Background: an optimization exercise with open tools, aiming at small area, a short achievable clock period and few clock cycles. Do not read the settings as production practice. In this exercise RTL edits were held to simulation tests only and were not proved equivalent to the original. The series may have gaps, and a smaller design here may also do less where the tests do not look.

Run 1, clock distribution:
(1 px per micron)
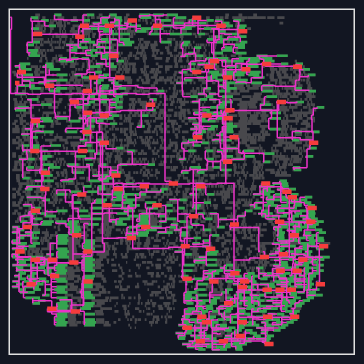
Run 1, sequential cells coloured by netlist name:
(2 px per micron) Other sequential cells in the stronger grey, the rest of the logic in the fainter grey.
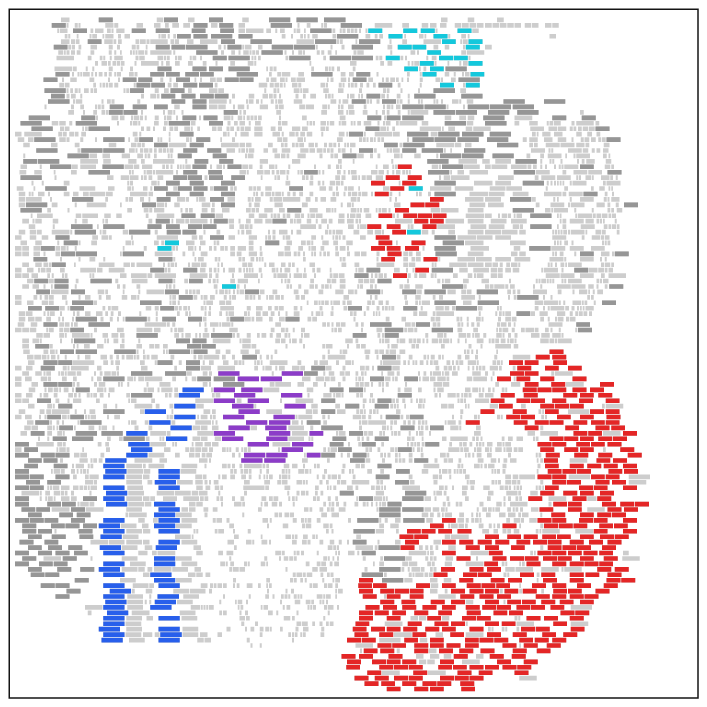
Run 1, pin map:
(1 px per micron) Pins as bars across the die edge, other pins in grey.
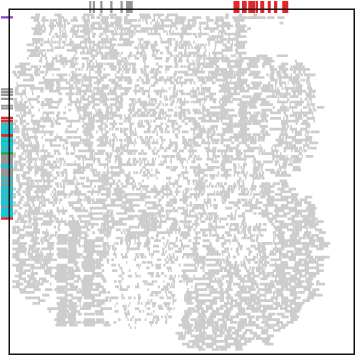
File: flow/constraint.sdc
create_clock -name core_clock -period 15.0 [get_ports {clk}]
set_input_delay 3.0000 -clock core_clock [delete_from_list [all_inputs] [get_ports {clk}]]
set_output_delay 3.0000 -clock core_clock [all_outputs]
set_load 0.01 [all_outputs]
File: flow/config.mk
export PLATFORM = sky130hd
export DESIGN_NAME = tinyqv_top
export DESIGN_NICKNAME = tinyqv_top
export VERILOG_FILES = /design/flow/design.v
export SDC_FILE = /design/flow/constraint.sdc
export NUM_CORES = 4
export LEC_CHECK = 0
export CAP_MARGIN = 20
export CORE_MARGIN = 2
export CORE_UTILIZATION = 40
export SLEW_MARGIN = 20
File: flow/design.v
module tinyqv_alu (
    input [3:0] op,
    input [3:0] a,
    input [3:0] b,
    input cy_in,
    input cmp_in,
    output reg [3:0] d,
    output cy_out,
    output reg cmp_res    
);
    wire [4:0] a_for_add = {1'b0, a};
    wire [4:0] b_for_add = {1'b0, (op[1] || op[3]) ? ~b : b};
    wire [4:0] sum = a_for_add + b_for_add + {4'b0, cy_in};
    wire [3:0] a_xor_b = a ^ b;
    always @(*) begin
        case (op[2:0])
            3'b000: d = sum[3:0];
            3'b111: d = a & b;
            3'b110: d = a | b;
            3'b100: d = a_xor_b;
            default: d = 4'b0;
        endcase
    end
    always @(*) begin
        if (op[0])      cmp_res = ~sum[4];
        else if (op[1]) cmp_res = a[3] ^ b_for_add[3] ^ sum[4];
        else            cmp_res = cmp_in && a_xor_b == 0;
    end
    assign cy_out = sum[4];
endmodule
module tinyqv_shifter (
    input [3:2] op,
    input [2:0] counter,
    input [31:0] a,
    input [4:0] b,
    output [3:0] d
);
    wire top_bit = op[3] ? a[31] : 1'b0;
    wire shift_right = op[2];
    wire [31:0] a_for_shift_right = shift_right ? a :
      { a[ 0], a[ 1], a[ 2], a[ 3], a[ 4], a[ 5], a[ 6], a[ 7],
        a[ 8], a[ 9], a[10], a[11], a[12], a[13], a[14], a[15],
        a[16], a[17], a[18], a[19], a[20], a[21], a[22], a[23],
        a[24], a[25], a[26], a[27], a[28], a[29], a[30], a[31]
      };
    wire [2:0] c = shift_right ? counter : ~counter;
    wire [5:0] shift_amt = {1'b0, b} + {1'b0, c, 2'b0};
    wire [5:0] adjusted_shift_amt = {1'b0, shift_amt[4:0]};
    wire [34:0] a_for_shift = {{3{top_bit}}, a_for_shift_right};
    reg [3:0] dr;
    always @(*) begin
        if (shift_amt[5]) dr = {4{top_bit}};
        else dr = a_for_shift[adjusted_shift_amt+:4];
    end
    assign d = shift_right ? dr : { dr[ 0], dr[ 1], dr[ 2], dr[ 3]};
endmodule
module tinyqv_mul #(parameter B_BITS=16) (
    input clk,
    input [3:0] a,
    input [B_BITS-1:0] b,
    output [3:0] d
);
    reg [B_BITS-1:0] accum;
    wire [B_BITS+3:0] next_accum = {4'b0, accum} + {{B_BITS{1'b0}}, a} * {4'd0, b};
    always @(posedge clk) begin
        accum <= (a != 4'b0000) ? next_accum[B_BITS+3:4] : {4'b0000, accum[B_BITS-1:4]};
    end
    assign d = next_accum[3:0];
endmodule
module tinyqv_counter #(parameter OUTPUT_WIDTH=4) (
    input clk,
    input rstn,
    input add,
    input [2:0] counter,
    input set,
    input [3:0] data_in,
    output [OUTPUT_WIDTH-1:0] data,
    output cy_out
);
    reg [31:0] register;
    reg cy;
    wire [4:0] increment_result = set ? {1'b0, data_in} : {1'b0, register[7:4]} + {4'b0000, (counter == 0) ? add : cy};
    always @(posedge clk) begin
        if (!rstn) begin
            register[3:0] <= 4'h0;
            cy <= 0;
        end else begin
            {cy, register[3:0]} <= increment_result;
        end
    end
    wire [31:4] reg_buf;
    assign reg_buf = {register[3:0], register[31:8]};
    always @(posedge clk) register[31:4] <= reg_buf;
    assign data = register[3 + OUTPUT_WIDTH:4];
    assign cy_out = increment_result[4];
endmodule
module tinyqv_registers #(parameter NUM_REGS=16, parameter REG_ADDR_BITS=4) (
    input clk,
    input rstn,
    input wr_en,   
    input [2:0] counter,
    input [REG_ADDR_BITS-1:0] rs1,
    input [REG_ADDR_BITS-1:0] rs2,
    input [REG_ADDR_BITS-1:0] rd,
    output [3:0] data_rs1,
    output [3:0] data_rs2,
    input [3:0] data_rd,
    output [23:1] return_addr
);
    reg [31:0] registers [1:NUM_REGS-1];
    wire [3:0] reg_access [0:2**REG_ADDR_BITS-1];
    genvar i;
    generate
        for (i = 0; i < 2**REG_ADDR_BITS; i = i + 1) begin
            if (i == 0 || i >= NUM_REGS) begin : gen_reg_zero
                assign reg_access[i] = 0;
            end else if (i == 3) begin : gen_reg_gp  
                assign reg_access[i] = {1'b0, (counter == 2), 1'b0, (counter == 6)};
            end else if (i == 4) begin : gen_reg_tp  
                assign reg_access[i] = {(counter == 6), 3'b0};
            end else begin : gen_reg_normal
                always @(posedge clk) begin
                    if (wr_en && rd == i)
                        registers[i][3:0] <= data_rd;
                    else
                        registers[i][3:0] <= registers[i][7:4];
                end
                wire [31:4] reg_buf;
                assign reg_buf = {registers[i][3:0], registers[i][31:8]};
                always @(posedge clk) registers[i][31:4] <= reg_buf;
                assign reg_access[i] = registers[i][7:4];
            end
        end
    endgenerate 
    assign data_rs1 = reg_access[rs1];
    assign data_rs2 = reg_access[rs2];
    assign return_addr = registers[1][31:9];
    wire _unused = &{rstn, 1'b0};
endmodule
module tinyqv_decoder #(parameter REG_ADDR_BITS=4) (
    input [31:0] instr,
    output reg [31:0] imm,
    output reg is_load,
    output reg is_alu_imm,
    output reg is_auipc,
    output reg is_store,
    output reg is_alu_reg,
    output reg is_lui,
    output reg is_branch,
    output reg is_jalr,
    output reg is_jal,
    output reg is_ret,
    output reg is_system,
    output [2:1] instr_len,
    output reg [3:0] alu_op,   
    output reg [2:0] mem_op,       
    output reg [REG_ADDR_BITS-1:0] rs1,
    output reg [REG_ADDR_BITS-1:0] rs2,
    output reg [REG_ADDR_BITS-1:0] rd,
    output reg [2:0] additional_mem_ops,
    output reg       mem_op_increment_reg
);
    wire [31:0] Uimm = {    instr[31],   instr[30:12], {12{1'b0}}};
    wire [31:0] Iimm = {{21{instr[31]}}, instr[30:20]};
    wire [31:0] Simm = {{21{instr[31]}}, instr[30:25],instr[11:7]};
    wire [31:0] Bimm = {{20{instr[31]}}, instr[7],instr[30:25],instr[11:8],1'b0};
    wire [31:0] Jimm = {{12{instr[31]}}, instr[19:12],instr[20],instr[30:21],1'b0};
    wire [31:0] CLWSPimm     = {24'b0, instr[3:2], instr[12], instr[6:4], 2'b00};
    wire [31:0] CSWSPimm     = {24'b0, instr[8:7], instr[12:9], 2'b00};
    wire [31:0] CLSWimm      = {25'b0, instr[5], instr[12:10], instr[6], 2'b00};   
    wire [31:0] CLSHimm      = {30'b0, instr[5], 1'b0};   
    wire [31:0] CLSBimm      = {30'b0, instr[5], instr[6]};   
    wire [31:0] CJimm        = {{21{instr[12]}}, instr[8], instr[10:9], instr[6], instr[7], instr[2], instr[11], instr[5:3], 1'b0};
    wire [31:0] CBimm        = {{24{instr[12]}}, instr[6:5], instr[2], instr[11:10], instr[4:3], 1'b0};
    wire [31:0] CALUimm      = {{27{instr[12]}}, instr[6:2]};           
    wire [31:0] CLUIimm      = {{15{instr[12]}}, instr[6:2], 12'b0};
    wire [31:0] CADDI16SPimm = {{23{instr[12]}}, instr[4:3], instr[5], instr[2], instr[6], 4'b0};
    wire [31:0] CADDI4SPimm  = {22'b0, instr[10:7], instr[12:11], instr[5], instr[6], 2'b0};
    wire [31:0] CSCXTimm     = {{23{instr[12]}}, instr[9:7], instr[10], instr[11], 4'b0};
    always @(*) begin
        additional_mem_ops = 3'b000;
        mem_op_increment_reg = 1;
        is_ret = 0;
        if (instr[1:0] == 2'b11) begin
            is_load    =  (instr[6:2] == 5'b00000);  
            is_alu_imm =  (instr[6:2] == 5'b00100);  
            is_auipc   =  (instr[6:2] == 5'b00101);  
            is_store   =  (instr[6:2] == 5'b01000);  
            is_alu_reg =  (instr[6:2] == 5'b01100);  
            is_lui     =  (instr[6:2] == 5'b01101);  
            is_branch  =  (instr[6:2] == 5'b11000);  
            is_jalr    =  (instr[6:2] == 5'b11001);  
            is_jal     =  (instr[6:2] == 5'b11011);  
            is_system  =  (instr[6:2] == 5'b11100);  
            if (is_auipc || is_lui) imm = Uimm;
            else if (is_store) imm = Simm;
            else if (is_branch) imm = Bimm;
            else if (is_jal) imm = Jimm;
            else imm = Iimm;
            if (is_load || is_auipc || is_store || is_jalr || is_jal) alu_op = 4'b0000;   
            else if (is_branch) alu_op = {1'b0, !instr[14], instr[14:13]};
            else if (instr[26] && is_alu_reg) alu_op = {1'b1, instr[27:26], instr[13]};   
            else alu_op = {instr[30] && (instr[5] || instr[13:12] == 2'b01),instr[14:12]};
            mem_op = instr[14:12];
            if ((is_load || is_store) && instr[13:12] == 2'b11) begin
                mem_op = 3'b010;
                additional_mem_ops = {1'b0, instr[14], 1'b1};
            end
            if (is_store && instr[14:12] == 3'b110) begin
                mem_op = 3'b010;
                additional_mem_ops = {1'b0, instr[14], 1'b1};
                mem_op_increment_reg = 0;
            end
            rs1 = instr[15+:REG_ADDR_BITS];
            rs2 = instr[20+:REG_ADDR_BITS];
            rd  = instr[ 7+:REG_ADDR_BITS];
        end else begin
            is_load    = 0;
            is_alu_imm = 0;
            is_auipc   = 0;
            is_store   = 0;
            is_alu_reg = 0;
            is_lui     = 0;
            is_branch  = 0;
            is_jalr    = 0;
            is_jal     = 0;
            is_system  = 0;
            imm = {32{1'bx}};
            alu_op = 4'b0000;
            mem_op = 3'bxxx;
            rs1 = {REG_ADDR_BITS{1'bx}};
            rs2 = {REG_ADDR_BITS{1'bx}};
            rd = {REG_ADDR_BITS{1'bx}};
            case ({instr[1:0], instr[15:13]})
                5'b00000: begin  
                    is_alu_imm = 1;
                    imm = CADDI4SPimm;
                    rs1 = 4'd2;
                    rd  = {1'b1, instr[4:2]};
                end
                5'b00010: begin  
                    is_load = 1;
                    mem_op = 3'b010;
                    imm = CLSWimm;
                    rs1 = {1'b1, instr[9:7]};
                    rd  = {1'b1, instr[4:2]};
                end 
                5'b00100: begin  
                    imm = instr[10] ? CLSHimm : CLSBimm;
                    rs1 = {1'b1, instr[9:7]};
                    if (instr[11]) begin
                        is_store = 1;
                        mem_op = {2'b00, instr[10]};
                        rs2 = {1'b1, instr[4:2]};
                    end else begin
                        is_load = 1;
                        mem_op = {~(instr[10] & instr[6]), 1'b0, instr[10]};
                        rd = {1'b1, instr[4:2]};
                    end
                end
                5'b00110: begin  
                    is_store = 1;
                    mem_op = 3'b010;
                    imm = CLSWimm;
                    rs1 = {1'b1, instr[9:7]};
                    rs2 = {1'b1, instr[4:2]};
                end
                5'b00111: begin  
                    is_store = 1;     
                    mem_op = 3'b010;
                    imm = CSCXTimm;
                    rs1 = 4'd3;
                    rs2 = {instr[5], 3'b001};
                    additional_mem_ops = instr[4:2];
                end
                5'b01000: begin  
                    is_alu_imm = 1;
                    imm = CALUimm;
                    rs1 = instr[10:7];
                    rd  = instr[10:7];
                end
                5'b01001: begin  
                    is_jal = 1;
                    imm = CJimm;
                    rd  = 4'd1;
                end
                5'b01010: begin  
                    is_alu_imm = 1;
                    imm = CALUimm;
                    rs1 = 4'd0;
                    rd  = instr[10:7];
                end
                5'b01011: begin  
                    rd  = instr[10:7];
                    if (instr[10:7] == 4'd2) begin
                        is_alu_imm = 1;
                        imm = CADDI16SPimm;
                        rs1 = 4'd2;
                    end else begin
                        is_lui = 1;
                        imm = CLUIimm;
                    end
                end
                5'b01100: begin  
                    rs1 = {1'b1, instr[9:7]};
                    rs2 = {1'b1, instr[4:2]};
                    rd  = {1'b1, instr[9:7]};
                    imm = CALUimm;
                    if (instr[11:10] != 2'b11) begin
                        is_alu_imm = 1;
                        if (instr[11] == 1'b0) begin  
                            alu_op = {instr[10], 3'b101};
                        end else begin
                            alu_op = 4'b0111;
                        end
                    end else if (instr[12]) begin
                        is_alu_imm = 1;
                        case (instr[4:2])
                            3'b101: begin   
                                    alu_op = 4'b0100;  
                                    imm = 32'hffffffff;
                            end
                            default: begin  
                                    alu_op = 4'b0111;  
                                    imm = {16'h0000, {8{instr[3]}}, 8'hff};
                            end
                        endcase
                    end else begin
                        is_alu_reg = 1;
                        case (instr[6:5])
                            2'b00: alu_op = 4'b1000;   
                            2'b01: alu_op = 4'b0100;   
                            2'b10: alu_op = 4'b0110;   
                            2'b11: alu_op = 4'b0111;   
                        endcase
                    end
                end
                5'b01101: begin  
                    is_jal = 1;
                    imm = CJimm;
                    rd  = 4'd0;
                end                
                5'b01110: begin  
                    is_branch = 1;
                    imm = CBimm;
                    rs1 = {1'b1, instr[9:7]};
                    rs2 = 4'd0;
                    alu_op = 4'b0100;
                    mem_op = 3'b000;
                end    
                5'b01111: begin  
                    is_branch = 1;
                    imm = CBimm;
                    rs1 = {1'b1, instr[9:7]};
                    rs2 = 4'd0;
                    alu_op = 4'b0100;
                    mem_op = 3'b001;
                end
                5'b10000: begin  
                    is_alu_imm = 1;
                    imm = CALUimm;
                    rs1 = instr[10:7];
                    rd  = instr[10:7];
                    alu_op = 4'b0001;
                end
                5'b10001: begin  
                    is_load = 1;      
                    mem_op = 3'b010;
                    imm = CADDI16SPimm;
                    rs1 = 4'd3;
                    rd  = {instr[10], 3'b001};
                    additional_mem_ops = instr[9:7];
                end
                5'b10010: begin  
                    is_load = 1;
                    mem_op = 3'b010;
                    imm = CLWSPimm;
                    rs1 = 4'd2;
                    rd  = instr[10:7];
                end
                5'b10011: begin  
                    is_load = 1;
                    mem_op = 3'b010;
                    imm = CLWSPimm;
                    rs1 = 4'd4;
                    rd  = instr[10:7];
                end
                5'b10100: begin 
                    if (instr[6:2] == 0) begin
                        if (instr[11:7] == 0) begin   
                            is_system = 1;
                            imm = 1;
                        end else begin  
                            if (instr[10:7] == 4'd1 && !instr[12]) is_ret = 1;
                            is_jalr = 1;
                            imm = 0;
                            rs1 = instr[10:7];
                            rd = {3'b000, instr[12]};
                        end
                    end else begin   
                        is_alu_reg = 1;
                        rs1 = instr[12] ? instr[10:7] : 4'd0;
                        rs2 = instr[5:2];
                        rd  = instr[10:7];
                    end
                end
                5'b10101: begin  
                    is_alu_reg = 1;
                    alu_op = 4'b1010;
                    rs1 = instr[10:7];
                    rs2 = instr[5:2];
                    rd  = instr[10:7];                    
                end
                5'b10110: begin  
                    is_store = 1;
                    mem_op = 3'b010;
                    imm = CSWSPimm;
                    rs1 = 4'd2;
                    rs2 = instr[5:2];
                end
                5'b10111: begin  
                    is_store = 1;
                    mem_op = 3'b010;
                    imm = CSWSPimm;
                    rs1 = 4'd4;
                    rs2 = instr[5:2];
                end
                default: begin
                    is_system = 1;
                    imm = 32'd2;
                end
            endcase
        end
    end
    assign instr_len = (instr[1:0] == 2'b11) ? 2'b10 : 2'b01;
endmodule
module tinyqv_core #(parameter NUM_REGS=16, parameter REG_ADDR_BITS=4) (
    input clk,
    input rstn,
    input [3:0] imm,
    input [11:0] imm_lo,
    input is_load,
    input is_alu_imm,
    input is_auipc,
    input is_store,
    input is_alu_reg,
    input is_lui,
    input is_branch,
    input is_jalr,
    input is_jal,
    input is_system,
    input is_interrupt,
    input is_stall,
    input [3:0] alu_op,   
    input [2:0] mem_op,
    input [REG_ADDR_BITS-1:0] rs1,
    input [REG_ADDR_BITS-1:0] rs2,
    input [REG_ADDR_BITS-1:0] rd,
    input [2:0] counter,     
    input [3:0] pc,
    input [3:0] next_pc,
    input [3:0] data_in,
    input load_data_ready,
    output reg [3:0] data_out,   
    output [27:0] addr_out,
    output address_ready,    
    output reg instr_complete,   
    output branch,           
    output [23:1] return_addr,  
    input [15:0] interrupt_req,
    input       timer_interrupt,
    output interrupt_pending,
    output       debug_reg_wen,
    output [3:0] debug_rd
);
    wire last_count = (counter == 7);
    reg [1:0] cycle;
    wire is_shift = alu_op[1:0] == 2'b01;
    wire is_mul = alu_op[3:1] == 3'b101;
    wire is_czero = alu_op[3:1] == 3'b111;
    wire is_priv = is_system && (alu_op[2:0] == 3'b000);
    wire is_trap = is_priv && (imm_lo[9:8] == 2'b00);
    wire is_exception = is_trap || is_interrupt;
    wire is_mret = is_priv && (imm_lo[9:8] == 2'b11);
    reg [23:0] mepc;
    reg mstatus_mte;    
    reg mstatus_mie;    
    reg mstatus_mpie;   
    wire is_csr = is_system && alu_op[1:0] != 2'b00;
    reg [3:0] csr_read;
    wire is_csr_write = is_csr && alu_op[1:0] == 2'b01;
    wire is_csr_set   = is_csr && alu_op[1:0] == 2'b10;
    wire is_csr_clear = is_csr && alu_op[1:0] == 2'b11;
    wire [3:0] data_rs1;
    wire [3:0] data_rs2;
    reg [3:0] data_rd;
    reg wr_en;
    reg [31:0] tmp_data;
    tinyqv_registers #(.REG_ADDR_BITS(REG_ADDR_BITS), .NUM_REGS(NUM_REGS)) 
        i_registers(clk, rstn, wr_en, counter, rs1, rs2, rd, data_rs1, data_rs2, data_rd, return_addr);
    wire is_slt = alu_op[3:1] == 3'b001;
    reg [0:0] alu_cycles;
    always @(*) begin
        if (is_slt || is_shift || is_mul) alu_cycles = 1;
        else alu_cycles = 0;
    end
    reg cy;
    reg cmp;
    wire [3:0] alu_op_in = is_czero ? 4'b0100 : alu_op;
    wire [3:0] alu_a_in = is_czero ? 4'b0000 : 
                          (is_auipc || is_jal) ? pc : data_rs1;
    wire [3:0] alu_b_in = (is_alu_reg || is_branch) ? data_rs2 : imm;
    wire [3:0] alu_out;
    wire cy_in = (counter == 0) ? (alu_op_in[1] || alu_op_in[3]) : cy;
    wire cmp_in = (counter == 0) ? 1'b1 : cmp;
    wire cy_out, cmp_out;
    tinyqv_alu i_alu(alu_op_in, alu_a_in, alu_b_in, cy_in, cmp_in, alu_out, cy_out, cmp_out);
    always @(posedge clk) begin
        cy <= cy_out;
        cmp <= cmp_out;
    end
    reg [4:0] shift_amt;
    always @(posedge clk) begin
        if (cycle == 0) begin
            if (counter == 0) shift_amt[3:0] <= is_alu_imm ? imm : data_rs2;
            else if (counter == 1) shift_amt[4] <= is_alu_imm ? imm[0] : data_rs2[0];
        end
    end
    wire [3:0] shift_out;
    tinyqv_shifter i_shift(alu_op[3:2], counter, tmp_data, shift_amt, shift_out);
    wire [3:0] mul_out;
    tinyqv_mul #(.B_BITS(16)) multiplier(clk, data_rs1 & {4{cycle[0]}}, tmp_data[15:0], mul_out);
    reg load_top_bit_next;
    reg load_top_bit;
    always @(*) begin
        load_top_bit_next = (counter == 0) ? 0 : load_top_bit;
        if (is_load && load_data_ready &&
            ((mem_op == 3'b001 && counter == 3) || 
             (mem_op == 3'b000 && counter == 1)))
        begin
            load_top_bit_next = data_in[3];
        end
    end
    always @(posedge clk)
        load_top_bit <= load_top_bit_next;
    always @(*) begin
        wr_en = 0;
        data_rd = 0;
        if (is_alu_imm || is_alu_reg || is_auipc) begin
            wr_en = 1;
            if (is_czero) begin
                if (cycle == 1) data_rd = tmp_data[3:0];
            end else if (is_slt && cycle == 1 && counter == 0)
                data_rd = {3'b000, cmp};
            else if (is_shift && cycle == 1)
                data_rd = shift_out;
            else if (is_mul) begin
                wr_en = cycle[0];
                data_rd = mul_out;
            end else
                data_rd = alu_out;
        end else if (is_load && load_data_ready) begin
            wr_en = 1;
            if ((mem_op[1:0] == 2'b00 && counter > 1) ||
                (mem_op[1:0] == 2'b01 && counter > 3))
                data_rd = {4{load_top_bit}};
            else
                data_rd = data_in;
        end else if (is_lui) begin
            wr_en = 1;
            data_rd = imm;
        end else if (is_jal || is_jalr) begin
            wr_en = 1;
            data_rd = next_pc;
        end else if (is_csr) begin
            wr_en = 1;
            data_rd = csr_read;
        end
    end
    wire take_branch = last_count && (cmp_out ^ mem_op[0]);
    assign branch = last_count && ((is_jal || is_jalr || is_trap || is_interrupt || is_mret) || (is_branch && take_branch));
    always @(posedge clk) begin
        if (!rstn) cycle <= 0;
        else if (last_count) begin
            if (instr_complete) cycle <= 0;
            else if (cycle != 2'b11) cycle <= cycle + 1;
        end
    end
    reg load_done;
    always @(*) begin
        instr_complete = 0;
        if (last_count) begin
            if (is_auipc || is_lui || is_jal || is_jalr || is_system || is_stall || is_exception || is_branch)
                instr_complete = 1;
            else if (is_store)
                if (tmp_data[31:30] == 2'b11) instr_complete = cycle[0];   
                else instr_complete = 1;
            else if (is_czero)
                instr_complete = cycle[0] || (cmp_out ^ alu_op[0]);
            else if (is_alu_imm || is_alu_reg)
                instr_complete = cycle[0:0] == alu_cycles;
            else if (load_done && is_load)
                instr_complete = 1;
        end
    end
    always @(posedge clk) begin
        if (counter == 0)
            load_done <= load_data_ready && (cycle != 0);
    end
    assign address_ready = last_count && (cycle == 0) && (is_load || is_store);
    reg [3:0] tmp_data_in;
    reg tmp_data_shift;
    always @(*) begin
        tmp_data_shift = 1;
        if (is_exception)
            tmp_data_in = (counter == 0) ? {is_interrupt, is_trap && mstatus_mte, 2'b00} : 4'b0000;
        else if (is_shift || is_czero)
            tmp_data_in = data_rs1;
        else if (is_mul)
            tmp_data_in = data_rs2;
        else if (cycle == 0)
            tmp_data_in = alu_out;
        else
            tmp_data_in = data_rs2;
        if (cycle == 1 && (is_shift || is_mul))
            tmp_data_shift = 0;
    end
    always @(posedge clk) begin
        if (tmp_data_shift)
            tmp_data <= {tmp_data_in, tmp_data[31:4]};
    end
    assign addr_out = is_mret ? {4'b0000, mepc} : tmp_data[31:4];
    always @(*) begin
        data_out = data_rs2;
        if ((mem_op[1:0] == 2'b00 && counter > 1) ||
            (mem_op[1:0] == 2'b01 && counter > 3))
            data_out = 0;
    end
    wire [6:0] cycle_count_wide;
    wire cycle_cy;
    tinyqv_counter #(.OUTPUT_WIDTH(7)) i_cycles (
        .clk(clk),
        .rstn(rstn),
        .add(1'b1),
        .counter(counter),
        .set(1'b0),
        .data_in(4'b0),
        .data(cycle_count_wide),
        .cy_out(cycle_cy)
    );
    reg [2:0] time_hi;
    always @(posedge clk) begin
        if (!rstn) time_hi <= 0;
        else if (counter == 7 && cycle_cy) time_hi <= time_hi + 3'b001;
    end
    wire [3:0] cycle_count = cycle_count_wide[3:0];
    wire [3:0] time_count = (counter == 7) ? {time_hi, cycle_count_wide[3]} : cycle_count_wide[6:3];
    wire [3:0] instrret_count;
    reg instr_retired;
    always @(posedge clk) begin
        instr_retired <= instr_complete && !is_stall;
    end
    /*verilator lint_off PINMISSING*/   
    tinyqv_counter i_instrret (
        .clk(clk),
        .rstn(rstn),
        .add(instr_retired),
        .counter(counter),
        .set(1'b0),
        .data_in(4'b0),
        .data(instrret_count)
    );
    /*verilator lint_on PINMISSING*/
    reg [17:16] mip_reg;
    wire [16:0] mip = {timer_interrupt, interrupt_req[15:2], mip_reg};
    reg [16:0] mie;
    reg [5:0] mcause;
    always @(posedge clk) begin
        if (!rstn) mcause <= 0;
        else if (counter == 0) begin
            if (is_interrupt) begin
                mcause[5] <= 1;
                casez (mip[16:0] & mie[16:0])
                    17'b1????????????????: mcause[4:0] <= 5'h07;
                    17'b0???????????????1: mcause[4:0] <= 5'h10;
                    17'b0??????????????10: mcause[4:0] <= 5'h11;
                    17'b0?????????????100: mcause[4:0] <= 5'h12;
                    17'b0????????????1000: mcause[4:0] <= 5'h13;
                    17'b0???????????10000: mcause[4:0] <= 5'h14;
                    17'b0??????????100000: mcause[4:0] <= 5'h15;
                    17'b0?????????1000000: mcause[4:0] <= 5'h16;
                    17'b0????????10000000: mcause[4:0] <= 5'h17;
                    17'b0???????100000000: mcause[4:0] <= 5'h18;
                    17'b0??????1000000000: mcause[4:0] <= 5'h19;
                    17'b0?????10000000000: mcause[4:0] <= 5'h1a;
                    17'b0????100000000000: mcause[4:0] <= 5'h1b;
                    17'b0???1000000000000: mcause[4:0] <= 5'h1c;
                    17'b0??10000000000000: mcause[4:0] <= 5'h1d;
                    17'b0?100000000000000: mcause[4:0] <= 5'h1e;
                    17'b01000000000000000: mcause[4:0] <= 5'h1f;
                    default:  mcause[4:0] <= 5'h10;   
                endcase
            end else if (is_trap) begin
                if (imm == 4'b0000)      mcause <= 6'd11;   
                else if (imm == 4'b0001) mcause <= 6'd3;    
                else                     mcause <= 6'd2;    
            end
        end
    end
    reg is_double_fault_r;
    always @(posedge clk) begin
        if (counter == 0)
            is_double_fault_r <= is_trap && !mstatus_mte;
    end
    wire is_double_fault = (counter == 0 && is_trap && !mstatus_mte) || is_double_fault_r;
    always @(posedge clk) begin
        if (counter <= 5) begin
            mepc[23:20] <= (!rstn)                             ? 4'b0000 :
                           (is_exception)                      ? pc : 
                           (is_csr_write && imm_lo == 12'h341) ? data_rs1 :
                                                                 mepc[3:0];
            mepc[19:0] <= mepc[23:4];
        end
    end
    /*verilator lint_off SYNCASYNCNET*/
    always @(posedge clk or negedge rstn) begin
        if (!rstn) begin
            mstatus_mte <= 1;
        end else if (is_double_fault) begin
            mstatus_mte <= 1;
        end else if (counter == 0 && (is_exception)) begin
            mstatus_mte <= 0;
        end else if (is_mret) begin
            mstatus_mte <= 1;
        end
    end
    /*verilator lint_on SYNCASYNCNET*/
    always @(posedge clk) begin
        if (!rstn || is_double_fault) begin
            mstatus_mie <= 1;
            mstatus_mpie <= 0;
        end else if (counter == 0 && (is_exception)) begin
            mstatus_mpie <= mstatus_mie;
            mstatus_mie <= 0;
        end else if (is_mret) begin
            mstatus_mie <= mstatus_mpie;
        end else if (imm_lo == 12'h300) begin
            if (counter == 0) begin
                if (is_csr_write) mstatus_mie <= data_rs1[3];
                else if (is_csr_set && data_rs1[3]) mstatus_mie <= 1;
                else if (is_csr_clear && data_rs1[3]) mstatus_mie <= 0;
            end else if (counter == 1) begin
                if (is_csr_write) mstatus_mpie <= data_rs1[3];
                else if (is_csr_set && data_rs1[3]) mstatus_mpie <= 1;
                else if (is_csr_clear && data_rs1[3]) mstatus_mpie <= 0;
            end
        end
    end    
    reg [1:0] last_interrupt_req;
    always @(posedge clk) begin
        if (!rstn || is_double_fault) begin
            mie <= 0;
            mip_reg <= 0;
        end else if (counter == 1) begin
            if (imm_lo == 12'h304) begin
                if (is_csr_write) mie[16] <= data_rs1[3];
                else if (is_csr_set) mie[16] <= mie[16] | data_rs1[3];
                else if (is_csr_clear) mie[16] <= mie[16] & ~data_rs1[3];
            end
        end else if (counter == 4) begin
            if (imm_lo == 12'h304) begin
                if (is_csr_write) mie[3:0] <= data_rs1;
                else if (is_csr_set) mie[3:0] <= mie[3:0] | data_rs1;
                else if (is_csr_clear) mie[3:0] <= mie[3:0] & ~data_rs1;
            end else if (imm_lo == 12'h344) begin 
                if (is_csr_write) mip_reg <= data_rs1[1:0];
                else if (is_csr_set) mip_reg <= mip_reg | data_rs1[1:0];
                else if (is_csr_clear) mip_reg <= mip_reg & ~data_rs1[1:0];
            end
        end else if (counter == 5) begin
            last_interrupt_req <= interrupt_req[1:0];
            mip_reg <= mip_reg | (interrupt_req[1:0] & ~last_interrupt_req);
            if (imm_lo == 12'h304) begin
                if (is_csr_write) mie[7:4] <= data_rs1;
                else if (is_csr_set) mie[7:4] <= mie[7:4] | data_rs1;
                else if (is_csr_clear) mie[7:4] <= mie[7:4] & ~data_rs1;
            end
        end else if (counter == 6) begin
            if (imm_lo == 12'h304) begin
                if (is_csr_write) mie[11:8] <= data_rs1;
                else if (is_csr_set) mie[11:8] <= mie[11:8] | data_rs1;
                else if (is_csr_clear) mie[11:8] <= mie[11:8] & ~data_rs1;
            end
        end else if (counter == 7) begin
            if (imm_lo == 12'h304) begin
                if (is_csr_write) mie[15:12] <= data_rs1;
                else if (is_csr_set) mie[15:12] <= mie[15:12] | data_rs1;
                else if (is_csr_clear) mie[15:12] <= mie[15:12] & ~data_rs1;
            end
        end
    end
    assign interrupt_pending = mstatus_mie && |(mip & mie);
    always @(*) begin
        case (imm_lo) 
            12'h300: csr_read = (counter == 0) ? {mstatus_mie, mstatus_mte, 2'b00} :
                                (counter == 1) ? {mstatus_mpie, 3'b000} :
                                                 4'b0000;
            12'h301: csr_read = (counter == 0 || counter == 7) ? 4'b0100 :   
                                (counter == 1) ?                 4'b0001 :   
                                                                 4'b0000;
            12'h304: csr_read = (counter == 1) ? {mie[16], 3'b000} :
                                (counter == 4) ? mie[3:0] :
                                (counter == 5) ? mie[7:4] :
                                (counter == 6) ? mie[11:8] :
                                (counter == 7) ? mie[15:12] : 4'b0000;
            12'h341: csr_read = (counter <= 5) ? mepc[3:0] : 4'b0000;
            12'h342: csr_read = (counter == 0) ? mcause[3:0] :
                                (counter == 1) ? {3'b000, mcause[4]} :
                                (counter == 7) ? {mcause[5], 3'b000} :
                                                 4'b0000;
            12'h344: csr_read = (counter == 1) ? {mip[16], 3'b000} :
                                (counter == 4) ? mip[3:0] :
                                (counter == 5) ? mip[7:4] :
                                (counter == 6) ? mip[11:8] :
                                (counter == 7) ? mip[15:12] : 4'b0000;
            12'hC00: csr_read = cycle_count;
            12'hC02: csr_read = instrret_count;
            12'hC01: csr_read = time_count;
            12'hF13: csr_read = (counter == 0) ? 4'b0011 : 4'b0000;
            default: csr_read = 4'b0000;
        endcase
    end
    assign debug_reg_wen = wr_en;
    assign debug_rd = data_rd;
endmodule
`default_nettype none
module tinyQV_time (
    input         clk,
    input         rstn,
    input         time_pulse,      
    input         set_mtime,
    input         set_mtimecmp,
    input [3:0]   data_in,
    input [2:0]   counter,
    input         read_mtimecmp,   
    output [3:0]  data_out,
    output reg    timer_interrupt
);
    wire [3:0] mtime_out;
    reg [31:0] mtimecmp;
    reg time_pulse_r;
    /*verilator lint_off PINMISSING*/   
    tinyqv_counter i_mtime (
        .clk(clk),
        .rstn(rstn),
        .add(time_pulse | time_pulse_r),
        .counter(counter),
        .set(set_mtime),
        .data_in(data_in),
        .data(mtime_out)
    );
    /*verilator lint_on PINMISSING*/
    wire [31:4] reg_buf;
    assign reg_buf = {mtimecmp[3:0], mtimecmp[31:8]};
    always @(posedge clk) mtimecmp[31:4] <= reg_buf;
    always @(posedge clk) begin
        if (!rstn)
            mtimecmp[3:0] <= 0;
        else begin
            if (set_mtimecmp) mtimecmp[3:0] <= data_in;
            else mtimecmp[3:0] <= mtimecmp[7:4];
        end
    end
    reg cy;
    wire [4:0] comparison = {1'b0, mtime_out} + {1'b0, ~mtimecmp[7:4]} + {4'b0, cy};
    always @(posedge clk) begin
        cy <= (counter == 3'd7) ? 1'b1 : comparison[4];
    end
    always @(posedge clk) begin
        if (counter == 3'd7) timer_interrupt <= (comparison[3:2] == 2'b0);
    end
    always @(posedge clk) begin
        if (counter == 0) time_pulse_r <= 0;
        else time_pulse_r <= time_pulse | time_pulse_r;
    end
    assign data_out = read_mtimecmp ? mtimecmp[7:4] : mtime_out;
    wire _unused = &{comparison[1:0], 1'b0};
endmodule
module tinyqv_cpu #(parameter NUM_REGS=16, parameter REG_ADDR_BITS=4) (
    input clk,
    input rstn,
    output [23:1] instr_addr,
    output        instr_fetch_restart,
    output        instr_fetch_stall,
    input         instr_fetch_started,
    input         instr_fetch_stopped,
    input  [15:0] instr_data_in,
    input         instr_ready,
    input  [15:0] interrupt_req,
    output reg [27:0] data_addr,
    output reg [1:0]  data_write_n,  
    output reg [1:0]  data_read_n,   
    output            data_read_complete,
    output reg [31:0] data_out,
    output reg    data_continue,
    input         data_ready,   
    input  [31:0] data_in,
    input         time_pulse,   
    output        debug_instr_complete,
    output        debug_instr_valid,
    output        debug_interrupt_pending,
    output        debug_branch,
    output        debug_early_branch,
    output        debug_ret,
    output        debug_reg_wen,
    output        debug_counter_0,
    output [3:0] debug_rd
);
    wire [31:0] instr;
    wire [31:0] imm_de;
    wire is_load_de;
    wire is_alu_imm_de;
    wire is_auipc_de;
    wire is_store_de;
    wire is_alu_reg_de;
    wire is_lui_de;
    wire is_branch_de;
    wire is_jalr_de;
    wire is_jal_de;
    wire is_ret_de;
    wire is_system_de;
    wire [2:1] instr_len_de;
    wire [3:0] alu_op_de;
    wire [2:0] mem_op_de;
    wire [3:0] rs1_de;
    wire [3:0] rs2_de;
    wire [3:0] rd_de;
    wire [2:0] additional_mem_ops_de;
    wire mem_op_increment_reg_de;
    tinyqv_decoder i_decoder(
        .instr(instr),
        .imm(imm_de),
        .is_load(is_load_de),
        .is_alu_imm(is_alu_imm_de),
        .is_auipc(is_auipc_de),
        .is_store(is_store_de),
        .is_alu_reg(is_alu_reg_de),
        .is_lui(is_lui_de),
        .is_branch(is_branch_de),
        .is_jalr(is_jalr_de),
        .is_jal(is_jal_de),
        .is_ret(is_ret_de),
        .is_system(is_system_de),
        .instr_len(instr_len_de),
        .alu_op(alu_op_de),   
        .mem_op(mem_op_de),
        .rs1(rs1_de),
        .rs2(rs2_de),
        .rd(rd_de),
        .additional_mem_ops(additional_mem_ops_de),
        .mem_op_increment_reg(mem_op_increment_reg_de)
    );
    reg [31:0] imm;
    reg is_load;
    reg is_alu_imm;
    reg is_auipc;
    reg is_store;
    reg is_alu_reg;
    reg is_lui;
    reg is_branch;
    reg is_jalr;
    reg is_jal;
    reg is_system;
    reg [2:1] instr_len;
    reg [3:0] alu_op;
    reg [2:0] mem_op;
    reg [3:0] rs1;
    reg [3:0] rs2;
    reg [3:0] rd;
    reg [2:0] additional_mem_ops;
    reg [3:2] addr_offset;
    reg mem_op_increment_reg;
    reg interrupt_core;
    reg instr_valid;
    wire [31:0] pc;
    wire [31:0] next_pc_for_core;
    wire [27:0] addr_out;
    wire address_ready;
    wire instr_complete_core;
    wire branch;
    wire [23:1] return_addr;
    wire interrupt_pending;
    wire any_additional_mem_ops = additional_mem_ops != 3'b000;
    reg [4:2] counter_hi;
    wire [4:0] counter = {counter_hi, 2'b00};
    wire timer_interrupt;
    wire [3:0] timer_data;
    wire is_timer_addr;
    reg no_write_in_progress;
    reg load_started;
    wire stall_core = !instr_valid || ((is_store || is_load) && !no_write_in_progress);
    wire instr_complete = instr_complete_core && !stall_core && !any_additional_mem_ops;
    reg [2:1] pc_offset;
    reg [3:1] instr_write_offset;
    reg was_early_branch;
    wire [3:1] next_pc_offset = {1'b0, pc_offset} + {1'b0, instr_len};
    wire [3:1] instr_avail_len = was_early_branch ? 3'b000 :
                                                    instr_write_offset - (instr_valid ? next_pc_offset : {1'b0, pc_offset});
    always @(posedge clk) begin
        if (!rstn) begin
            instr_valid <= 0;
            is_load <= 0;
            is_alu_imm <= 0;
            is_auipc <= 0;
            is_store <= 0;
            is_alu_reg <= 0;
            is_lui <= 0;
            is_branch <= 0;
            is_jalr <= 0;
            is_jal <= 0;
            is_system <= 0;
            alu_op <= 0;
            imm[9:8] <= 0;   
            instr_len <= 2'b10;
            additional_mem_ops <= 3'b000;
            addr_offset <= 2'b00;
            interrupt_core <= 0;
        end else if (any_additional_mem_ops && instr_complete_core && !stall_core) begin
            rs2 <= rs2 + {3'b000, mem_op_increment_reg};
            rd <= rd + 4'b0001;
            additional_mem_ops <= additional_mem_ops - 3'b001;
            addr_offset <= addr_offset + 2'b01;
        end else if (instr_complete_core && !any_additional_mem_ops && no_write_in_progress && interrupt_pending) begin
            instr_valid <= 0;
            interrupt_core <= 1;
        end else if ((counter_hi == 3'd7 && !instr_valid) || instr_complete || branch) begin
            interrupt_core <= 0;
            if ({1'b0,instr_len_de} <= instr_avail_len) begin
                imm <= imm_de;
                is_load <= is_load_de;
                is_alu_imm <= is_alu_imm_de;
                is_auipc <= is_auipc_de;
                is_store <= is_store_de;
                is_alu_reg <= is_alu_reg_de;
                is_lui <= is_lui_de;
                is_branch <= is_branch_de;
                is_jalr <= is_jalr_de;
                is_jal <= is_jal_de;
                is_system <= is_system_de;
                instr_len <= instr_len_de;
                alu_op <= alu_op_de;
                mem_op <= mem_op_de;
                rs1 <= rs1_de;
                rs2 <= rs2_de;
                rd <= rd_de;
                additional_mem_ops <= additional_mem_ops_de;
                addr_offset <= 2'b00;
                mem_op_increment_reg <= mem_op_increment_reg_de;
                instr_valid <= !branch && !is_ret_de;
            end else begin
                instr_valid <= 0;
            end
        end
    end
    reg early_branch;
    reg is_ret;
    always @(*) begin
        early_branch = 0;
        is_ret = 0;
        if (!rstn) begin
        end else if (any_additional_mem_ops && instr_complete_core && !stall_core) begin
        end else if (instr_complete_core && interrupt_pending) begin
        end else if (((counter_hi == 3'd7 && !instr_valid) || instr_complete) && {1'b0,instr_len_de} <= instr_avail_len) begin
            early_branch = is_jal_de && !branch;
            is_ret = is_ret_de && !branch;
        end
    end
    wire [3:0] data_out_slice;
    wire data_ready_ext = data_ready && data_addr[27:26] != 2'b11;
    reg data_ready_latch;
    reg data_ready_sync;
    wire data_ready_core;
    always @(posedge clk) begin
        if (!rstn) begin
            counter_hi <= 0;
            data_ready_sync <= 0;
            data_ready_latch <= 0;
        end else begin
            counter_hi <= counter_hi + 1;
            if (counter_hi == 3'd0) begin
                data_ready_latch <= 0;
                if (data_ready_ext || data_ready_latch || is_timer_addr) begin
                    data_ready_sync <= 1;
                end else begin
                    data_ready_sync <= 0;
                end
            end else if (!data_ready_latch) begin
                data_ready_latch <= data_ready_ext;
            end else if (address_ready) begin
                data_ready_latch <= 0;
            end
        end
    end
    assign data_ready_core = (counter_hi == 3'd0) ? (data_ready_ext || data_ready_latch || is_timer_addr) : data_ready_sync;
    always @(posedge clk) begin
        if (!rstn) begin
            data_addr <= 0;
        end else if (address_ready) begin
            data_addr <= {addr_out[27:4], addr_out[3:2] + addr_offset, addr_out[1:0]};
        end
    end
    always @(posedge clk) begin
        if (!rstn) begin
            data_write_n <= 2'b11;
            no_write_in_progress <= 1;
            data_continue <= 0;
        end else if (is_store && address_ready) begin
            data_write_n <= mem_op[1:0];
            no_write_in_progress <= addr_out[27];      
            data_continue <= any_additional_mem_ops;
        end else if (data_ready_ext) begin
            data_write_n <= 2'b11;
            if (counter_hi == 3'b111) no_write_in_progress <= 1;
        end else if (counter_hi == 3'b111) begin
            if (data_ready_sync) begin
                data_write_n <= 2'b11;
                no_write_in_progress <= 1;
            end else begin    
                no_write_in_progress <= data_write_n == 2'b11;
            end
        end
        if (is_load && !instr_complete) begin
            if (address_ready) begin
                data_read_n <= mem_op[1:0]; 
                load_started <= 1;
                data_continue <= any_additional_mem_ops;
            end 
            if (data_ready_ext && load_started) begin
                data_read_n <= 2'b11;
            end 
        end else begin
            data_read_n <= 2'b11;
            load_started <= 0;
        end
    end
    assign data_read_complete = is_load && instr_complete_core && !stall_core;
    always @(posedge clk) begin
        if (!rstn) begin
            data_out <= 0;
        end else if (is_store && no_write_in_progress) begin
            data_out[counter+:4] <= data_out_slice;
        end
    end
    always @(posedge clk) begin
        if (!rstn)
            was_early_branch <= 0;
        else if (counter_hi == 3'd7)
            was_early_branch <= early_branch && !branch;
    end
    tinyqv_core #(.REG_ADDR_BITS(REG_ADDR_BITS), .NUM_REGS(NUM_REGS))  i_core(
        .clk(clk),
        .rstn(rstn),
        .imm(imm[counter+:4]),
        .imm_lo(imm[11:0]),
        .is_load(is_load && instr_valid && no_write_in_progress),
        .is_alu_imm(is_alu_imm && instr_valid),
        .is_auipc(is_auipc && instr_valid),
        .is_store(is_store && instr_valid && no_write_in_progress),
        .is_alu_reg(is_alu_reg && instr_valid),
        .is_lui(is_lui && instr_valid),
        .is_branch(is_branch && instr_valid),
        .is_jalr(is_jalr && instr_valid),
        .is_jal(is_jal && instr_valid),
        .is_system(is_system && instr_valid),
        .is_interrupt(interrupt_core),
        .is_stall(stall_core && !interrupt_core),
        .alu_op(alu_op),
        .mem_op(mem_op),
        .rs1(rs1),
        .rs2(rs2),
        .rd(rd),
        .counter(counter[4:2]),
        .pc(pc[counter+:4]),
        .next_pc(next_pc_for_core[counter+:4]),
        .data_in(is_timer_addr ? timer_data : data_in[counter+:4]),
        .load_data_ready(data_ready_core),
        .data_out(data_out_slice),
        .addr_out(addr_out),
        .address_ready(address_ready),
        .instr_complete(instr_complete_core),
        .branch(branch),
        .return_addr(return_addr),
        .interrupt_req(interrupt_req),
        .timer_interrupt(timer_interrupt),
        .interrupt_pending(interrupt_pending),
        .debug_reg_wen(debug_reg_wen),
        .debug_rd(debug_rd)
    );
    reg [15:0] instr_data[0:3];
    reg [23:3] instr_data_start;
    reg instr_fetch_running;
    wire [23:0] next_pc = {instr_data_start, 3'b000} + {20'd0, next_pc_offset, 1'b0};
    wire pc_wrap = next_pc_offset[3] && instr_complete;
    wire [3:1] next_instr_write_offset = instr_write_offset + (instr_ready && instr_fetch_running ? 3'b001 : 3'b000) - (pc_wrap ? 3'b100 : 3'b000);
    wire next_instr_stall = (next_instr_write_offset == {1'b1, pc_offset});
    wire [23:1] early_branch_addr = pc[23:1] + imm[23:1];
    always @(posedge clk) begin
        if (!rstn) begin
            instr_data[0][1:0] <= 2'b11;
            instr_data[1][1:0] <= 2'b11;
            instr_data[2][1:0] <= 2'b11;
            instr_data[3][1:0] <= 2'b11;
            instr_data_start <= 0;
            pc_offset <= 0;
            instr_write_offset <= 0;
            instr_fetch_running <= 0;
        end else begin
            if (branch) begin
                if (is_branch && instr_valid) begin
                    instr_data_start <= early_branch_addr[23:3];
                    instr_write_offset <= {1'b0, early_branch_addr[2:1]};
                    pc_offset <= early_branch_addr[2:1];
                end else begin
                    instr_data_start <= addr_out[23:3];
                    instr_write_offset <= {1'b0, addr_out[2:1]};
                    pc_offset <= addr_out[2:1];
                end
                instr_fetch_running <= was_early_branch;
            end
            else if (is_ret) begin
                instr_data_start <= return_addr[23:3];
                instr_write_offset <= {1'b0, return_addr[2:1]};
                pc_offset <= return_addr[2:1];
                instr_fetch_running <= 0;
            end
            else begin
                if (early_branch)             instr_fetch_running <= 0;
                else if (instr_fetch_started) instr_fetch_running <= 1;
                else if (instr_fetch_stopped) instr_fetch_running <= 0;
                instr_write_offset <= next_instr_write_offset;
                if (instr_complete) begin
                    pc_offset <= next_pc_offset[2:1];
                    instr_data_start <= next_pc[23:3];
                end
                if (instr_ready && instr_fetch_running) begin
                    instr_data[instr_write_offset[2:1]] <= instr_data_in;
                end
            end
        end
    end
    assign instr_fetch_restart = !instr_fetch_running && (!branch || was_early_branch) && !early_branch && !is_ret;
    assign instr_fetch_stall = next_instr_stall;
    assign instr_addr = was_early_branch ? early_branch_addr : {instr_data_start, 2'b00} + {20'd0, instr_write_offset};
    wire [2:1] pc_offset_hi = pc_offset + 2'b01;
    wire [2:1] next_pc_offset_hi = next_pc_offset[2:1] + 2'b01;
    assign instr = instr_valid ? {instr_data[next_pc_offset_hi], instr_data[next_pc_offset[2:1]]} : {instr_data[pc_offset_hi], instr_data[pc_offset]};
    assign pc = {8'h00, instr_data_start, pc_offset, 1'b0};
    assign next_pc_for_core = {8'h00, next_pc};
    assign is_timer_addr = data_addr[27:4] == 24'hfffff0 && data_addr[3] == 0;
    wire is_timer_write = is_timer_addr && data_write_n != 2'b11;
    tinyQV_time i_timer (
        .clk(clk),
        .rstn(rstn),
        .time_pulse(time_pulse),
        .set_mtime(is_timer_write && !data_addr[2]),
        .set_mtimecmp(is_timer_write && data_addr[2]),
        .data_in(data_out_slice),
        .counter(counter_hi),
        .read_mtimecmp(data_addr[2]),
        .data_out(timer_data),
        .timer_interrupt(timer_interrupt)
    );
    assign debug_instr_complete = instr_complete;
    assign debug_instr_valid = instr_valid;
    assign debug_interrupt_pending = interrupt_pending;
    assign debug_branch = branch;
    assign debug_early_branch = early_branch;
    assign debug_ret = is_ret;
    assign debug_counter_0 = (counter_hi == 3'b000);
endmodule
module qspi_controller (
    input clk,
    input rstn,
    input      [3:0] spi_data_in,
    output reg [3:0] spi_data_out,
    output reg [3:0] spi_data_oe,
    output           spi_clk_out,
    output reg       spi_flash_select,
    output reg       spi_ram_a_select,
    output reg       spi_ram_b_select,
    input [24:0] addr_in,
    input  [7:0] data_in,
    input        start_read,
    input        start_write,
    input        stall_txn,
    input        stop_txn,
    output [7:0] data_out,
    output reg   data_req,
    output reg   data_ready,
    output       busy
);
    localparam ADDR_BITS = 24;
    localparam DATA_WIDTH_BITS = 8;   
    localparam FSM_IDLE = 0;
    localparam FSM_CMD  = 1;
    localparam FSM_ADDR = 2;
    localparam FSM_DUMMY1 = 3;
    localparam FSM_DUMMY2 = 4;
    localparam FSM_DATA = 5;
    localparam FSM_STALLED = 6;
    localparam FSM_STALL_RECOVER = 7;
    reg [2:0] fsm_state;
    reg       is_writing;
    reg [ADDR_BITS-1:0]       addr;
    reg [DATA_WIDTH_BITS-1:0] data;
    reg [2:0] nibbles_remaining;
    reg [1:0] delay_cycles_cfg;
    reg       spi_clk_use_neg;
    reg       spi_clk_pos;
    reg       spi_clk_neg;
    reg [3:0] spi_in_buffer;
    assign data_out = data;
    assign busy = fsm_state != FSM_IDLE;
    reg stop_txn_reg;
    wire stop_txn_now = stop_txn_reg || (stop_txn && (!is_writing || spi_clk_pos));
    always @(posedge clk) begin
        if (!rstn) 
            stop_txn_reg <= 0;
        else
            stop_txn_reg <= stop_txn && !stop_txn_now;
    end
    reg [1:0] read_cycles_count;
    reg last_ram_a_sel;
    reg last_ram_b_sel;
    wire ram_a_block = (last_ram_a_sel == 0) && addr_in[24:23] == 2'b10;
    wire ram_b_block = (last_ram_b_sel == 0) && addr_in[24:23] == 2'b11;
    always @(posedge clk) begin
        if (!rstn) begin
            delay_cycles_cfg <= spi_data_in[1:0];
            spi_clk_use_neg <= spi_data_in[2];
        end
    end
/*verilator lint_off WIDTH*/
    always @(posedge clk) begin
        if (!rstn || stop_txn_now) begin
            fsm_state <= FSM_IDLE;
            is_writing <= 0;
            nibbles_remaining <= 0;
            data_ready <= 0;
            spi_clk_pos <= 0;
            spi_data_oe <= 4'b0000;
            spi_flash_select <= 1;
            spi_ram_a_select <= 1;
            spi_ram_b_select <= 1;
            data_req <= 0;
            read_cycles_count <= 0;
        end else begin
            data_ready <= 0;
            data_req <= 0;
            if (fsm_state == FSM_IDLE) begin
                if ((start_read || start_write) && !ram_a_block && !ram_b_block) begin
                    fsm_state <= addr_in[24] ? FSM_CMD : FSM_ADDR;
                    is_writing <= !start_read && addr_in[24];   
                    nibbles_remaining <= addr_in[24] ? 2-1 : 6-1;
                    spi_data_oe <= 4'b1111;
                    spi_clk_pos <= 0;
                    spi_flash_select <= addr_in[24];
                    spi_ram_a_select <= addr_in[24:23] != 2'b10;
                    spi_ram_b_select <= addr_in[24:23] != 2'b11;
                end
            end else begin
                if (read_cycles_count == 0) read_cycles_count <= 2'b01;
                else read_cycles_count <= read_cycles_count - 2'b01;
                if (fsm_state == FSM_STALLED) begin
                    spi_clk_pos <= 0;
                    if (!stall_txn && !read_cycles_count[1]) begin
                        data_ready <= !is_writing;
                        if (is_writing) begin
                            fsm_state <= FSM_DATA;
                            read_cycles_count <= 2'b00;
                        end else begin
                            fsm_state <= (delay_cycles_cfg[1] == 0) ? FSM_DATA : FSM_STALL_RECOVER;
                            read_cycles_count <= {1'b0, delay_cycles_cfg[0]};
                        end
                    end
                end else begin
                    spi_clk_pos <= !spi_clk_pos;
                    if (((fsm_state == FSM_DATA && !is_writing) || fsm_state == FSM_STALL_RECOVER) ? (read_cycles_count == 0) : spi_clk_pos) begin
                        if (nibbles_remaining == 0) begin
                            if (fsm_state == FSM_DATA || fsm_state == FSM_STALL_RECOVER) begin
                                data_ready <= !is_writing && !stall_txn;
                                nibbles_remaining <= (DATA_WIDTH_BITS >> 2)-1;
                                if (stall_txn) begin
                                    fsm_state <= FSM_STALLED;
                                    read_cycles_count <= delay_cycles_cfg | 2'b01;
                                end else begin
                                    fsm_state <= FSM_DATA;
                                end
                            end else begin
                                fsm_state <= fsm_state + 1;
                                if (fsm_state == FSM_CMD) begin
                                    nibbles_remaining <= (ADDR_BITS >> 2)-1;
                                end
                                else if (fsm_state == FSM_ADDR) begin
                                    if (is_writing) begin
                                        fsm_state <= FSM_DATA;
                                        nibbles_remaining <= (DATA_WIDTH_BITS >> 2)-1;
                                    end else if (spi_flash_select) begin
                                        fsm_state <= FSM_DUMMY2;
                                        spi_data_oe <= 4'b0000;
                                        nibbles_remaining <= 4-1;
                                    end else begin
                                        nibbles_remaining <= 2-1;
                                    end
                                end
                                else if (fsm_state == FSM_DUMMY1) begin
                                    spi_data_oe <= 4'b0000;
                                    nibbles_remaining <= 4-1;
                                end
                                else if (fsm_state == FSM_DUMMY2) begin
                                    nibbles_remaining <= (DATA_WIDTH_BITS >> 2)-1;
                                    read_cycles_count <= delay_cycles_cfg;
                                end
                            end
                        end else begin
                            if (fsm_state == FSM_STALL_RECOVER) fsm_state <= FSM_DATA;
                            nibbles_remaining <= nibbles_remaining - 1;
                        end
                    end else begin
                        data_req <= is_writing && (fsm_state == FSM_DATA) && nibbles_remaining == 0;
                    end
                end
            end
        end
    end
/*verilator lint_on WIDTH*/
    always @(posedge clk) begin
        if (fsm_state == FSM_IDLE && (start_read || start_write)) begin
            addr <= addr_in[23:0];
        end else if (fsm_state == FSM_ADDR && spi_clk_pos) begin
            addr <= {addr[ADDR_BITS-5:0], 4'b0000};
        end
    end
    always @(posedge clk) begin
        if (is_writing) begin
            if (fsm_state == FSM_STALLED) begin
                data <= data_in;
            end else if (spi_clk_pos) begin
                if (nibbles_remaining == 0) begin
                    data <= data_in;
                end else if (fsm_state == FSM_DATA) begin
                    data <= {data[DATA_WIDTH_BITS-5:0], spi_data_in};
                end
            end
        end else if (read_cycles_count == 0 && fsm_state == FSM_DATA) begin
            data <= {data[DATA_WIDTH_BITS-5:0], spi_data_in};
        end else if (read_cycles_count == 0 && fsm_state == FSM_STALL_RECOVER) begin
            data <= {data[DATA_WIDTH_BITS-5:0], spi_in_buffer};
        end else if (read_cycles_count == 2'b10 && fsm_state == FSM_STALLED) begin
            spi_in_buffer <= spi_data_in;
        end
    end
    always @(*) begin
        case (fsm_state)
            FSM_CMD: begin  
                if (is_writing) begin
                    if (nibbles_remaining[0])
                        spi_data_out = 4'b0000;
                    else
                        spi_data_out = 4'b0010;
                end else begin
                    if (nibbles_remaining[0])
                        spi_data_out = 4'b0000;
                    else
                        spi_data_out = 4'b1011;
                end
            end
            FSM_ADDR:   spi_data_out = addr[ADDR_BITS-1:ADDR_BITS-4];
            FSM_DUMMY1: spi_data_out = 4'b1010;
            FSM_DATA:   spi_data_out = is_writing ? data[DATA_WIDTH_BITS-1:DATA_WIDTH_BITS-4] : 4'b1111;
            default:    spi_data_out = 4'b1010;
        endcase
    end
    always @(posedge clk) begin
        if (!rstn) begin
            last_ram_a_sel <= 1;
            last_ram_b_sel <= 1;
        end else begin
            last_ram_a_sel <= spi_ram_a_select;
            last_ram_b_sel <= spi_ram_b_select;
        end
    end
    always @(negedge clk) spi_clk_neg <= spi_clk_pos;
    assign spi_clk_out = spi_clk_use_neg ? spi_clk_neg : spi_clk_pos;
endmodule
module tinyqv_mem_ctrl (
    input clk,
    input rstn,
    input [23:1] instr_addr,
    input        instr_fetch_restart,
    input        instr_fetch_stall,
    output reg     instr_fetch_started,
    output reg     instr_fetch_stopped,
    output  [15:0] instr_data,
    output         instr_ready,
    input [24:0] data_addr,
    input [1:0]  data_write_n,  
    input [1:0]  data_read_n,   
    input [31:0] data_to_write,
    input        data_continue,  
    output         data_ready,   
    output  [31:0] data_from_read,
    input      [3:0] spi_data_in,
    output     [3:0] spi_data_out,
    output     [3:0] spi_data_oe,
    output           spi_clk_out,
    output           spi_flash_select,
    output           spi_ram_a_select,
    output           spi_ram_b_select,
    output        debug_stall_txn,
    output        debug_stop_txn
);
    reg start_instr;
    reg start_read;
    reg start_write;
    reg stop_txn;
    reg continue_txn;
    reg [1:0] data_txn_n;
    reg [1:0] data_txn_len;
    reg qspi_write_done;
    wire qspi_busy;
    reg instr_active;
    wire is_instr = instr_active || start_instr;
    wire [1:0] txn_len = is_instr ? 2'b01 : data_txn_len;
    wire [24:0] addr_in = is_instr ? {1'b0, instr_addr, 1'b0} : data_addr[24:0];
    reg [31:0] qspi_data_buf;
    reg [1:0] qspi_data_byte_idx;
    wire qspi_data_req;
    wire qspi_data_ready;
    wire [7:0] qspi_data_out;
    wire stall_txn = instr_active && instr_fetch_stall && !instr_ready && qspi_data_byte_idx == 2'b01;
    reg data_stall;
    always @(*) begin
        start_instr = 0;
        start_read = 0;
        start_write = 0;
        stop_txn = 0;
        data_txn_n = data_write_n & data_read_n;
        if (qspi_busy || qspi_write_done) begin
            if (instr_active) begin
                if (instr_fetch_restart && (!instr_fetch_started || stall_txn)) begin
                    stop_txn = 1;
                end else if ((qspi_data_ready && qspi_data_byte_idx == 2'b01) || instr_fetch_stall) begin
                    if (data_txn_n != 2'b11) begin
                        stop_txn = 1;
                    end
                end
            end else if ((qspi_data_ready || qspi_data_req) && qspi_data_byte_idx == data_txn_len && !continue_txn) begin
                stop_txn = 1;
            end
        end else begin
            if (data_read_n != 2'b11)
                start_read = 1;
            else if (data_write_n != 2'b11)
                start_write = 1;
            else if (instr_fetch_restart)
                start_instr = 1;
        end
    end
    always @(posedge clk) begin
        if (!rstn || stop_txn) begin
            instr_active <= 0;
        end else begin
            instr_active <= qspi_busy ? instr_active : start_instr;
        end
    end
    wire [1:0] write_qspi_data_byte_idx = qspi_data_byte_idx + (qspi_data_req ? 2'b01 : 2'b00);
    qspi_controller q_ctrl(
        .clk(clk),
        .rstn(rstn),
        .spi_data_in(spi_data_in),
        .spi_data_out(spi_data_out),
        .spi_data_oe(spi_data_oe),
        .spi_clk_out(spi_clk_out),
        .spi_flash_select(spi_flash_select),
        .spi_ram_a_select(spi_ram_a_select),
        .spi_ram_b_select(spi_ram_b_select),
        .addr_in(addr_in),
        .data_in(qspi_data_buf[{write_qspi_data_byte_idx,3'b000} +:8]),
        .start_read(start_read || start_instr),
        .start_write(start_write),
        .stall_txn(stall_txn || data_stall),
        .stop_txn(stop_txn),
        .data_out(qspi_data_out),
        .data_req(qspi_data_req),
        .data_ready(qspi_data_ready),
        .busy(qspi_busy)
    );
    always @(posedge clk) begin
        if (!rstn) begin
            instr_fetch_started <= 1'b0;
            instr_fetch_stopped <= 1'b0;
        end else begin
            instr_fetch_started <= start_instr;
            instr_fetch_stopped <= stop_txn;
        end
    end
    always @(posedge clk) begin
        if (!rstn || start_instr || start_read || start_write) begin
            qspi_data_byte_idx <= 2'b00;
        end else begin
            if (qspi_data_ready || qspi_data_req) begin
                qspi_data_byte_idx <= qspi_data_byte_idx + 2'b01;
                if (qspi_data_byte_idx == txn_len) begin
                    qspi_data_byte_idx <= 0;
                end
            end
        end
    end
    always @(posedge clk) begin
        if (qspi_data_ready) begin
            qspi_data_buf[{qspi_data_byte_idx,3'b000} +:8] <= qspi_data_out;
        end else if (data_write_n != 2'b11 && (data_stall || start_write)) begin
            qspi_data_buf <= data_to_write;
        end
    end
    assign instr_data = {qspi_data_out, qspi_data_buf[7:0]};
    assign instr_ready = instr_active && qspi_data_ready && qspi_data_byte_idx == 2'b01;
    always @(posedge clk) begin
        qspi_write_done <= qspi_data_req && qspi_data_byte_idx == data_txn_len;
    end
    always @(posedge clk) begin
        if (!rstn)
            data_txn_len <= 2'b11;
        else if (start_read || start_write) begin
            data_txn_len <= {data_txn_n[1], data_txn_n[1] | data_txn_n[0]};   
        end
    end
    always @(posedge clk) begin
        if (!rstn) begin
            continue_txn <= 0;
        end else begin
            if (continue_txn) begin
                if ((qspi_data_req && qspi_data_byte_idx + 2'b01 == data_txn_len) ||
                    (qspi_data_ready && qspi_data_byte_idx == data_txn_len))
                begin
                    data_stall <= 1;
                end else if (data_stall && qspi_data_byte_idx == 2'b00 && ((data_read_n != 2'b11 && !data_ready) || data_write_n != 2'b11)) begin
                    data_stall <= 0;
                    continue_txn <= data_continue;
                end
            end else begin
                data_stall <= 0;
                if (start_write || start_read) begin
                    continue_txn <= data_continue;
                end
            end
        end
    end
    assign data_ready = !instr_active && ((qspi_data_ready && qspi_data_byte_idx == data_txn_len) || (data_write_n != 2'b11 && ((data_stall && qspi_data_byte_idx == 2'b00) || start_write)));
    assign data_from_read = data_ready ? ({qspi_data_out, qspi_data_buf[23:16],
        data_txn_len == 2'b01 ? qspi_data_out : qspi_data_buf[15:8],
        data_txn_len == 2'b00 ? qspi_data_out : qspi_data_buf[7:0]}) : qspi_data_buf;
    assign debug_stall_txn = stall_txn;
    assign debug_stop_txn = stop_txn;
endmodule
`default_nettype none
module tinyQV (
    input clk,
    input rstn,
    output [27:0] data_addr,
    output  [1:0] data_write_n,  
    output  [1:0] data_read_n,   
    output        data_read_complete,
    output [31:0] data_out,    
    input         data_ready,   
    input  [31:0] data_in,
    input  [15:0] interrupt_req,
    input         time_pulse,
    input   [3:0] spi_data_in,
    output  [3:0] spi_data_out,
    output  [3:0] spi_data_oe,
    output        spi_clk_out,
    output        spi_flash_select,
    output        spi_ram_a_select,
    output        spi_ram_b_select,
    output        debug_instr_complete,
    output        debug_instr_ready,
    output        debug_instr_valid,
    output        debug_fetch_restart,
    output        debug_data_ready,
    output        debug_interrupt_pending,
    output        debug_branch,
    output        debug_early_branch,
    output        debug_ret,
    output        debug_reg_wen,
    output        debug_counter_0,
    output        debug_data_continue,
    output        debug_stall_txn,
    output        debug_stop_txn,
    output  [3:0] debug_rd
);
  wire [23:1] instr_addr;
  wire        instr_fetch_restart;
  wire        instr_fetch_stall;
  wire        instr_fetch_started;
  wire        instr_fetch_stopped;
  wire [15:0] instr_data;
  wire        instr_ready;
  wire [27:0] qv_data_addr;
  wire  [1:0] qv_data_write_n;
  wire  [1:0] qv_data_read_n;
  wire        qv_data_read_complete;
  wire [31:0] qv_data_to_write;
  wire        qv_data_ready;
  wire [31:0] qv_data_from_read;
  wire        qv_data_continue;
  wire  [1:0] mem_data_write_n;
  wire  [1:0] mem_data_read_n;
  wire        mem_data_ready;
  wire [31:0] mem_data_from_read;
  wire is_mem = qv_data_addr[27:25] == 0;
  assign qv_data_ready = is_mem ? mem_data_ready : data_ready;
  assign qv_data_from_read = is_mem ? mem_data_from_read : data_in;
  assign mem_data_write_n = is_mem ? qv_data_write_n : 2'b11;
  assign mem_data_read_n =  is_mem ? qv_data_read_n  : 2'b11;
  assign data_addr = qv_data_addr;
  assign data_write_n =       !is_mem ? qv_data_write_n       : 2'b11;
  assign data_read_n =        !is_mem ? qv_data_read_n        : 2'b11;
  assign data_read_complete = !is_mem ? qv_data_read_complete : 0;
  assign data_out = qv_data_to_write;
  reg rst_reg_n;
  always @(posedge clk) rst_reg_n <= rstn;
  tinyqv_cpu cpu(
        .clk(clk),
        .rstn(rst_reg_n),
        .instr_addr(instr_addr),
        .instr_fetch_restart(instr_fetch_restart),
        .instr_fetch_stall(instr_fetch_stall),
        .instr_fetch_started(instr_fetch_started),
        .instr_fetch_stopped(instr_fetch_stopped),
        .instr_data_in(instr_data),
        .instr_ready(instr_ready),
        .interrupt_req(interrupt_req),
        .data_addr(qv_data_addr),
        .data_write_n(qv_data_write_n),
        .data_read_n(qv_data_read_n),
        .data_read_complete(qv_data_read_complete),
        .data_out(qv_data_to_write),
        .data_continue(qv_data_continue),
        .data_ready(qv_data_ready),
        .data_in(qv_data_from_read),
        .time_pulse(time_pulse),
        .debug_instr_complete(debug_instr_complete),
        .debug_instr_valid(debug_instr_valid),
        .debug_interrupt_pending(debug_interrupt_pending),
        .debug_branch(debug_branch),
        .debug_early_branch(debug_early_branch),
        .debug_ret(debug_ret),
        .debug_reg_wen(debug_reg_wen),
        .debug_counter_0(debug_counter_0),
        .debug_rd(debug_rd)
    );
  tinyqv_mem_ctrl mem(
        .clk(clk),
        .rstn(rstn),
        .instr_addr(instr_addr),
        .instr_fetch_restart(instr_fetch_restart),
        .instr_fetch_stall(instr_fetch_stall),
        .instr_fetch_started(instr_fetch_started),
        .instr_fetch_stopped(instr_fetch_stopped),
        .instr_data(instr_data),
        .instr_ready(instr_ready),
        .data_addr(qv_data_addr[24:0]),
        .data_write_n(mem_data_write_n),
        .data_read_n(mem_data_read_n),
        .data_to_write(qv_data_to_write),
        .data_continue(qv_data_continue),
        .data_ready(mem_data_ready),
        .data_from_read(mem_data_from_read),
        .spi_data_in(spi_data_in),
        .spi_data_out(spi_data_out),
        .spi_data_oe(spi_data_oe),
        .spi_flash_select(spi_flash_select),
        .spi_ram_a_select(spi_ram_a_select),
        .spi_ram_b_select(spi_ram_b_select),
        .spi_clk_out(spi_clk_out),
        .debug_stall_txn(debug_stall_txn),
        .debug_stop_txn(debug_stop_txn)
    );
    assign debug_instr_ready = instr_ready;
    assign debug_fetch_restart = instr_fetch_restart;
    assign debug_data_ready = qv_data_ready;
    assign debug_data_continue = qv_data_continue;
endmodule
`default_nettype none
module tinyqv_top (
    input         clk,
    input         rst_n,
    output [27:0] data_addr,
    output  [1:0] data_write_n,
    output  [1:0] data_read_n,
    output [31:0] data_out,
    input         data_ready,
    input  [31:0] data_in,
    input   [3:0] spi_data_in,
    output  [3:0] spi_data_out,
    output  [3:0] spi_data_oe,
    output        spi_clk_out,
    output        spi_flash_select,
    output        spi_ram_a_select,
    output        spi_ram_b_select
);
    wire        data_read_complete;
    wire [15:0] debug_unused;
    wire  [3:0] debug_rd;
    tinyQV i_tinyqv (
        .clk(clk),
        .rstn(rst_n),
        .data_addr(data_addr),
        .data_write_n(data_write_n),
        .data_read_n(data_read_n),
        .data_read_complete(data_read_complete),
        .data_out(data_out),
        .data_ready(data_ready),
        .data_in(data_in),
        .interrupt_req(16'd0),
        .time_pulse(1'b0),
        .spi_data_in(spi_data_in),
        .spi_data_out(spi_data_out),
        .spi_data_oe(spi_data_oe),
        .spi_clk_out(spi_clk_out),
        .spi_flash_select(spi_flash_select),
        .spi_ram_a_select(spi_ram_a_select),
        .spi_ram_b_select(spi_ram_b_select),
        .debug_instr_complete(debug_unused[0]),
        .debug_instr_ready(debug_unused[1]),
        .debug_instr_valid(debug_unused[2]),
        .debug_fetch_restart(debug_unused[3]),
        .debug_data_ready(debug_unused[4]),
        .debug_interrupt_pending(debug_unused[5]),
        .debug_branch(debug_unused[6]),
        .debug_early_branch(debug_unused[7]),
        .debug_ret(debug_unused[8]),
        .debug_reg_wen(debug_unused[9]),
        .debug_counter_0(debug_unused[10]),
        .debug_data_continue(debug_unused[11]),
        .debug_stall_txn(debug_unused[12]),
        .debug_stop_txn(debug_unused[13]),
        .debug_rd(debug_rd)
    );
    assign debug_unused[15:14] = 2'b00;
    wire _unused = &{data_read_complete, debug_unused, debug_rd, 1'b0};
endmodule
File: flow/run.sh
#!/bin/bash
# synth_recipe.tcl (not shown) runs the flow's synth.tcl, then flattens the netlist and writes it again
# the make line also repeats each setting of config.mk as NAME=value (left out here)
make -C /OpenROAD-flow-scripts/flow DESIGN_CONFIG=/design/flow/config.mk WORK_HOME=/design/flow/orfs CLKGATE_MAP_FILE= SYNTH_SCRIPT=/design/flow/synth_recipe.tcl finish
==> qor.yml, run 1 <==
grt_pass1_wl_mm: 227.6
grt_pass1_vias: 34480
worstHoldEndpoint: "i_tinyqv.cpu.i_core.i_registers.registers[12][30]"
first_iter_violations: 4143
synthCells: 4544
r2r_cells: 0
crit_type: "reg -> out"
report.final.slew_viol_count: 0
clk_share: 0.06682
taps: 1512
postCtsHoldBufs: 0
cts_resized: 0
synth_warnings: 14
end_kind: "primary output"
first_pass_iters: 6
num-nonclk-buffers: 199
multi_input_comb_cells: 3129
drive_gt1_frac: 0.1031
worstSetupStartpointType: "flop"
multi_input_area_sq_mm: 0.02202
netlist_area_sq_mm: 0.04613
synth_area_leaders: "dfxtp_1, edfxtp_1, mux4_2"
synthAdderAreaFrac: 0.05408
crit_slowest_cell: "clkdlybuf4s50_1"
yosys.area_share.simple: 0.1476
final_nets: 4787
buffer_area_frac: 0.03462
synth_top_area_frac: 0.3281
seq_cells: 1004
nClkBuffers: 132
yosysUniqueCellTypes: 91
synth_top_family_by_area: "simple AND/OR/NAND/NOR gates"
path_clk_slew_ns: 0.06
worst_slew_pin_slew_ns: 1.128
r2r_slack_ns: 6.81
synth_ff_type: "dfxtp_1"
synthArstFlopShare: 0.0009960
biggestCellCategory: "sequential cells"
routed_via_density: 5.930
ys_ff_latch: 1004
cts_tree: "built"
synth_compound_area_frac: 0.1451
finalSetupViolations: 0
status: "complete, no violations"
vias: 36630
wirelength_mm: 154.6
multi_input_area_share: 0.4207
hold_ws_ns: 0.2831
r2r_end: "i_tinyqv.mem.q_ctrl.spi_clk_neg"
path_cells: "mux2_2 > clkdlybuf4s50_1"
row_count: 124
synth_common_cells: "dfxtp_1, nor2_1, nand2_1, a21oi_1, o21ai_0"
initial_utilization: 0.4034
ant_nets: 0
worstSetupEndpoint: "spi_clk_out"
synthToLayoutAreaGrowth_pct: 13.46
final_cell_area_sq_mm: 0.05234
inverters: 142
cp_data_required_time_ns: 12.00
relSlewSlack: 0.2414
io_pins: 115
final-hold-violation-count: 0
route.detailed.wl_per_inst_microns: 25.03
synth_edf_count: 247
grt_max_degree: 69
clkSinkCount: 1004
synth-xor-area-share: 0.02013
post-route-drc-count: 0
die_area_sq_mm: 0.1181
grt_overflow: 0
min_path_type: "reg -> reg"
arrival_ns: 9.22
diodes: 0
clk_path_buf_depth: 3
Testbench counts for the RTL of run 1, summed over its fixed seeds: cycles 1,962,716.
Notes on 'clock distribution' above:
green -> flip-flops  # count 1004
magenta -> clock wires  # length 11900 microns
red -> clock drivers  # count 102
flops lie = spread over the die
routed clock nets = 103
latest clock arrival within the worst-skew pair: 0.73 ns

Notes on 'sequential cells coloured by netlist name' above:
red -> i_tinyqv.cpu.i_core.i_registers.registers  # placed flops 416
purple -> i_tinyqv.cpu.imm  # placed flops 32
blue -> i_tinyqv.cpu.instr_data  # placed flops 64, where south-west
cyan -> i_tinyqv.cpu.data_addr  # placed flops 28
not coloured = 464
Layout Utilization: 0.4577
sequential cell area share: 0.4315
Register Area: 0.02258 sq mm

Notes on 'pin map' above:
green -> data_read_n  # pins 2, direction output, edge west
purple -> clk  # pins 1, direction input, edge west
red -> data_addr  # pins 28, direction output, edge 23 north, 5 west
cyan -> data_out  # pins 32, direction output, edge west
all pins by edge = 81 west, 34 north
die height: 343.6 microns
# port buffers: 114
die width: 343.6 microns

==> run 1: per-layer routing <==
| metal | vias to the layer above | GRT usage | part of all wire |
|---|---|---|---|
| met2 | 1773 | 0.4127 | 0.46 |
| met4 | 2 | 0.1219 | 0.051 |
| met1 | 17860 | 0.3449 | 0.42 |
| li1 | 16640 | - | - |
| met3 | 357 | 0.03393 | 0.074 |
| met5 | - | 0 | 0.00012 |
==> run 1: stage by stage <==
step           worst slack [ns]  instances    util
4_1_cts                   2.754       6175  0.4572
3_3_place_gp              3.480       5985  0.4266
5_1_grt                   2.686       6177  0.4577
3_5_place_dp              3.500       5985  0.4267
2_1_floorplan             3.950       4544       -
6_report                  2.782       6177  0.4577
==> run 1: critical path: cells and delay by family (launching register included) <==
family	cells	cell delay, ns
mux	1	0.25
buf+inv	1	0.48
flops	1	0.28
Run 1, finished layout with every layer on:
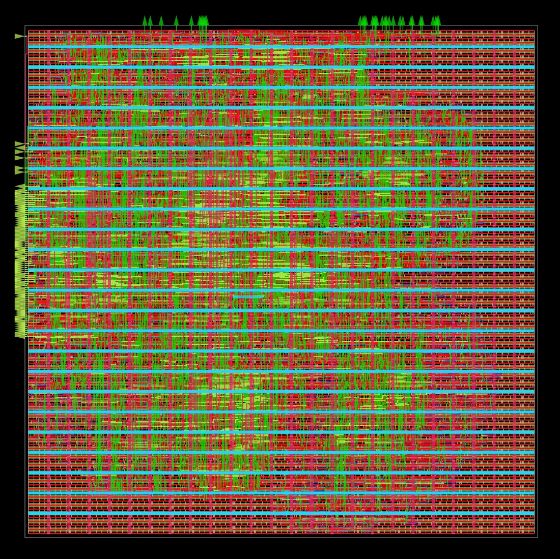

--- run 2 (diff from run 1) ---
--- a/flow/design.v
+++ b/flow/design.v
@@ -479,15 +479,15 @@
     wire is_mul = alu_op[3:1] == 3'b101;
     wire is_czero = alu_op[3:1] == 3'b111;
     wire is_priv = is_system && (alu_op[2:0] == 3'b000);
-    wire is_trap = is_priv && (imm_lo[9:8] == 2'b00);
+    wire is_trap = 1'b0;
     wire is_exception = is_trap || is_interrupt;
-    wire is_mret = is_priv && (imm_lo[9:8] == 2'b11);
-    reg [23:0] mepc;
+    wire is_mret = 1'b0;
+    wire [23:0] mepc = 24'd0;   
     reg mstatus_mte;    
     reg mstatus_mie;    
     reg mstatus_mpie;   
     wire is_csr = is_system && alu_op[1:0] != 2'b00;
-    reg [3:0] csr_read;
+    wire [3:0] csr_read = 4'b0000;
     wire is_csr_write = is_csr && alu_op[1:0] == 2'b01;
     wire is_csr_set   = is_csr && alu_op[1:0] == 2'b10;
     wire is_csr_clear = is_csr && alu_op[1:0] == 2'b11;
@@ -613,7 +613,7 @@
     always @(*) begin
         tmp_data_shift = 1;
         if (is_exception)
-            tmp_data_in = (counter == 0) ? {is_interrupt, is_trap && mstatus_mte, 2'b00} : 4'b0000;
+            tmp_data_in = (counter == 0) ? {is_interrupt, 3'b000} : 4'b0000;
         else if (is_shift || is_czero)
             tmp_data_in = data_rs1;
         else if (is_mul)
@@ -636,200 +636,9 @@
             (mem_op[1:0] == 2'b01 && counter > 3))
             data_out = 0;
     end
-    wire [6:0] cycle_count_wide;
-    wire cycle_cy;
-    tinyqv_counter #(.OUTPUT_WIDTH(7)) i_cycles (
-        .clk(clk),
-        .rstn(rstn),
-        .add(1'b1),
-        .counter(counter),
-        .set(1'b0),
-        .data_in(4'b0),
-        .data(cycle_count_wide),
-        .cy_out(cycle_cy)
-    );
-    reg [2:0] time_hi;
-    always @(posedge clk) begin
-        if (!rstn) time_hi <= 0;
-        else if (counter == 7 && cycle_cy) time_hi <= time_hi + 3'b001;
-    end
-    wire [3:0] cycle_count = cycle_count_wide[3:0];
-    wire [3:0] time_count = (counter == 7) ? {time_hi, cycle_count_wide[3]} : cycle_count_wide[6:3];
-    wire [3:0] instrret_count;
-    reg instr_retired;
-    always @(posedge clk) begin
-        instr_retired <= instr_complete && !is_stall;
-    end
-    /*verilator lint_off PINMISSING*/   
-    tinyqv_counter i_instrret (
-        .clk(clk),
-        .rstn(rstn),
-        .add(instr_retired),
-        .counter(counter),
-        .set(1'b0),
-        .data_in(4'b0),
-        .data(instrret_count)
-    );
-    /*verilator lint_on PINMISSING*/
-    reg [17:16] mip_reg;
-    wire [16:0] mip = {timer_interrupt, interrupt_req[15:2], mip_reg};
-    reg [16:0] mie;
-    reg [5:0] mcause;
-    always @(posedge clk) begin
-        if (!rstn) mcause <= 0;
-        else if (counter == 0) begin
-            if (is_interrupt) begin
-                mcause[5] <= 1;
-                casez (mip[16:0] & mie[16:0])
-                    17'b1????????????????: mcause[4:0] <= 5'h07;
-                    17'b0???????????????1: mcause[4:0] <= 5'h10;
-                    17'b0??????????????10: mcause[4:0] <= 5'h11;
-                    17'b0?????????????100: mcause[4:0] <= 5'h12;
-                    17'b0????????????1000: mcause[4:0] <= 5'h13;
-                    17'b0???????????10000: mcause[4:0] <= 5'h14;
-                    17'b0??????????100000: mcause[4:0] <= 5'h15;
-                    17'b0?????????1000000: mcause[4:0] <= 5'h16;
-                    17'b0????????10000000: mcause[4:0] <= 5'h17;
-                    17'b0???????100000000: mcause[4:0] <= 5'h18;
-                    17'b0??????1000000000: mcause[4:0] <= 5'h19;
-                    17'b0?????10000000000: mcause[4:0] <= 5'h1a;
-                    17'b0????100000000000: mcause[4:0] <= 5'h1b;
-                    17'b0???1000000000000: mcause[4:0] <= 5'h1c;
-                    17'b0??10000000000000: mcause[4:0] <= 5'h1d;
-                    17'b0?100000000000000: mcause[4:0] <= 5'h1e;
-                    17'b01000000000000000: mcause[4:0] <= 5'h1f;
-                    default:  mcause[4:0] <= 5'h10;   
-                endcase
-            end else if (is_trap) begin
-                if (imm == 4'b0000)      mcause <= 6'd11;   
-                else if (imm == 4'b0001) mcause <= 6'd3;    
-                else                     mcause <= 6'd2;    
-            end
-        end
-    end
-    reg is_double_fault_r;
-    always @(posedge clk) begin
-        if (counter == 0)
-            is_double_fault_r <= is_trap && !mstatus_mte;
-    end
-    wire is_double_fault = (counter == 0 && is_trap && !mstatus_mte) || is_double_fault_r;
-    always @(posedge clk) begin
-        if (counter <= 5) begin
-            mepc[23:20] <= (!rstn)                             ? 4'b0000 :
-                           (is_exception)                      ? pc : 
-                           (is_csr_write && imm_lo == 12'h341) ? data_rs1 :
-                                                                 mepc[3:0];
-            mepc[19:0] <= mepc[23:4];
-        end
-    end
-    /*verilator lint_off SYNCASYNCNET*/
-    always @(posedge clk or negedge rstn) begin
-        if (!rstn) begin
-            mstatus_mte <= 1;
-        end else if (is_double_fault) begin
-            mstatus_mte <= 1;
-        end else if (counter == 0 && (is_exception)) begin
-            mstatus_mte <= 0;
-        end else if (is_mret) begin
-            mstatus_mte <= 1;
-        end
-    end
-    /*verilator lint_on SYNCASYNCNET*/
-    always @(posedge clk) begin
-        if (!rstn || is_double_fault) begin
-            mstatus_mie <= 1;
-            mstatus_mpie <= 0;
-        end else if (counter == 0 && (is_exception)) begin
-            mstatus_mpie <= mstatus_mie;
-            mstatus_mie <= 0;
-        end else if (is_mret) begin
-            mstatus_mie <= mstatus_mpie;
-        end else if (imm_lo == 12'h300) begin
-            if (counter == 0) begin
-                if (is_csr_write) mstatus_mie <= data_rs1[3];
-                else if (is_csr_set && data_rs1[3]) mstatus_mie <= 1;
-                else if (is_csr_clear && data_rs1[3]) mstatus_mie <= 0;
-            end else if (counter == 1) begin
-                if (is_csr_write) mstatus_mpie <= data_rs1[3];
-                else if (is_csr_set && data_rs1[3]) mstatus_mpie <= 1;
-                else if (is_csr_clear && data_rs1[3]) mstatus_mpie <= 0;
-            end
-        end
-    end    
-    reg [1:0] last_interrupt_req;
-    always @(posedge clk) begin
-        if (!rstn || is_double_fault) begin
-            mie <= 0;
-            mip_reg <= 0;
-        end else if (counter == 1) begin
-            if (imm_lo == 12'h304) begin
-                if (is_csr_write) mie[16] <= data_rs1[3];
-                else if (is_csr_set) mie[16] <= mie[16] | data_rs1[3];
-                else if (is_csr_clear) mie[16] <= mie[16] & ~data_rs1[3];
-            end
-        end else if (counter == 4) begin
-            if (imm_lo == 12'h304) begin
-                if (is_csr_write) mie[3:0] <= data_rs1;
-                else if (is_csr_set) mie[3:0] <= mie[3:0] | data_rs1;
-                else if (is_csr_clear) mie[3:0] <= mie[3:0] & ~data_rs1;
-            end else if (imm_lo == 12'h344) begin 
-                if (is_csr_write) mip_reg <= data_rs1[1:0];
-                else if (is_csr_set) mip_reg <= mip_reg | data_rs1[1:0];
-                else if (is_csr_clear) mip_reg <= mip_reg & ~data_rs1[1:0];
-            end
-        end else if (counter == 5) begin
-            last_interrupt_req <= interrupt_req[1:0];
-            mip_reg <= mip_reg | (interrupt_req[1:0] & ~last_interrupt_req);
-            if (imm_lo == 12'h304) begin
-                if (is_csr_write) mie[7:4] <= data_rs1;
-                else if (is_csr_set) mie[7:4] <= mie[7:4] | data_rs1;
-                else if (is_csr_clear) mie[7:4] <= mie[7:4] & ~data_rs1;
-            end
-        end else if (counter == 6) begin
-            if (imm_lo == 12'h304) begin
-                if (is_csr_write) mie[11:8] <= data_rs1;
-                else if (is_csr_set) mie[11:8] <= mie[11:8] | data_rs1;
-                else if (is_csr_clear) mie[11:8] <= mie[11:8] & ~data_rs1;
-            end
-        end else if (counter == 7) begin
-            if (imm_lo == 12'h304) begin
-                if (is_csr_write) mie[15:12] <= data_rs1;
-                else if (is_csr_set) mie[15:12] <= mie[15:12] | data_rs1;
-                else if (is_csr_clear) mie[15:12] <= mie[15:12] & ~data_rs1;
-            end
-        end
-    end
-    assign interrupt_pending = mstatus_mie && |(mip & mie);
-    always @(*) begin
-        case (imm_lo) 
-            12'h300: csr_read = (counter == 0) ? {mstatus_mie, mstatus_mte, 2'b00} :
-                                (counter == 1) ? {mstatus_mpie, 3'b000} :
-                                                 4'b0000;
-            12'h301: csr_read = (counter == 0 || counter == 7) ? 4'b0100 :   
-                                (counter == 1) ?                 4'b0001 :   
-                                                                 4'b0000;
-            12'h304: csr_read = (counter == 1) ? {mie[16], 3'b000} :
-                                (counter == 4) ? mie[3:0] :
-                                (counter == 5) ? mie[7:4] :
-                                (counter == 6) ? mie[11:8] :
-                                (counter == 7) ? mie[15:12] : 4'b0000;
-            12'h341: csr_read = (counter <= 5) ? mepc[3:0] : 4'b0000;
-            12'h342: csr_read = (counter == 0) ? mcause[3:0] :
-                                (counter == 1) ? {3'b000, mcause[4]} :
-                                (counter == 7) ? {mcause[5], 3'b000} :
-                                                 4'b0000;
-            12'h344: csr_read = (counter == 1) ? {mip[16], 3'b000} :
-                                (counter == 4) ? mip[3:0] :
-                                (counter == 5) ? mip[7:4] :
-                                (counter == 6) ? mip[11:8] :
-                                (counter == 7) ? mip[15:12] : 4'b0000;
-            12'hC00: csr_read = cycle_count;
-            12'hC02: csr_read = instrret_count;
-            12'hC01: csr_read = time_count;
-            12'hF13: csr_read = (counter == 0) ? 4'b0011 : 4'b0000;
-            default: csr_read = 4'b0000;
-        endcase
-    end
+    assign interrupt_pending = 1'b0;
+    wire is_double_fault = 1'b0;
+    wire _unused_irq = &{interrupt_req, timer_interrupt, is_csr_write, is_csr_set, is_csr_clear, 1'b0};
     assign debug_reg_wen = wr_en;
     assign debug_rd = data_rd;
 endmodule
@@ -1256,20 +1065,10 @@
     assign instr = instr_valid ? {instr_data[next_pc_offset_hi], instr_data[next_pc_offset[2:1]]} : {instr_data[pc_offset_hi], instr_data[pc_offset]};
     assign pc = {8'h00, instr_data_start, pc_offset, 1'b0};
     assign next_pc_for_core = {8'h00, next_pc};
-    assign is_timer_addr = data_addr[27:4] == 24'hfffff0 && data_addr[3] == 0;
+    assign is_timer_addr = 1'b0;
+    assign timer_data = 4'b0;
+    assign timer_interrupt = 1'b0;
     wire is_timer_write = is_timer_addr && data_write_n != 2'b11;
-    tinyQV_time i_timer (
-        .clk(clk),
-        .rstn(rstn),
-        .time_pulse(time_pulse),
-        .set_mtime(is_timer_write && !data_addr[2]),
-        .set_mtimecmp(is_timer_write && data_addr[2]),
-        .data_in(data_out_slice),
-        .counter(counter_hi),
-        .read_mtimecmp(data_addr[2]),
-        .data_out(timer_data),
-        .timer_interrupt(timer_interrupt)
-    );
     assign debug_instr_complete = instr_complete;
     assign debug_instr_valid = instr_valid;
     assign debug_interrupt_pending = interrupt_pending;
@@ -1314,10 +1113,8 @@
     reg [ADDR_BITS-1:0]       addr;
     reg [DATA_WIDTH_BITS-1:0] data;
     reg [2:0] nibbles_remaining;
-    reg [1:0] delay_cycles_cfg;
-    reg       spi_clk_use_neg;
+    wire [1:0] delay_cycles_cfg = 2'b01;   
     reg       spi_clk_pos;
-    reg       spi_clk_neg;
     reg [3:0] spi_in_buffer;
     assign data_out = data;
     assign busy = fsm_state != FSM_IDLE;
@@ -1334,12 +1131,6 @@
     reg last_ram_b_sel;
     wire ram_a_block = (last_ram_a_sel == 0) && addr_in[24:23] == 2'b10;
     wire ram_b_block = (last_ram_b_sel == 0) && addr_in[24:23] == 2'b11;
-    always @(posedge clk) begin
-        if (!rstn) begin
-            delay_cycles_cfg <= spi_data_in[1:0];
-            spi_clk_use_neg <= spi_data_in[2];
-        end
-    end
 /*verilator lint_off WIDTH*/
     always @(posedge clk) begin
         if (!rstn || stop_txn_now) begin
@@ -1490,8 +1281,7 @@
             last_ram_b_sel <= spi_ram_b_select;
         end
     end
-    always @(negedge clk) spi_clk_neg <= spi_clk_pos;
-    assign spi_clk_out = spi_clk_use_neg ? spi_clk_neg : spi_clk_pos;
+    assign spi_clk_out = spi_clk_pos;
 endmodule
 module tinyqv_mem_ctrl (
     input clk,
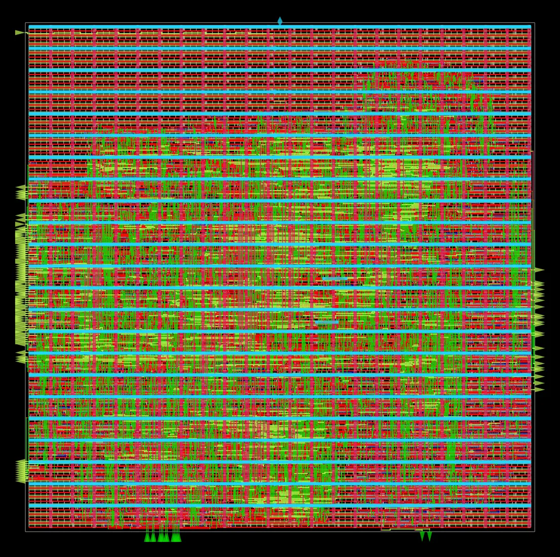
Run 2: finished layout with every layer on
Layout Cells excl Fill: 5312
die width: 318.0 microns
I/O Pins: 115
Routed WL: 135.8 mm
Layout Utilization: 0.4566

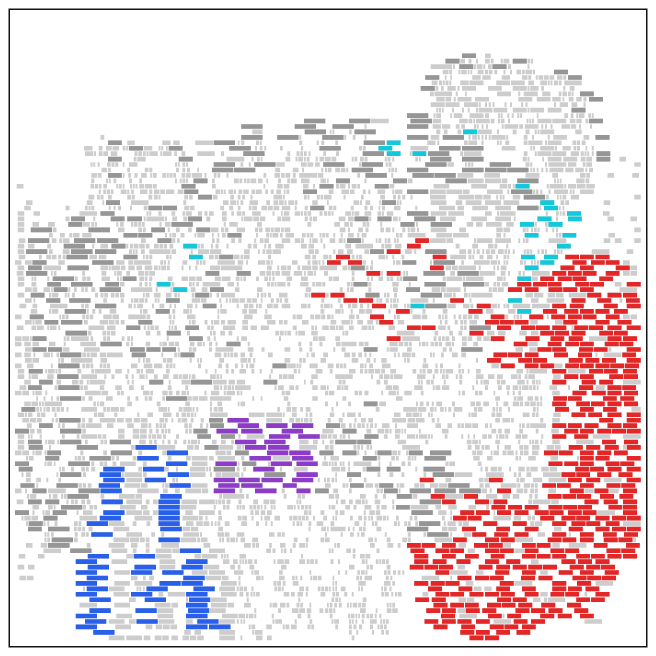
Run 2: sequential cells coloured by netlist name
(2 px per micron) Other sequential cells in the stronger grey, the rest of the logic in the fainter grey.
blue -> i_tinyqv.cpu.instr_data  # placed flops 64, where south-west
red -> i_tinyqv.cpu.i_core.i_registers.registers  # placed flops 416
cyan -> i_tinyqv.cpu.data_addr  # placed flops 28
purple -> i_tinyqv.cpu.imm  # placed flops 32
not coloured = 269
sequential cell area share: 0.4108
Register Area: 0.01838 sq mm

==> run 2 against run 1 <==
Effect of this change: synthesized area fell by 15%; design area fell by 15%; critical endpoint is now i_tinyqv.cpu.alu_op[1]; highest routed layer unchanged.
==> qor.yml, run 2 <==
status: "complete, no violations"  # unchanged
seq_cells: 809  # was 1004
synth_warnings: 11  # was 14
crit_type: "reg -> reg"  # was reg -> out
synth_common_cells: "dfxtp_1, nand2_1, nor2_1, a21oi_1, o21ai_0"  # was dfxtp_1, nor2_1, nand2_1, a21oi_1, o21ai_0
biggestCellCategory: "multi-input combinational cells"  # was sequential cells
path_cells: "buf_4 > inv_1 > ha_1 > nand2_1 > o21ai_0 > a22oi_1 > a21oi_1 > a211oi_1 > mux2_2 > inv_1 > ha_1 > nor4_1 > a21oi_1 > or4b_2 > o211ai_1 > a21oi_1 > nand2_1 > o311ai_2 > buf_4 > a2111oi_0 > o211ai_1 > a21oi_1"  # was mux2_2 > clkdlybuf4s50_1
multi_input_comb_cells: 2753  # was 3129
first_iter_violations: 3742  # was 4143
grtUsageMet1: 0.3587  # was 0.3449
taps: 1287  # was 1512
cp_top_family: "compound AO/OA/AOI/OAI gates"  # was buffers and inverters
yosysUniqueCellTypes: 102  # was 91
postCtsHoldBufs: 0  # unchanged
relSlewSlack: 0.2014  # was 0.2414
insertion_delay_ns: 0.67  # was 0.73 ns
worstSetupStartpointType: "flop"  # unchanged
crit_buf_inv: 4  # was 1
cp.depth: 22  # was 2
row_count: 115  # was 124
routed_via_density: 5.944  # was 5.930
grt_overflow: 0  # unchanged
grt_pass1_vias: 29490  # was 34480
clkSinkCount: 809  # was 1004
synth_ff_type: "dfxtp_1"  # unchanged
portBuffers: 114  # unchanged
synth_edf_count: 218  # was 247
synth_top_area_frac: 0.3000  # was 0.3281
nClkBuffers: 119  # was 132
synth_top_family_by_area: "compound AO/OA/AOI/OAI gates"  # was simple AND/OR/NAND/NOR gates
crit_slowest_cell: "a2111oi_0"  # was clkdlybuf4s50_1
end_kind: "flop"  # was primary output
drive_gt1_frac: 0.1151  # was 0.1031
synth_area_leaders: "dfxtp_1, edfxtp_1, mux4_2"  # unchanged
synthToLayoutAreaGrowth_pct: 13.46  # about the same
synth-xor-area-share: 0.02199  # was 0.02013
cts_resized: 0  # unchanged
arrival_ns: 8.20  # was 9.22 ns
initial_utilization: 0.4025  # was 0.4034
final-hold-violation-count: 0  # unchanged
clk_path_buf_depth: 3  # unchanged
busiest_layer: "met2"  # unchanged
inverters: 115  # was 142
min_path_type: "reg -> reg"  # unchanged
r2r_cells: 22  # was 0
grt_util_met2: 0.4045  # was 0.4127
Testbench counts for the RTL of run 2, summed over its fixed seeds: cycles 1,962,716.
[run 2: changes by cell type after synthesis, sizes merged, moves of 28 or more]
cell    change
edfxtp     -29
a211oi     -37
mux2i      -41
nand3      -31
nor2b      +31
nor2      -154
a21oi      +30
dfxtp     -165
and3       -28
a221oi     -36
[run 2: final timing paths]
path | slack, ns | from | to
setup / recovery | 7.39 | i_tinyqv.cpu.counter_hi[2] | i_tinyqv.cpu.alu_op[1]
hold / removal | 0.31 | i_tinyqv.cpu.i_core.i_registers.registers[2][8] | i_tinyqv.cpu.i_core.i_registers.registers[2][4]
setup reg to reg | 7.39 | i_tinyqv.cpu.counter_hi[2] | i_tinyqv.cpu.alu_op[1]
hold reg to reg | 0.31 | i_tinyqv.cpu.i_core.i_registers.registers[2][8] | i_tinyqv.cpu.i_core.i_registers.registers[2][4]
[run 2: through the flow]
step	std cells	hold WS [ns]	util	cell area [sq um]
global route	5311	0.3116	0.4566	44740
global placement	5151	0.3096	0.4268	41820
floorplan	3925	0.3096	-	39440
CTS	5309	0.3102	0.4562	44700
finish	5312	0.3139	0.4566	44740
detailed placement	5152	0.3121	0.4270	41840
Run 2, pin map:
(1 px per micron) Pins as bars across the die edge, other pins in grey.
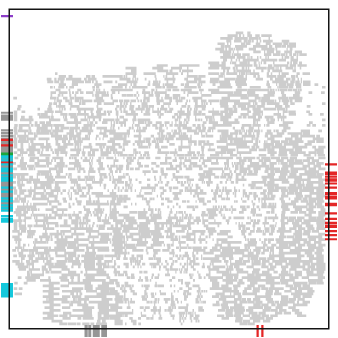

## Run 3: files that changed since run 2, shown whole
==> flow/design.v <==
module tinyqv_decoder #(parameter REG_ADDR_BITS=4) (
    input [31:0] instr,
    output reg [31:0] imm,
    output reg is_load,
    output reg is_alu_imm,
    output reg is_auipc,
    output reg is_store,
    output reg is_alu_reg,
    output reg is_lui,
    output reg is_branch,
    output reg is_jalr,
    output reg is_jal,
    output reg is_ret,
    output reg is_system,
    output [2:1] instr_len,
    output reg [3:0] alu_op,   
    output reg [2:0] mem_op,       
    output reg [REG_ADDR_BITS-1:0] rs1,
    output reg [REG_ADDR_BITS-1:0] rs2,
    output reg [REG_ADDR_BITS-1:0] rd,
    output reg [2:0] additional_mem_ops,
    output reg       mem_op_increment_reg
);
    wire [31:0] Uimm = {    instr[31],   instr[30:12], {12{1'b0}}};
    wire [31:0] Iimm = {{21{instr[31]}}, instr[30:20]};
    wire [31:0] Simm = {{21{instr[31]}}, instr[30:25],instr[11:7]};
    wire [31:0] Bimm = {{20{instr[31]}}, instr[7],instr[30:25],instr[11:8],1'b0};
    wire [31:0] Jimm = {{12{instr[31]}}, instr[19:12],instr[20],instr[30:21],1'b0};
    wire [31:0] CLWSPimm     = {24'b0, instr[3:2], instr[12], instr[6:4], 2'b00};
    wire [31:0] CSWSPimm     = {24'b0, instr[8:7], instr[12:9], 2'b00};
    wire [31:0] CLSWimm      = {25'b0, instr[5], instr[12:10], instr[6], 2'b00};   
    wire [31:0] CLSHimm      = {30'b0, instr[5], 1'b0};   
    wire [31:0] CLSBimm      = {30'b0, instr[5], instr[6]};   
    wire [31:0] CJimm        = {{21{instr[12]}}, instr[8], instr[10:9], instr[6], instr[7], instr[2], instr[11], instr[5:3], 1'b0};
    wire [31:0] CBimm        = {{24{instr[12]}}, instr[6:5], instr[2], instr[11:10], instr[4:3], 1'b0};
    wire [31:0] CALUimm      = {{27{instr[12]}}, instr[6:2]};           
    wire [31:0] CLUIimm      = {{15{instr[12]}}, instr[6:2], 12'b0};
    wire [31:0] CADDI16SPimm = {{23{instr[12]}}, instr[4:3], instr[5], instr[2], instr[6], 4'b0};
    wire [31:0] CADDI4SPimm  = {22'b0, instr[10:7], instr[12:11], instr[5], instr[6], 2'b0};
    wire [31:0] CSCXTimm     = {{23{instr[12]}}, instr[9:7], instr[10], instr[11], 4'b0};
    always @(*) begin
        additional_mem_ops = 3'b000;
        mem_op_increment_reg = 1;
        is_ret = 0;
        if (instr[1:0] == 2'b11) begin
            is_load    =  (instr[6:2] == 5'b00000);  
            is_alu_imm =  (instr[6:2] == 5'b00100);  
            is_auipc   =  (instr[6:2] == 5'b00101);  
            is_store   =  (instr[6:2] == 5'b01000);  
            is_alu_reg =  (instr[6:2] == 5'b01100);  
            is_lui     =  (instr[6:2] == 5'b01101);  
            is_branch  =  (instr[6:2] == 5'b11000);  
            is_jalr    =  (instr[6:2] == 5'b11001);  
            is_jal     =  (instr[6:2] == 5'b11011);  
            is_system  =  (instr[6:2] == 5'b11100);  
            if (is_auipc || is_lui) imm = Uimm;
            else if (is_store) imm = Simm;
            else if (is_branch) imm = Bimm;
            else if (is_jal) imm = Jimm;
            else imm = Iimm;
            if (is_load || is_auipc || is_store || is_jalr || is_jal) alu_op = 4'b0000;   
            else if (is_branch) alu_op = {1'b0, !instr[14], instr[14:13]};
            else if (instr[26] && is_alu_reg) alu_op = {1'b1, instr[27:26], instr[13]};   
            else alu_op = {instr[30] && (instr[5] || instr[13:12] == 2'b01),instr[14:12]};
            mem_op = instr[14:12];
            if ((is_load || is_store) && instr[13:12] == 2'b11) begin
                mem_op = 3'b010;
                additional_mem_ops = {1'b0, instr[14], 1'b1};
            end
            if (is_store && instr[14:12] == 3'b110) begin
                mem_op = 3'b010;
                additional_mem_ops = {1'b0, instr[14], 1'b1};
                mem_op_increment_reg = 0;
            end
            rs1 = instr[15+:REG_ADDR_BITS];
            rs2 = instr[20+:REG_ADDR_BITS];
            rd  = instr[ 7+:REG_ADDR_BITS];
        end else begin
            is_load    = 0;
            is_alu_imm = 0;
            is_auipc   = 0;
            is_store   = 0;
            is_alu_reg = 0;
            is_lui     = 0;
            is_branch  = 0;
            is_jalr    = 0;
            is_jal     = 0;
            is_system  = 0;
            imm = {32{1'bx}};
            alu_op = 4'b0000;
            mem_op = 3'bxxx;
            rs1 = {REG_ADDR_BITS{1'bx}};
            rs2 = {REG_ADDR_BITS{1'bx}};
            rd = {REG_ADDR_BITS{1'bx}};
            case ({instr[1:0], instr[15:13]})
                5'b00000: begin  
                    is_alu_imm = 1;
                    imm = CADDI4SPimm;
                    rs1 = 4'd2;
                    rd  = {1'b1, instr[4:2]};
                end
                5'b00010: begin  
                    is_load = 1;
                    mem_op = 3'b010;
                    imm = CLSWimm;
                    rs1 = {1'b1, instr[9:7]};
                    rd  = {1'b1, instr[4:2]};
                end 
                5'b00100: begin  
                    imm = instr[10] ? CLSHimm : CLSBimm;
                    rs1 = {1'b1, instr[9:7]};
                    if (instr[11]) begin
                        is_store = 1;
                        mem_op = {2'b00, instr[10]};
                        rs2 = {1'b1, instr[4:2]};
                    end else begin
                        is_load = 1;
                        mem_op = {~(instr[10] & instr[6]), 1'b0, instr[10]};
                        rd = {1'b1, instr[4:2]};
                    end
                end
                5'b00110: begin  
                    is_store = 1;
                    mem_op = 3'b010;
                    imm = CLSWimm;
                    rs1 = {1'b1, instr[9:7]};
                    rs2 = {1'b1, instr[4:2]};
                end
                5'b00111: begin  
                    is_store = 1;     
                    mem_op = 3'b010;
                    imm = CSCXTimm;
                    rs1 = 4'd3;
                    rs2 = {instr[5], 3'b001};
                    additional_mem_ops = instr[4:2];
                end
                5'b01000: begin  
                    is_alu_imm = 1;
                    imm = CALUimm;
                    rs1 = instr[10:7];
                    rd  = instr[10:7];
                end
                5'b01001: begin  
                    is_jal = 1;
                    imm = CJimm;
                    rd  = 4'd1;
                end
                5'b01010: begin  
                    is_alu_imm = 1;
                    imm = CALUimm;
                    rs1 = 4'd0;
                    rd  = instr[10:7];
                end
                5'b01011: begin  
                    rd  = instr[10:7];
                    if (instr[10:7] == 4'd2) begin
                        is_alu_imm = 1;
                        imm = CADDI16SPimm;
                        rs1 = 4'd2;
                    end else begin
                        is_lui = 1;
                        imm = CLUIimm;
                    end
                end
                5'b01100: begin  
                    rs1 = {1'b1, instr[9:7]};
                    rs2 = {1'b1, instr[4:2]};
                    rd  = {1'b1, instr[9:7]};
                    imm = CALUimm;
                    if (instr[11:10] != 2'b11) begin
                        is_alu_imm = 1;
                        if (instr[11] == 1'b0) begin  
                            alu_op = {instr[10], 3'b101};
                        end else begin
                            alu_op = 4'b0111;
                        end
                    end else if (instr[12]) begin
                        is_alu_imm = 1;
                        case (instr[4:2])
                            3'b101: begin   
                                    alu_op = 4'b0100;  
                                    imm = 32'hffffffff;
                            end
                            default: begin  
                                    alu_op = 4'b0111;  
                                    imm = {16'h0000, {8{instr[3]}}, 8'hff};
                            end
                        endcase
                    end else begin
                        is_alu_reg = 1;
                        case (instr[6:5])
                            2'b00: alu_op = 4'b1000;   
                            2'b01: alu_op = 4'b0100;   
                            2'b10: alu_op = 4'b0110;   
                            2'b11: alu_op = 4'b0111;   
                        endcase
                    end
                end
                5'b01101: begin  
                    is_jal = 1;
                    imm = CJimm;
                    rd  = 4'd0;
                end                
                5'b01110: begin  
                    is_branch = 1;
                    imm = CBimm;
                    rs1 = {1'b1, instr[9:7]};
                    rs2 = 4'd0;
                    alu_op = 4'b0100;
                    mem_op = 3'b000;
                end    
                5'b01111: begin  
                    is_branch = 1;
                    imm = CBimm;
                    rs1 = {1'b1, instr[9:7]};
                    rs2 = 4'd0;
                    alu_op = 4'b0100;
                    mem_op = 3'b001;
                end
                5'b10000: begin  
                    is_alu_imm = 1;
                    imm = CALUimm;
                    rs1 = instr[10:7];
                    rd  = instr[10:7];
                    alu_op = 4'b0001;
                end
                5'b10001: begin  
                    is_load = 1;      
                    mem_op = 3'b010;
                    imm = CADDI16SPimm;
                    rs1 = 4'd3;
                    rd  = {instr[10], 3'b001};
                    additional_mem_ops = instr[9:7];
                end
                5'b10010: begin  
                    is_load = 1;
                    mem_op = 3'b010;
                    imm = CLWSPimm;
                    rs1 = 4'd2;
                    rd  = instr[10:7];
                end
                5'b10011: begin  
                    is_load = 1;
                    mem_op = 3'b010;
                    imm = CLWSPimm;
                    rs1 = 4'd4;
                    rd  = instr[10:7];
                end
                5'b10100: begin 
                    if (instr[6:2] == 0) begin
                        if (instr[11:7] == 0) begin   
                            is_system = 1;
                            imm = 1;
                        end else begin  
                            if (instr[10:7] == 4'd1 && !instr[12]) is_ret = 1;
                            is_jalr = 1;
                            imm = 0;
                            rs1 = instr[10:7];
                            rd = {3'b000, instr[12]};
                        end
                    end else begin   
                        is_alu_reg = 1;
                        rs1 = instr[12] ? instr[10:7] : 4'd0;
                        rs2 = instr[5:2];
                        rd  = instr[10:7];
                    end
                end
                5'b10101: begin  
                    is_alu_reg = 1;
                    alu_op = 4'b1010;
                    rs1 = instr[10:7];
                    rs2 = instr[5:2];
                    rd  = instr[10:7];                    
                end
                5'b10110: begin  
                    is_store = 1;
                    mem_op = 3'b010;
                    imm = CSWSPimm;
                    rs1 = 4'd2;
                    rs2 = instr[5:2];
                end
                5'b10111: begin  
                    is_store = 1;
                    mem_op = 3'b010;
                    imm = CSWSPimm;
                    rs1 = 4'd4;
                    rs2 = instr[5:2];
                end
                default: begin
                    is_system = 1;
                    imm = 32'd2;
                end
            endcase
        end
    end
    assign instr_len = (instr[1:0] == 2'b11) ? 2'b10 : 2'b01;
endmodule
module tinyqv_cpu #(parameter NUM_REGS=16, parameter REG_ADDR_BITS=4) (
    input clk,
    input rstn,
    output [23:1] instr_addr,
    output        instr_fetch_restart,
    output        instr_fetch_stall,
    input         instr_fetch_started,
    input         instr_fetch_stopped,
    input  [15:0] instr_data_in,
    input         instr_ready,
    input  [15:0] interrupt_req,
    output reg [27:0] data_addr,
    output reg [1:0]  data_write_n,  
    output reg [1:0]  data_read_n,   
    output            data_read_complete,
    output reg [31:0] data_out,
    output reg    data_continue,
    input         data_ready,   
    input  [31:0] data_in,
    input         time_pulse,
    output        debug_instr_complete,
    output        debug_instr_valid,
    output        debug_interrupt_pending,
    output        debug_branch,
    output        debug_early_branch,
    output        debug_ret,
    output        debug_reg_wen,
    output        debug_counter_0,
    output [3:0] debug_rd
);
    reg  [23:1] pc_d;                    
    wire [23:1] pc_d2 = pc_d + 23'd1;    
    reg  [15:0] cache_e [0:15];          
    reg  [15:0] cache_o [0:15];          
    reg  [31:0] cache_v;                 
    reg  [14:6] cache_tag [0:3];         
    wire [3:0]  idx_e = pc_d[5:2] + {3'b000, pc_d[1]};
    wire [15:0] hw_e = cache_e[idx_e];
    wire [15:0] hw_o = cache_o[pc_d[5:2]];
    wire [31:0] instr = pc_d[1] ? {hw_e, hw_o} : {hw_o, hw_e};
    wire hit0 = cache_v[pc_d[5:1]]  && cache_tag[pc_d[5:4]]  == pc_d[14:6];
    wire hit1 = cache_v[pc_d2[5:1]] && cache_tag[pc_d2[5:4]] == pc_d2[14:6];
    wire [31:0] imm_de;
    wire is_load_de, is_alu_imm_de, is_auipc_de, is_store_de, is_alu_reg_de, is_lui_de;
    wire is_branch_de, is_jalr_de, is_jal_de, is_ret_de, is_system_de;
    wire [2:1] instr_len_de;
    wire [3:0] alu_op_de;
    wire [2:0] mem_op_de;
    wire [3:0] rs1_de, rs2_de, rd_de;
    wire [2:0] additional_mem_ops_de;
    wire mem_op_increment_reg_de;
    tinyqv_decoder i_decoder(
        .instr(instr),
        .imm(imm_de),
        .is_load(is_load_de),
        .is_alu_imm(is_alu_imm_de),
        .is_auipc(is_auipc_de),
        .is_store(is_store_de),
        .is_alu_reg(is_alu_reg_de),
        .is_lui(is_lui_de),
        .is_branch(is_branch_de),
        .is_jalr(is_jalr_de),
        .is_jal(is_jal_de),
        .is_ret(is_ret_de),
        .is_system(is_system_de),
        .instr_len(instr_len_de),
        .alu_op(alu_op_de),
        .mem_op(mem_op_de),
        .rs1(rs1_de),
        .rs2(rs2_de),
        .rd(rd_de),
        .additional_mem_ops(additional_mem_ops_de),
        .mem_op_increment_reg(mem_op_increment_reg_de)
    );
    wire ready_d = hit0 && (!instr_len_de[2] || hit1);
    wire [23:1] miss_addr = hit0 ? pc_d2 : pc_d;
    localparam F_IDLE = 2'd0;    
    localparam F_REQ  = 2'd1;    
    localparam F_RUN  = 2'd2;    
    reg [1:0]  fstate;
    reg [23:1] stream_addr;
    wire [14:1] stream_ahead = stream_addr[14:1] - pc_d[14:1];
    wire redirect_stream = !ready_d && stream_addr != miss_addr;
    always @(posedge clk) begin
        if (!rstn) begin
            fstate <= F_IDLE;
        end else begin
            case (fstate)
                F_IDLE: if (!ready_d) begin
                            fstate <= F_REQ;
                            stream_addr <= miss_addr;
                        end
                F_REQ:  if (instr_fetch_started) fstate <= F_RUN;
                default: begin
                    if (redirect_stream) begin
                        fstate <= F_REQ;
                        stream_addr <= miss_addr;
                    end else if (instr_fetch_stopped) begin
                        fstate <= F_IDLE;
                    end else if (instr_ready) begin
                        stream_addr <= stream_addr + 23'd1;
                    end
                end
            endcase
        end
    end
    wire cache_write = fstate == F_RUN && instr_ready;
    always @(posedge clk) begin
        if (cache_write) begin
            if (stream_addr[1]) cache_o[stream_addr[5:2]] <= instr_data_in;
            else                cache_e[stream_addr[5:2]] <= instr_data_in;
        end
    end
    always @(posedge clk) begin
        if (!rstn) begin
            cache_v <= 32'd0;
        end else if (cache_write) begin
            if (cache_tag[stream_addr[5:4]] != stream_addr[14:6]) begin
                cache_tag[stream_addr[5:4]] <= stream_addr[14:6];
                cache_v[{stream_addr[5:4], 3'b000} +: 8] <= 8'd1 << stream_addr[3:1];
            end else begin
                cache_v[stream_addr[5:1]] <= 1'b1;
            end
        end
    end
    assign instr_addr = stream_addr;
    assign instr_fetch_restart = fstate == F_REQ;
    assign instr_fetch_stall = fstate == F_RUN && stream_ahead >= 14'd8;
    reg        e_valid;
    reg [23:1] pc_e;
    reg [31:0] imm;
    reg is_load, is_alu_imm, is_auipc, is_store, is_alu_reg, is_lui, is_branch, is_jalr, is_jal;
    reg [3:0] alu_op;
    reg [2:0] mem_op;
    reg [3:0] rs1, rs2, rd;
    reg [2:0] additional_mem_ops;
    reg       mem_op_increment_reg;
    localparam X_EXEC = 2'd0;    
    localparam X_MEM  = 2'd1;    
    localparam X_NEXT = 2'd2;    
    localparam X_MUL  = 2'd3;    
    reg [1:0]  xstate;
    reg [31:0] acc;
    reg [3:0]  mul_count;
    reg [31:0] regs [0:15];
    reg        wr_en;
    reg [31:0] wr_data;
    genvar i;
    generate
        for (i = 1; i < 16; i = i + 1) begin : gen_regs
            if (i != 3 && i != 4) begin : gen_reg
                always @(posedge clk)
                    if (wr_en && rd == i) regs[i] <= wr_data;
            end
        end
    endgenerate
    function [31:0] read_reg(input [3:0] r);
        case (r)
            4'd0: read_reg = 32'd0;
            4'd3: read_reg = 32'h01000400;   
            4'd4: read_reg = 32'h08000000;   
            default: read_reg = regs[r];
        endcase
    endfunction
    wire [31:0] r1 = read_reg(rs1);
    wire [31:0] r2 = read_reg(rs2);
    wire is_mul   = alu_op[3:1] == 3'b101;
    wire is_czero = alu_op[3:1] == 3'b111;
    wire in_mul   = xstate == X_MUL;
    wire [31:0] pc_e_full = {8'h00, pc_e, 1'b0};
    wire [31:0] opa = in_mul ? {acc[30:0], 1'b0} : is_auipc ? pc_e_full : r1;
    wire [31:0] opb = in_mul ? (r1 & {32{r2[mul_count]}}) : (is_alu_reg || is_branch) ? r2 : imm;
    wire        sub = (alu_op[1] || alu_op[3]) && !in_mul;
    wire [32:0] sum = {1'b0, opa} + {1'b0, opb ^ {32{sub}}} + {32'd0, sub};
    wire eq  = r1 == opb;
    wire ltu = !sum[32];
    wire lt  = (r1[31] != opb[31]) ? r1[31] : sum[31];
    wire cmp = alu_op[0] ? ltu : alu_op[1] ? lt : eq;
    function [31:0] reverse(input [31:0] x);
        integer k;
        for (k = 0; k < 32; k = k + 1) reverse[k] = x[31-k];
    endfunction
    wire        shift_left = !alu_op[2];
    wire [31:0] shift_in = shift_left ? reverse(r1) : r1;
    wire        shift_fill = alu_op[3] && alu_op[2] && r1[31];
    wire [63:0] shift_ext = {{32{shift_fill}}, shift_in} >> opb[4:0];
    wire [31:0] shift_out = shift_left ? reverse(shift_ext[31:0]) : shift_ext[31:0];
    reg [31:0] alu_out;
    always @(*) begin
        if (is_czero)
            alu_out = ((r2 == 32'd0) ^ alu_op[0]) ? 32'd0 : r1;
        else case (alu_op[2:0])
            3'b000:  alu_out = sum[31:0];
            3'b010,
            3'b011:  alu_out = {31'd0, cmp};
            3'b100:  alu_out = r1 ^ opb;
            3'b110:  alu_out = r1 | opb;
            3'b111:  alu_out = r1 & opb;
            default: alu_out = shift_out;
        endcase
    end
    wire [23:1] pc_target = pc_e + imm[23:1];
    wire take_branch = is_jal || is_jalr || (is_branch && (cmp ^ mem_op[0]));
    wire in_exec = e_valid && xstate == X_EXEC;
    wire redirect = in_exec && take_branch;
    wire is_mem_op = is_load || is_store;
    wire mem_done  = xstate == X_MEM && data_ready;
    wire exec_done = (in_exec && !is_mem_op && !((is_alu_imm || is_alu_reg) && is_mul)) ||
                     (mem_done && additional_mem_ops == 3'b000) ||
                     (in_mul && mul_count == 4'd0);
    wire exec_free = !e_valid || exec_done;
    wire accept = exec_free && ready_d;
    wire [31:0] load_data = mem_op[1] ? data_in :
                            mem_op[0] ? {{16{!mem_op[2] && data_in[15]}}, data_in[15:0]} :
                                        {{24{!mem_op[2] && data_in[7]}}, data_in[7:0]};
    always @(*) begin
        wr_en = 1'b0;
        wr_data = alu_out;
        if (in_exec) begin
            if (is_alu_imm || is_alu_reg) begin
                wr_en = !is_mul;
            end else if (is_auipc) begin
                wr_en = 1'b1;
            end else if (is_lui) begin
                wr_en = 1'b1;
                wr_data = imm;
            end else if (is_jal || is_jalr) begin
                wr_en = 1'b1;
                wr_data = {8'h00, pc_d, 1'b0};
            end
        end else if (xstate == X_MEM) begin
            wr_en = data_ready && is_load;
            wr_data = load_data;
        end else if (in_mul) begin
            wr_en = mul_count == 4'd0;
            wr_data = sum[31:0];
        end
    end
    always @(posedge clk) begin
        if (!rstn) begin
            pc_d <= 23'd0;
            e_valid <= 1'b0;
            xstate <= X_EXEC;
            data_read_n <= 2'b11;
            data_write_n <= 2'b11;
            data_continue <= 1'b0;
        end else begin
            if (accept) begin
                pc_e <= pc_d;
                imm <= imm_de;
                is_load <= is_load_de;
                is_alu_imm <= is_alu_imm_de;
                is_auipc <= is_auipc_de;
                is_store <= is_store_de;
                is_alu_reg <= is_alu_reg_de;
                is_lui <= is_lui_de;
                is_branch <= is_branch_de;
                is_jalr <= is_jalr_de;
                is_jal <= is_jal_de;
                alu_op <= alu_op_de;
                mem_op <= mem_op_de;
                rs1 <= rs1_de;
                rs2 <= rs2_de;
                rd <= rd_de;
                additional_mem_ops <= additional_mem_ops_de;
                mem_op_increment_reg <= mem_op_increment_reg_de;
            end
            if (redirect) begin
                pc_d <= is_jalr ? sum[23:1] : pc_target;
                e_valid <= 1'b0;
            end else if (accept) begin
                pc_d <= pc_d + {21'd0, instr_len_de};
                e_valid <= 1'b1;
            end else if (exec_done) begin
                e_valid <= 1'b0;
            end
            case (xstate)
                X_EXEC: if (e_valid) begin
                    if (is_mem_op) begin
                        data_addr <= sum[27:0];
                        data_read_n <= is_load ? mem_op[1:0] : 2'b11;
                        data_write_n <= is_store ? mem_op[1:0] : 2'b11;
                        data_out <= r2;
                        data_continue <= additional_mem_ops != 3'b000;
                        xstate <= X_MEM;
                    end else if ((is_alu_imm || is_alu_reg) && is_mul) begin
                        acc <= 32'd0;
                        mul_count <= 4'd15;
                        xstate <= X_MUL;
                    end
                end
                X_MEM: if (data_ready) begin
                    data_read_n <= 2'b11;
                    data_write_n <= 2'b11;
                    if (additional_mem_ops != 3'b000) begin
                        additional_mem_ops <= additional_mem_ops - 3'd1;
                        rd <= rd + 4'd1;
                        rs2 <= rs2 + {3'd0, mem_op_increment_reg};
                        data_addr[3:2] <= data_addr[3:2] + 2'd1;
                        xstate <= X_NEXT;
                    end else begin
                        xstate <= X_EXEC;
                    end
                end
                X_NEXT: begin
                    data_read_n <= is_load ? mem_op[1:0] : 2'b11;
                    data_write_n <= is_store ? mem_op[1:0] : 2'b11;
                    data_out <= r2;
                    data_continue <= additional_mem_ops != 3'b000;
                    xstate <= X_MEM;
                end
                default: begin
                    acc <= sum[31:0];
                    mul_count <= mul_count - 4'd1;
                    if (mul_count == 4'd0) xstate <= X_EXEC;
                end
            endcase
        end
    end
    assign data_read_complete = 1'b0;
    assign debug_instr_complete = exec_done;
    assign debug_instr_valid = e_valid;
    assign debug_interrupt_pending = 1'b0;
    assign debug_branch = redirect;
    assign debug_early_branch = 1'b0;
    assign debug_ret = 1'b0;
    assign debug_reg_wen = wr_en;
    assign debug_counter_0 = 1'b0;
    assign debug_rd = wr_data[3:0];
    wire _unused = &{interrupt_req, time_pulse, is_ret_de, is_system_de, 1'b0};
endmodule
module qspi_controller (
    input clk,
    input rstn,
    input      [3:0] spi_data_in,
    output reg [3:0] spi_data_out,
    output reg [3:0] spi_data_oe,
    output           spi_clk_out,
    output reg       spi_flash_select,
    output reg       spi_ram_a_select,
    output reg       spi_ram_b_select,
    input [24:0] addr_in,
    input  [7:0] data_in,
    input        start_read,
    input        start_write,
    input        stall_txn,
    input        stop_txn,
    output [7:0] data_out,
    output reg   data_req,
    output reg   data_ready,
    output       busy
);
    localparam ADDR_BITS = 24;
    localparam DATA_WIDTH_BITS = 8;   
    localparam FSM_IDLE = 0;
    localparam FSM_CMD  = 1;
    localparam FSM_ADDR = 2;
    localparam FSM_DUMMY1 = 3;
    localparam FSM_DUMMY2 = 4;
    localparam FSM_DATA = 5;
    localparam FSM_STALLED = 6;
    localparam FSM_STALL_RECOVER = 7;
    reg [2:0] fsm_state;
    reg       is_writing;
    reg [ADDR_BITS-1:0]       addr;
    reg [DATA_WIDTH_BITS-1:0] data;
    reg [2:0] nibbles_remaining;
    wire [1:0] delay_cycles_cfg = 2'b01;   
    reg       spi_clk_pos;
    reg [3:0] spi_in_buffer;
    assign data_out = data;
    assign busy = fsm_state != FSM_IDLE;
    reg stop_txn_reg;
    wire stop_txn_now = stop_txn_reg || (stop_txn && (!is_writing || spi_clk_pos));
    always @(posedge clk) begin
        if (!rstn) 
            stop_txn_reg <= 0;
        else
            stop_txn_reg <= stop_txn && !stop_txn_now;
    end
    reg [1:0] read_cycles_count;
    reg last_ram_a_sel;
    reg last_ram_b_sel;
    wire ram_a_block = (last_ram_a_sel == 0) && addr_in[24:23] == 2'b10;
    wire ram_b_block = (last_ram_b_sel == 0) && addr_in[24:23] == 2'b11;
/*verilator lint_off WIDTH*/
    always @(posedge clk) begin
        if (!rstn || stop_txn_now) begin
            fsm_state <= FSM_IDLE;
            is_writing <= 0;
            nibbles_remaining <= 0;
            data_ready <= 0;
            spi_clk_pos <= 0;
            spi_data_oe <= 4'b0000;
            spi_flash_select <= 1;
            spi_ram_a_select <= 1;
            spi_ram_b_select <= 1;
            data_req <= 0;
            read_cycles_count <= 0;
        end else begin
            data_ready <= 0;
            data_req <= 0;
            if (fsm_state == FSM_IDLE) begin
                if ((start_read || start_write) && !ram_a_block && !ram_b_block) begin
                    fsm_state <= addr_in[24] ? FSM_CMD : FSM_ADDR;
                    is_writing <= !start_read && addr_in[24];   
                    nibbles_remaining <= addr_in[24] ? 2-1 : 6-1;
                    spi_data_oe <= 4'b1111;
                    spi_clk_pos <= 0;
                    spi_flash_select <= addr_in[24];
                    spi_ram_a_select <= addr_in[24:23] != 2'b10;
                    spi_ram_b_select <= addr_in[24:23] != 2'b11;
                end
            end else begin
                if (read_cycles_count == 0) read_cycles_count <= 2'b01;
                else read_cycles_count <= read_cycles_count - 2'b01;
                if (fsm_state == FSM_STALLED) begin
                    spi_clk_pos <= 0;
                    if (!stall_txn && !read_cycles_count[1]) begin
                        data_ready <= !is_writing;
                        if (is_writing) begin
                            fsm_state <= FSM_DATA;
                            read_cycles_count <= 2'b00;
                        end else begin
                            fsm_state <= (delay_cycles_cfg[1] == 0) ? FSM_DATA : FSM_STALL_RECOVER;
                            read_cycles_count <= {1'b0, delay_cycles_cfg[0]};
                        end
                    end
                end else begin
                    spi_clk_pos <= !spi_clk_pos;
                    if (((fsm_state == FSM_DATA && !is_writing) || fsm_state == FSM_STALL_RECOVER) ? (read_cycles_count == 0) : spi_clk_pos) begin
                        if (nibbles_remaining == 0) begin
                            if (fsm_state == FSM_DATA || fsm_state == FSM_STALL_RECOVER) begin
                                data_ready <= !is_writing && !stall_txn;
                                nibbles_remaining <= (DATA_WIDTH_BITS >> 2)-1;
                                if (stall_txn) begin
                                    fsm_state <= FSM_STALLED;
                                    read_cycles_count <= delay_cycles_cfg | 2'b01;
                                end else begin
                                    fsm_state <= FSM_DATA;
                                end
                            end else begin
                                fsm_state <= fsm_state + 1;
                                if (fsm_state == FSM_CMD) begin
                                    nibbles_remaining <= (ADDR_BITS >> 2)-1;
                                end
                                else if (fsm_state == FSM_ADDR) begin
                                    if (is_writing) begin
                                        fsm_state <= FSM_DATA;
                                        nibbles_remaining <= (DATA_WIDTH_BITS >> 2)-1;
                                    end else if (spi_flash_select) begin
                                        fsm_state <= FSM_DUMMY2;
                                        spi_data_oe <= 4'b0000;
                                        nibbles_remaining <= 4-1;
                                    end else begin
                                        nibbles_remaining <= 2-1;
                                    end
                                end
                                else if (fsm_state == FSM_DUMMY1) begin
                                    spi_data_oe <= 4'b0000;
                                    nibbles_remaining <= 4-1;
                                end
                                else if (fsm_state == FSM_DUMMY2) begin
                                    nibbles_remaining <= (DATA_WIDTH_BITS >> 2)-1;
                                    read_cycles_count <= delay_cycles_cfg;
                                end
                            end
                        end else begin
                            if (fsm_state == FSM_STALL_RECOVER) fsm_state <= FSM_DATA;
                            nibbles_remaining <= nibbles_remaining - 1;
                        end
                    end else begin
                        data_req <= is_writing && (fsm_state == FSM_DATA) && nibbles_remaining == 0;
                    end
                end
            end
        end
    end
/*verilator lint_on WIDTH*/
    always @(posedge clk) begin
        if (fsm_state == FSM_IDLE && (start_read || start_write)) begin
            addr <= addr_in[23:0];
        end else if (fsm_state == FSM_ADDR && spi_clk_pos) begin
            addr <= {addr[ADDR_BITS-5:0], 4'b0000};
        end
    end
    always @(posedge clk) begin
        if (is_writing) begin
            if (fsm_state == FSM_STALLED) begin
                data <= data_in;
            end else if (spi_clk_pos) begin
                if (nibbles_remaining == 0) begin
                    data <= data_in;
                end else if (fsm_state == FSM_DATA) begin
                    data <= {data[DATA_WIDTH_BITS-5:0], spi_data_in};
                end
            end
        end else if (read_cycles_count == 0 && fsm_state == FSM_DATA) begin
            data <= {data[DATA_WIDTH_BITS-5:0], spi_data_in};
        end else if (read_cycles_count == 0 && fsm_state == FSM_STALL_RECOVER) begin
            data <= {data[DATA_WIDTH_BITS-5:0], spi_in_buffer};
        end else if (read_cycles_count == 2'b10 && fsm_state == FSM_STALLED) begin
            spi_in_buffer <= spi_data_in;
        end
    end
    always @(*) begin
        case (fsm_state)
            FSM_CMD: begin  
                if (is_writing) begin
                    if (nibbles_remaining[0])
                        spi_data_out = 4'b0000;
                    else
                        spi_data_out = 4'b0010;
                end else begin
                    if (nibbles_remaining[0])
                        spi_data_out = 4'b0000;
                    else
                        spi_data_out = 4'b1011;
                end
            end
            FSM_ADDR:   spi_data_out = addr[ADDR_BITS-1:ADDR_BITS-4];
            FSM_DUMMY1: spi_data_out = 4'b1010;
            FSM_DATA:   spi_data_out = is_writing ? data[DATA_WIDTH_BITS-1:DATA_WIDTH_BITS-4] : 4'b1111;
            default:    spi_data_out = 4'b1010;
        endcase
    end
    always @(posedge clk) begin
        if (!rstn) begin
            last_ram_a_sel <= 1;
            last_ram_b_sel <= 1;
        end else begin
            last_ram_a_sel <= spi_ram_a_select;
            last_ram_b_sel <= spi_ram_b_select;
        end
    end
    assign spi_clk_out = spi_clk_pos;
endmodule
module tinyqv_mem_ctrl (
    input clk,
    input rstn,
    input [23:1] instr_addr,
    input        instr_fetch_restart,
    input        instr_fetch_stall,
    output reg     instr_fetch_started,
    output reg     instr_fetch_stopped,
    output  [15:0] instr_data,
    output         instr_ready,
    input [24:0] data_addr,
    input [1:0]  data_write_n,  
    input [1:0]  data_read_n,   
    input [31:0] data_to_write,
    input        data_continue,  
    output         data_ready,   
    output  [31:0] data_from_read,
    input      [3:0] spi_data_in,
    output     [3:0] spi_data_out,
    output     [3:0] spi_data_oe,
    output           spi_clk_out,
    output           spi_flash_select,
    output           spi_ram_a_select,
    output           spi_ram_b_select,
    output        debug_stall_txn,
    output        debug_stop_txn
);
    reg start_instr;
    reg start_read;
    reg start_write;
    reg stop_txn;
    reg continue_txn;
    reg [1:0] data_txn_n;
    reg [1:0] data_txn_len;
    reg qspi_write_done;
    wire qspi_busy;
    reg instr_active;
    wire is_instr = instr_active || start_instr;
    wire [1:0] txn_len = is_instr ? 2'b01 : data_txn_len;
    wire [24:0] addr_in = is_instr ? {1'b0, instr_addr, 1'b0} : data_addr[24:0];
    reg [31:0] qspi_data_buf;
    reg [1:0] qspi_data_byte_idx;
    wire qspi_data_req;
    wire qspi_data_ready;
    wire [7:0] qspi_data_out;
    wire stall_txn = instr_active && instr_fetch_stall && !instr_ready && qspi_data_byte_idx == 2'b01;
    reg data_stall;
    always @(*) begin
        start_instr = 0;
        start_read = 0;
        start_write = 0;
        stop_txn = 0;
        data_txn_n = data_write_n & data_read_n;
        if (qspi_busy || qspi_write_done) begin
            if (instr_active) begin
                if (instr_fetch_restart && (!instr_fetch_started || stall_txn)) begin
                    stop_txn = 1;
                end else if ((qspi_data_ready && qspi_data_byte_idx == 2'b01) || instr_fetch_stall) begin
                    if (data_txn_n != 2'b11) begin
                        stop_txn = 1;
                    end
                end
            end else if ((qspi_data_ready || qspi_data_req) && qspi_data_byte_idx == data_txn_len && !continue_txn) begin
                stop_txn = 1;
            end
        end else begin
            if (data_read_n != 2'b11)
                start_read = 1;
            else if (data_write_n != 2'b11)
                start_write = 1;
            else if (instr_fetch_restart)
                start_instr = 1;
        end
    end
    always @(posedge clk) begin
        if (!rstn || stop_txn) begin
            instr_active <= 0;
        end else begin
            instr_active <= qspi_busy ? instr_active : start_instr;
        end
    end
    wire [1:0] write_qspi_data_byte_idx = qspi_data_byte_idx + (qspi_data_req ? 2'b01 : 2'b00);
    qspi_controller q_ctrl(
        .clk(clk),
        .rstn(rstn),
        .spi_data_in(spi_data_in),
        .spi_data_out(spi_data_out),
        .spi_data_oe(spi_data_oe),
        .spi_clk_out(spi_clk_out),
        .spi_flash_select(spi_flash_select),
        .spi_ram_a_select(spi_ram_a_select),
        .spi_ram_b_select(spi_ram_b_select),
        .addr_in(addr_in),
        .data_in(qspi_data_buf[{write_qspi_data_byte_idx,3'b000} +:8]),
        .start_read(start_read || start_instr),
        .start_write(start_write),
        .stall_txn(stall_txn || data_stall),
        .stop_txn(stop_txn),
        .data_out(qspi_data_out),
        .data_req(qspi_data_req),
        .data_ready(qspi_data_ready),
        .busy(qspi_busy)
    );
    always @(posedge clk) begin
        if (!rstn) begin
            instr_fetch_started <= 1'b0;
            instr_fetch_stopped <= 1'b0;
        end else begin
            instr_fetch_started <= start_instr;
            instr_fetch_stopped <= stop_txn;
        end
    end
    always @(posedge clk) begin
        if (!rstn || start_instr || start_read || start_write) begin
            qspi_data_byte_idx <= 2'b00;
        end else begin
            if (qspi_data_ready || qspi_data_req) begin
                qspi_data_byte_idx <= qspi_data_byte_idx + 2'b01;
                if (qspi_data_byte_idx == txn_len) begin
                    qspi_data_byte_idx <= 0;
                end
            end
        end
    end
    always @(posedge clk) begin
        if (qspi_data_ready) begin
            qspi_data_buf[{qspi_data_byte_idx,3'b000} +:8] <= qspi_data_out;
        end else if (data_write_n != 2'b11 && (data_stall || start_write)) begin
            qspi_data_buf <= data_to_write;
        end
    end
    assign instr_data = {qspi_data_out, qspi_data_buf[7:0]};
    assign instr_ready = instr_active && qspi_data_ready && qspi_data_byte_idx == 2'b01;
    always @(posedge clk) begin
        qspi_write_done <= qspi_data_req && qspi_data_byte_idx == data_txn_len;
    end
    always @(posedge clk) begin
        if (!rstn)
            data_txn_len <= 2'b11;
        else if (start_read || start_write) begin
            data_txn_len <= {data_txn_n[1], data_txn_n[1] | data_txn_n[0]};   
        end
    end
    always @(posedge clk) begin
        if (!rstn) begin
            continue_txn <= 0;
        end else begin
            if (continue_txn) begin
                if ((qspi_data_req && qspi_data_byte_idx + 2'b01 == data_txn_len) ||
                    (qspi_data_ready && qspi_data_byte_idx == data_txn_len))
                begin
                    data_stall <= 1;
                end else if (data_stall && qspi_data_byte_idx == 2'b00 && ((data_read_n != 2'b11 && !data_ready) || data_write_n != 2'b11)) begin
                    data_stall <= 0;
                    continue_txn <= data_continue;
                end
            end else begin
                data_stall <= 0;
                if (start_write || start_read) begin
                    continue_txn <= data_continue;
                end
            end
        end
    end
    assign data_ready = !instr_active && ((qspi_data_ready && qspi_data_byte_idx == data_txn_len) || (data_write_n != 2'b11 && ((data_stall && qspi_data_byte_idx == 2'b00) || start_write)));
    assign data_from_read = data_ready ? ({qspi_data_out, qspi_data_buf[23:16],
        data_txn_len == 2'b01 ? qspi_data_out : qspi_data_buf[15:8],
        data_txn_len == 2'b00 ? qspi_data_out : qspi_data_buf[7:0]}) : qspi_data_buf;
    assign debug_stall_txn = stall_txn;
    assign debug_stop_txn = stop_txn;
endmodule
`default_nettype none
module tinyQV (
    input clk,
    input rstn,
    output [27:0] data_addr,
    output  [1:0] data_write_n,  
    output  [1:0] data_read_n,   
    output        data_read_complete,
    output [31:0] data_out,    
    input         data_ready,   
    input  [31:0] data_in,
    input  [15:0] interrupt_req,
    input         time_pulse,
    input   [3:0] spi_data_in,
    output  [3:0] spi_data_out,
    output  [3:0] spi_data_oe,
    output        spi_clk_out,
    output        spi_flash_select,
    output        spi_ram_a_select,
    output        spi_ram_b_select,
    output        debug_instr_complete,
    output        debug_instr_ready,
    output        debug_instr_valid,
    output        debug_fetch_restart,
    output        debug_data_ready,
    output        debug_interrupt_pending,
    output        debug_branch,
    output        debug_early_branch,
    output        debug_ret,
    output        debug_reg_wen,
    output        debug_counter_0,
    output        debug_data_continue,
    output        debug_stall_txn,
    output        debug_stop_txn,
    output  [3:0] debug_rd
);
  wire [23:1] instr_addr;
  wire        instr_fetch_restart;
  wire        instr_fetch_stall;
  wire        instr_fetch_started;
  wire        instr_fetch_stopped;
  wire [15:0] instr_data;
  wire        instr_ready;
  wire [27:0] qv_data_addr;
  wire  [1:0] qv_data_write_n;
  wire  [1:0] qv_data_read_n;
  wire        qv_data_read_complete;
  wire [31:0] qv_data_to_write;
  wire        qv_data_ready;
  wire [31:0] qv_data_from_read;
  wire        qv_data_continue;
  wire  [1:0] mem_data_write_n;
  wire  [1:0] mem_data_read_n;
  wire        mem_data_ready;
  wire [31:0] mem_data_from_read;
  wire is_mem = qv_data_addr[27:25] == 0;
  assign qv_data_ready = is_mem ? mem_data_ready : data_ready;
  assign qv_data_from_read = is_mem ? mem_data_from_read : data_in;
  assign mem_data_write_n = is_mem ? qv_data_write_n : 2'b11;
  assign mem_data_read_n =  is_mem ? qv_data_read_n  : 2'b11;
  assign data_addr = qv_data_addr;
  assign data_write_n =       !is_mem ? qv_data_write_n       : 2'b11;
  assign data_read_n =        !is_mem ? qv_data_read_n        : 2'b11;
  assign data_read_complete = !is_mem ? qv_data_read_complete : 0;
  assign data_out = qv_data_to_write;
  reg rst_reg_n;
  always @(posedge clk) rst_reg_n <= rstn;
  tinyqv_cpu cpu(
        .clk(clk),
        .rstn(rst_reg_n),
        .instr_addr(instr_addr),
        .instr_fetch_restart(instr_fetch_restart),
        .instr_fetch_stall(instr_fetch_stall),
        .instr_fetch_started(instr_fetch_started),
        .instr_fetch_stopped(instr_fetch_stopped),
        .instr_data_in(instr_data),
        .instr_ready(instr_ready),
        .interrupt_req(interrupt_req),
        .data_addr(qv_data_addr),
        .data_write_n(qv_data_write_n),
        .data_read_n(qv_data_read_n),
        .data_read_complete(qv_data_read_complete),
        .data_out(qv_data_to_write),
        .data_continue(qv_data_continue),
        .data_ready(qv_data_ready),
        .data_in(qv_data_from_read),
        .time_pulse(time_pulse),
        .debug_instr_complete(debug_instr_complete),
        .debug_instr_valid(debug_instr_valid),
        .debug_interrupt_pending(debug_interrupt_pending),
        .debug_branch(debug_branch),
        .debug_early_branch(debug_early_branch),
        .debug_ret(debug_ret),
        .debug_reg_wen(debug_reg_wen),
        .debug_counter_0(debug_counter_0),
        .debug_rd(debug_rd)
    );
  tinyqv_mem_ctrl mem(
        .clk(clk),
        .rstn(rstn),
        .instr_addr(instr_addr),
        .instr_fetch_restart(instr_fetch_restart),
        .instr_fetch_stall(instr_fetch_stall),
        .instr_fetch_started(instr_fetch_started),
        .instr_fetch_stopped(instr_fetch_stopped),
        .instr_data(instr_data),
        .instr_ready(instr_ready),
        .data_addr(qv_data_addr[24:0]),
        .data_write_n(mem_data_write_n),
        .data_read_n(mem_data_read_n),
        .data_to_write(qv_data_to_write),
        .data_continue(qv_data_continue),
        .data_ready(mem_data_ready),
        .data_from_read(mem_data_from_read),
        .spi_data_in(spi_data_in),
        .spi_data_out(spi_data_out),
        .spi_data_oe(spi_data_oe),
        .spi_flash_select(spi_flash_select),
        .spi_ram_a_select(spi_ram_a_select),
        .spi_ram_b_select(spi_ram_b_select),
        .spi_clk_out(spi_clk_out),
        .debug_stall_txn(debug_stall_txn),
        .debug_stop_txn(debug_stop_txn)
    );
    assign debug_instr_ready = instr_ready;
    assign debug_fetch_restart = instr_fetch_restart;
    assign debug_data_ready = qv_data_ready;
    assign debug_data_continue = qv_data_continue;
endmodule
`default_nettype none
module tinyqv_top (
    input         clk,
    input         rst_n,
    output [27:0] data_addr,
    output  [1:0] data_write_n,
    output  [1:0] data_read_n,
    output [31:0] data_out,
    input         data_ready,
    input  [31:0] data_in,
    input   [3:0] spi_data_in,
    output  [3:0] spi_data_out,
    output  [3:0] spi_data_oe,
    output        spi_clk_out,
    output        spi_flash_select,
    output        spi_ram_a_select,
    output        spi_ram_b_select
);
    wire        data_read_complete;
    wire [15:0] debug_unused;
    wire  [3:0] debug_rd;
    tinyQV i_tinyqv (
        .clk(clk),
        .rstn(rst_n),
        .data_addr(data_addr),
        .data_write_n(data_write_n),
        .data_read_n(data_read_n),
        .data_read_complete(data_read_complete),
        .data_out(data_out),
        .data_ready(data_ready),
        .data_in(data_in),
        .interrupt_req(16'd0),
        .time_pulse(1'b0),
        .spi_data_in(spi_data_in),
        .spi_data_out(spi_data_out),
        .spi_data_oe(spi_data_oe),
        .spi_clk_out(spi_clk_out),
        .spi_flash_select(spi_flash_select),
        .spi_ram_a_select(spi_ram_a_select),
        .spi_ram_b_select(spi_ram_b_select),
        .debug_instr_complete(debug_unused[0]),
        .debug_instr_ready(debug_unused[1]),
        .debug_instr_valid(debug_unused[2]),
        .debug_fetch_restart(debug_unused[3]),
        .debug_data_ready(debug_unused[4]),
        .debug_interrupt_pending(debug_unused[5]),
        .debug_branch(debug_unused[6]),
        .debug_early_branch(debug_unused[7]),
        .debug_ret(debug_unused[8]),
        .debug_reg_wen(debug_unused[9]),
        .debug_counter_0(debug_unused[10]),
        .debug_data_continue(debug_unused[11]),
        .debug_stall_txn(debug_unused[12]),
        .debug_stop_txn(debug_unused[13]),
        .debug_rd(debug_rd)
    );
    assign debug_unused[15:14] = 2'b00;
    wire _unused = &{data_read_complete, debug_unused, debug_rd, 1'b0};
endmodule
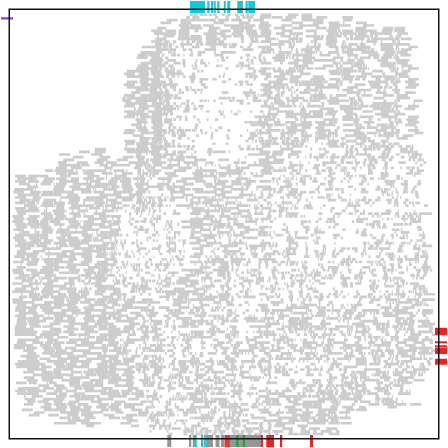
Run 3: pin map
Pins as bars across the die edge, other pins in grey.
purple -> clk  # pins 1, direction input, edge west
cyan -> data_out  # pins 32, direction output, edge 29 north, 3 south
green -> data_read_n  # pins 2, direction output, edge south
red -> data_addr  # pins 28, direction output, edge 15 east, 13 south
die width: 433.2 microns
die height: 433.2 microns

==> run 3 against run 2 <==
Effect of this change: setup slack worse by 4.0 ns; critical path type unchanged; register-to-register slack got worse by 4.0 ns; sequential share of layout area rose by 5.9 points; synthesized area rose by 87%; core utilization down 0.15 points; routed wire length increased by 130%; still clean on timing, DRC and antenna; clock skew up 0.045 ns; non-clock buffer count is 178 higher; hold slack better by 0.15 ns; die area is 86% higher.
==> qor.yml, run 3 <==
status: "complete, no violations"  # unchanged
seq_cells: 1338  # was 809
worst_slew_pin_slew_ns: 1.284  # was 1.191 ns
synth_area_per_cell_sq_um: 11.38  # was 10.05 sq um
final_cell_area_sq_mm: 0.08333  # was 0.04474 sq mm
portBuffers: 114  # unchanged
synthToLayoutAreaGrowth_pct: 13.07  # was 13.46%
io_pins: 115  # unchanged
dp_cells: 8846  # was 5152
ant_nets: 0  # unchanged
worstHoldEndpoint: "i_tinyqv.mem.q_ctrl.last_ram_a_sel"  # was i_tinyqv.cpu.i_core.i_registers.registers[2][4]
synth_warnings: 102  # was 11
cp_top_family: "compound AO/OA/AOI/OAI gates"  # unchanged
met3_usage: 0.07426  # was 0.04764
first_pass_iters: 9  # was 6
routed_via_density: 6.579  # was 5.944
r2r_slack_ns: 3.38  # was 7.39 ns
vias: 60040  # was 31580
grt_pass1_wl_mm: 435.4  # was 198.7 mm
clkSinkCount: 1338  # was 809
grtUsageMet1: 0.4502  # was 0.3587
cts_tree: "built"  # unchanged
path_clk_slew_ns: 0.06  # about the same
diodes: 10  # was 1
grt_max_degree: 91  # was 72
synthCells: 6475  # was 3925
synth_common_cells: "edfxtp_1, nor2_1, nand2_1, a21oi_1, clkbuf_1"  # was dfxtp_1, nand2_1, nor2_1, a21oi_1, o21ai_0
finalSetupViolations: 0  # unchanged
row_count: 157  # was 115
clk_share: 0.05876  # was 0.06398
synth_edf_count: 1238  # was 218
busiest_layer: "met2"  # unchanged
wl_met3_mm: 34.78  # was 12.20 mm
die_area_sq_mm: 0.1877  # was 0.1011 sq mm
wl_met1_mm: 125.5  # was 57.28 mm
crit_type: "reg -> reg"  # unchanged
slowest_delay_ns: 0.84  # was 0.86 ns
preCtsSetupSlack_ns: 3.934  # was 7.066 ns
worstSetupStartpointType: "flop"  # unchanged
synthArstFlopShare: 0  # unchanged
end_kind: "flop"  # unchanged
r2r_cells: 27  # was 22
hp-start: "i_tinyqv.mem.q_ctrl.spi_ram_a_select"  # was i_tinyqv.cpu.i_core.i_registers.registers[2][8]
yosysUniqueCellTypes: 106  # was 102
top_layer_used: "met5"  # unchanged
drive_gt1_frac: 0.1288  # was 0.1151
clk_path_buf_depth: 3  # unchanged
cts_resized: 0  # unchanged
nClkBuffers: 195  # was 119
crit_buf_inv: 2  # was 4
dr_wl_met2_mm: 134.6  # was 59.82 mm
postCtsHoldBufs: 0  # unchanged
final_util: 0.4551  # was 0.4566
multi_input_area_share: 0.3883  # was 0.4408
report.final.slew_viol_count: 0  # unchanged
final-hold-violation-count: 0  # unchanged
synth_top_area_frac: 0.5045  # was 0.3000
multi_input_comb_cells: 4481  # was 2753
yosys.area.top_type: "edfxtp_1"  # was dfxtp_1
biggestCellCategory: "sequential cells"  # was multi-input combinational cells
fin_ws_ns: 3.383  # was 7.389 ns
min_period_over_period: 0.7744  # was 0.5074
layout.cells.non_filler: 9126  # was 5312
taps: 2464  # was 1287
crit_path_start: "i_tinyqv.cpu.rs2[0]"  # was i_tinyqv.cpu.counter_hi[2]
post-route-drc-count: 0  # unchanged
hold_ws_ns: 0.4625  # was 0.3139 ns
inverters: 195  # was 115
ys_ff_latch: 1338  # was 809
cp.depth: 27  # was 22
crit_slowest_cell: "or2_2"  # was a2111oi_0
grt_pass1_vias: 55890  # was 29490
netlist_area_sq_mm: 0.07369  # was 0.03944 sq mm
relSlewSlack: 0.1438  # was 0.2014
syn_nets: 6693  # was 4122
initial_utilization: 0.4025  # about the same
buffer_area_frac: 0.03658  # was 0.03865
final_nets: 6751  # was 4150
arrival_ns: 12.31  # was 8.20 ns
grt_overflow: 0  # unchanged
regToRegStartpoint: "i_tinyqv.cpu.rs2[0]"  # was i_tinyqv.cpu.counter_hi[2]
min_path_type: "reg -> reg"  # unchanged
wirelength_mm: 314.9  # was 135.8 mm
sh_seq_area: 0.4703  # was 0.4108
place_area_sq_mm: 0.07835  # was 0.04184 sq mm
route.detailed.wl_per_inst_microns: 34.50  # was 25.57 microns
regArea_sq_mm: 0.03919  # was 0.01838 sq mm
synth_area_leaders: "edfxtp_1, mux4_2, a21oi_1"  # was dfxtp_1, edfxtp_1, mux4_2
grt_util_met2: 0.4804  # was 0.4045
num-nonclk-buffers: 368  # was 190
Testbench counts for the RTL of run 3, summed over its fixed seeds: cycles 537,805.
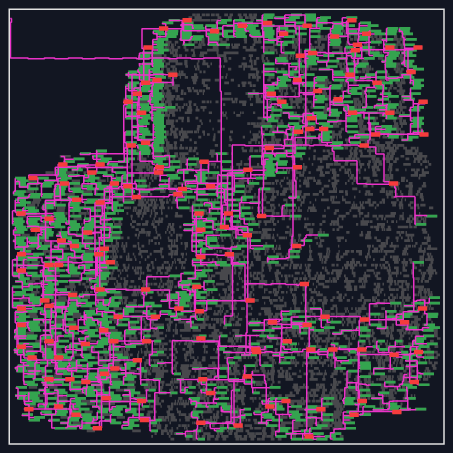
Run 3: clock distribution
(1 px per micron)
magenta -> clock wires  # length 17500 microns
red -> clock drivers  # count 149
green -> flip-flops  # count 1338
flops lie = spread over the die
routed clock nets = 150
latest clock arrival within the worst-skew pair: 0.85 ns
skew final: 0.08509 ns

## run 3: cell count changes after synthesis, moves of 127 or more
cell and delta:
dfxtp_1 -491, a21oi_1 +143, nand2_1 +143, edfxtp_1 +1020
nor2_1 +272, clkbuf_1 +127
## run 3: cells by family (layout without fill, tap and decap cells)
group / Yosys count / count (layout) / share of synthesized area
AND/OR/NAND/NOR: 1908 / 1908 / 0.1212
AO/OA/AOI/OAI: 1757 / 1757 / 0.1614
flip-flops: 1338 / 1338 / 0.5316
buffers and inverters: 656 / 833 / 0.03645
multiplexers: 454 / 454 / 0.09688
XOR/XNOR: 183 / 183 / 0.02175
adder cells (fa/ha/maj): 179 / 179 / 0.03070
other: 0 / 10 / 0
Run 3, finished layout with every layer on:
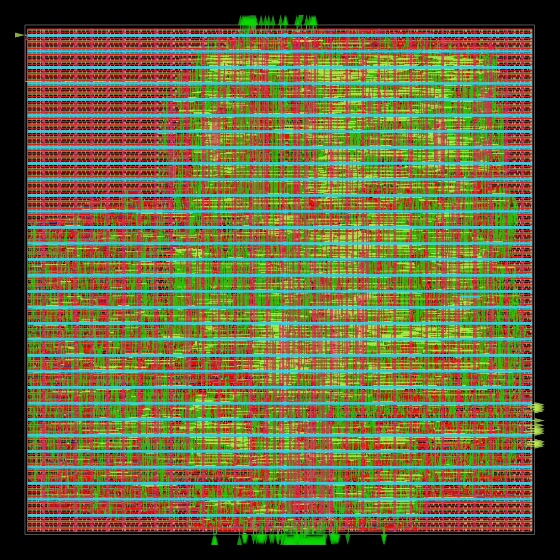

--- run 4 (diff from run 3) ---
--- a/flow/design.v
+++ b/flow/design.v
@@ -325,18 +325,16 @@
     output        debug_counter_0,
     output [3:0] debug_rd
 );
+    localparam CB = 6;                   
+    localparam NE = 1 << (CB - 2);       
+    localparam NL = 1 << (CB - 4);       
+    reg  [15:0] cache_e [0:NE-1];        
+    reg  [15:0] cache_o [0:NE-1];        
+    reg  [2*NE-1:0] cache_v;             
+    reg  [14:CB] cache_tag [0:NL-1];     
     reg  [23:1] pc_d;                    
-    wire [23:1] pc_d2 = pc_d + 23'd1;    
-    reg  [15:0] cache_e [0:15];          
-    reg  [15:0] cache_o [0:15];          
-    reg  [31:0] cache_v;                 
-    reg  [14:6] cache_tag [0:3];         
-    wire [3:0]  idx_e = pc_d[5:2] + {3'b000, pc_d[1]};
-    wire [15:0] hw_e = cache_e[idx_e];
-    wire [15:0] hw_o = cache_o[pc_d[5:2]];
-    wire [31:0] instr = pc_d[1] ? {hw_e, hw_o} : {hw_o, hw_e};
-    wire hit0 = cache_v[pc_d[5:1]]  && cache_tag[pc_d[5:4]]  == pc_d[14:6];
-    wire hit1 = cache_v[pc_d2[5:1]] && cache_tag[pc_d2[5:4]] == pc_d2[14:6];
+    reg  [31:0] ibuf;                    
+    reg         ibuf_valid;
     wire [31:0] imm_de;
     wire is_load_de, is_alu_imm_de, is_auipc_de, is_store_de, is_alu_reg_de, is_lui_de;
     wire is_branch_de, is_jalr_de, is_jal_de, is_ret_de, is_system_de;
@@ -347,7 +345,7 @@
     wire [2:0] additional_mem_ops_de;
     wire mem_op_increment_reg_de;
     tinyqv_decoder i_decoder(
-        .instr(instr),
+        .instr(ibuf),
         .imm(imm_de),
         .is_load(is_load_de),
         .is_alu_imm(is_alu_imm_de),
@@ -369,27 +367,63 @@
         .additional_mem_ops(additional_mem_ops_de),
         .mem_op_increment_reg(mem_op_increment_reg_de)
     );
-    wire ready_d = hit0 && (!instr_len_de[2] || hit1);
-    wire [23:1] miss_addr = hit0 ? pc_d2 : pc_d;
+    wire accept;                         
+    wire redirect;                       
+    wire [23:1] redirect_target;
+    wire [23:1] pc_next  = pc_d + {21'd0, instr_len_de};
+    wire [23:1] pc_next2 = pc_next + 23'd1;
+    wire [23:1] pc_d2    = pc_d + 23'd1;
+    wire [CB-1:2] idx_e_d = pc_d[CB-1:2] + {{(CB-3){1'b0}}, pc_d[1]};
+    wire [CB-1:2] idx_e_n = pc_next[CB-1:2] + {{(CB-3){1'b0}}, pc_next[1]};
+    wire [CB-1:2] idx_e = accept ? idx_e_n : idx_e_d;
+    wire [CB-1:2] idx_o = accept ? pc_next[CB-1:2] : pc_d[CB-1:2];
+    wire          swap  = accept ? pc_next[1] : pc_d[1];
+    wire [15:0] hw_e = cache_e[idx_e];
+    wire [15:0] hw_o = cache_o[idx_o];
+    wire [31:0] instr_f = swap ? {hw_e, hw_o} : {hw_o, hw_e};
+    wire hit0_d = cache_v[pc_d[CB-1:1]]     && cache_tag[pc_d[CB-1:4]]     == pc_d[14:CB];
+    wire hit1_d = cache_v[pc_d2[CB-1:1]]    && cache_tag[pc_d2[CB-1:4]]    == pc_d2[14:CB];
+    wire hit0_n = cache_v[pc_next[CB-1:1]]  && cache_tag[pc_next[CB-1:4]]  == pc_next[14:CB];
+    wire hit1_n = cache_v[pc_next2[CB-1:1]] && cache_tag[pc_next2[CB-1:4]] == pc_next2[14:CB];
+    wire hit0 = accept ? hit0_n : hit0_d;
+    wire hit1 = accept ? hit1_n : hit1_d;
+    wire valid_f = hit0 && (instr_f[1:0] != 2'b11 || hit1);
+    always @(posedge clk) begin
+        if (!rstn) begin
+            pc_d <= 23'd0;
+            ibuf_valid <= 1'b0;
+        end else if (redirect) begin
+            pc_d <= redirect_target;
+            ibuf_valid <= 1'b0;
+        end else begin
+            if (accept) pc_d <= pc_next;
+            if (accept || !ibuf_valid) begin
+                ibuf <= instr_f;
+                ibuf_valid <= valid_f;
+            end
+        end
+    end
     localparam F_IDLE = 2'd0;    
     localparam F_REQ  = 2'd1;    
     localparam F_RUN  = 2'd2;    
     reg [1:0]  fstate;
     reg [23:1] stream_addr;
+    wire [15:0] hw_d = pc_d[1] ? cache_o[pc_d[CB-1:2]] : cache_e[pc_d[CB-1:2]];
+    wire fetch_miss = !ibuf_valid && !(hit0_d && (hw_d[1:0] != 2'b11 || hit1_d));
+    wire [23:1] miss_addr = hit0_d ? pc_d2 : pc_d;
     wire [14:1] stream_ahead = stream_addr[14:1] - pc_d[14:1];
-    wire redirect_stream = !ready_d && stream_addr != miss_addr;
     always @(posedge clk) begin
         if (!rstn) begin
             fstate <= F_IDLE;
         end else begin
             case (fstate)
-                F_IDLE: if (!ready_d) begin
+                F_IDLE: if (fetch_miss) begin
                             fstate <= F_REQ;
                             stream_addr <= miss_addr;
                         end
                 F_REQ:  if (instr_fetch_started) fstate <= F_RUN;
                 default: begin
-                    if (redirect_stream) begin
+                    if (fetch_miss && stream_addr != miss_addr) begin
                         fstate <= F_REQ;
                         stream_addr <= miss_addr;
                     end else if (instr_fetch_stopped) begin
@@ -404,19 +438,19 @@
     wire cache_write = fstate == F_RUN && instr_ready;
     always @(posedge clk) begin
         if (cache_write) begin
-            if (stream_addr[1]) cache_o[stream_addr[5:2]] <= instr_data_in;
-            else                cache_e[stream_addr[5:2]] <= instr_data_in;
+            if (stream_addr[1]) cache_o[stream_addr[CB-1:2]] <= instr_data_in;
+            else                cache_e[stream_addr[CB-1:2]] <= instr_data_in;
         end
     end
     always @(posedge clk) begin
         if (!rstn) begin
-            cache_v <= 32'd0;
+            cache_v <= {(2*NE){1'b0}};
         end else if (cache_write) begin
-            if (cache_tag[stream_addr[5:4]] != stream_addr[14:6]) begin
-                cache_tag[stream_addr[5:4]] <= stream_addr[14:6];
-                cache_v[{stream_addr[5:4], 3'b000} +: 8] <= 8'd1 << stream_addr[3:1];
+            if (cache_tag[stream_addr[CB-1:4]] != stream_addr[14:CB]) begin
+                cache_tag[stream_addr[CB-1:4]] <= stream_addr[14:CB];
+                cache_v[{stream_addr[CB-1:4], 3'b000} +: 8] <= 8'd1 << stream_addr[3:1];
             end else begin
-                cache_v[stream_addr[5:1]] <= 1'b1;
+                cache_v[stream_addr[CB-1:1]] <= 1'b1;
             end
         end
     end
@@ -424,30 +458,34 @@
     assign instr_fetch_restart = fstate == F_REQ;
     assign instr_fetch_stall = fstate == F_RUN && stream_ahead >= 14'd8;
     reg        e_valid;
-    reg [23:1] pc_e;
-    reg [31:0] imm;
-    reg is_load, is_alu_imm, is_auipc, is_store, is_alu_reg, is_lui, is_branch, is_jalr, is_jal;
+    reg is_load, is_store, is_alu, is_lui, is_branch, is_jalr, is_jal, is_mul, is_czero, e_sub;
     reg [3:0] alu_op;
     reg [2:0] mem_op;
-    reg [3:0] rs1, rs2, rd;
+    reg [3:0] rs2, rd;
     reg [2:0] additional_mem_ops;
     reg       mem_op_increment_reg;
-    localparam X_EXEC = 2'd0;    
-    localparam X_MEM  = 2'd1;    
-    localparam X_NEXT = 2'd2;    
-    localparam X_MUL  = 2'd3;    
-    reg [1:0]  xstate;
-    reg [31:0] acc;
-    reg [3:0]  mul_count;
+    reg [31:0] a;                
+    reg [31:0] b;                
+    reg [31:0] r2;               
+    reg [23:1] target;           
+    localparam X_EXEC = 3'd0;    
+    localparam X_MEM  = 3'd1;    
+    localparam X_WB   = 3'd2;    
+    localparam X_NEXT = 3'd3;    
+    localparam X_MUL  = 3'd4;    
+    reg [2:0]  xstate;
+    reg [3:0]  mul_count;        
+    reg [31:0] load_data;
     reg [31:0] regs [0:15];
     reg        wr_en;
     reg [31:0] wr_data;
+    wire       wr_reg = wr_en && rd != 4'd0 && rd != 4'd3 && rd != 4'd4;
     genvar i;
     generate
         for (i = 1; i < 16; i = i + 1) begin : gen_regs
             if (i != 3 && i != 4) begin : gen_reg
                 always @(posedge clk)
-                    if (wr_en && rd == i) regs[i] <= wr_data;
+                    if (wr_reg && rd == i) regs[i] <= wr_data;
             end
         end
     endgenerate
@@ -459,75 +497,102 @@
             default: read_reg = regs[r];
         endcase
     endfunction
-    wire [31:0] r1 = read_reg(rs1);
-    wire [31:0] r2 = read_reg(rs2);
-    wire is_mul   = alu_op[3:1] == 3'b101;
-    wire is_czero = alu_op[3:1] == 3'b111;
-    wire in_mul   = xstate == X_MUL;
-    wire [31:0] pc_e_full = {8'h00, pc_e, 1'b0};
-    wire [31:0] opa = in_mul ? {acc[30:0], 1'b0} : is_auipc ? pc_e_full : r1;
-    wire [31:0] opb = in_mul ? (r1 & {32{r2[mul_count]}}) : (is_alu_reg || is_branch) ? r2 : imm;
-    wire        sub = (alu_op[1] || alu_op[3]) && !in_mul;
-    wire [32:0] sum = {1'b0, opa} + {1'b0, opb ^ {32{sub}}} + {32'd0, sub};
-    wire eq  = r1 == opb;
+    wire [3:0]  rb = xstate == X_NEXT ? rs2 : rs2_de;
+    wire [31:0] rf_a = (wr_reg && rd == rs1_de) ? wr_data : read_reg(rs1_de);
+    wire [31:0] rf_b = (wr_reg && rd == rb) ? wr_data : read_reg(rb);
+    wire is_mul_de = (is_alu_imm_de || is_alu_reg_de) && alu_op_de[3:1] == 3'b101;
+    always @(posedge clk) begin
+        if (accept) begin
+            is_load <= is_load_de;
+            is_store <= is_store_de;
+            is_alu <= is_alu_imm_de || is_alu_reg_de || is_auipc_de;
+            is_lui <= is_lui_de;
+            is_branch <= is_branch_de;
+            is_jalr <= is_jalr_de;
+            is_jal <= is_jal_de;
+            is_mul <= is_mul_de;
+            is_czero <= is_alu_reg_de && alu_op_de[3:1] == 3'b111;
+            e_sub <= (alu_op_de[1] || alu_op_de[3]) && !is_mul_de && !is_auipc_de;
+            alu_op <= is_auipc_de ? 4'b0000 : alu_op_de;
+            mem_op <= mem_op_de;
+            rs2 <= rs2_de;
+            rd <= rd_de;
+            additional_mem_ops <= additional_mem_ops_de;
+            mem_op_increment_reg <= mem_op_increment_reg_de;
+            a <= is_auipc_de ? {8'h00, pc_d, 1'b0} : rf_a;
+            b <= (is_alu_reg_de || is_branch_de) ? rf_b : imm_de;
+            r2 <= rf_b;
+            target <= pc_d + imm_de[23:1];
+        end else if (xstate == X_MUL && mul_count != 4'd0) begin
+            a <= {sum[30:0], 1'b0};
+            b <= r2[15] ? data_out : 32'd0;
+            r2 <= {r2[30:0], 1'b0};
+        end else if (e_valid && xstate == X_EXEC && is_mul) begin
+            a <= 32'd0;
+            b <= r2[15] ? a : 32'd0;
+            r2 <= {r2[30:0], 1'b0};
+        end else if (xstate == X_WB && additional_mem_ops != 3'b000) begin
+            additional_mem_ops <= additional_mem_ops - 3'd1;
+            rd <= rd + 4'd1;
+            rs2 <= rs2 + {3'd0, mem_op_increment_reg};
+        end
+    end
+    wire [32:0] sum = {1'b0, a} + {1'b0, b ^ {32{e_sub}}} + {32'd0, e_sub};
+    wire eq  = a == b;
     wire ltu = !sum[32];
-    wire lt  = (r1[31] != opb[31]) ? r1[31] : sum[31];
+    wire lt  = (a[31] != b[31]) ? a[31] : sum[31];
     wire cmp = alu_op[0] ? ltu : alu_op[1] ? lt : eq;
     function [31:0] reverse(input [31:0] x);
         integer k;
         for (k = 0; k < 32; k = k + 1) reverse[k] = x[31-k];
     endfunction
     wire        shift_left = !alu_op[2];
-    wire [31:0] shift_in = shift_left ? reverse(r1) : r1;
-    wire        shift_fill = alu_op[3] && alu_op[2] && r1[31];
-    wire [63:0] shift_ext = {{32{shift_fill}}, shift_in} >> opb[4:0];
+    wire [31:0] shift_in = shift_left ? reverse(a) : a;
+    wire        shift_fill = alu_op[3] && alu_op[2] && a[31];
+    wire [63:0] shift_ext = {{32{shift_fill}}, shift_in} >> b[4:0];
     wire [31:0] shift_out = shift_left ? reverse(shift_ext[31:0]) : shift_ext[31:0];
     reg [31:0] alu_out;
     always @(*) begin
         if (is_czero)
-            alu_out = ((r2 == 32'd0) ^ alu_op[0]) ? 32'd0 : r1;
+            alu_out = ((r2 == 32'd0) ^ alu_op[0]) ? 32'd0 : a;
         else case (alu_op[2:0])
             3'b000:  alu_out = sum[31:0];
             3'b010,
             3'b011:  alu_out = {31'd0, cmp};
-            3'b100:  alu_out = r1 ^ opb;
-            3'b110:  alu_out = r1 | opb;
-            3'b111:  alu_out = r1 & opb;
+            3'b100:  alu_out = a ^ b;
+            3'b110:  alu_out = a | b;
+            3'b111:  alu_out = a & b;
             default: alu_out = shift_out;
         endcase
     end
-    wire [23:1] pc_target = pc_e + imm[23:1];
-    wire take_branch = is_jal || is_jalr || (is_branch && (cmp ^ mem_op[0]));
     wire in_exec = e_valid && xstate == X_EXEC;
-    wire redirect = in_exec && take_branch;
+    wire in_mul = xstate == X_MUL;
     wire is_mem_op = is_load || is_store;
-    wire mem_done  = xstate == X_MEM && data_ready;
-    wire exec_done = (in_exec && !is_mem_op && !((is_alu_imm || is_alu_reg) && is_mul)) ||
-                     (mem_done && additional_mem_ops == 3'b000) ||
+    assign redirect = in_exec && (is_jal || is_jalr || (is_branch && (cmp ^ mem_op[0])));
+    assign redirect_target = is_jalr ? sum[23:1] : target;
+    wire exec_done = (in_exec && !is_mem_op && !is_mul) ||
+                     (xstate == X_WB && additional_mem_ops == 3'b000) ||
                      (in_mul && mul_count == 4'd0);
-    wire exec_free = !e_valid || exec_done;
-    wire accept = exec_free && ready_d;
-    wire [31:0] load_data = mem_op[1] ? data_in :
-                            mem_op[0] ? {{16{!mem_op[2] && data_in[15]}}, data_in[15:0]} :
-                                        {{24{!mem_op[2] && data_in[7]}}, data_in[7:0]};
+    assign accept = (!e_valid || exec_done) && ibuf_valid;
+    wire [31:0] load_ext = mem_op[1] ? load_data :
+                           mem_op[0] ? {{16{!mem_op[2] && load_data[15]}}, load_data[15:0]} :
+                                       {{24{!mem_op[2] && load_data[7]}}, load_data[7:0]};
     always @(*) begin
         wr_en = 1'b0;
         wr_data = alu_out;
         if (in_exec) begin
-            if (is_alu_imm || is_alu_reg) begin
+            if (is_alu) begin
                 wr_en = !is_mul;
-            end else if (is_auipc) begin
-                wr_en = 1'b1;
             end else if (is_lui) begin
                 wr_en = 1'b1;
-                wr_data = imm;
+                wr_data = b;
             end else if (is_jal || is_jalr) begin
                 wr_en = 1'b1;
                 wr_data = {8'h00, pc_d, 1'b0};
             end
-        end else if (xstate == X_MEM) begin
-            wr_en = data_ready && is_load;
-            wr_data = load_data;
+        end else if (xstate == X_WB) begin
+            wr_en = is_load;
+            wr_data = load_ext;
         end else if (in_mul) begin
             wr_en = mul_count == 4'd0;
             wr_data = sum[31:0];
@@ -535,42 +600,15 @@
     end
     always @(posedge clk) begin
         if (!rstn) begin
-            pc_d <= 23'd0;
             e_valid <= 1'b0;
             xstate <= X_EXEC;
             data_read_n <= 2'b11;
             data_write_n <= 2'b11;
             data_continue <= 1'b0;
         end else begin
-            if (accept) begin
-                pc_e <= pc_d;
-                imm <= imm_de;
-                is_load <= is_load_de;
-                is_alu_imm <= is_alu_imm_de;
-                is_auipc <= is_auipc_de;
-                is_store <= is_store_de;
-                is_alu_reg <= is_alu_reg_de;
-                is_lui <= is_lui_de;
-                is_branch <= is_branch_de;
-                is_jalr <= is_jalr_de;
-                is_jal <= is_jal_de;
-                alu_op <= alu_op_de;
-                mem_op <= mem_op_de;
-                rs1 <= rs1_de;
-                rs2 <= rs2_de;
-                rd <= rd_de;
-                additional_mem_ops <= additional_mem_ops_de;
-                mem_op_increment_reg <= mem_op_increment_reg_de;
-            end
-            if (redirect) begin
-                pc_d <= is_jalr ? sum[23:1] : pc_target;
-                e_valid <= 1'b0;
-            end else if (accept) begin
-                pc_d <= pc_d + {21'd0, instr_len_de};
-                e_valid <= 1'b1;
-            end else if (exec_done) begin
-                e_valid <= 1'b0;
-            end
+            if (redirect)       e_valid <= 1'b0;
+            else if (accept)    e_valid <= 1'b1;
+            else if (exec_done) e_valid <= 1'b0;
             case (xstate)
                 X_EXEC: if (e_valid) begin
                     if (is_mem_op) begin
@@ -580,19 +618,20 @@
                         data_out <= r2;
                         data_continue <= additional_mem_ops != 3'b000;
                         xstate <= X_MEM;
-                    end else if ((is_alu_imm || is_alu_reg) && is_mul) begin
-                        acc <= 32'd0;
+                    end else if (is_mul) begin
+                        data_out <= a;
                         mul_count <= 4'd15;
                         xstate <= X_MUL;
                     end
                 end
                 X_MEM: if (data_ready) begin
+                    load_data <= data_in;
                     data_read_n <= 2'b11;
                     data_write_n <= 2'b11;
+                    xstate <= X_WB;
+                end
+                X_WB: begin
                     if (additional_mem_ops != 3'b000) begin
-                        additional_mem_ops <= additional_mem_ops - 3'd1;
-                        rd <= rd + 4'd1;
-                        rs2 <= rs2 + {3'd0, mem_op_increment_reg};
                         data_addr[3:2] <= data_addr[3:2] + 2'd1;
                         xstate <= X_NEXT;
                     end else begin
@@ -602,12 +641,11 @@
                 X_NEXT: begin
                     data_read_n <= is_load ? mem_op[1:0] : 2'b11;
                     data_write_n <= is_store ? mem_op[1:0] : 2'b11;
-                    data_out <= r2;
+                    data_out <= rf_b;
                     data_continue <= additional_mem_ops != 3'b000;
                     xstate <= X_MEM;
                 end
                 default: begin
-                    acc <= sum[31:0];
                     mul_count <= mul_count - 4'd1;
                     if (mul_count == 4'd0) xstate <= X_EXEC;
                 end
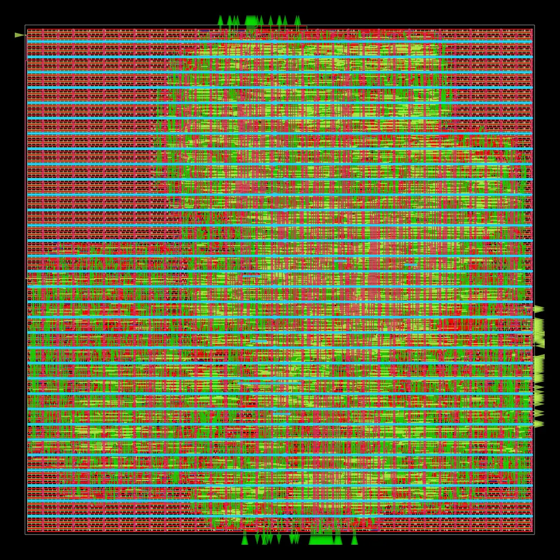
Run 4: finished layout with every layer on
Layout Cells excl Fill: 9784
die width: 452.7 microns
die area: 0.2049 sq mm
Routed WL: 351.1 mm
# rows: 164

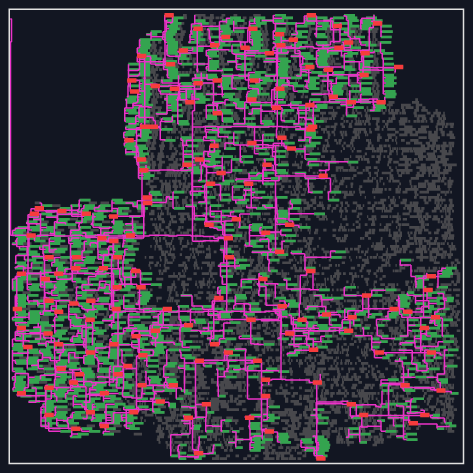
Run 4: clock distribution
(1 px per micron)
red -> clock drivers  # count 159
green -> flip-flops  # count 1434
magenta -> clock wires  # length 18200 microns
routed clock nets = 160
flops lie = spread over the die
skew final: 0.08351 ns

==> run 4 against run 3 <==
Effect of this change: design area grew 9.3%; maximum frequency grew 73%; clock skew shrank 0.0016 ns; register-to-register slack gained 4.9 ns; still clean on timing, DRC and antenna; core utilization is essentially flat; highest routed layer unchanged; synthesized cell count grew 7.1%; sequential share of layout area shrank 0.85 points; final cell count grew 7.2%; non-clock buffer count grew 21; routed wire length grew 12%; sequential cell count grew 96.
==> qor.yml, run 4 <==
grt_overflow: 0  # unchanged
clkSinkCount: 1434  # was 1338
crit_type: "reg -> reg"  # unchanged
ys_ff_latch: 1434  # was 1338
dp_cells: 9483  # was 8846
cts_resized: 0  # unchanged
hp-start: "i_tinyqv.mem.q_ctrl.nibbles_remaining[1]"  # was i_tinyqv.mem.q_ctrl.spi_ram_a_select
final_cell_mix: "edfxtp_1, nand2_1, a21oi_1"  # was edfxtp_1, nor2_1, nand2_1
multi_input_area_sq_mm: 0.03637  # was 0.03236 sq mm
place_area_sq_mm: 0.08565  # was 0.07835 sq mm
initial_utilization: 0.4029  # was 0.4025
final_cell_area_sq_mm: 0.09104  # was 0.08333 sq mm
seq_cells: 1434  # was 1338
synth_ff_type: "edfxtp_1"  # unchanged
fin_ws_ns: 8.279  # was 3.383 ns
insertion_delay_ns: 0.86  # was 0.85 ns
htreeDepth: 4  # unchanged
path_clk_slew_ns: 0.07  # was 0.06 ns
regArea_sq_mm: 0.04204  # was 0.03919 sq mm
busiest_layer: "met2"  # unchanged
largest_reg_flops: 416  # unchanged
grt_pass1_wl_mm: 485.7  # was 435.4 mm
taps: 2656  # was 2464
synth_area_leaders: "edfxtp_1, mux4_2, nand2_1"  # was edfxtp_1, mux4_2, a21oi_1
netlist_area_sq_mm: 0.08052  # was 0.07369 sq mm
routed_via_density: 6.797  # was 6.579
maxCapViolations: 0  # unchanged
finalSetupViolations: 0  # unchanged
fin_crit_ns: 6.721  # was 11.62 ns
multi_input_comb_cells: 4809  # was 4481
hold_ws_ns: 0.4525  # was 0.4625 ns
grtUsageMet1: 0.4468  # was 0.4502
grt_max_degree: 110  # was 91
vias: 66510  # was 60040
drive_gt1_frac: 0.1478  # was 0.1288
inverters: 197  # was 195
multi_input_area_share: 0.3995  # was 0.3883
biggestCellCategory: "sequential cells"  # unchanged
buffer_area_frac: 0.03562  # was 0.03658
wl_met3_mm: 45.94  # was 34.78 mm
yosysUniqueCellTypes: 107  # was 106
fill_cells: 18260  # was 16820
grt_pass1_vias: 62180  # was 55890
wl_met1_mm: 132.0  # was 125.5 mm
io_pins: 115  # unchanged
cts_tree: "built"  # unchanged
dr_wl_met2_mm: 148.1  # was 134.6 mm
postCtsHoldBufs: 0  # unchanged
num-nonclk-buffers: 389  # was 368
worst_slew_pin_slew_ns: 1.223  # was 1.284 ns
report.final.slew_viol_count: 0  # unchanged
grt_util_met2: 0.4802  # was 0.4804
synthCells: 6936  # was 6475
preCtsSetupSlack_ns: 8.277  # was 3.934 ns
post-route-drc-count: 0  # unchanged
yosys.area.top_type: "edfxtp_1"  # unchanged
worstHoldEndpoint: "i_tinyqv.mem.q_ctrl.nibbles_remaining[1]"  # was i_tinyqv.mem.q_ctrl.last_ram_a_sel
ant_nets: 0  # unchanged
diodes: 10  # unchanged
crit_path_start: "i_tinyqv.cpu.b[0]"  # was i_tinyqv.cpu.rs2[0]
cp_data_required_time_ns: 15.48  # was 15.70 ns
synth_common_cells: "edfxtp_1, nand2_1, a21oi_1, nor2_1, o21ai_0"  # was edfxtp_1, nor2_1, nand2_1, a21oi_1, clkbuf_1
first_pass_iters: 10  # was 9
clk_share: 0.05820  # was 0.05876
synth_warnings: 102  # unchanged
clk_path_buf_depth: 3  # unchanged
synthArstFlopShare: 0  # unchanged
met3_usage: 0.09674  # was 0.07426
route.detailed.wl_per_inst_microns: 35.88  # was 34.50 microns
min_period_over_period: 0.4481  # was 0.7744
r2r_end: "i_tinyqv.cpu.ibuf[18]"
path_max_fanout: 40  # was 56
synthToLayoutAreaGrowth_pct: 13.06  # was 13.07%
top_layer_used: "met5"  # unchanged
r2r_cells: 16  # was 27
final_util: 0.4555  # was 0.4551
r2r_slack_ns: 8.28  # was 3.38 ns
synth_top_area_frac: 0.4967  # was 0.5045
worstSetupStartpointType: "flop"  # unchanged
worstSetupEndpoint: "i_tinyqv.cpu.ibuf[18]"
arrival_ns: 7.20  # was 12.31 ns
synth_area_per_cell_sq_um: 11.61  # was 11.38 sq um
syn_nets: 7153  # was 6693
first_iter_violations: 11220  # was 9751
min_path_type: "reg -> reg"  # unchanged
final-hold-violation-count: 0  # unchanged
grtUsageTotal: 0.3340  # was 0.3279
regToRegStartpoint: "i_tinyqv.cpu.b[0]"  # was i_tinyqv.cpu.rs2[0]
cts_setup_buffers: 0  # unchanged
status: "complete, no violations"  # unchanged
end_kind: "flop"  # unchanged
core_area_sq_mm: 0.1999  # was 0.1831 sq mm
nClkBuffers: 201  # was 195
final_nets: 7207  # was 6751
relSlewSlack: 0.1814  # was 0.1438
synth_edf_count: 1332  # was 1238
sh_seq_area: 0.4618  # was 0.4703
portBuffers: 114  # unchanged
Testbench counts for the RTL of run 4, summed over its fixed seeds: cycles 554,562.
[run 4: cell families after synthesis]
group,Yosys count,synth area share
muxes,568,0.1170
buffers and inverters,693,0.03473
and+or+nand+nor,1873,0.1087
xor gates and xnor gates,243,0.02652
AOI/OAI and AO/OA,1946,0.1629
adders and majority gates,179,0.02806
DFF,1434,0.5221
[run 4: worst max-delay path, cell delays in order, from the launching register on]
cell and delay [ns]:
edfxtp_1 0.32, buf_4 0.52, mux2i_2 0.43, fa_1 0.31
nor2b_1 0.09, o31a_1 0.30, o311a_1 0.34, o311ai_0 0.74
a211o_1 0.43, a31oi_1 0.17, o211ai_1 0.33, a2111oi_0 0.16
a41o_1 0.24, buf_4 0.23, nor2_2 0.87, and3_1 0.30
buf_4 0.42
Run 4, pin map:
Pins as bars across the die edge, other pins in grey.
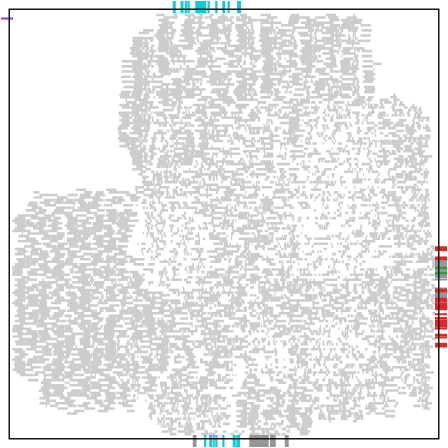

--- run 5 (diff from run 4) ---
--- a/flow/design.v
+++ b/flow/design.v
@@ -327,7 +327,9 @@
 );
     localparam CB = 6;                   
     localparam NE = 1 << (CB - 2);       
-    localparam NL = 1 << (CB - 4);       
+    localparam LB = 4;                   
+    localparam NL = 1 << (CB - LB);      
+    localparam LIM = 8;                  
     reg  [15:0] cache_e [0:NE-1];        
     reg  [15:0] cache_o [0:NE-1];        
     reg  [2*NE-1:0] cache_v;             
@@ -368,6 +370,8 @@
         .mem_op_increment_reg(mem_op_increment_reg_de)
     );
     wire accept;                         
+    wire [23:1] target_de = pc_d + imm_de[23:1];
+    wire predict_de = is_jal_de || (is_branch_de && imm_de[31]);
     wire redirect;                       
     wire [23:1] redirect_target;
     wire [23:1] pc_next  = pc_d + {21'd0, instr_len_de};
@@ -375,18 +379,18 @@
     wire [23:1] pc_d2    = pc_d + 23'd1;
     wire [CB-1:2] idx_e_d = pc_d[CB-1:2] + {{(CB-3){1'b0}}, pc_d[1]};
     wire [CB-1:2] idx_e_n = pc_next[CB-1:2] + {{(CB-3){1'b0}}, pc_next[1]};
-    wire [CB-1:2] idx_e = accept ? idx_e_n : idx_e_d;
-    wire [CB-1:2] idx_o = accept ? pc_next[CB-1:2] : pc_d[CB-1:2];
-    wire          swap  = accept ? pc_next[1] : pc_d[1];
+    wire [CB-1:2] idx_e = ibuf_valid ? idx_e_n : idx_e_d;
+    wire [CB-1:2] idx_o = ibuf_valid ? pc_next[CB-1:2] : pc_d[CB-1:2];
+    wire          swap  = ibuf_valid ? pc_next[1] : pc_d[1];
     wire [15:0] hw_e = cache_e[idx_e];
     wire [15:0] hw_o = cache_o[idx_o];
     wire [31:0] instr_f = swap ? {hw_e, hw_o} : {hw_o, hw_e};
-    wire hit0_d = cache_v[pc_d[CB-1:1]]     && cache_tag[pc_d[CB-1:4]]     == pc_d[14:CB];
-    wire hit1_d = cache_v[pc_d2[CB-1:1]]    && cache_tag[pc_d2[CB-1:4]]    == pc_d2[14:CB];
-    wire hit0_n = cache_v[pc_next[CB-1:1]]  && cache_tag[pc_next[CB-1:4]]  == pc_next[14:CB];
-    wire hit1_n = cache_v[pc_next2[CB-1:1]] && cache_tag[pc_next2[CB-1:4]] == pc_next2[14:CB];
-    wire hit0 = accept ? hit0_n : hit0_d;
-    wire hit1 = accept ? hit1_n : hit1_d;
+    wire hit0_d = cache_v[pc_d[CB-1:1]]     && cache_tag[pc_d[CB-1:LB]]     == pc_d[14:CB];
+    wire hit1_d = cache_v[pc_d2[CB-1:1]]    && cache_tag[pc_d2[CB-1:LB]]    == pc_d2[14:CB];
+    wire hit0_n = cache_v[pc_next[CB-1:1]]  && cache_tag[pc_next[CB-1:LB]]  == pc_next[14:CB];
+    wire hit1_n = cache_v[pc_next2[CB-1:1]] && cache_tag[pc_next2[CB-1:LB]] == pc_next2[14:CB];
+    wire hit0 = ibuf_valid ? hit0_n : hit0_d;
+    wire hit1 = ibuf_valid ? hit1_n : hit1_d;
     wire valid_f = hit0 && (instr_f[1:0] != 2'b11 || hit1);
     always @(posedge clk) begin
         if (!rstn) begin
@@ -395,6 +399,9 @@
         end else if (redirect) begin
             pc_d <= redirect_target;
             ibuf_valid <= 1'b0;
+        end else if (accept && predict_de) begin
+            pc_d <= target_de;
+            ibuf_valid <= 1'b0;
         end else begin
             if (accept) pc_d <= pc_next;
             if (accept || !ibuf_valid) begin
@@ -446,9 +453,9 @@
         if (!rstn) begin
             cache_v <= {(2*NE){1'b0}};
         end else if (cache_write) begin
-            if (cache_tag[stream_addr[CB-1:4]] != stream_addr[14:CB]) begin
-                cache_tag[stream_addr[CB-1:4]] <= stream_addr[14:CB];
-                cache_v[{stream_addr[CB-1:4], 3'b000} +: 8] <= 8'd1 << stream_addr[3:1];
+            if (cache_tag[stream_addr[CB-1:LB]] != stream_addr[14:CB]) begin
+                cache_tag[stream_addr[CB-1:LB]] <= stream_addr[14:CB];
+                cache_v[{stream_addr[CB-1:LB], {(LB-1){1'b0}}} +: (1 << (LB-1))] <= {{((1 << (LB-1))-1){1'b0}}, 1'b1} << stream_addr[LB-1:1];
             end else begin
                 cache_v[stream_addr[CB-1:1]] <= 1'b1;
             end
@@ -456,7 +463,7 @@
     end
     assign instr_addr = stream_addr;
     assign instr_fetch_restart = fstate == F_REQ;
-    assign instr_fetch_stall = fstate == F_RUN && stream_ahead >= 14'd8;
+    assign instr_fetch_stall = fstate == F_RUN && stream_ahead >= LIM;
     reg        e_valid;
     reg is_load, is_store, is_alu, is_lui, is_branch, is_jalr, is_jal, is_mul, is_czero, e_sub;
     reg [3:0] alu_op;
@@ -468,6 +475,7 @@
     reg [31:0] b;                
     reg [31:0] r2;               
     reg [23:1] target;           
+    reg        e_predict;
     localparam X_EXEC = 3'd0;    
     localparam X_MEM  = 3'd1;    
     localparam X_WB   = 3'd2;    
@@ -475,7 +483,6 @@
     localparam X_MUL  = 3'd4;    
     reg [2:0]  xstate;
     reg [3:0]  mul_count;        
-    reg [31:0] load_data;
     reg [31:0] regs [0:15];
     reg        wr_en;
     reg [31:0] wr_data;
@@ -522,7 +529,8 @@
             a <= is_auipc_de ? {8'h00, pc_d, 1'b0} : rf_a;
             b <= (is_alu_reg_de || is_branch_de) ? rf_b : imm_de;
             r2 <= rf_b;
-            target <= pc_d + imm_de[23:1];
+            target <= predict_de ? pc_next : target_de;
+            e_predict <= predict_de;
         end else if (xstate == X_MUL && mul_count != 4'd0) begin
             a <= {sum[30:0], 1'b0};
             b <= r2[15] ? data_out : 32'd0;
@@ -531,6 +539,8 @@
             a <= 32'd0;
             b <= r2[15] ? a : 32'd0;
             r2 <= {r2[30:0], 1'b0};
+        end else if (xstate == X_MEM && data_ready) begin
+            b <= data_in;
         end else if (xstate == X_WB && additional_mem_ops != 3'b000) begin
             additional_mem_ops <= additional_mem_ops - 3'd1;
             rd <= rd + 4'd1;
@@ -568,15 +578,15 @@
     wire in_exec = e_valid && xstate == X_EXEC;
     wire in_mul = xstate == X_MUL;
     wire is_mem_op = is_load || is_store;
-    assign redirect = in_exec && (is_jal || is_jalr || (is_branch && (cmp ^ mem_op[0])));
+    assign redirect = in_exec && (is_jalr || (is_branch && (cmp ^ mem_op[0] ^ e_predict)));
     assign redirect_target = is_jalr ? sum[23:1] : target;
     wire exec_done = (in_exec && !is_mem_op && !is_mul) ||
                      (xstate == X_WB && additional_mem_ops == 3'b000) ||
                      (in_mul && mul_count == 4'd0);
     assign accept = (!e_valid || exec_done) && ibuf_valid;
-    wire [31:0] load_ext = mem_op[1] ? load_data :
-                           mem_op[0] ? {{16{!mem_op[2] && load_data[15]}}, load_data[15:0]} :
-                                       {{24{!mem_op[2] && load_data[7]}}, load_data[7:0]};
+    wire [31:0] load_ext = mem_op[1] ? b :
+                           mem_op[0] ? {{16{!mem_op[2] && b[15]}}, b[15:0]} :
+                                       {{24{!mem_op[2] && b[7]}}, b[7:0]};
     always @(*) begin
         wr_en = 1'b0;
         wr_data = alu_out;
@@ -588,7 +598,7 @@
                 wr_data = b;
             end else if (is_jal || is_jalr) begin
                 wr_en = 1'b1;
-                wr_data = {8'h00, pc_d, 1'b0};
+                wr_data = {8'h00, is_jal ? target : pc_d, 1'b0};
             end
         end else if (xstate == X_WB) begin
             wr_en = is_load;
@@ -625,7 +635,6 @@
                     end
                 end
                 X_MEM: if (data_ready) begin
-                    load_data <= data_in;
                     data_read_n <= 2'b11;
                     data_write_n <= 2'b11;
                     xstate <= X_WB;
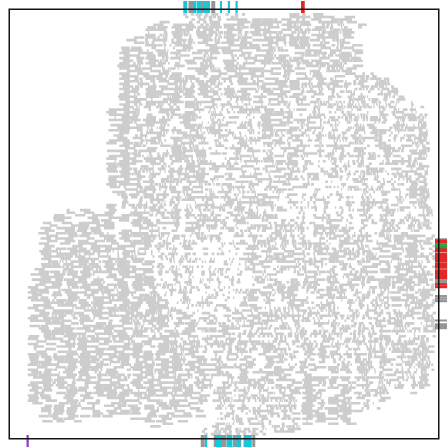
Run 5: pin map
Pins as bars across the die edge, other pins in grey.
cyan -> data_out  # pins 32, direction output, edge 16 north, 16 south
purple -> clk  # pins 1, direction input, edge south
red -> data_addr  # pins 28, direction output, edge 25 east, 3 north
green -> data_read_n  # pins 2, direction output, edge east
all pins by edge = 43 east, 40 south, 32 north
die width: 452.1 microns
die height: 452.1 microns

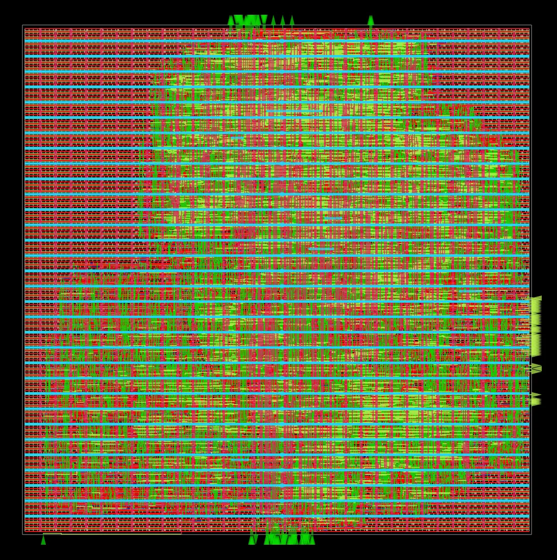
Run 5: finished layout with every layer on
Layout Cells excl Fill: 9979
Final Cell Area: 0.09036 sq mm
die area: 0.2044 sq mm

==> run 5 against run 4 <==
Effect of this change: still clean; via count is 1.4% higher; routed wire length is 2.3% lower; global-route usage is 0.71 points lower; core utilization is 0.30 points lower; sequential cell count is 31 lower; clock skew is 0.019 ns lower; final cell count is 2.0% higher; die area is 0.27% lower; register-to-register slack better by 0.30 ns; setup slack better by 0.17 ns; clock-buffer cell count is 21 lower; critical path type is now reg -> out.
==> qor.yml, run 5 <==
status: "complete, no violations"  # unchanged
grt_overflow: 0  # unchanged
ys_ff_latch: 1403  # was 1434
worstHoldEndpoint: "i_tinyqv.mem.q_ctrl.last_ram_a_sel"  # was i_tinyqv.mem.q_ctrl.nibbles_remaining[1]
synthAdderAreaFrac: 0.02817  # was 0.02806
syn_nets: 7408  # was 7153
synth_ff_type: "edfxtp_1"  # unchanged
multi_input_area_sq_mm: 0.03693  # was 0.03637 sq mm
cts_tree: "built"  # unchanged
worstSetupStartpointType: "flop"  # unchanged
yosys.area.top_type: "edfxtp_1"  # unchanged
min_period_over_period: 0.4368  # was 0.4481
hp-start: "i_tinyqv.mem.q_ctrl.spi_ram_a_select"  # was i_tinyqv.mem.q_ctrl.nibbles_remaining[1]
vias: 67440  # was 66510
final_nets: 7412  # was 7207
largest_reg_flops: 416  # unchanged
slowest_delay_ns: 0.85  # was 0.87 ns
row_count: 164  # unchanged
arrival_ns: 3.55  # was 7.20 ns
path_cells: "inv_1 > buf_4 > nor2_1 > o21ai_0 > clkdlybuf4s50_1"  # was buf_4 > mux2i_2 > fa_1 > nor2b_1 > o31a_1 > o311a_1 > o311ai_0 > a211o_1 > a31oi_1 > o211ai_1 > a2111oi_0 > a41o_1 > buf_4 > nor2_2 > and3_1 > buf_4
place_area_sq_mm: 0.08524  # was 0.08565 sq mm
finalSetupViolations: 0  # unchanged
fill_cells: 18250  # was 18260
portBuffers: 114  # unchanged
synthToLayoutAreaGrowth_pct: 12.52  # was 13.06%
synth_compound_area_frac: 0.1737  # was 0.1629
end_kind: "primary output"  # was flop
path_max_fanout: 12  # was 40
relSlewSlack: 0.1574  # was 0.1814
synth_top_family_by_area: "compound AO/OA/AOI/OAI gates"  # unchanged
htreeDepth: 4  # unchanged
crit_path_start: "i_tinyqv.mem.q_ctrl.is_writing"  # was i_tinyqv.cpu.b[0]
worstSetupEndpoint: "spi_data_out[2]"  # was i_tinyqv.cpu.ibuf[18]
maxCapViolations: 0  # unchanged
r2r_slack_ns: 8.58  # was 8.28 ns
synth-xor-area-share: 0.02705  # was 0.02652
r2r_end: "i_tinyqv.cpu.a[11]"  # was i_tinyqv.cpu.ibuf[18]
synth_top_area_frac: 0.4865  # was 0.4967
final_util: 0.4526  # was 0.4555
first_pass_iters: 14  # was 10
drive_gt1_frac: 0.1341  # was 0.1478
synth_common_cells: "edfxtp_1, nand2_1, a21oi_1, nor2_1, clkbuf_1"  # was edfxtp_1, nand2_1, a21oi_1, nor2_1, o21ai_0
clk_path_buf_depth: 3  # unchanged
synth_warnings: 102  # unchanged
post-route-drc-count: 0  # unchanged
yosysUniqueCellTypes: 96  # was 107
yosys.area_share.simple: 0.1166  # was 0.1087
initial_utilization: 0.4022  # was 0.4029
grt_pass1_vias: 63710  # was 62180
route.detailed.wl_per_inst_microns: 34.37  # was 35.88 microns
regArea_sq_mm: 0.04111  # was 0.04204 sq mm
worst_slew_pin_slew_ns: 1.244  # was 1.223 ns
cp_data_required_time_ns: 12.00  # was 15.48 ns
regToRegStartpoint: "i_tinyqv.cpu.alu_op[2]"  # was i_tinyqv.cpu.b[0]
postCtsHoldBufs: 0  # unchanged
grtUsageTotal: 0.3270  # was 0.3340
fin_crit_ns: 6.551  # was 6.721 ns
hold_ws_ns: 0.4788  # was 0.4525 ns
core_area_sq_mm: 0.1997  # was 0.1999 sq mm
synth_area_per_cell_sq_um: 11.17  # was 11.61 sq um
clkSinkCount: 1403  # was 1434
min_path_type: "reg -> reg"  # unchanged
crit_type: "reg -> out"  # was reg -> reg
crit_slowest_cell: "dfxtp_1"  # was nor2_2
io_pins: 115  # unchanged
path_clk_slew_ns: 0.06  # was 0.07 ns
r2r_cells: 14  # was 16
fmax_ghz: 0.1526  # was 0.1488 GHz
cts_setup_buffers: 0  # unchanged
synth_area_leaders: "edfxtp_1, mux4_2, a21oi_1"  # was edfxtp_1, mux4_2, nand2_1
synth_edf_count: 1301  # was 1332
synthCells: 7190  # was 6936
grt_pass1_wl_mm: 481.0  # was 485.7 mm
report.final.slew_viol_count: 0  # unchanged
synthMuxAreaShare: 0.1067  # was 0.1170
wirelength_mm: 343.0  # was 351.1 mm
cts_resized: 0  # unchanged
first_iter_violations: 11410  # was 11220
Testbench counts for the RTL of run 5, summed over its fixed seeds: cycles 547,246.
run 5: cell type report:
cell class,count,area share
clock inverters,97,0.01209
multi-input cells,5063,0.4087
inverters,186,0.007782
clock buffers,180,0.04384
well taps,2656,0.03678
repair buffers,387,0.03562
flip-flops and latches,1403,0.4550
diodes,7,0.0001939
run 5: per-layer routing:
| layer | vias up | routed length [microns] | GRT usage |
|---|---|---|---|
| met1 | 33160 | 126600 | 0.4287 |
| met5 | - | 123 | 0.001632 |
| met2 | 5213 | 145300 | 0.4788 |
| met4 | 12 | 27780 | 0.2131 |
| met3 | 1186 | 43170 | 0.08428 |
| li1 | 27880 | - | - |
run 5: metrics by stage:
stage | std cells | worst slack, ns
2_1_floorplan | 7190 | 9.336
3_3_place_gp | 9692 | 8.702
3_5_place_dp | 9694 | 8.605
4_1_cts | 9971 | 8.544
5_1_grt | 9973 | 8.262
6_report | 9979 | 8.449
run 5: worst max-delay path: cells and delay by family, from the launching register on:
family                 cells  cell delay, ns
AO/OA/AOI/OAI              1            0.30
buffers and inverters      3            1.01
AND/OR/NAND/NOR            1            0.54
flip-flops                 1            0.85
Run 5, sequential cells coloured by netlist name:
(1.5 px per micron) Other sequential cells in the stronger grey, the rest of the logic in the fainter grey.
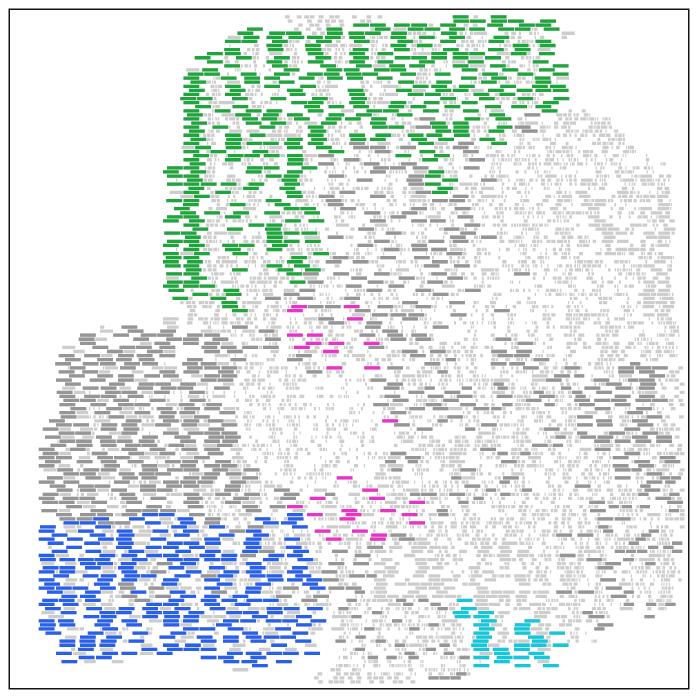

--- run 6 (diff from run 5) ---
--- a/flow/design.v
+++ b/flow/design.v
@@ -375,41 +375,41 @@
     wire redirect;                       
     wire [23:1] redirect_target;
     wire [23:1] pc_next  = pc_d + {21'd0, instr_len_de};
-    wire [23:1] pc_next2 = pc_next + 23'd1;
-    wire [23:1] pc_d2    = pc_d + 23'd1;
-    wire [CB-1:2] idx_e_d = pc_d[CB-1:2] + {{(CB-3){1'b0}}, pc_d[1]};
-    wire [CB-1:2] idx_e_n = pc_next[CB-1:2] + {{(CB-3){1'b0}}, pc_next[1]};
-    wire [CB-1:2] idx_e = ibuf_valid ? idx_e_n : idx_e_d;
-    wire [CB-1:2] idx_o = ibuf_valid ? pc_next[CB-1:2] : pc_d[CB-1:2];
-    wire          swap  = ibuf_valid ? pc_next[1] : pc_d[1];
+    wire [CB-1:1] h_d   = pc_d[CB-1:1];
+    wire [14:CB]  tag_d = pc_d[14:CB];
+    wire [14:CB]  tag_d1 = tag_d + 1'b1;
+    wire [1:0]    step  = ibuf_valid ? instr_len_de : 2'd0;
+    wire [CB-1:0] hf0   = {1'b0, h_d} + {{(CB-2){1'b0}}, step};
+    wire [CB-1:0] hf1   = {1'b0, h_d} + {{(CB-2){1'b0}}, step} + 1'b1;
+    wire [14:CB]  tag_f0 = hf0[CB-1] ? tag_d1 : tag_d;
+    wire [14:CB]  tag_f1 = hf1[CB-1] ? tag_d1 : tag_d;
+    wire [CB-1:2] idx_o = hf0[CB-2:1];
+    wire [CB-1:2] idx_e = hf1[CB-2:1];
+    wire          swap  = hf0[0];
     wire [15:0] hw_e = cache_e[idx_e];
     wire [15:0] hw_o = cache_o[idx_o];
     wire [31:0] instr_f = swap ? {hw_e, hw_o} : {hw_o, hw_e};
-    wire hit0_d = cache_v[pc_d[CB-1:1]]     && cache_tag[pc_d[CB-1:LB]]     == pc_d[14:CB];
-    wire hit1_d = cache_v[pc_d2[CB-1:1]]    && cache_tag[pc_d2[CB-1:LB]]    == pc_d2[14:CB];
-    wire hit0_n = cache_v[pc_next[CB-1:1]]  && cache_tag[pc_next[CB-1:LB]]  == pc_next[14:CB];
-    wire hit1_n = cache_v[pc_next2[CB-1:1]] && cache_tag[pc_next2[CB-1:LB]] == pc_next2[14:CB];
-    wire hit0 = ibuf_valid ? hit0_n : hit0_d;
-    wire hit1 = ibuf_valid ? hit1_n : hit1_d;
+    wire hit0 = cache_v[hf0[CB-2:0]] && cache_tag[hf0[CB-2:LB-1]] == tag_f0;
+    wire hit1 = cache_v[hf1[CB-2:0]] && cache_tag[hf1[CB-2:LB-1]] == tag_f1;
+    wire [CB-1:0] hd1    = {1'b0, h_d} + 1'b1;
+    wire [14:CB]  tag_dd1 = hd1[CB-1] ? tag_d1 : tag_d;
+    wire hit0_d = cache_v[h_d] && cache_tag[h_d[CB-1:LB]] == tag_d;
+    wire hit1_d = cache_v[hd1[CB-2:0]] && cache_tag[hd1[CB-2:LB-1]] == tag_dd1;
+    wire [23:1] pc_d2 = pc_d + 23'd1;
     wire valid_f = hit0 && (instr_f[1:0] != 2'b11 || hit1);
     always @(posedge clk) begin
         if (!rstn) begin
             pc_d <= 23'd0;
             ibuf_valid <= 1'b0;
-        end else if (redirect) begin
-            pc_d <= redirect_target;
-            ibuf_valid <= 1'b0;
-        end else if (accept && predict_de) begin
-            pc_d <= target_de;
-            ibuf_valid <= 1'b0;
         end else begin
-            if (accept) pc_d <= pc_next;
-            if (accept || !ibuf_valid) begin
-                ibuf <= instr_f;
-                ibuf_valid <= valid_f;
-            end
+            if (redirect)    pc_d <= redirect_target;
+            else if (accept) pc_d <= predict_de ? target_de : pc_next;
+            if (redirect || (accept && predict_de)) ibuf_valid <= 1'b0;
+            else if (accept || !ibuf_valid)         ibuf_valid <= valid_f;
         end
     end
+    always @(posedge clk)
+        if (accept || !ibuf_valid) ibuf <= instr_f;
     localparam F_IDLE = 2'd0;    
     localparam F_REQ  = 2'd1;    
     localparam F_RUN  = 2'd2;    
--- a/flow/config.mk
+++ b/flow/config.mk
@@ -8,4 +8,6 @@
 export CAP_MARGIN = 20
 export CORE_MARGIN = 2
 export CORE_UTILIZATION = 40
+export CTS_CLUSTER_DIAMETER = 60
+export CTS_CLUSTER_SIZE = 25
 export SLEW_MARGIN = 20
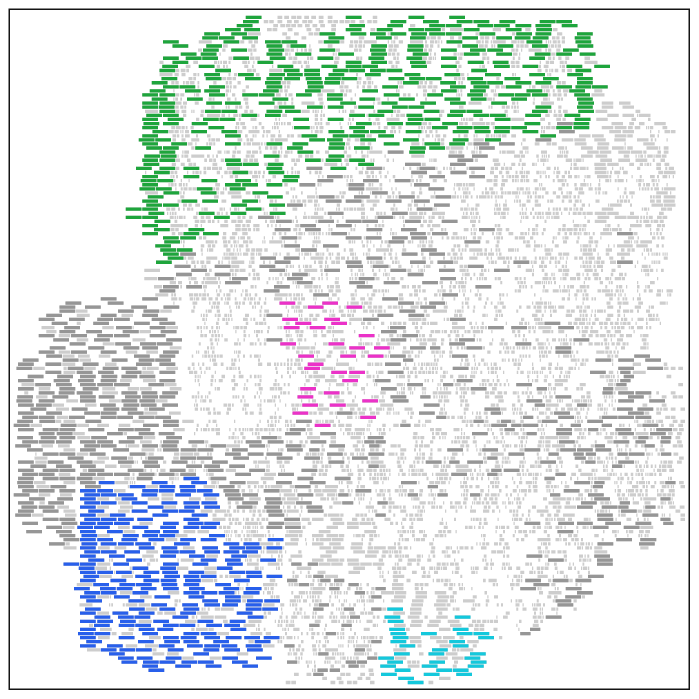
Run 6: sequential cells coloured by netlist name
(1.5 px per micron) Other sequential cells in the stronger grey, the rest of the logic in the fainter grey.
magenta -> i_tinyqv.mem.qspi_data_buf  # placed flops 32, where centre
green -> i_tinyqv.cpu.regs  # placed flops 416
cyan -> i_tinyqv.cpu.cache_tag  # placed flops 36
blue -> i_tinyqv.cpu.cache_e  # placed flops 256, where south-west
not coloured = 663
Register Area: 0.04111 sq mm
Layout Utilization: 0.4504

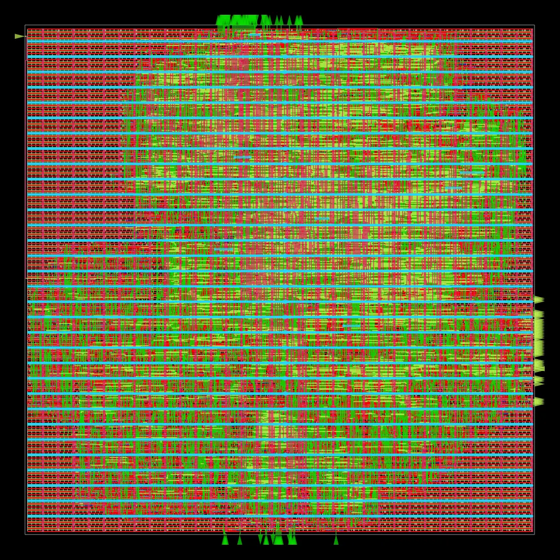
Run 6: finished layout with every layer on
die height: 452.4 microns
Routed WL: 353.0 mm
die area: 0.2047 sq mm
die width: 452.4 microns
Final Cell Area: 0.09002 sq mm

==> run 6 against run 5 <==
Effect of this change: synthesized cell count is 0.11% lower; non-clock buffer count rose by 33; sequential cell count unchanged; design area fell by 0.37%; clock skew is 0.016 ns higher; via count grew 1.3%; first-iteration DRC count up 4.3%; maximum frequency fell by 3.3%; critical endpoint is now i_tinyqv.cpu.a[10]; largest cell class unchanged.
==> qor.yml, run 6 <==
status: "complete, no violations"  # unchanged
yosysUniqueCellTypes: 90  # was 96
finClkSkew_ns: 0.08094  # was 0.06496 ns
r2r_slack_ns: 8.22  # was 8.58 ns
multi_input_comb_cells: 5038  # was 5063
hold_ws_ns: 0.4162  # was 0.4788 ns
slowest_delay_ns: 1.00  # was 0.85 ns
fin_crit_ns: 6.777  # was 6.551 ns
nClkBuffers: 122  # was 180
core_area_sq_mm: 0.1999  # was 0.1997 sq mm
grt_pass1_vias: 63330  # was 63710
post-route-drc-count: 0  # unchanged
ant_nets: 0  # unchanged
synth_compound_area_frac: 0.1698  # was 0.1737
worst_slew_pin_slew_ns: 1.310  # was 1.244 ns
worstSetupStartpointType: "flop"  # unchanged
crit_slowest_cell: "o31ai_1"  # was dfxtp_1
cp_data_required_time_ns: 15.47  # was 12.00 ns
synth-xor-area-share: 0.02845  # was 0.02705
sh_seq_area: 0.4567  # was 0.4550
routed_via_density: 6.866  # was 6.758
htreeDepth: 3  # was 4
vias: 68300  # was 67440
multi_input_area_sq_mm: 0.03706  # was 0.03693 sq mm
first_pass_iters: 10  # was 14
insertion_delay_ns: 0.84  # was 0.86 ns
clk_share: 0.04762  # was 0.05593
buffer_area_frac: 0.03854  # was 0.03562
synthToLayoutAreaGrowth_pct: 11.93  # was 12.52%
fill_cells: 18530  # was 18250
synth_area_leaders: "edfxtp_1, mux4_2, a21oi_1"  # unchanged
synth_top_area_frac: 0.4857  # was 0.4865
yosys.area.top_type: "edfxtp_1"  # unchanged
clkSinkCount: 1403  # unchanged
syn_nets: 7401  # was 7408
report.final.slew_viol_count: 0  # unchanged
wl_met1_mm: 131.9  # was 126.6 mm
cts_setup_buffers: 0  # unchanged
relSlewSlack: 0.1195  # was 0.1574
grt_max_degree: 80  # was 71
path_cells: "buf_4 > nand2b_1 > o22ai_1 > a222oi_1 > o21a_1 > nand3_1 > nor2_2 > buf_4 > a222oi_1 > nand2_1 > nor2_1 > o21ai_0 > a211oi_1 > o31ai_1"  # was inv_1 > buf_4 > nor2_1 > o21ai_0 > clkdlybuf4s50_1
arrival_ns: 7.25  # was 3.55 ns
fmax_ghz: 0.1476  # was 0.1526 GHz
busiest_layer: "met2"  # unchanged
synth_area_per_cell_sq_um: 11.20  # was 11.17 sq um
synth_ff_type: "edfxtp_1"  # unchanged
Testbench counts for the RTL of run 6, summed over its fixed seeds: cycles 547,246.
==> run 6: changes by cell type in the layout (fill, tap and decap cells not counted), sizes merged, moves of 38 or more <==
cell	before	now
nor2	546	627
a211oi	152	74
nor2b	105	37
inv	178	239
clkbuf	180	122
clkinv	84	46
==> run 6: final timing paths <==
kind                                                  startpoint                               end  cells past startpoint
worst min register to register  i_tinyqv.mem.q_ctrl.stop_txn_reg  i_tinyqv.mem.q_ctrl.stop_txn_reg                      1
worst max-delay path                        i_tinyqv.cpu.ibuf[1]                i_tinyqv.cpu.a[10]                     14
worst max register to register              i_tinyqv.cpu.ibuf[1]                i_tinyqv.cpu.a[10]                     14
worst min-delay path            i_tinyqv.mem.q_ctrl.stop_txn_reg  i_tinyqv.mem.q_ctrl.stop_txn_reg                      1
==> run 6: per-stage QoR <==
stage | cell area, sq um | instances | setup WS [ns]
floorplan | 80430 | 7182 | 9.944
detailed placement | 85670 | 9709 | 8.804
global route | 89980 | 9929 | 8.340
CTS | 89960 | 9928 | 8.691
global placement | 85600 | 9706 | 8.814
finish | 90020 | 9947 | 8.223
Run 6, pin map:
Pins as bars across the die edge, other pins in grey.
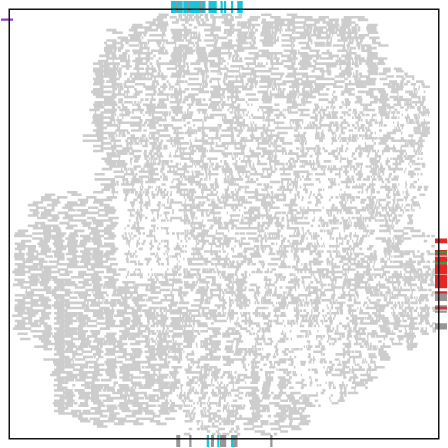

--- run 7 (diff from run 6) ---
--- a/flow/config.mk
+++ b/flow/config.mk
@@ -5,6 +5,7 @@
 export SDC_FILE = /design/flow/constraint.sdc
 export NUM_CORES = 4
 export LEC_CHECK = 0
+export ABC_AREA = 1
 export CAP_MARGIN = 20
 export CORE_MARGIN = 2
 export CORE_UTILIZATION = 40
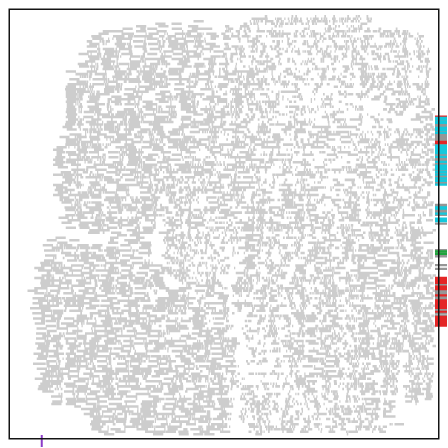
Run 7: pin map
Pins as bars across the die edge, other pins in grey.
purple -> clk  # pins 1, direction input, edge south
green -> data_read_n  # pins 2, direction output, edge east
red -> data_addr  # pins 28, direction output, edge east
cyan -> data_out  # pins 32, direction output, edge east
all pins by edge = 114 east, 1 south
die width: 462.3 microns
die height: 462.3 microns

==> run 7 against run 6 <==
Effect of this change: sequential cell count unchanged; clock skew increased by 0.0020 ns; clock-buffer cell count increased by 6; synthesized cell count increased by 45%; design area increased by 3.2%; still clean on timing, DRC and antenna; die area increased by 4.4%; non-clock buffer count decreased by 93; core utilization decreased by 0.63 points; setup slack improved by 0.78 ns; register-to-register slack improved by 0.78 ns; final cell count increased by 33%.
==> qor.yml, run 7 <==
cts_setup_buffers: 0  # unchanged
clk_path_buf_depth: 3  # unchanged
wl_met1_mm: 152.8  # was 131.9 mm
grt_overflow: 0  # unchanged
initial_utilization: 0.4017  # was 0.4024
synthCells: 10390  # was 7182
crit_path_start: "i_tinyqv.cpu.ibuf[1]"  # unchanged
finClkSkew_ns: 0.08291  # was 0.08094 ns
worstSetupStartpointType: "flop"  # unchanged
final_nets: 10500  # was 7390
yosys.area_share.simple: 0.2346  # was 0.1138
fill_cells: 20600  # was 18530
arrival_ns: 6.56  # was 7.25 ns
dr_wl_met2_mm: 157.7  # was 148.8 mm
drive_gt1_frac: 0.05998  # was 0.1437
dp_cells: 12960  # was 9709
r2r_slack_ns: 9.00  # was 8.22 ns
yosys.area.top_type: "edfxtp_1"  # unchanged
io_pins: 115  # unchanged
grt_pass1_wl_mm: 542.6  # was 490.3 mm
largest_reg_flops: 416  # unchanged
vias: 80850  # was 68300
portBuffers: 114  # unchanged
final_cell_area_sq_mm: 0.09289  # was 0.09002 sq mm
synth-xor-area-share: 0.01759  # was 0.02845
hold_ws_ns: 0.4780  # was 0.4162 ns
preCtsSetupSlack_ns: 9.156  # was 8.804 ns
synth_edf_count: 1301  # unchanged
path_max_fanout: 58  # was 46
grt_pass1_vias: 73820  # was 63330
r2r_end: "i_tinyqv.cpu.ibuf[13]"  # was i_tinyqv.cpu.a[10]
path_clk_slew_ns: 0.09  # about the same
wl_met3_mm: 53.27  # was 46.59 mm
routed_via_density: 6.123  # was 6.866
yosysUniqueCellTypes: 73  # was 90
synth_ff_type: "edfxtp_1"  # unchanged
relSlewSlack: 0.1883  # was 0.1195
grtUsageMet1: 0.4824  # was 0.4439
r2r_cells: 19  # was 14
met3_usage: 0.1025  # was 0.09753
final_cell_mix: "nand2_1, edfxtp_1, inv_1"  # was edfxtp_1, nand2_1, nor2_1
die_area_sq_mm: 0.2137  # was 0.2047 sq mm
first_iter_violations: 14130  # was 11900
synth_common_cells: "nand2_1, edfxtp_1, inv_1, o21ai_0, nand3_1"  # was edfxtp_1, nand2_1, nor2_1, a21oi_1, clkbuf_1
worst_slew_pin_slew_ns: 1.209  # was 1.310 ns
fmax_ghz: 0.1668  # was 0.1476 GHz
finalSetupViolations: 0  # unchanged
cts_tree: "built"  # unchanged
synth_area_leaders: "edfxtp_1, nand2_1, o21ai_0"  # was edfxtp_1, mux4_2, a21oi_1
synth_area_per_cell_sq_um: 8.088  # was 11.20 sq um
synthAdderAreaFrac: 0.02716  # was 0.02837
cts_resized: 0  # unchanged
wirelength_mm: 387.1  # was 353.0 mm
status: "complete, no violations"  # unchanged
top_layer_used: "met5"  # unchanged
min_path_type: "reg -> reg"  # unchanged
place_area_sq_mm: 0.08827  # was 0.08567 sq mm
report.final.slew_viol_count: 0  # unchanged
fin_crit_ns: 5.996  # was 6.777 ns
post-route-drc-count: 0  # unchanged
hp-start: "i_tinyqv.mem.q_ctrl.spi_ram_b_select"  # was i_tinyqv.mem.q_ctrl.stop_txn_reg
min_path_cells: 2  # was 1
synthToLayoutAreaGrowth_pct: 10.56  # was 11.93%
synth_warnings: 102  # unchanged
grt_max_degree: 103  # was 80
synth_compound_area_frac: 0.1577  # was 0.1698
synth_top_family_by_area: "simple AND/OR/NAND/NOR gates"  # was compound AO/OA/AOI/OAI gates
row_count: 168  # was 164
maxCapViolations: 0  # unchanged
cp_data_required_time_ns: 15.57  # was 15.47 ns
layout.cells.non_filler: 13210  # was 9947
postCtsHoldBufs: 0  # unchanged
grtUsageTotal: 0.3523  # was 0.3340
multi_input_area_sq_mm: 0.03721  # was 0.03706 sq mm
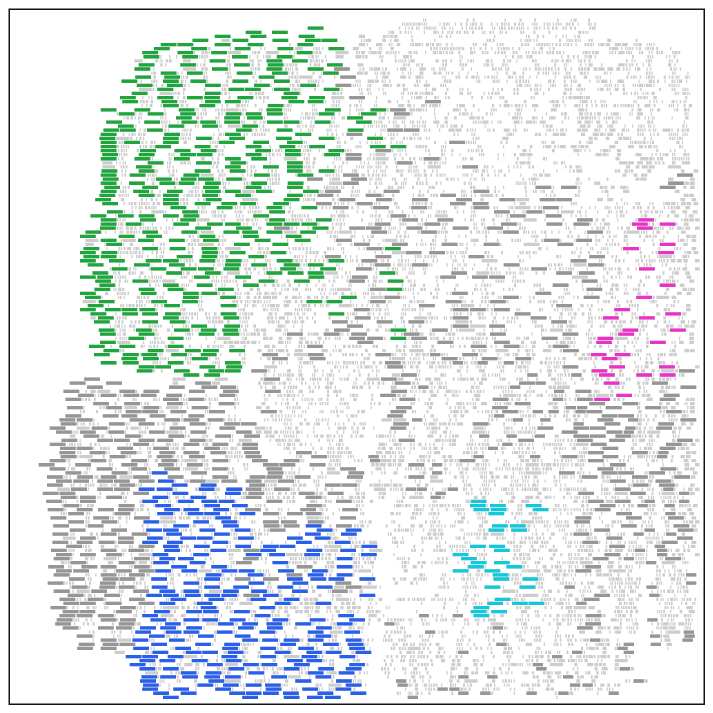
Run 7: sequential cells coloured by netlist name
(1.5 px per micron) Other sequential cells in the stronger grey, the rest of the logic in the fainter grey.
blue -> i_tinyqv.cpu.cache_e  # placed flops 256
cyan -> i_tinyqv.cpu.cache_tag  # placed flops 36
magenta -> i_tinyqv.mem.qspi_data_buf  # placed flops 32, where east
green -> i_tinyqv.cpu.regs  # placed flops 416
not coloured = 663
Layout Utilization: 0.4441
Register Area: 0.04111 sq mm
sequential cell area share: 0.4426

-- run 7: changes by cell type in the layout (fill, tap and decap cells not counted), sizes merged, moves of 135 or more --
cell,before,now
a22oi,167,32
inv,239,1017
mux2i,146,9
mux4,301,0
nand2,725,2777
nand3,134,819
nor2,627,825
o21ai,383,933
o22ai,43,179
xnor2,181,30
-- run 7: area by class of cell --
type	instances	share of cell area
flip-flops and latches	1403	0.4426
multi-input cells	7434	0.4006
inverters	993	0.04017
well taps	2805	0.03778
clock buffers	128	0.03311
repair buffers	327	0.03009
clock inverters	102	0.01529
diodes	13	0.0003502
-- run 7: critical path, stage by stage, from the launching register on --
cell and delay (ns):
edfxtp_1 0.56, nand2_1 0.09, buf_4 0.25, inv_1 0.14, nor2_1 0.06, ha_2 0.22, fa_2 0.81, inv_2 0.33
nor3_1 0.39, inv_1 0.07, nand2_1 0.10, nand2_4 0.18, inv_2 0.52, buf_4 0.65, nand2_1 0.11, a21oi_1 0.15
nor3_1 0.08, o32ai_1 0.35, inv_1 0.19, o21ai_0 0.41
Run 7, clock distribution:
(1 px per micron)
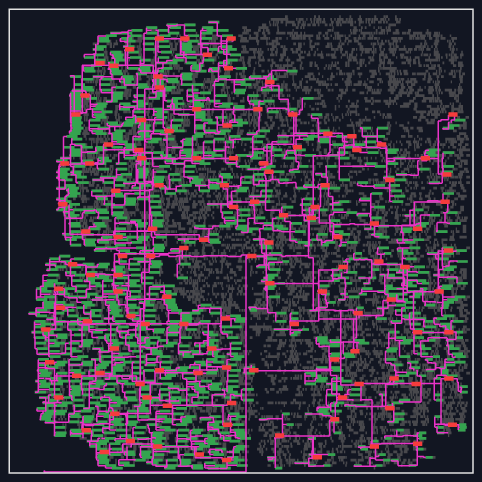

--- run 8 (diff from run 7) ---
--- a/flow/design.v
+++ b/flow/design.v
@@ -370,8 +370,13 @@
         .mem_op_increment_reg(mem_op_increment_reg_de)
     );
     wire accept;                         
-    wire [23:1] target_de = pc_d + imm_de[23:1];
-    wire predict_de = is_jal_de || (is_branch_de && imm_de[31]);
+    wire [23:1] offset_de = (ibuf[1:0] == 2'b11) ?
+        (ibuf[3] ? {{4{ibuf[31]}}, ibuf[19:12], ibuf[20], ibuf[30:21]} :                       
+                   {{12{ibuf[31]}}, ibuf[7], ibuf[30:25], ibuf[11:8]}) :                       
+        (ibuf[14] ? {{16{ibuf[12]}}, ibuf[6:5], ibuf[2], ibuf[11:10], ibuf[4:3]} :             
+                    {{13{ibuf[12]}}, ibuf[8], ibuf[10:9], ibuf[6], ibuf[7], ibuf[2], ibuf[11], ibuf[5:3]});  
+    wire [23:1] target_de = pc_d + offset_de;
+    wire predict_de = is_jal_de || (is_branch_de && offset_de[23]);
     wire redirect;                       
     wire [23:1] redirect_target;
     wire [23:1] pc_next  = pc_d + {21'd0, instr_len_de};
@@ -414,10 +419,10 @@
     localparam F_REQ  = 2'd1;    
     localparam F_RUN  = 2'd2;    
     reg [1:0]  fstate;
-    reg [23:1] stream_addr;
+    reg [14:1] stream_addr;              
     wire [15:0] hw_d = pc_d[1] ? cache_o[pc_d[CB-1:2]] : cache_e[pc_d[CB-1:2]];
     wire fetch_miss = !ibuf_valid && !(hit0_d && (hw_d[1:0] != 2'b11 || hit1_d));
-    wire [23:1] miss_addr = hit0_d ? pc_d2 : pc_d;
+    wire [14:1] miss_addr = hit0_d ? pc_d2[14:1] : pc_d[14:1];
     wire [14:1] stream_ahead = stream_addr[14:1] - pc_d[14:1];
     always @(posedge clk) begin
         if (!rstn) begin
@@ -436,7 +441,7 @@
                     end else if (instr_fetch_stopped) begin
                         fstate <= F_IDLE;
                     end else if (instr_ready) begin
-                        stream_addr <= stream_addr + 23'd1;
+                        stream_addr <= stream_addr + 14'd1;
                     end
                 end
             endcase
@@ -461,7 +466,7 @@
             end
         end
     end
-    assign instr_addr = stream_addr;
+    assign instr_addr = {9'd0, stream_addr};
     assign instr_fetch_restart = fstate == F_REQ;
     assign instr_fetch_stall = fstate == F_RUN && stream_ahead >= LIM;
     reg        e_valid;
==> flow/flow/run.sh (new file) <==
#!/bin/bash
set -e
export SETUP_SLACK_MARGIN=8.5
bash standard.sh > standard.log 2>&1
==> flow/standard.sh (new file) <==
#!/bin/bash
# synth_recipe.tcl (not shown) runs the flow's synth.tcl, then flattens the netlist and writes it again
# the make line also repeats each setting of config.mk as NAME=value (left out here)
make -C /OpenROAD-flow-scripts/flow DESIGN_CONFIG=/design/flow/config.mk WORK_HOME=/design/flow/orfs CLKGATE_MAP_FILE= SYNTH_SCRIPT=/design/flow/synth_recipe.tcl "${@:-finish}"
--- a/flow/config.mk
+++ b/flow/config.mk
@@ -5,7 +5,6 @@
 export SDC_FILE = /design/flow/constraint.sdc
 export NUM_CORES = 4
 export LEC_CHECK = 0
-export ABC_AREA = 1
 export CAP_MARGIN = 20
 export CORE_MARGIN = 2
 export CORE_UTILIZATION = 40
removed: flow/run.sh
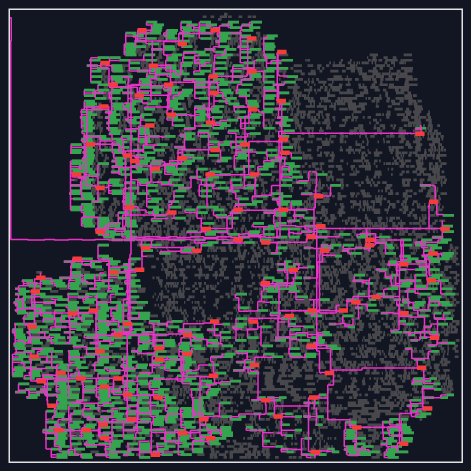
Run 8: clock distribution
(1 px per micron)
magenta -> clock wires  # length 16800 microns
red -> clock drivers  # count 110
green -> flip-flops  # count 1394
routed clock nets = 111
latest clock arrival within the worst-skew pair: 0.86 ns

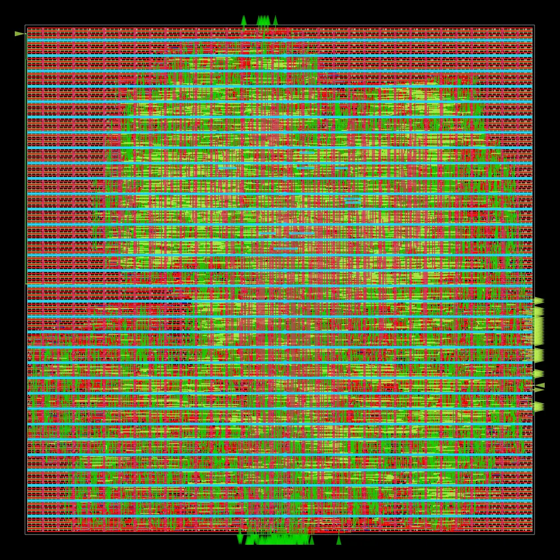
Run 8: finished layout with every layer on
Layout Cells excl Fill: 9825
Final Cell Area: 0.08937 sq mm

==> run 8 against run 7 <==
Effect of this change: core utilization is 0.40 points higher; first-iteration DRC count fell by 23%; final cell count fell by 26%; sequential share of layout area up 1.4 points; hold slack better by 0.0029 ns; clock skew grew 0.022 ns; design area is 3.8% lower; register-to-register slack got worse by 0.23 ns.
==> qor.yml, run 8 <==
die_h_microns: 451.5  # was 462.3 microns
fin_ws_ns: 8.776  # was 9.004 ns
synthArstFlopShare: 0  # unchanged
clkSinkCount: 1394  # was 1403
grtUsageMet1: 0.4408  # was 0.4824
synth_common_cells: "edfxtp_1, nand2_1, a21oi_1, nor2_1, o21ai_0"  # was nand2_1, edfxtp_1, inv_1, o21ai_0, nand3_1
path_cells: "buf_4 > nand2_1 > buf_4 > and2_1 > ha_2 > fa_4 > nand2_1 > a2111oi_0 > buf_4 > nor2_1 > nor3_1 > xnor2_1 > xnor2_1 > nor4_1 > nand4_1 > a311o_1 > a211oi_2"  # was nand2_1 > buf_4 > inv_1 > nor2_1 > ha_2 > fa_2 > inv_2 > nor3_1 > inv_1 > nand2_1 > nand2_4 > inv_2 > buf_4 > nand2_1 > a21oi_1 > nor3_1 > o32ai_1 > inv_1 > o21ai_0
route.detailed.wl_per_inst_microns: 34.78  # was 29.32 microns
status: "complete, no violations"  # unchanged
wirelength_mm: 341.7  # was 387.1 mm
wl_met1_mm: 130.7  # was 152.8 mm
grt_pass1_wl_mm: 477.1  # was 542.6 mm
regArea_sq_mm: 0.04084  # was 0.04111 sq mm
synthAdderAreaFrac: 0.02865  # was 0.02716
grt_overflow: 0  # unchanged
drive_gt1_frac: 0.1439  # was 0.05998
synth-xor-area-share: 0.02623  # was 0.01759
hp-start: "i_tinyqv.mem.q_ctrl.spi_ram_b_select"  # unchanged
synth_area_leaders: "edfxtp_1, mux4_2, nand2_1"  # was edfxtp_1, nand2_1, o21ai_0
yosysUniqueCellTypes: 105  # was 73
multi_input_area_sq_mm: 0.03699  # was 0.03721 sq mm
synthCells: 7096  # was 10390
min_period_over_period: 0.4150  # was 0.3997
worstSetupEndpoint: "i_tinyqv.cpu.ibuf_valid"  # was i_tinyqv.cpu.ibuf[13]
min_path_type: "reg -> reg"  # unchanged
initial_utilization: 0.4016  # was 0.4017
worstSetupStartpointType: "flop"  # unchanged
post-route-drc-count: 0  # unchanged
wl_met3_mm: 42.33  # was 53.27 mm
row_count: 164  # was 168
die_area_sq_mm: 0.2038  # was 0.2137 sq mm
critPathMostFrequentCell: "buf_4"
r2r_slack_ns: 8.78  # was 9.00 ns
sh_seq_area: 0.4570  # was 0.4426
slowest_delay_ns: 1.17  # was 0.81 ns
arrival_ns: 6.95  # was 6.56 ns
r2r_end: "i_tinyqv.cpu.ibuf_valid"  # was i_tinyqv.cpu.ibuf[13]
nClkBuffers: 113  # was 128
hold_ws_ns: 0.4809  # was 0.4780 ns
largest_reg_flops: 416  # unchanged
fin_crit_ns: 6.224  # was 5.996 ns
synth_edf_count: 1292  # was 1301
maxCapViolations: 0  # unchanged
end_kind: "flop"  # unchanged
finalSetupViolations: 0  # unchanged
path_clk_slew_ns: 0.09  # about the same
cts_tree: "built"  # unchanged
worst_slew_pin_slew_ns: 1.361  # was 1.209 ns
place_area_sq_mm: 0.08512  # was 0.08827 sq mm
dp_cells: 9610  # was 12960
netlist_area_sq_mm: 0.08009  # was 0.08401 sq mm
final_util: 0.4481  # was 0.4441
Testbench counts for the RTL of run 8, summed over its fixed seeds: cycles 547,246.
run 8: cell types whose count changed after synthesis, sizes merged, moves of 164 or more:
cell | previous run | this run
a22oi | 32 | 196
inv | 970 | 170
mux4 | 0 | 300
nand2 | 2777 | 747
nand3 | 819 | 175
nor2 | 825 | 518
o21ai | 933 | 424
run 8: critical path: cells and delay by family (launching register included):
| family | cells | cell delay, ns |
|---|---|---|
| xor gates and xnor gates | 2 | 0.29 |
| and+or+nand+nor | 7 | 1.56 |
| adders and majority gates | 2 | 1.37 |
| buffers and inverters | 3 | 0.95 |
| AOI/OAI and AO/OA | 3 | 1.57 |
| DFF | 1 | 0.33 |
run 8: logic make-up (layout without fill, tap and decap cells):
group / count (synthesis) / in the layout
xor gates and xnor gates: 239 / 239
AOI/OAI and AO/OA: 2044 / 2044
buffers and inverters: 722 / 791
and+or+nand+nor: 1988 / 1988
other: 0 / 4
DFF: 1394 / 1394
adders and majority gates: 181 / 181
muxes: 528 / 528
run 8: what timing repair did:
item / CTS / global route
endpoints found under the setup margin: 1 / 2
buffers inserted: 0 / 1
pin swaps: 0 / 1
hold endpoints to repair: 0 / 0
resized for setup: 1 / 2
hold buffers: 0 / 0
Run 8, pin map:
Pins as bars across the die edge, other pins in grey.
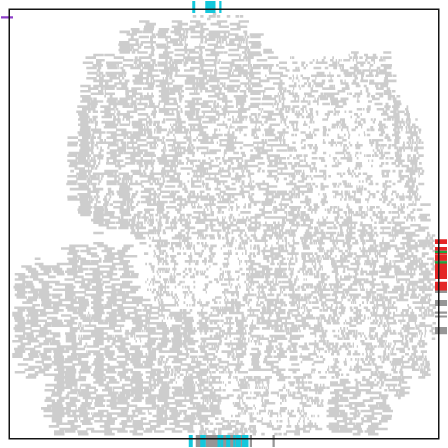

--- run 9 (diff from run 8) ---
==> flow/run.sh (new file) <==
#!/bin/bash
# synth_recipe.tcl (not shown) runs the flow's synth.tcl, then flattens the netlist and writes it again
# the make line also repeats each setting of config.mk as NAME=value (left out here)
make -C /OpenROAD-flow-scripts/flow DESIGN_CONFIG=/design/flow/config.mk WORK_HOME=/design/flow/orfs CLKGATE_MAP_FILE= SYNTH_SCRIPT=/design/flow/synth_recipe.tcl finish
--- a/flow/config.mk
+++ b/flow/config.mk
@@ -5,6 +5,7 @@
 export SDC_FILE = /design/flow/constraint.sdc
 export NUM_CORES = 4
 export LEC_CHECK = 0
+export ABC_AREA = 1
 export CAP_MARGIN = 20
 export CORE_MARGIN = 2
 export CORE_UTILIZATION = 40
removed: flow/flow/run.sh
removed: flow/standard.sh
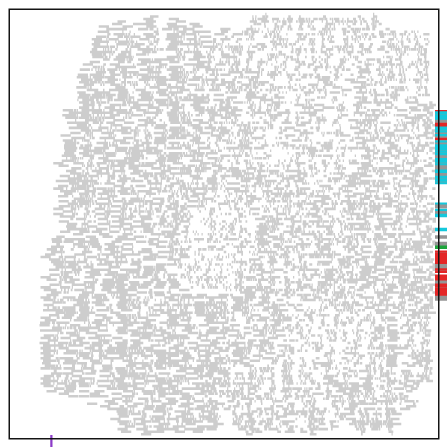
Run 9: pin map
Pins as bars across the die edge, other pins in grey.
green -> data_read_n  # pins 2, direction output, edge east
cyan -> data_out  # pins 32, direction output, edge east
purple -> clk  # pins 1, direction input, edge south
red -> data_addr  # pins 28, direction output, edge east
all pins by edge = 114 east, 1 south
die width: 459.8 microns
die height: 459.8 microns

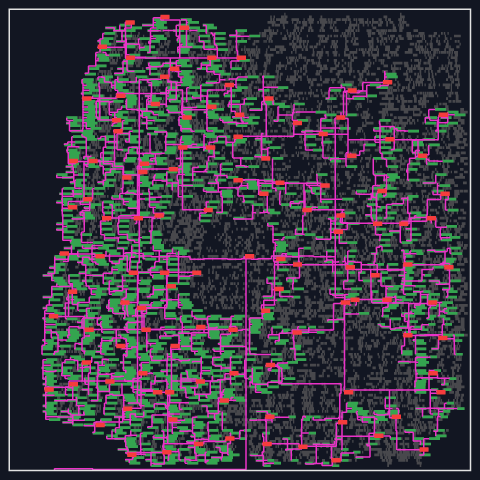
Run 9: clock distribution
(1 px per micron)
green -> flip-flops  # count 1394
red -> clock drivers  # count 117
magenta -> clock wires  # length 17700 microns
flops lie = spread over the die
skew final: 0.06349 ns
latest clock arrival within the worst-skew pair: 0.84 ns

==> run 9 against run 8 <==
Effect of this change: sequential cell count unchanged; final cell count increased by 31%; sequential share of layout area decreased by 1.2 points; first-iteration DRC count increased by 16%; maximum frequency increased by 4.8%; global-route usage increased by 1.7 points; setup slack improved by 0.29 ns; synthesized area increased by 3.8%; critical endpoint is now i_tinyqv.cpu.ibuf[11]; largest cell class unchanged; highest routed layer unchanged.
==> qor.yml, run 9 <==
cts_resized: 0  # was 1
final_cell_area_sq_mm: 0.09170  # was 0.08937 sq mm
report.final.slew_viol_count: 0  # unchanged
end_kind: "flop"  # unchanged
grt_pass1_wl_mm: 525.4  # was 477.1 mm
die_area_sq_mm: 0.2114  # was 0.2038 sq mm
netlist_area_sq_mm: 0.08311  # was 0.08009 sq mm
regToRegStartpoint: "i_tinyqv.cpu.ibuf[1]"  # was i_tinyqv.cpu.ibuf[0]
final-hold-violation-count: 0  # unchanged
wl_met3_mm: 46.76  # was 42.33 mm
r2r_slack_ns: 9.06  # was 8.78 ns
final_cell_mix: "nand2_1, edfxtp_1, nand3_1"  # was edfxtp_1, nand2_1, a21oi_1
worstHoldEndpoint: "i_tinyqv.mem.q_ctrl.nibbles_remaining[1]"  # was i_tinyqv.mem.q_ctrl.last_ram_b_sel
preCtsSetupSlack_ns: 9.183  # was 8.379 ns
clkSinkCount: 1394  # unchanged
htreeDepth: 3  # unchanged
relSlewSlack: 0.1723  # was 0.08310
top_layer_used: "met5"  # unchanged
portBuffers: 114  # unchanged
fin_crit_ns: 5.939  # was 6.224 ns
crit_path_start: "i_tinyqv.cpu.ibuf[1]"  # was i_tinyqv.cpu.ibuf[0]
grtUsageTotal: 0.3417  # was 0.3248
status: "complete, no violations"  # unchanged
clk_path_buf_depth: 3  # unchanged
worstSetupEndpoint: "i_tinyqv.cpu.ibuf[11]"  # was i_tinyqv.cpu.ibuf_valid
arrival_ns: 6.59  # was 6.95 ns
r2r_end: "i_tinyqv.cpu.ibuf[11]"  # was i_tinyqv.cpu.ibuf_valid
synthArstFlopShare: 0  # unchanged
crit_buf_inv: 7  # was 3
finalSetupViolations: 0  # unchanged
dp_cells: 12690  # was 9610
place_area_sq_mm: 0.08739  # was 0.08512 sq mm
wl_met1_mm: 148.0  # was 130.7 mm
synth_top_area_frac: 0.4668  # was 0.4844
grt_max_degree: 95  # was 118
layout.cells.non_filler: 12920  # was 9825
initial_utilization: 0.4018  # was 0.4016
path_cells: "nand2_1 > buf_4 > inv_1 > nor2_1 > ha_2 > fa_4 > inv_2 > nor3_1 > inv_1 > nand2_1 > nand2_4 > clkinv_2 > buf_4 > nand2_1 > a21oi_1 > nor3_1 > o32ai_1 > inv_1 > o21ai_1"  # was buf_4 > nand2_1 > buf_4 > and2_1 > ha_2 > fa_4 > nand2_1 > a2111oi_0 > buf_4 > nor2_1 > nor3_1 > xnor2_1 > xnor2_1 > nor4_1 > nand4_1 > a311o_1 > a211oi_2
dr_wl_met2_mm: 156.1  # was 146.0 mm
synth_warnings: 102  # unchanged
worstSetupStartpointType: "flop"  # unchanged
run 9: changes by cell type in the layout (fill, tap and decap cells not counted), sizes merged, moves of 96 or more:
cell | previous run | this run
nand2 | 747 | 2647
inv | 219 | 1016
nand3 | 175 | 967
o21ai | 424 | 802
mux4 | 300 | 0
nor2 | 518 | 781
o22ai | 30 | 206
mux2i | 172 | 8
a22oi | 196 | 42
xnor2 | 165 | 19
a21oi | 546 | 671
o211ai | 38 | 155
a221oi | 124 | 28
run 9: logic make-up after synthesis:
group                      share of synthesized area
muxes                                      0.0009635
AOI/OAI and AO/OA                             0.1508
xor gates and xnor gates                     0.01629
DFF                                           0.4914
and+or+nand+nor                               0.2396
adders and majority gates                    0.02761
buffers and inverters                        0.07342
run 9: layout make-up:
class	instances	area, sq um	share of cell area
clock inverters	98	1314	0.01433
multi-input cells	7262	36590	0.3991
repair buffers	339	2858	0.03116
diodes	6	15.01	0.0001637
well taps	2704	3383	0.03689
inverters	992	3726	0.04063
clock buffers	123	2972	0.03241
flip-flops and latches	1394	40840	0.4454
Run 9, sequential cells coloured by netlist name:
(1.5 px per micron) Other sequential cells in the stronger grey, the rest of the logic in the fainter grey.
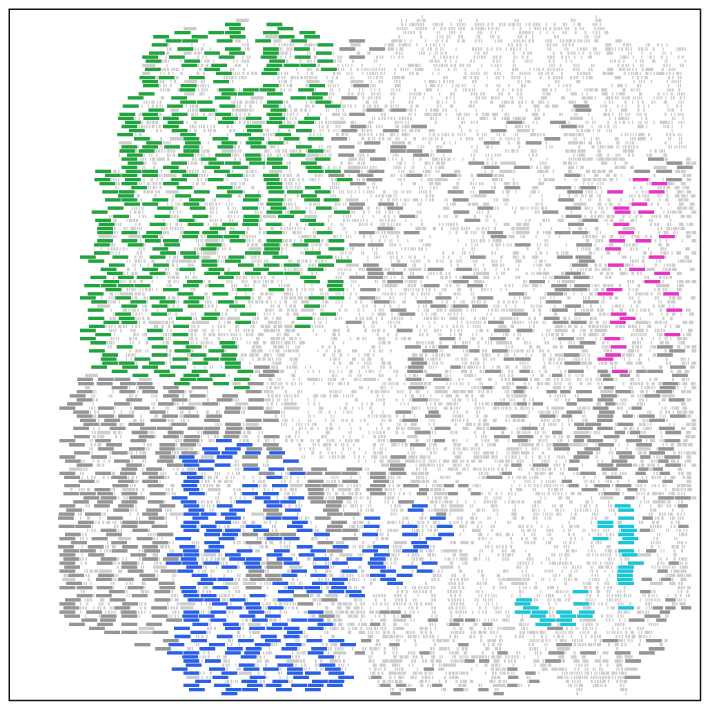

--- run 10 (diff from run 9) ---
--- a/flow/config.mk
+++ b/flow/config.mk
@@ -8,7 +8,8 @@
 export ABC_AREA = 1
 export CAP_MARGIN = 20
 export CORE_MARGIN = 2
-export CORE_UTILIZATION = 40
+export CORE_UTILIZATION = 50
 export CTS_CLUSTER_DIAMETER = 60
 export CTS_CLUSTER_SIZE = 25
+export PLACE_DENSITY = 0.7
 export SLEW_MARGIN = 20
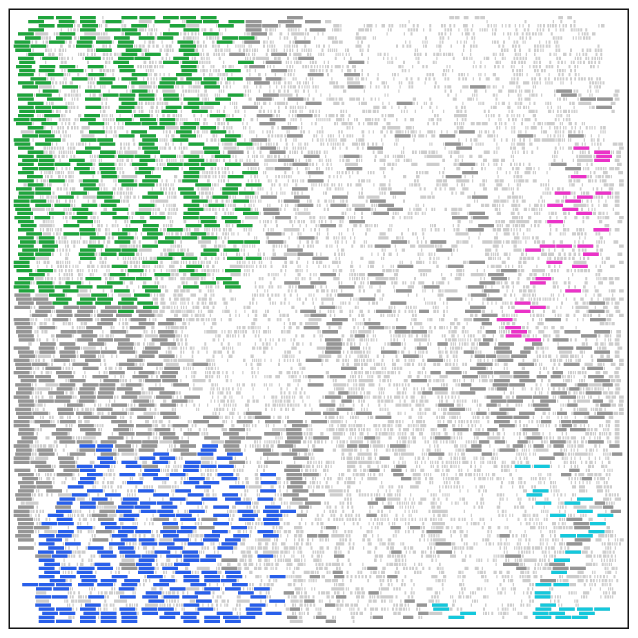
Run 10: sequential cells coloured by netlist name
(1.5 px per micron) Other sequential cells in the stronger grey, the rest of the logic in the fainter grey.
green -> i_tinyqv.cpu.regs  # placed flops 416
cyan -> i_tinyqv.cpu.cache_tag  # placed flops 36, where south-east
magenta -> i_tinyqv.mem.qspi_data_buf  # placed flops 32
blue -> i_tinyqv.cpu.cache_e  # placed flops 256, where south-west
sequential cell area share: 0.4480
Register Area: 0.04084 sq mm

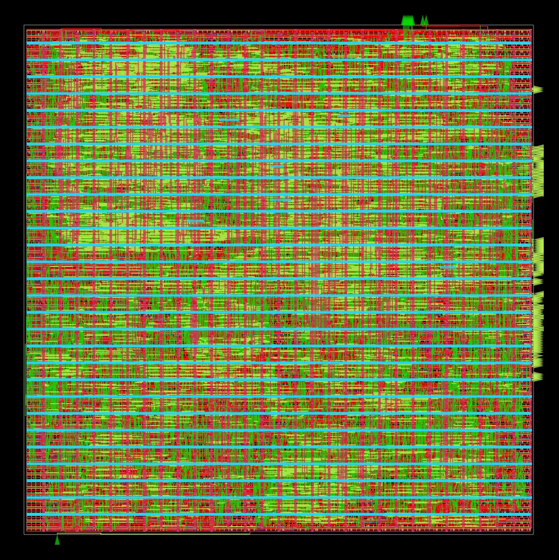
Run 10: finished layout with every layer on
Layout Utilization: 0.5525
Routed WL: 372.3 mm
Final Cell Area: 0.09115 sq mm
Layout Cells excl Fill: 12410

==> run 10 against run 9 <==
Effect of this change: setup slack worse by 0.28 ns; routed wire length down 0.20%; largest cell class unchanged; global-route usage increased by 8.5 points; critical path depth is 2 higher.
==> qor.yml, run 10 <==
crit_slowest_cell: "buf_4"  # was fa_4
io_pins: 115  # unchanged
synth_edf_count: 1292  # unchanged
route.detailed.wl_per_inst_microns: 30.00  # was 28.88 microns
syn_nets: 10430  # unchanged
drive_gt1_frac: 0.06445  # was 0.06397
first_iter_violations: 15340  # was 12510
routed_via_density: 6.501  # was 6.152
die_h_microns: 411.7  # was 459.8 microns
synthToLayoutAreaGrowth_pct: 9.672  # was 10.33%
grt_pass1_wl_mm: 526.1  # was 525.4 mm
r2r_end: "i_tinyqv.cpu.ibuf[30]"  # was i_tinyqv.cpu.ibuf[11]
grtUsageTotal: 0.4269  # was 0.3417
cp.depth: 21  # was 19
netlist_area_sq_mm: 0.08311  # unchanged
die_x_microns: 411.7  # was 459.8 microns
finalSetupViolations: 0  # unchanged
report.final.slew_viol_count: 0  # unchanged
min_path_type: "reg -> reg"  # unchanged
ant_nets: 0  # unchanged
clkSinkCount: 1394  # unchanged
post-route-drc-count: 0  # unchanged
crit_buf_inv: 9  # was 7
clk_path_buf_depth: 3  # unchanged
cts_resized: 0  # unchanged
fin_crit_ns: 6.221  # was 5.939 ns
cp_top_family: "buffers and inverters"  # unchanged
fmax_ghz: 0.1607  # was 0.1684 GHz
worstSetupStartpointType: "flop"  # unchanged
finClkSkew_ns: 0.07711  # was 0.06349 ns
maxCapViolations: 0  # unchanged
row_count: 149  # was 167
min_path_cells: 2  # unchanged
dp_cells: 12180  # was 12690
path_clk_slew_ns: 0.10  # was 0.09 ns
arrival_ns: 6.85  # was 6.59 ns
synthArstFlopShare: 0  # unchanged
critPathMostFrequentCell: "buf_4"
hold_ws_ns: 0.4656  # was 0.4779 ns
grt_pass1_vias: 73190  # was 72770
yosysUniqueCellTypes: 70  # unchanged
grt_max_degree: 140  # was 95
largest_reg_flops: 416  # unchanged
relSlewSlack: 0.1009  # was 0.1723
fin_ws_ns: 8.779  # was 9.061 ns
min_period_over_period: 0.4148  # was 0.3959
cts_setup_buffers: 0  # unchanged
initial_utilization: 0.5038  # was 0.4018
synth_ff_type: "edfxtp_1"  # unchanged
insertion_delay_ns: 0.83  # was 0.84 ns
crit_path_start: "i_tinyqv.cpu.ibuf[0]"  # was i_tinyqv.cpu.ibuf[1]
die_area_sq_mm: 0.1695  # was 0.2114 sq mm
final-hold-violation-count: 0  # unchanged
status: "complete, no violations"  # unchanged
run 10: cell count changes in the layout (fill, tap and decap cells not counted), sizes merged:
cell	previous run	this run
buf	225	224
bufinv	2	4
clkbuf	123	121
clkinv	65	62
clkinvlp	7	8
diode	6	11
inv	1016	1021
run 10: layout make-up:
cell class	count	area (sq um)
Fill cell	15270	73840
Multi-Input combinational cell	7262	36580
Timing Repair Buffer	338	2880
Clock buffer	121	2985
Clock inverter	103	1374
Sequential cell	1394	40840
Antenna cell	11	27.53
Tap cell	2189	2739
Inverter	992	3726
run 10: cells by family after synthesis:
kind of cell	Yosys count	share of synthesized area
adder cells (fa/ha/maj)	181	0.02761
flip-flops	1394	0.4914
AO/OA/AOI/OAI	2182	0.1508
XOR/XNOR	152	0.01629
AND/OR/NAND/NOR	4739	0.2396
buffers and inverters	1549	0.07342
multiplexers	8	0.0009635
run 10: layer usage:
layer  wire, microns  track usage
met3           56270       0.1211
met2          150700       0.5969
met5              68            0
met4           19070       0.1897
met1          146100       0.6123
Run 10, pin map:
(1 px per micron) Pins as bars across the die edge, other pins in grey.
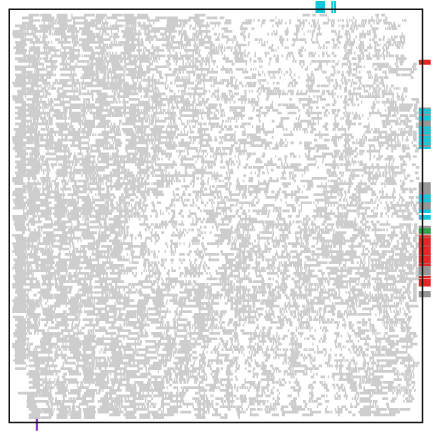

--- run 11 (diff from run 10) ---
==> flow/flow/run.sh (new file) <==
#!/bin/bash
# The standard layout (standard.sh: standard synthesis, then ORFS to
# finish at the design's clock period and constraints), with clock tree
# synthesis told not to add dummy loads for balancing.
set -e
export CTS_ARGS="-sink_clustering_enable -repair_clock_nets -sink_clustering_size 25 -sink_clustering_max_diameter 60 -dont_use_dummy_load"
bash standard.sh > standard.log 2>&1
==> flow/standard.sh (new file) <==
#!/bin/bash
# synth_recipe.tcl (not shown) runs the flow's synth.tcl, then flattens the netlist and writes it again
# the make line also repeats each setting of config.mk as NAME=value (left out here)
make -C /OpenROAD-flow-scripts/flow DESIGN_CONFIG=/design/flow/config.mk WORK_HOME=/design/flow/orfs CLKGATE_MAP_FILE= SYNTH_SCRIPT=/design/flow/synth_recipe.tcl "${@:-finish}"
--- a/flow/config.mk
+++ b/flow/config.mk
@@ -8,8 +8,7 @@
 export ABC_AREA = 1
 export CAP_MARGIN = 20
 export CORE_MARGIN = 2
-export CORE_UTILIZATION = 50
+export CORE_UTILIZATION = 40
 export CTS_CLUSTER_DIAMETER = 60
 export CTS_CLUSTER_SIZE = 25
-export PLACE_DENSITY = 0.7
 export SLEW_MARGIN = 20
removed: flow/run.sh
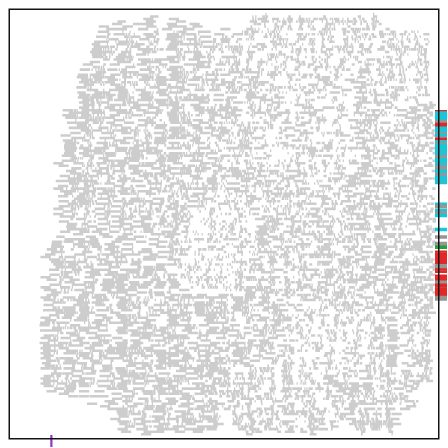
Run 11: pin map
Pins as bars across the die edge, other pins in grey.
purple -> clk  # pins 1, direction input, edge south
green -> data_read_n  # pins 2, direction output, edge east
red -> data_addr  # pins 28, direction output, edge east
cyan -> data_out  # pins 32, direction output, edge east

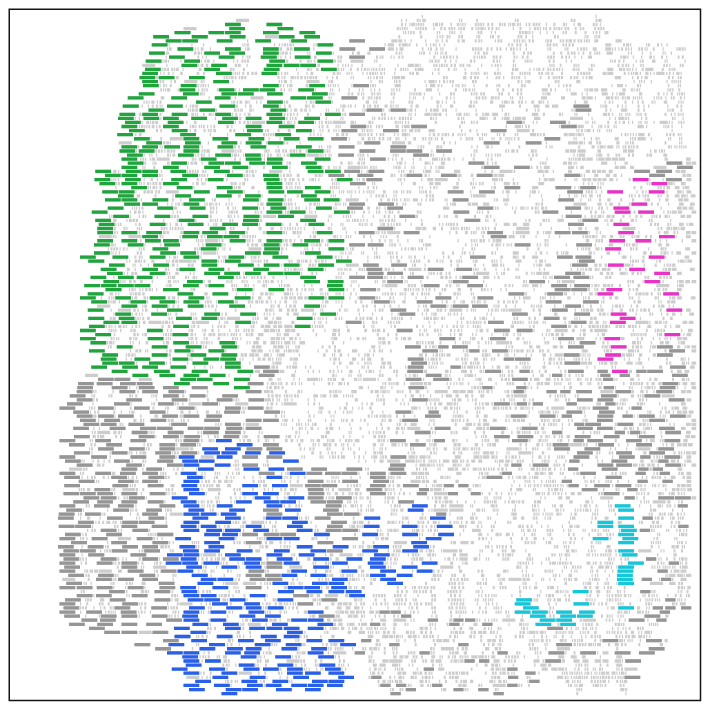
Run 11: sequential cells coloured by netlist name
(1.5 px per micron) Other sequential cells in the stronger grey, the rest of the logic in the fainter grey.
blue -> i_tinyqv.cpu.cache_e  # placed flops 256
cyan -> i_tinyqv.cpu.cache_tag  # placed flops 36, where south-east
magenta -> i_tinyqv.mem.qspi_data_buf  # placed flops 32
green -> i_tinyqv.cpu.regs  # placed flops 416
not coloured = 654
Layout Utilization: 0.4368

==> run 11 against run 10 <==
Effect of this change: maximum frequency rose by 4.8%; clock-buffer cell count fell by 4; synthesized area did not move; critical path type unchanged; still clean.
==> qor.yml, run 11 <==
status: "complete, no violations"  # unchanged
initial_utilization: 0.4018  # was 0.5038
largest_reg_flops: 416  # unchanged
synthCells: 10210  # unchanged
htreeDepth: 3  # unchanged
grt_overflow: 0  # unchanged
die_x_microns: 459.8  # was 411.7 microns
place_area_sq_mm: 0.08739  # was 0.08676 sq mm
grtUsageTotal: 0.3412  # was 0.4269
crit_slowest_cell: "fa_4"  # was buf_4
cts_tree: "built"  # unchanged
regToRegStartpoint: "i_tinyqv.cpu.ibuf[0]"  # unchanged
routed_via_density: 6.180  # was 6.501
final_nets: 10330  # about the same
finalSetupViolations: 0  # unchanged
r2r_end: "i_tinyqv.cpu.ibuf[30]"  # unchanged
preCtsSetupSlack_ns: 9.183  # was 8.904 ns
dp_cells: 12690  # was 12180
post-route-drc-count: 0  # unchanged
synth_edf_count: 1292  # unchanged
path_clk_slew_ns: 0.08  # was 0.10 ns
fin_ws_ns: 9.064  # was 8.779 ns
final-hold-violation-count: 0  # unchanged
drive_gt1_frac: 0.05523  # was 0.06445
ys_ff_latch: 1394  # unchanged
grt_pass1_wl_mm: 524.3  # was 526.1 mm
cp_data_required_time_ns: 15.66  # was 15.63 ns
path_cells: "nand2_1 > buf_4 > inv_1 > nor2_1 > ha_2 > fa_4 > inv_2 > nor3_1 > inv_1 > nand2_1 > nand2_4 > clkinv_2 > buf_4 > nand2_1 > a21oi_1 > o31ai_1 > o21ai_0 > inv_1 > o21ai_0"  # was nand2_1 > buf_4 > inv_1 > nor2_1 > ha_2 > fa_2 > buf_4 > inv_2 > buf_4 > nor3_1 > inv_1 > nand2_1 > nand2_4 > clkinv_2 > buf_4 > nand2_1 > a21oi_1 > o31ai_1 > o21ai_0 > inv_1 > o21ai_0
first_pass_iters: 8  # was 9
cp.depth: 19  # was 21
portBuffers: 114  # unchanged
final_cell_area_sq_mm: 0.09035  # was 0.09115 sq mm
core_area_sq_mm: 0.2069  # was 0.1650 sq mm
arrival_ns: 6.59  # was 6.85 ns
fill_cells: 20580  # was 15270
min_path_cells: 2  # unchanged
min_path_type: "reg -> reg"  # unchanged
cts_setup_buffers: 0  # unchanged
end_kind: "flop"  # unchanged
r2r_cells: 19  # was 21
[run 11: cell counts after synthesis]
No cell type changed its count.
[run 11: cell type report]
cell class | instances | area share
multi-input combinational | 7262 | 0.4050
timing repair buffer | 339 | 0.03163
antenna | 9 | 0.0002493
sequential | 1394 | 0.4520
tap | 2704 | 0.03745
clock buffer | 117 | 0.03240
inverter | 992 | 0.04124
[run 11: cells by family (layout without fill, tap and decap cells)]
logic type	after synthesis	after routing	share of synthesized area
compound gates	2182	2182	0.1508
xor+xnor	152	152	0.01629
fa+ha+maj	181	181	0.02761
buf+inv	1549	1448	0.07342
flops	1394	1394	0.4914
mux	8	8	0.0009635
other cells	0	9	0
simple gates	4739	4739	0.2396
[run 11: routing by layer]
layer | track usage | share of wire
met4 | 0.1736 | 0.059
met5 | 0 | 0.00012
met2 | 0.5017 | 0.42
met3 | 0.08318 | 0.13
met1 | 0.4659 | 0.40
Run 11, clock distribution:
(1 px per micron)
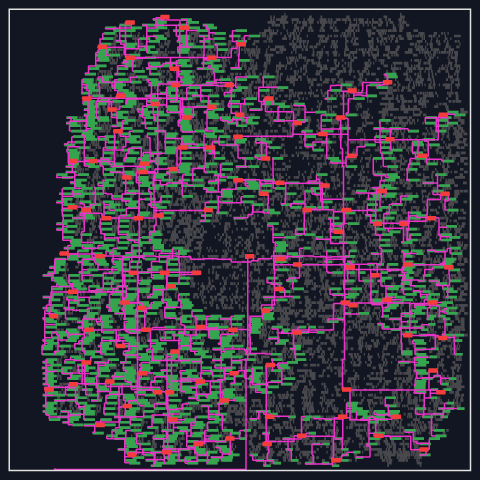

--- run 12 (diff from run 11) ---
==> flow/flow/run.sh (replaced) <==
#!/bin/bash
# The standard layout (standard.sh: standard synthesis, then ORFS to
# finish at the design's clock period and constraints), with clock tree
# synthesis told not to add dummy loads for balancing, and timing repair
# aiming for 9 ns of setup slack.
set -e
export CTS_ARGS="-sink_clustering_enable -repair_clock_nets -sink_clustering_size 25 -sink_clustering_max_diameter 60 -dont_use_dummy_load"
export SETUP_SLACK_MARGIN=9
bash standard.sh > standard.log 2>&1
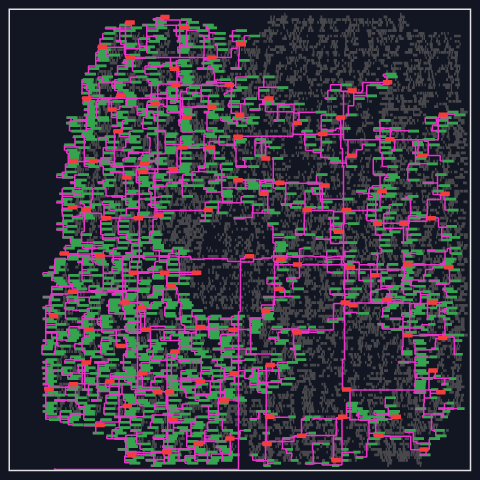
Run 12: clock distribution
(1 px per micron)
green -> flip-flops  # count 1394
magenta -> clock wires  # length 17500 microns
red -> clock drivers  # count 117
routed clock nets = 118
flops lie = spread over the die
latest clock arrival within the worst-skew pair: 0.83 ns
skew final: 0.1057 ns

==> run 12 against run 11 <==
Effect of this change: critical endpoint is now i_tinyqv.cpu.data_out[11]; via count about the same; synthesized area unchanged; die area unchanged; setup slack better by 0.17 ns; largest cell class unchanged; still clean on timing, DRC and antenna; clock-buffer cell count unchanged; design area about the same; critical path depth down 2; global-route usage unchanged.
==> qor.yml, run 12 <==
arrival_ns: 6.28  # was 6.59 ns
htreeDepth: 3  # unchanged
end_kind: "flop"  # unchanged
cp_data_required_time_ns: 15.52  # was 15.66 ns
crit_slowest_cell: "edfxtp_1"  # was fa_4
synth-xor-area-share: 0.01629  # unchanged
yosys.area_share.simple: 0.2396  # unchanged
fin_crit_ns: 5.764  # was 5.936 ns
portBuffers: 114  # unchanged
layout.cells.non_filler: 12810  # was 12820
taps: 2704  # unchanged
maxCapViolations: 0  # unchanged
grt_overflow: 0  # unchanged
first_iter_violations: 12360  # about the same
cts_setup_buffers: 0  # unchanged
routed_via_density: 6.179  # was 6.180
syn_nets: 10430  # unchanged
dp_cells: 12690  # unchanged
cts_tree: "built"  # unchanged
nClkBuffers: 117  # unchanged
synth_edf_count: 1292  # unchanged
path_max_fanout: 27  # was 94
place_area_sq_mm: 0.08739  # unchanged
synthCells: 10210  # unchanged
wirelength_mm: 372.3  # was 372.4 mm
inverters: 992  # unchanged
crit_buf_inv: 3  # was 7
dp_hpwl_mm: 258.3  # unchanged
synthArstFlopShare: 0  # unchanged
io_pins: 115  # unchanged
grt_pass1_vias: 72630  # unchanged
slowest_delay_ns: 0.86  # was 1.03 ns
seq_cells: 1394  # unchanged
yosysUniqueCellTypes: 70  # unchanged
synth_ff_type: "edfxtp_1"  # unchanged
synth_top_family_by_area: "simple AND/OR/NAND/NOR gates"  # unchanged
ys_ff_latch: 1394  # unchanged
cp.depth: 17  # was 19
biggestCellCategory: "sequential cells"  # unchanged
final_cell_area_sq_mm: 0.09036  # was 0.09035 sq mm
fmax_ghz: 0.1735  # was 0.1685 GHz
grtUsageTotal: 0.3412  # unchanged
clk_path_buf_depth: 3  # unchanged
regArea_sq_mm: 0.04084  # unchanged
fin_setup_tns_ns: 0  # unchanged
path_cells: "nand2_1 > inv_2 > nand3_2 > nand3_2 > nand2_1 > nand3_1 > nand3_1 > nand2_2 > inv_2 > nor2_4 > buf_4 > nand2_2 > o21ai_0 > nor2_1 > nand3_1 > nand2_1 > a31oi_1"  # was nand2_1 > buf_4 > inv_1 > nor2_1 > ha_2 > fa_4 > inv_2 > nor3_1 > inv_1 > nand2_1 > nand2_4 > clkinv_2 > buf_4 > nand2_1 > a21oi_1 > o31ai_1 > o21ai_0 > inv_1 > o21ai_0
clk_share: 0.03240  # about the same
worstSetupStartpointType: "flop"  # unchanged
synth_area_leaders: "edfxtp_1, nand2_1, nand3_1"  # unchanged
multi_input_area_sq_mm: 0.03659  # unchanged
fin_ws_ns: 9.236  # was 9.064 ns
crit_type: "reg -> reg"  # unchanged
synth_warnings: 102  # unchanged
r2r_cells: 17  # was 19
worst_slew_pin_slew_ns: 1.219  # was 1.193 ns
num-nonclk-buffers: 339  # unchanged
final-hold-violation-count: 0  # unchanged
hold_ws_ns: 0.4782  # was 0.4785 ns
report.final.slew_viol_count: 0  # unchanged
core_area_sq_mm: 0.2069  # unchanged
synthMuxAreaShare: 0.0009634  # unchanged
die_h_microns: 459.8  # unchanged
drive_gt1_frac: 0.05523  # unchanged
synth_top_area_frac: 0.4668  # unchanged
yosys.area.top_type: "edfxtp_1"  # unchanged
preCtsSetupSlack_ns: 9.183  # unchanged
cp_top_family: "simple AND/OR/NAND/NOR gates"  # was buffers and inverters
fill_cells: 20580  # about the same
row_count: 167  # unchanged
netlist_area_sq_mm: 0.08311  # unchanged
cts_resized: 0  # unchanged
post-route-drc-count: 0  # unchanged
grt_max_degree: 95  # unchanged
route.detailed.wl_per_inst_microns: 29.06  # was 29.05 microns
synth_area_per_cell_sq_um: 8.145  # unchanged
first_pass_iters: 8  # unchanged
largest_reg_flops: 416  # unchanged
synth_common_cells: "nand2_1, edfxtp_1, nand3_1, inv_1, nor2_1"  # unchanged
buffer_area_frac: 0.03181  # was 0.03163
initial_utilization: 0.4018  # unchanged
clkSinkCount: 1394  # unchanged
status: "complete, no violations"  # unchanged
multi_input_comb_cells: 7262  # unchanged
grt_pass1_wl_mm: 524.3  # unchanged
multi_input_area_share: 0.4050  # about the same
synth_compound_area_frac: 0.1508  # unchanged
finalSetupViolations: 0  # unchanged
vias: 79180  # was 79210
synthAdderAreaFrac: 0.02761  # unchanged
min_period_over_period: 0.3843  # was 0.3957
postCtsHoldBufs: 0  # unchanged
ant_nets: 0  # unchanged
min_path_type: "reg -> reg"  # unchanged
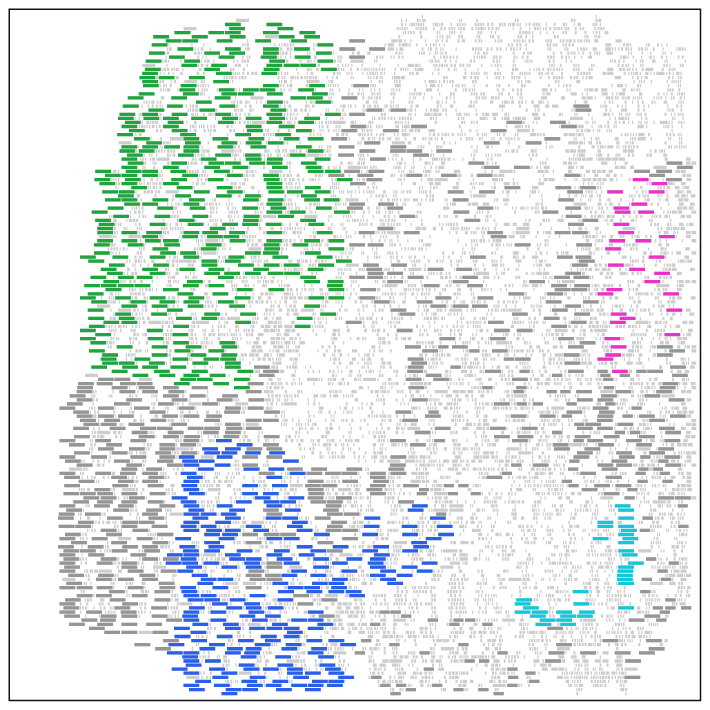
Run 12: sequential cells coloured by netlist name
(1.5 px per micron) Other sequential cells in the stronger grey, the rest of the logic in the fainter grey.
blue -> i_tinyqv.cpu.cache_e  # placed flops 256
green -> i_tinyqv.cpu.regs  # placed flops 416
magenta -> i_tinyqv.mem.qspi_data_buf  # placed flops 32
cyan -> i_tinyqv.cpu.cache_tag  # placed flops 36, where south-east
sequential cell area share: 0.4520
Layout Utilization: 0.4368

-- run 12: kinds of logic after synthesis --
logic type | count (synthesis)
AOI/OAI and AO/OA | 2182
xor gates and xnor gates | 152
adders and majority gates | 181
buffers and inverters | 1549
DFF | 1394
muxes | 8
and+or+nand+nor | 4739
-- run 12: worst paths after layout --
| check | end | startpoint | slack [ns] |
|---|---|---|---|
| setup reg to reg | i_tinyqv.cpu.data_out[11] | i_tinyqv.cpu.ibuf[14] | 9.24 |
| hold / removal | i_tinyqv.mem.q_ctrl.nibbles_remaining[1] | i_tinyqv.mem.q_ctrl.nibbles_remaining[1] | 0.48 |
| hold reg to reg | i_tinyqv.mem.q_ctrl.nibbles_remaining[1] | i_tinyqv.mem.q_ctrl.nibbles_remaining[1] | 0.48 |
| setup / recovery | i_tinyqv.cpu.data_out[11] | i_tinyqv.cpu.ibuf[14] | 9.24 |
-- run 12: metal layers --
metal / track usage / wire length, microns
met4: 0.1736 / 22130
met1: 0.4659 / 146100
met2: 0.5017 / 155800
met5: 0 / 43
met3: 0.08318 / 48260

==> notes/layouts.md <==
Pictures saved along the way, in no particular order.

Clock distribution.
(1 px per micron)
panel A
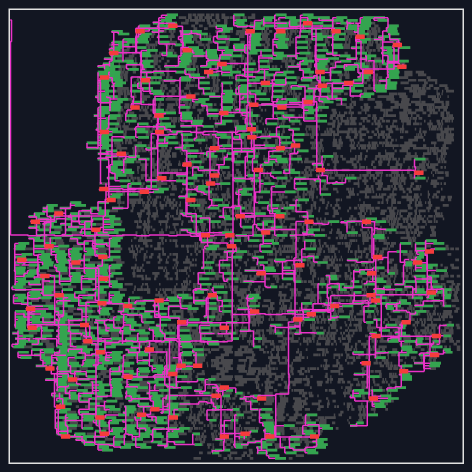
panel B
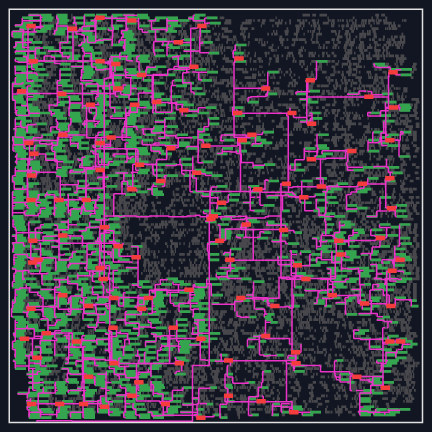
panel C
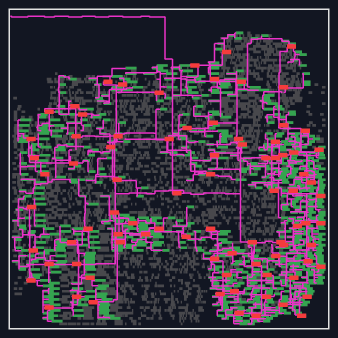
Of these, largest die: panel A
Of these, fewest sequential cells: panel C
| picture | from |
|---|---|
| panel C | run 2 |
| panel B | run 10 |
| panel A | run 6 |

Key to panel B:
red -> clock drivers  # count 119
green -> flip-flops  # count 1394
magenta -> clock wires  # length 17000 microns
routed clock nets = 120
flops lie = spread over the die


==> layout pictures side by side <==
Sequential cells coloured by netlist name.
(1.5 px per micron) Other sequential cells in the stronger grey, the rest of the logic in the fainter grey.
shot_01.png
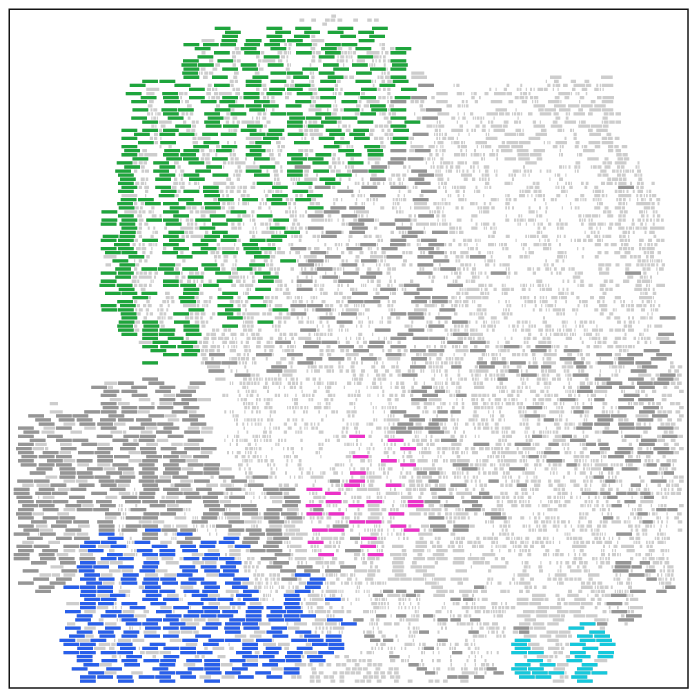
shot_02.png
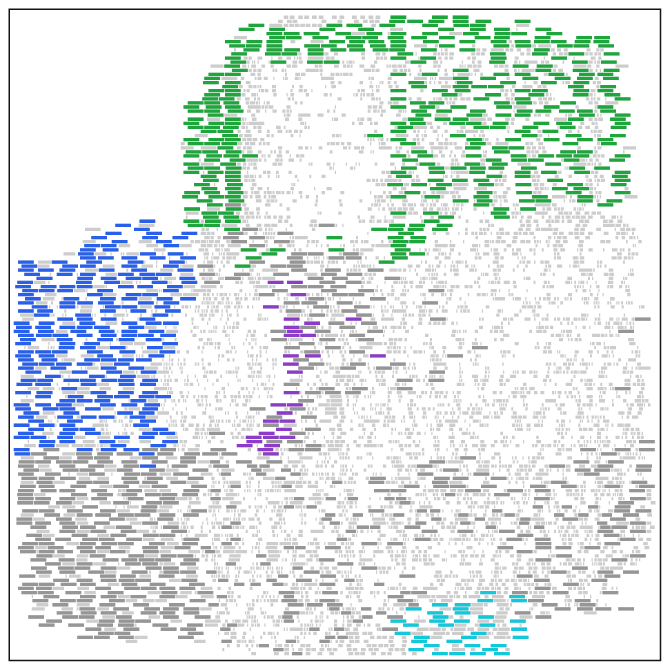
shot_03.png
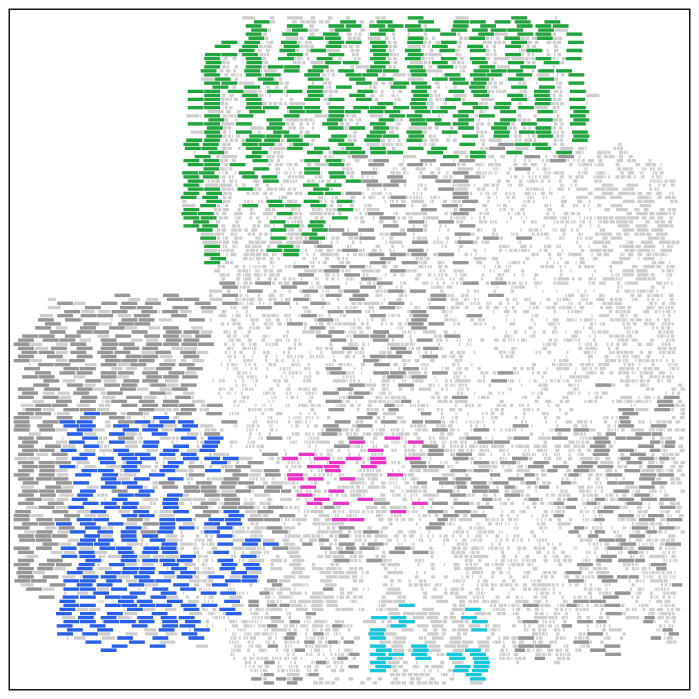
For run 3, see shot_02.png.
For run 8, see shot_01.png.
For run 4, see shot_03.png.

Key to shot_02.png:
purple -> i_tinyqv.cpu.imm  # placed flops 32, where centre
blue -> i_tinyqv.cpu.cache_e  # placed flops 256, where west
cyan -> i_tinyqv.cpu.cache_tag  # placed flops 36
green -> i_tinyqv.cpu.regs  # placed flops 416
not coloured = 598

## afterwards: timing with drivers on the ports
The flow's constraints put no driver on any port. The routed layouts listed below were extracted and timed again, unchanged, in two steps.
Step 1, drivers: a clkbuf_16 drives clk and a buf_2 each remaining input, both assumed.
Step 2 adds t to the input delays and takes it off the output delays; t is the mean of the earliest and latest rising clock arrival at the registers after step 1. Input paths then give back, and output paths get back, about the clock's delay inside the block.
Three values: ideal, step 1, step 2; two values: the first two.
| run | t (ns) | slack for setup (ns) | worst hold slack (ns) | worst data-port slew with drivers (ns) |
|---|---|---|---|---|
| run 2 | 0.722 | 7.389 / 7.389 / 7.389 | 0.314 / 0.314 / 0.314 | 0.07 |
| run 3 | 0.899 | 3.383 / 3.383 / 3.383 | 0.463 / 0.463 / 0.463 | 0.05 |
| run 4 | 0.905 | 8.279 / 8.279 / 8.279 | 0.452 / 0.452 / 0.452 | 0.04 |
| run 5 | 0.917 | 8.449 / 8.357 / 8.581 | 0.479 / 0.479 / 0.479 | 0.06 |
| run 6 | 0.879 | 8.223 / 8.223 / 8.223 | 0.416 / 0.416 / 0.416 | 0.04 |
| run 7 | 0.894 | 9.004 / 9.004 / 9.004 | 0.478 / 0.478 / 0.478 | 0.06 |
| run 8 | 0.883 | 8.776 / 8.776 / 8.776 | 0.481 / 0.481 / 0.481 | 0.08 |
| run 9 | 0.885 | 9.061 / 9.061 / 9.061 | 0.478 / 0.478 / 0.478 | 0.07 |
| run 10 | 0.871 | 8.779 / 8.779 / 8.779 | 0.466 / 0.466 / 0.466 | 0.05 |
| run 11 | 0.863 | 9.064 / 9.064 / 9.064 | 0.479 / 0.479 / 0.479 | 0.07 |
| run 12 | 0.852 | 9.236 / 9.236 / 9.236 | 0.478 / 0.478 / 0.478 | 0.07 |
After both steps every run listed still meets setup and hold.
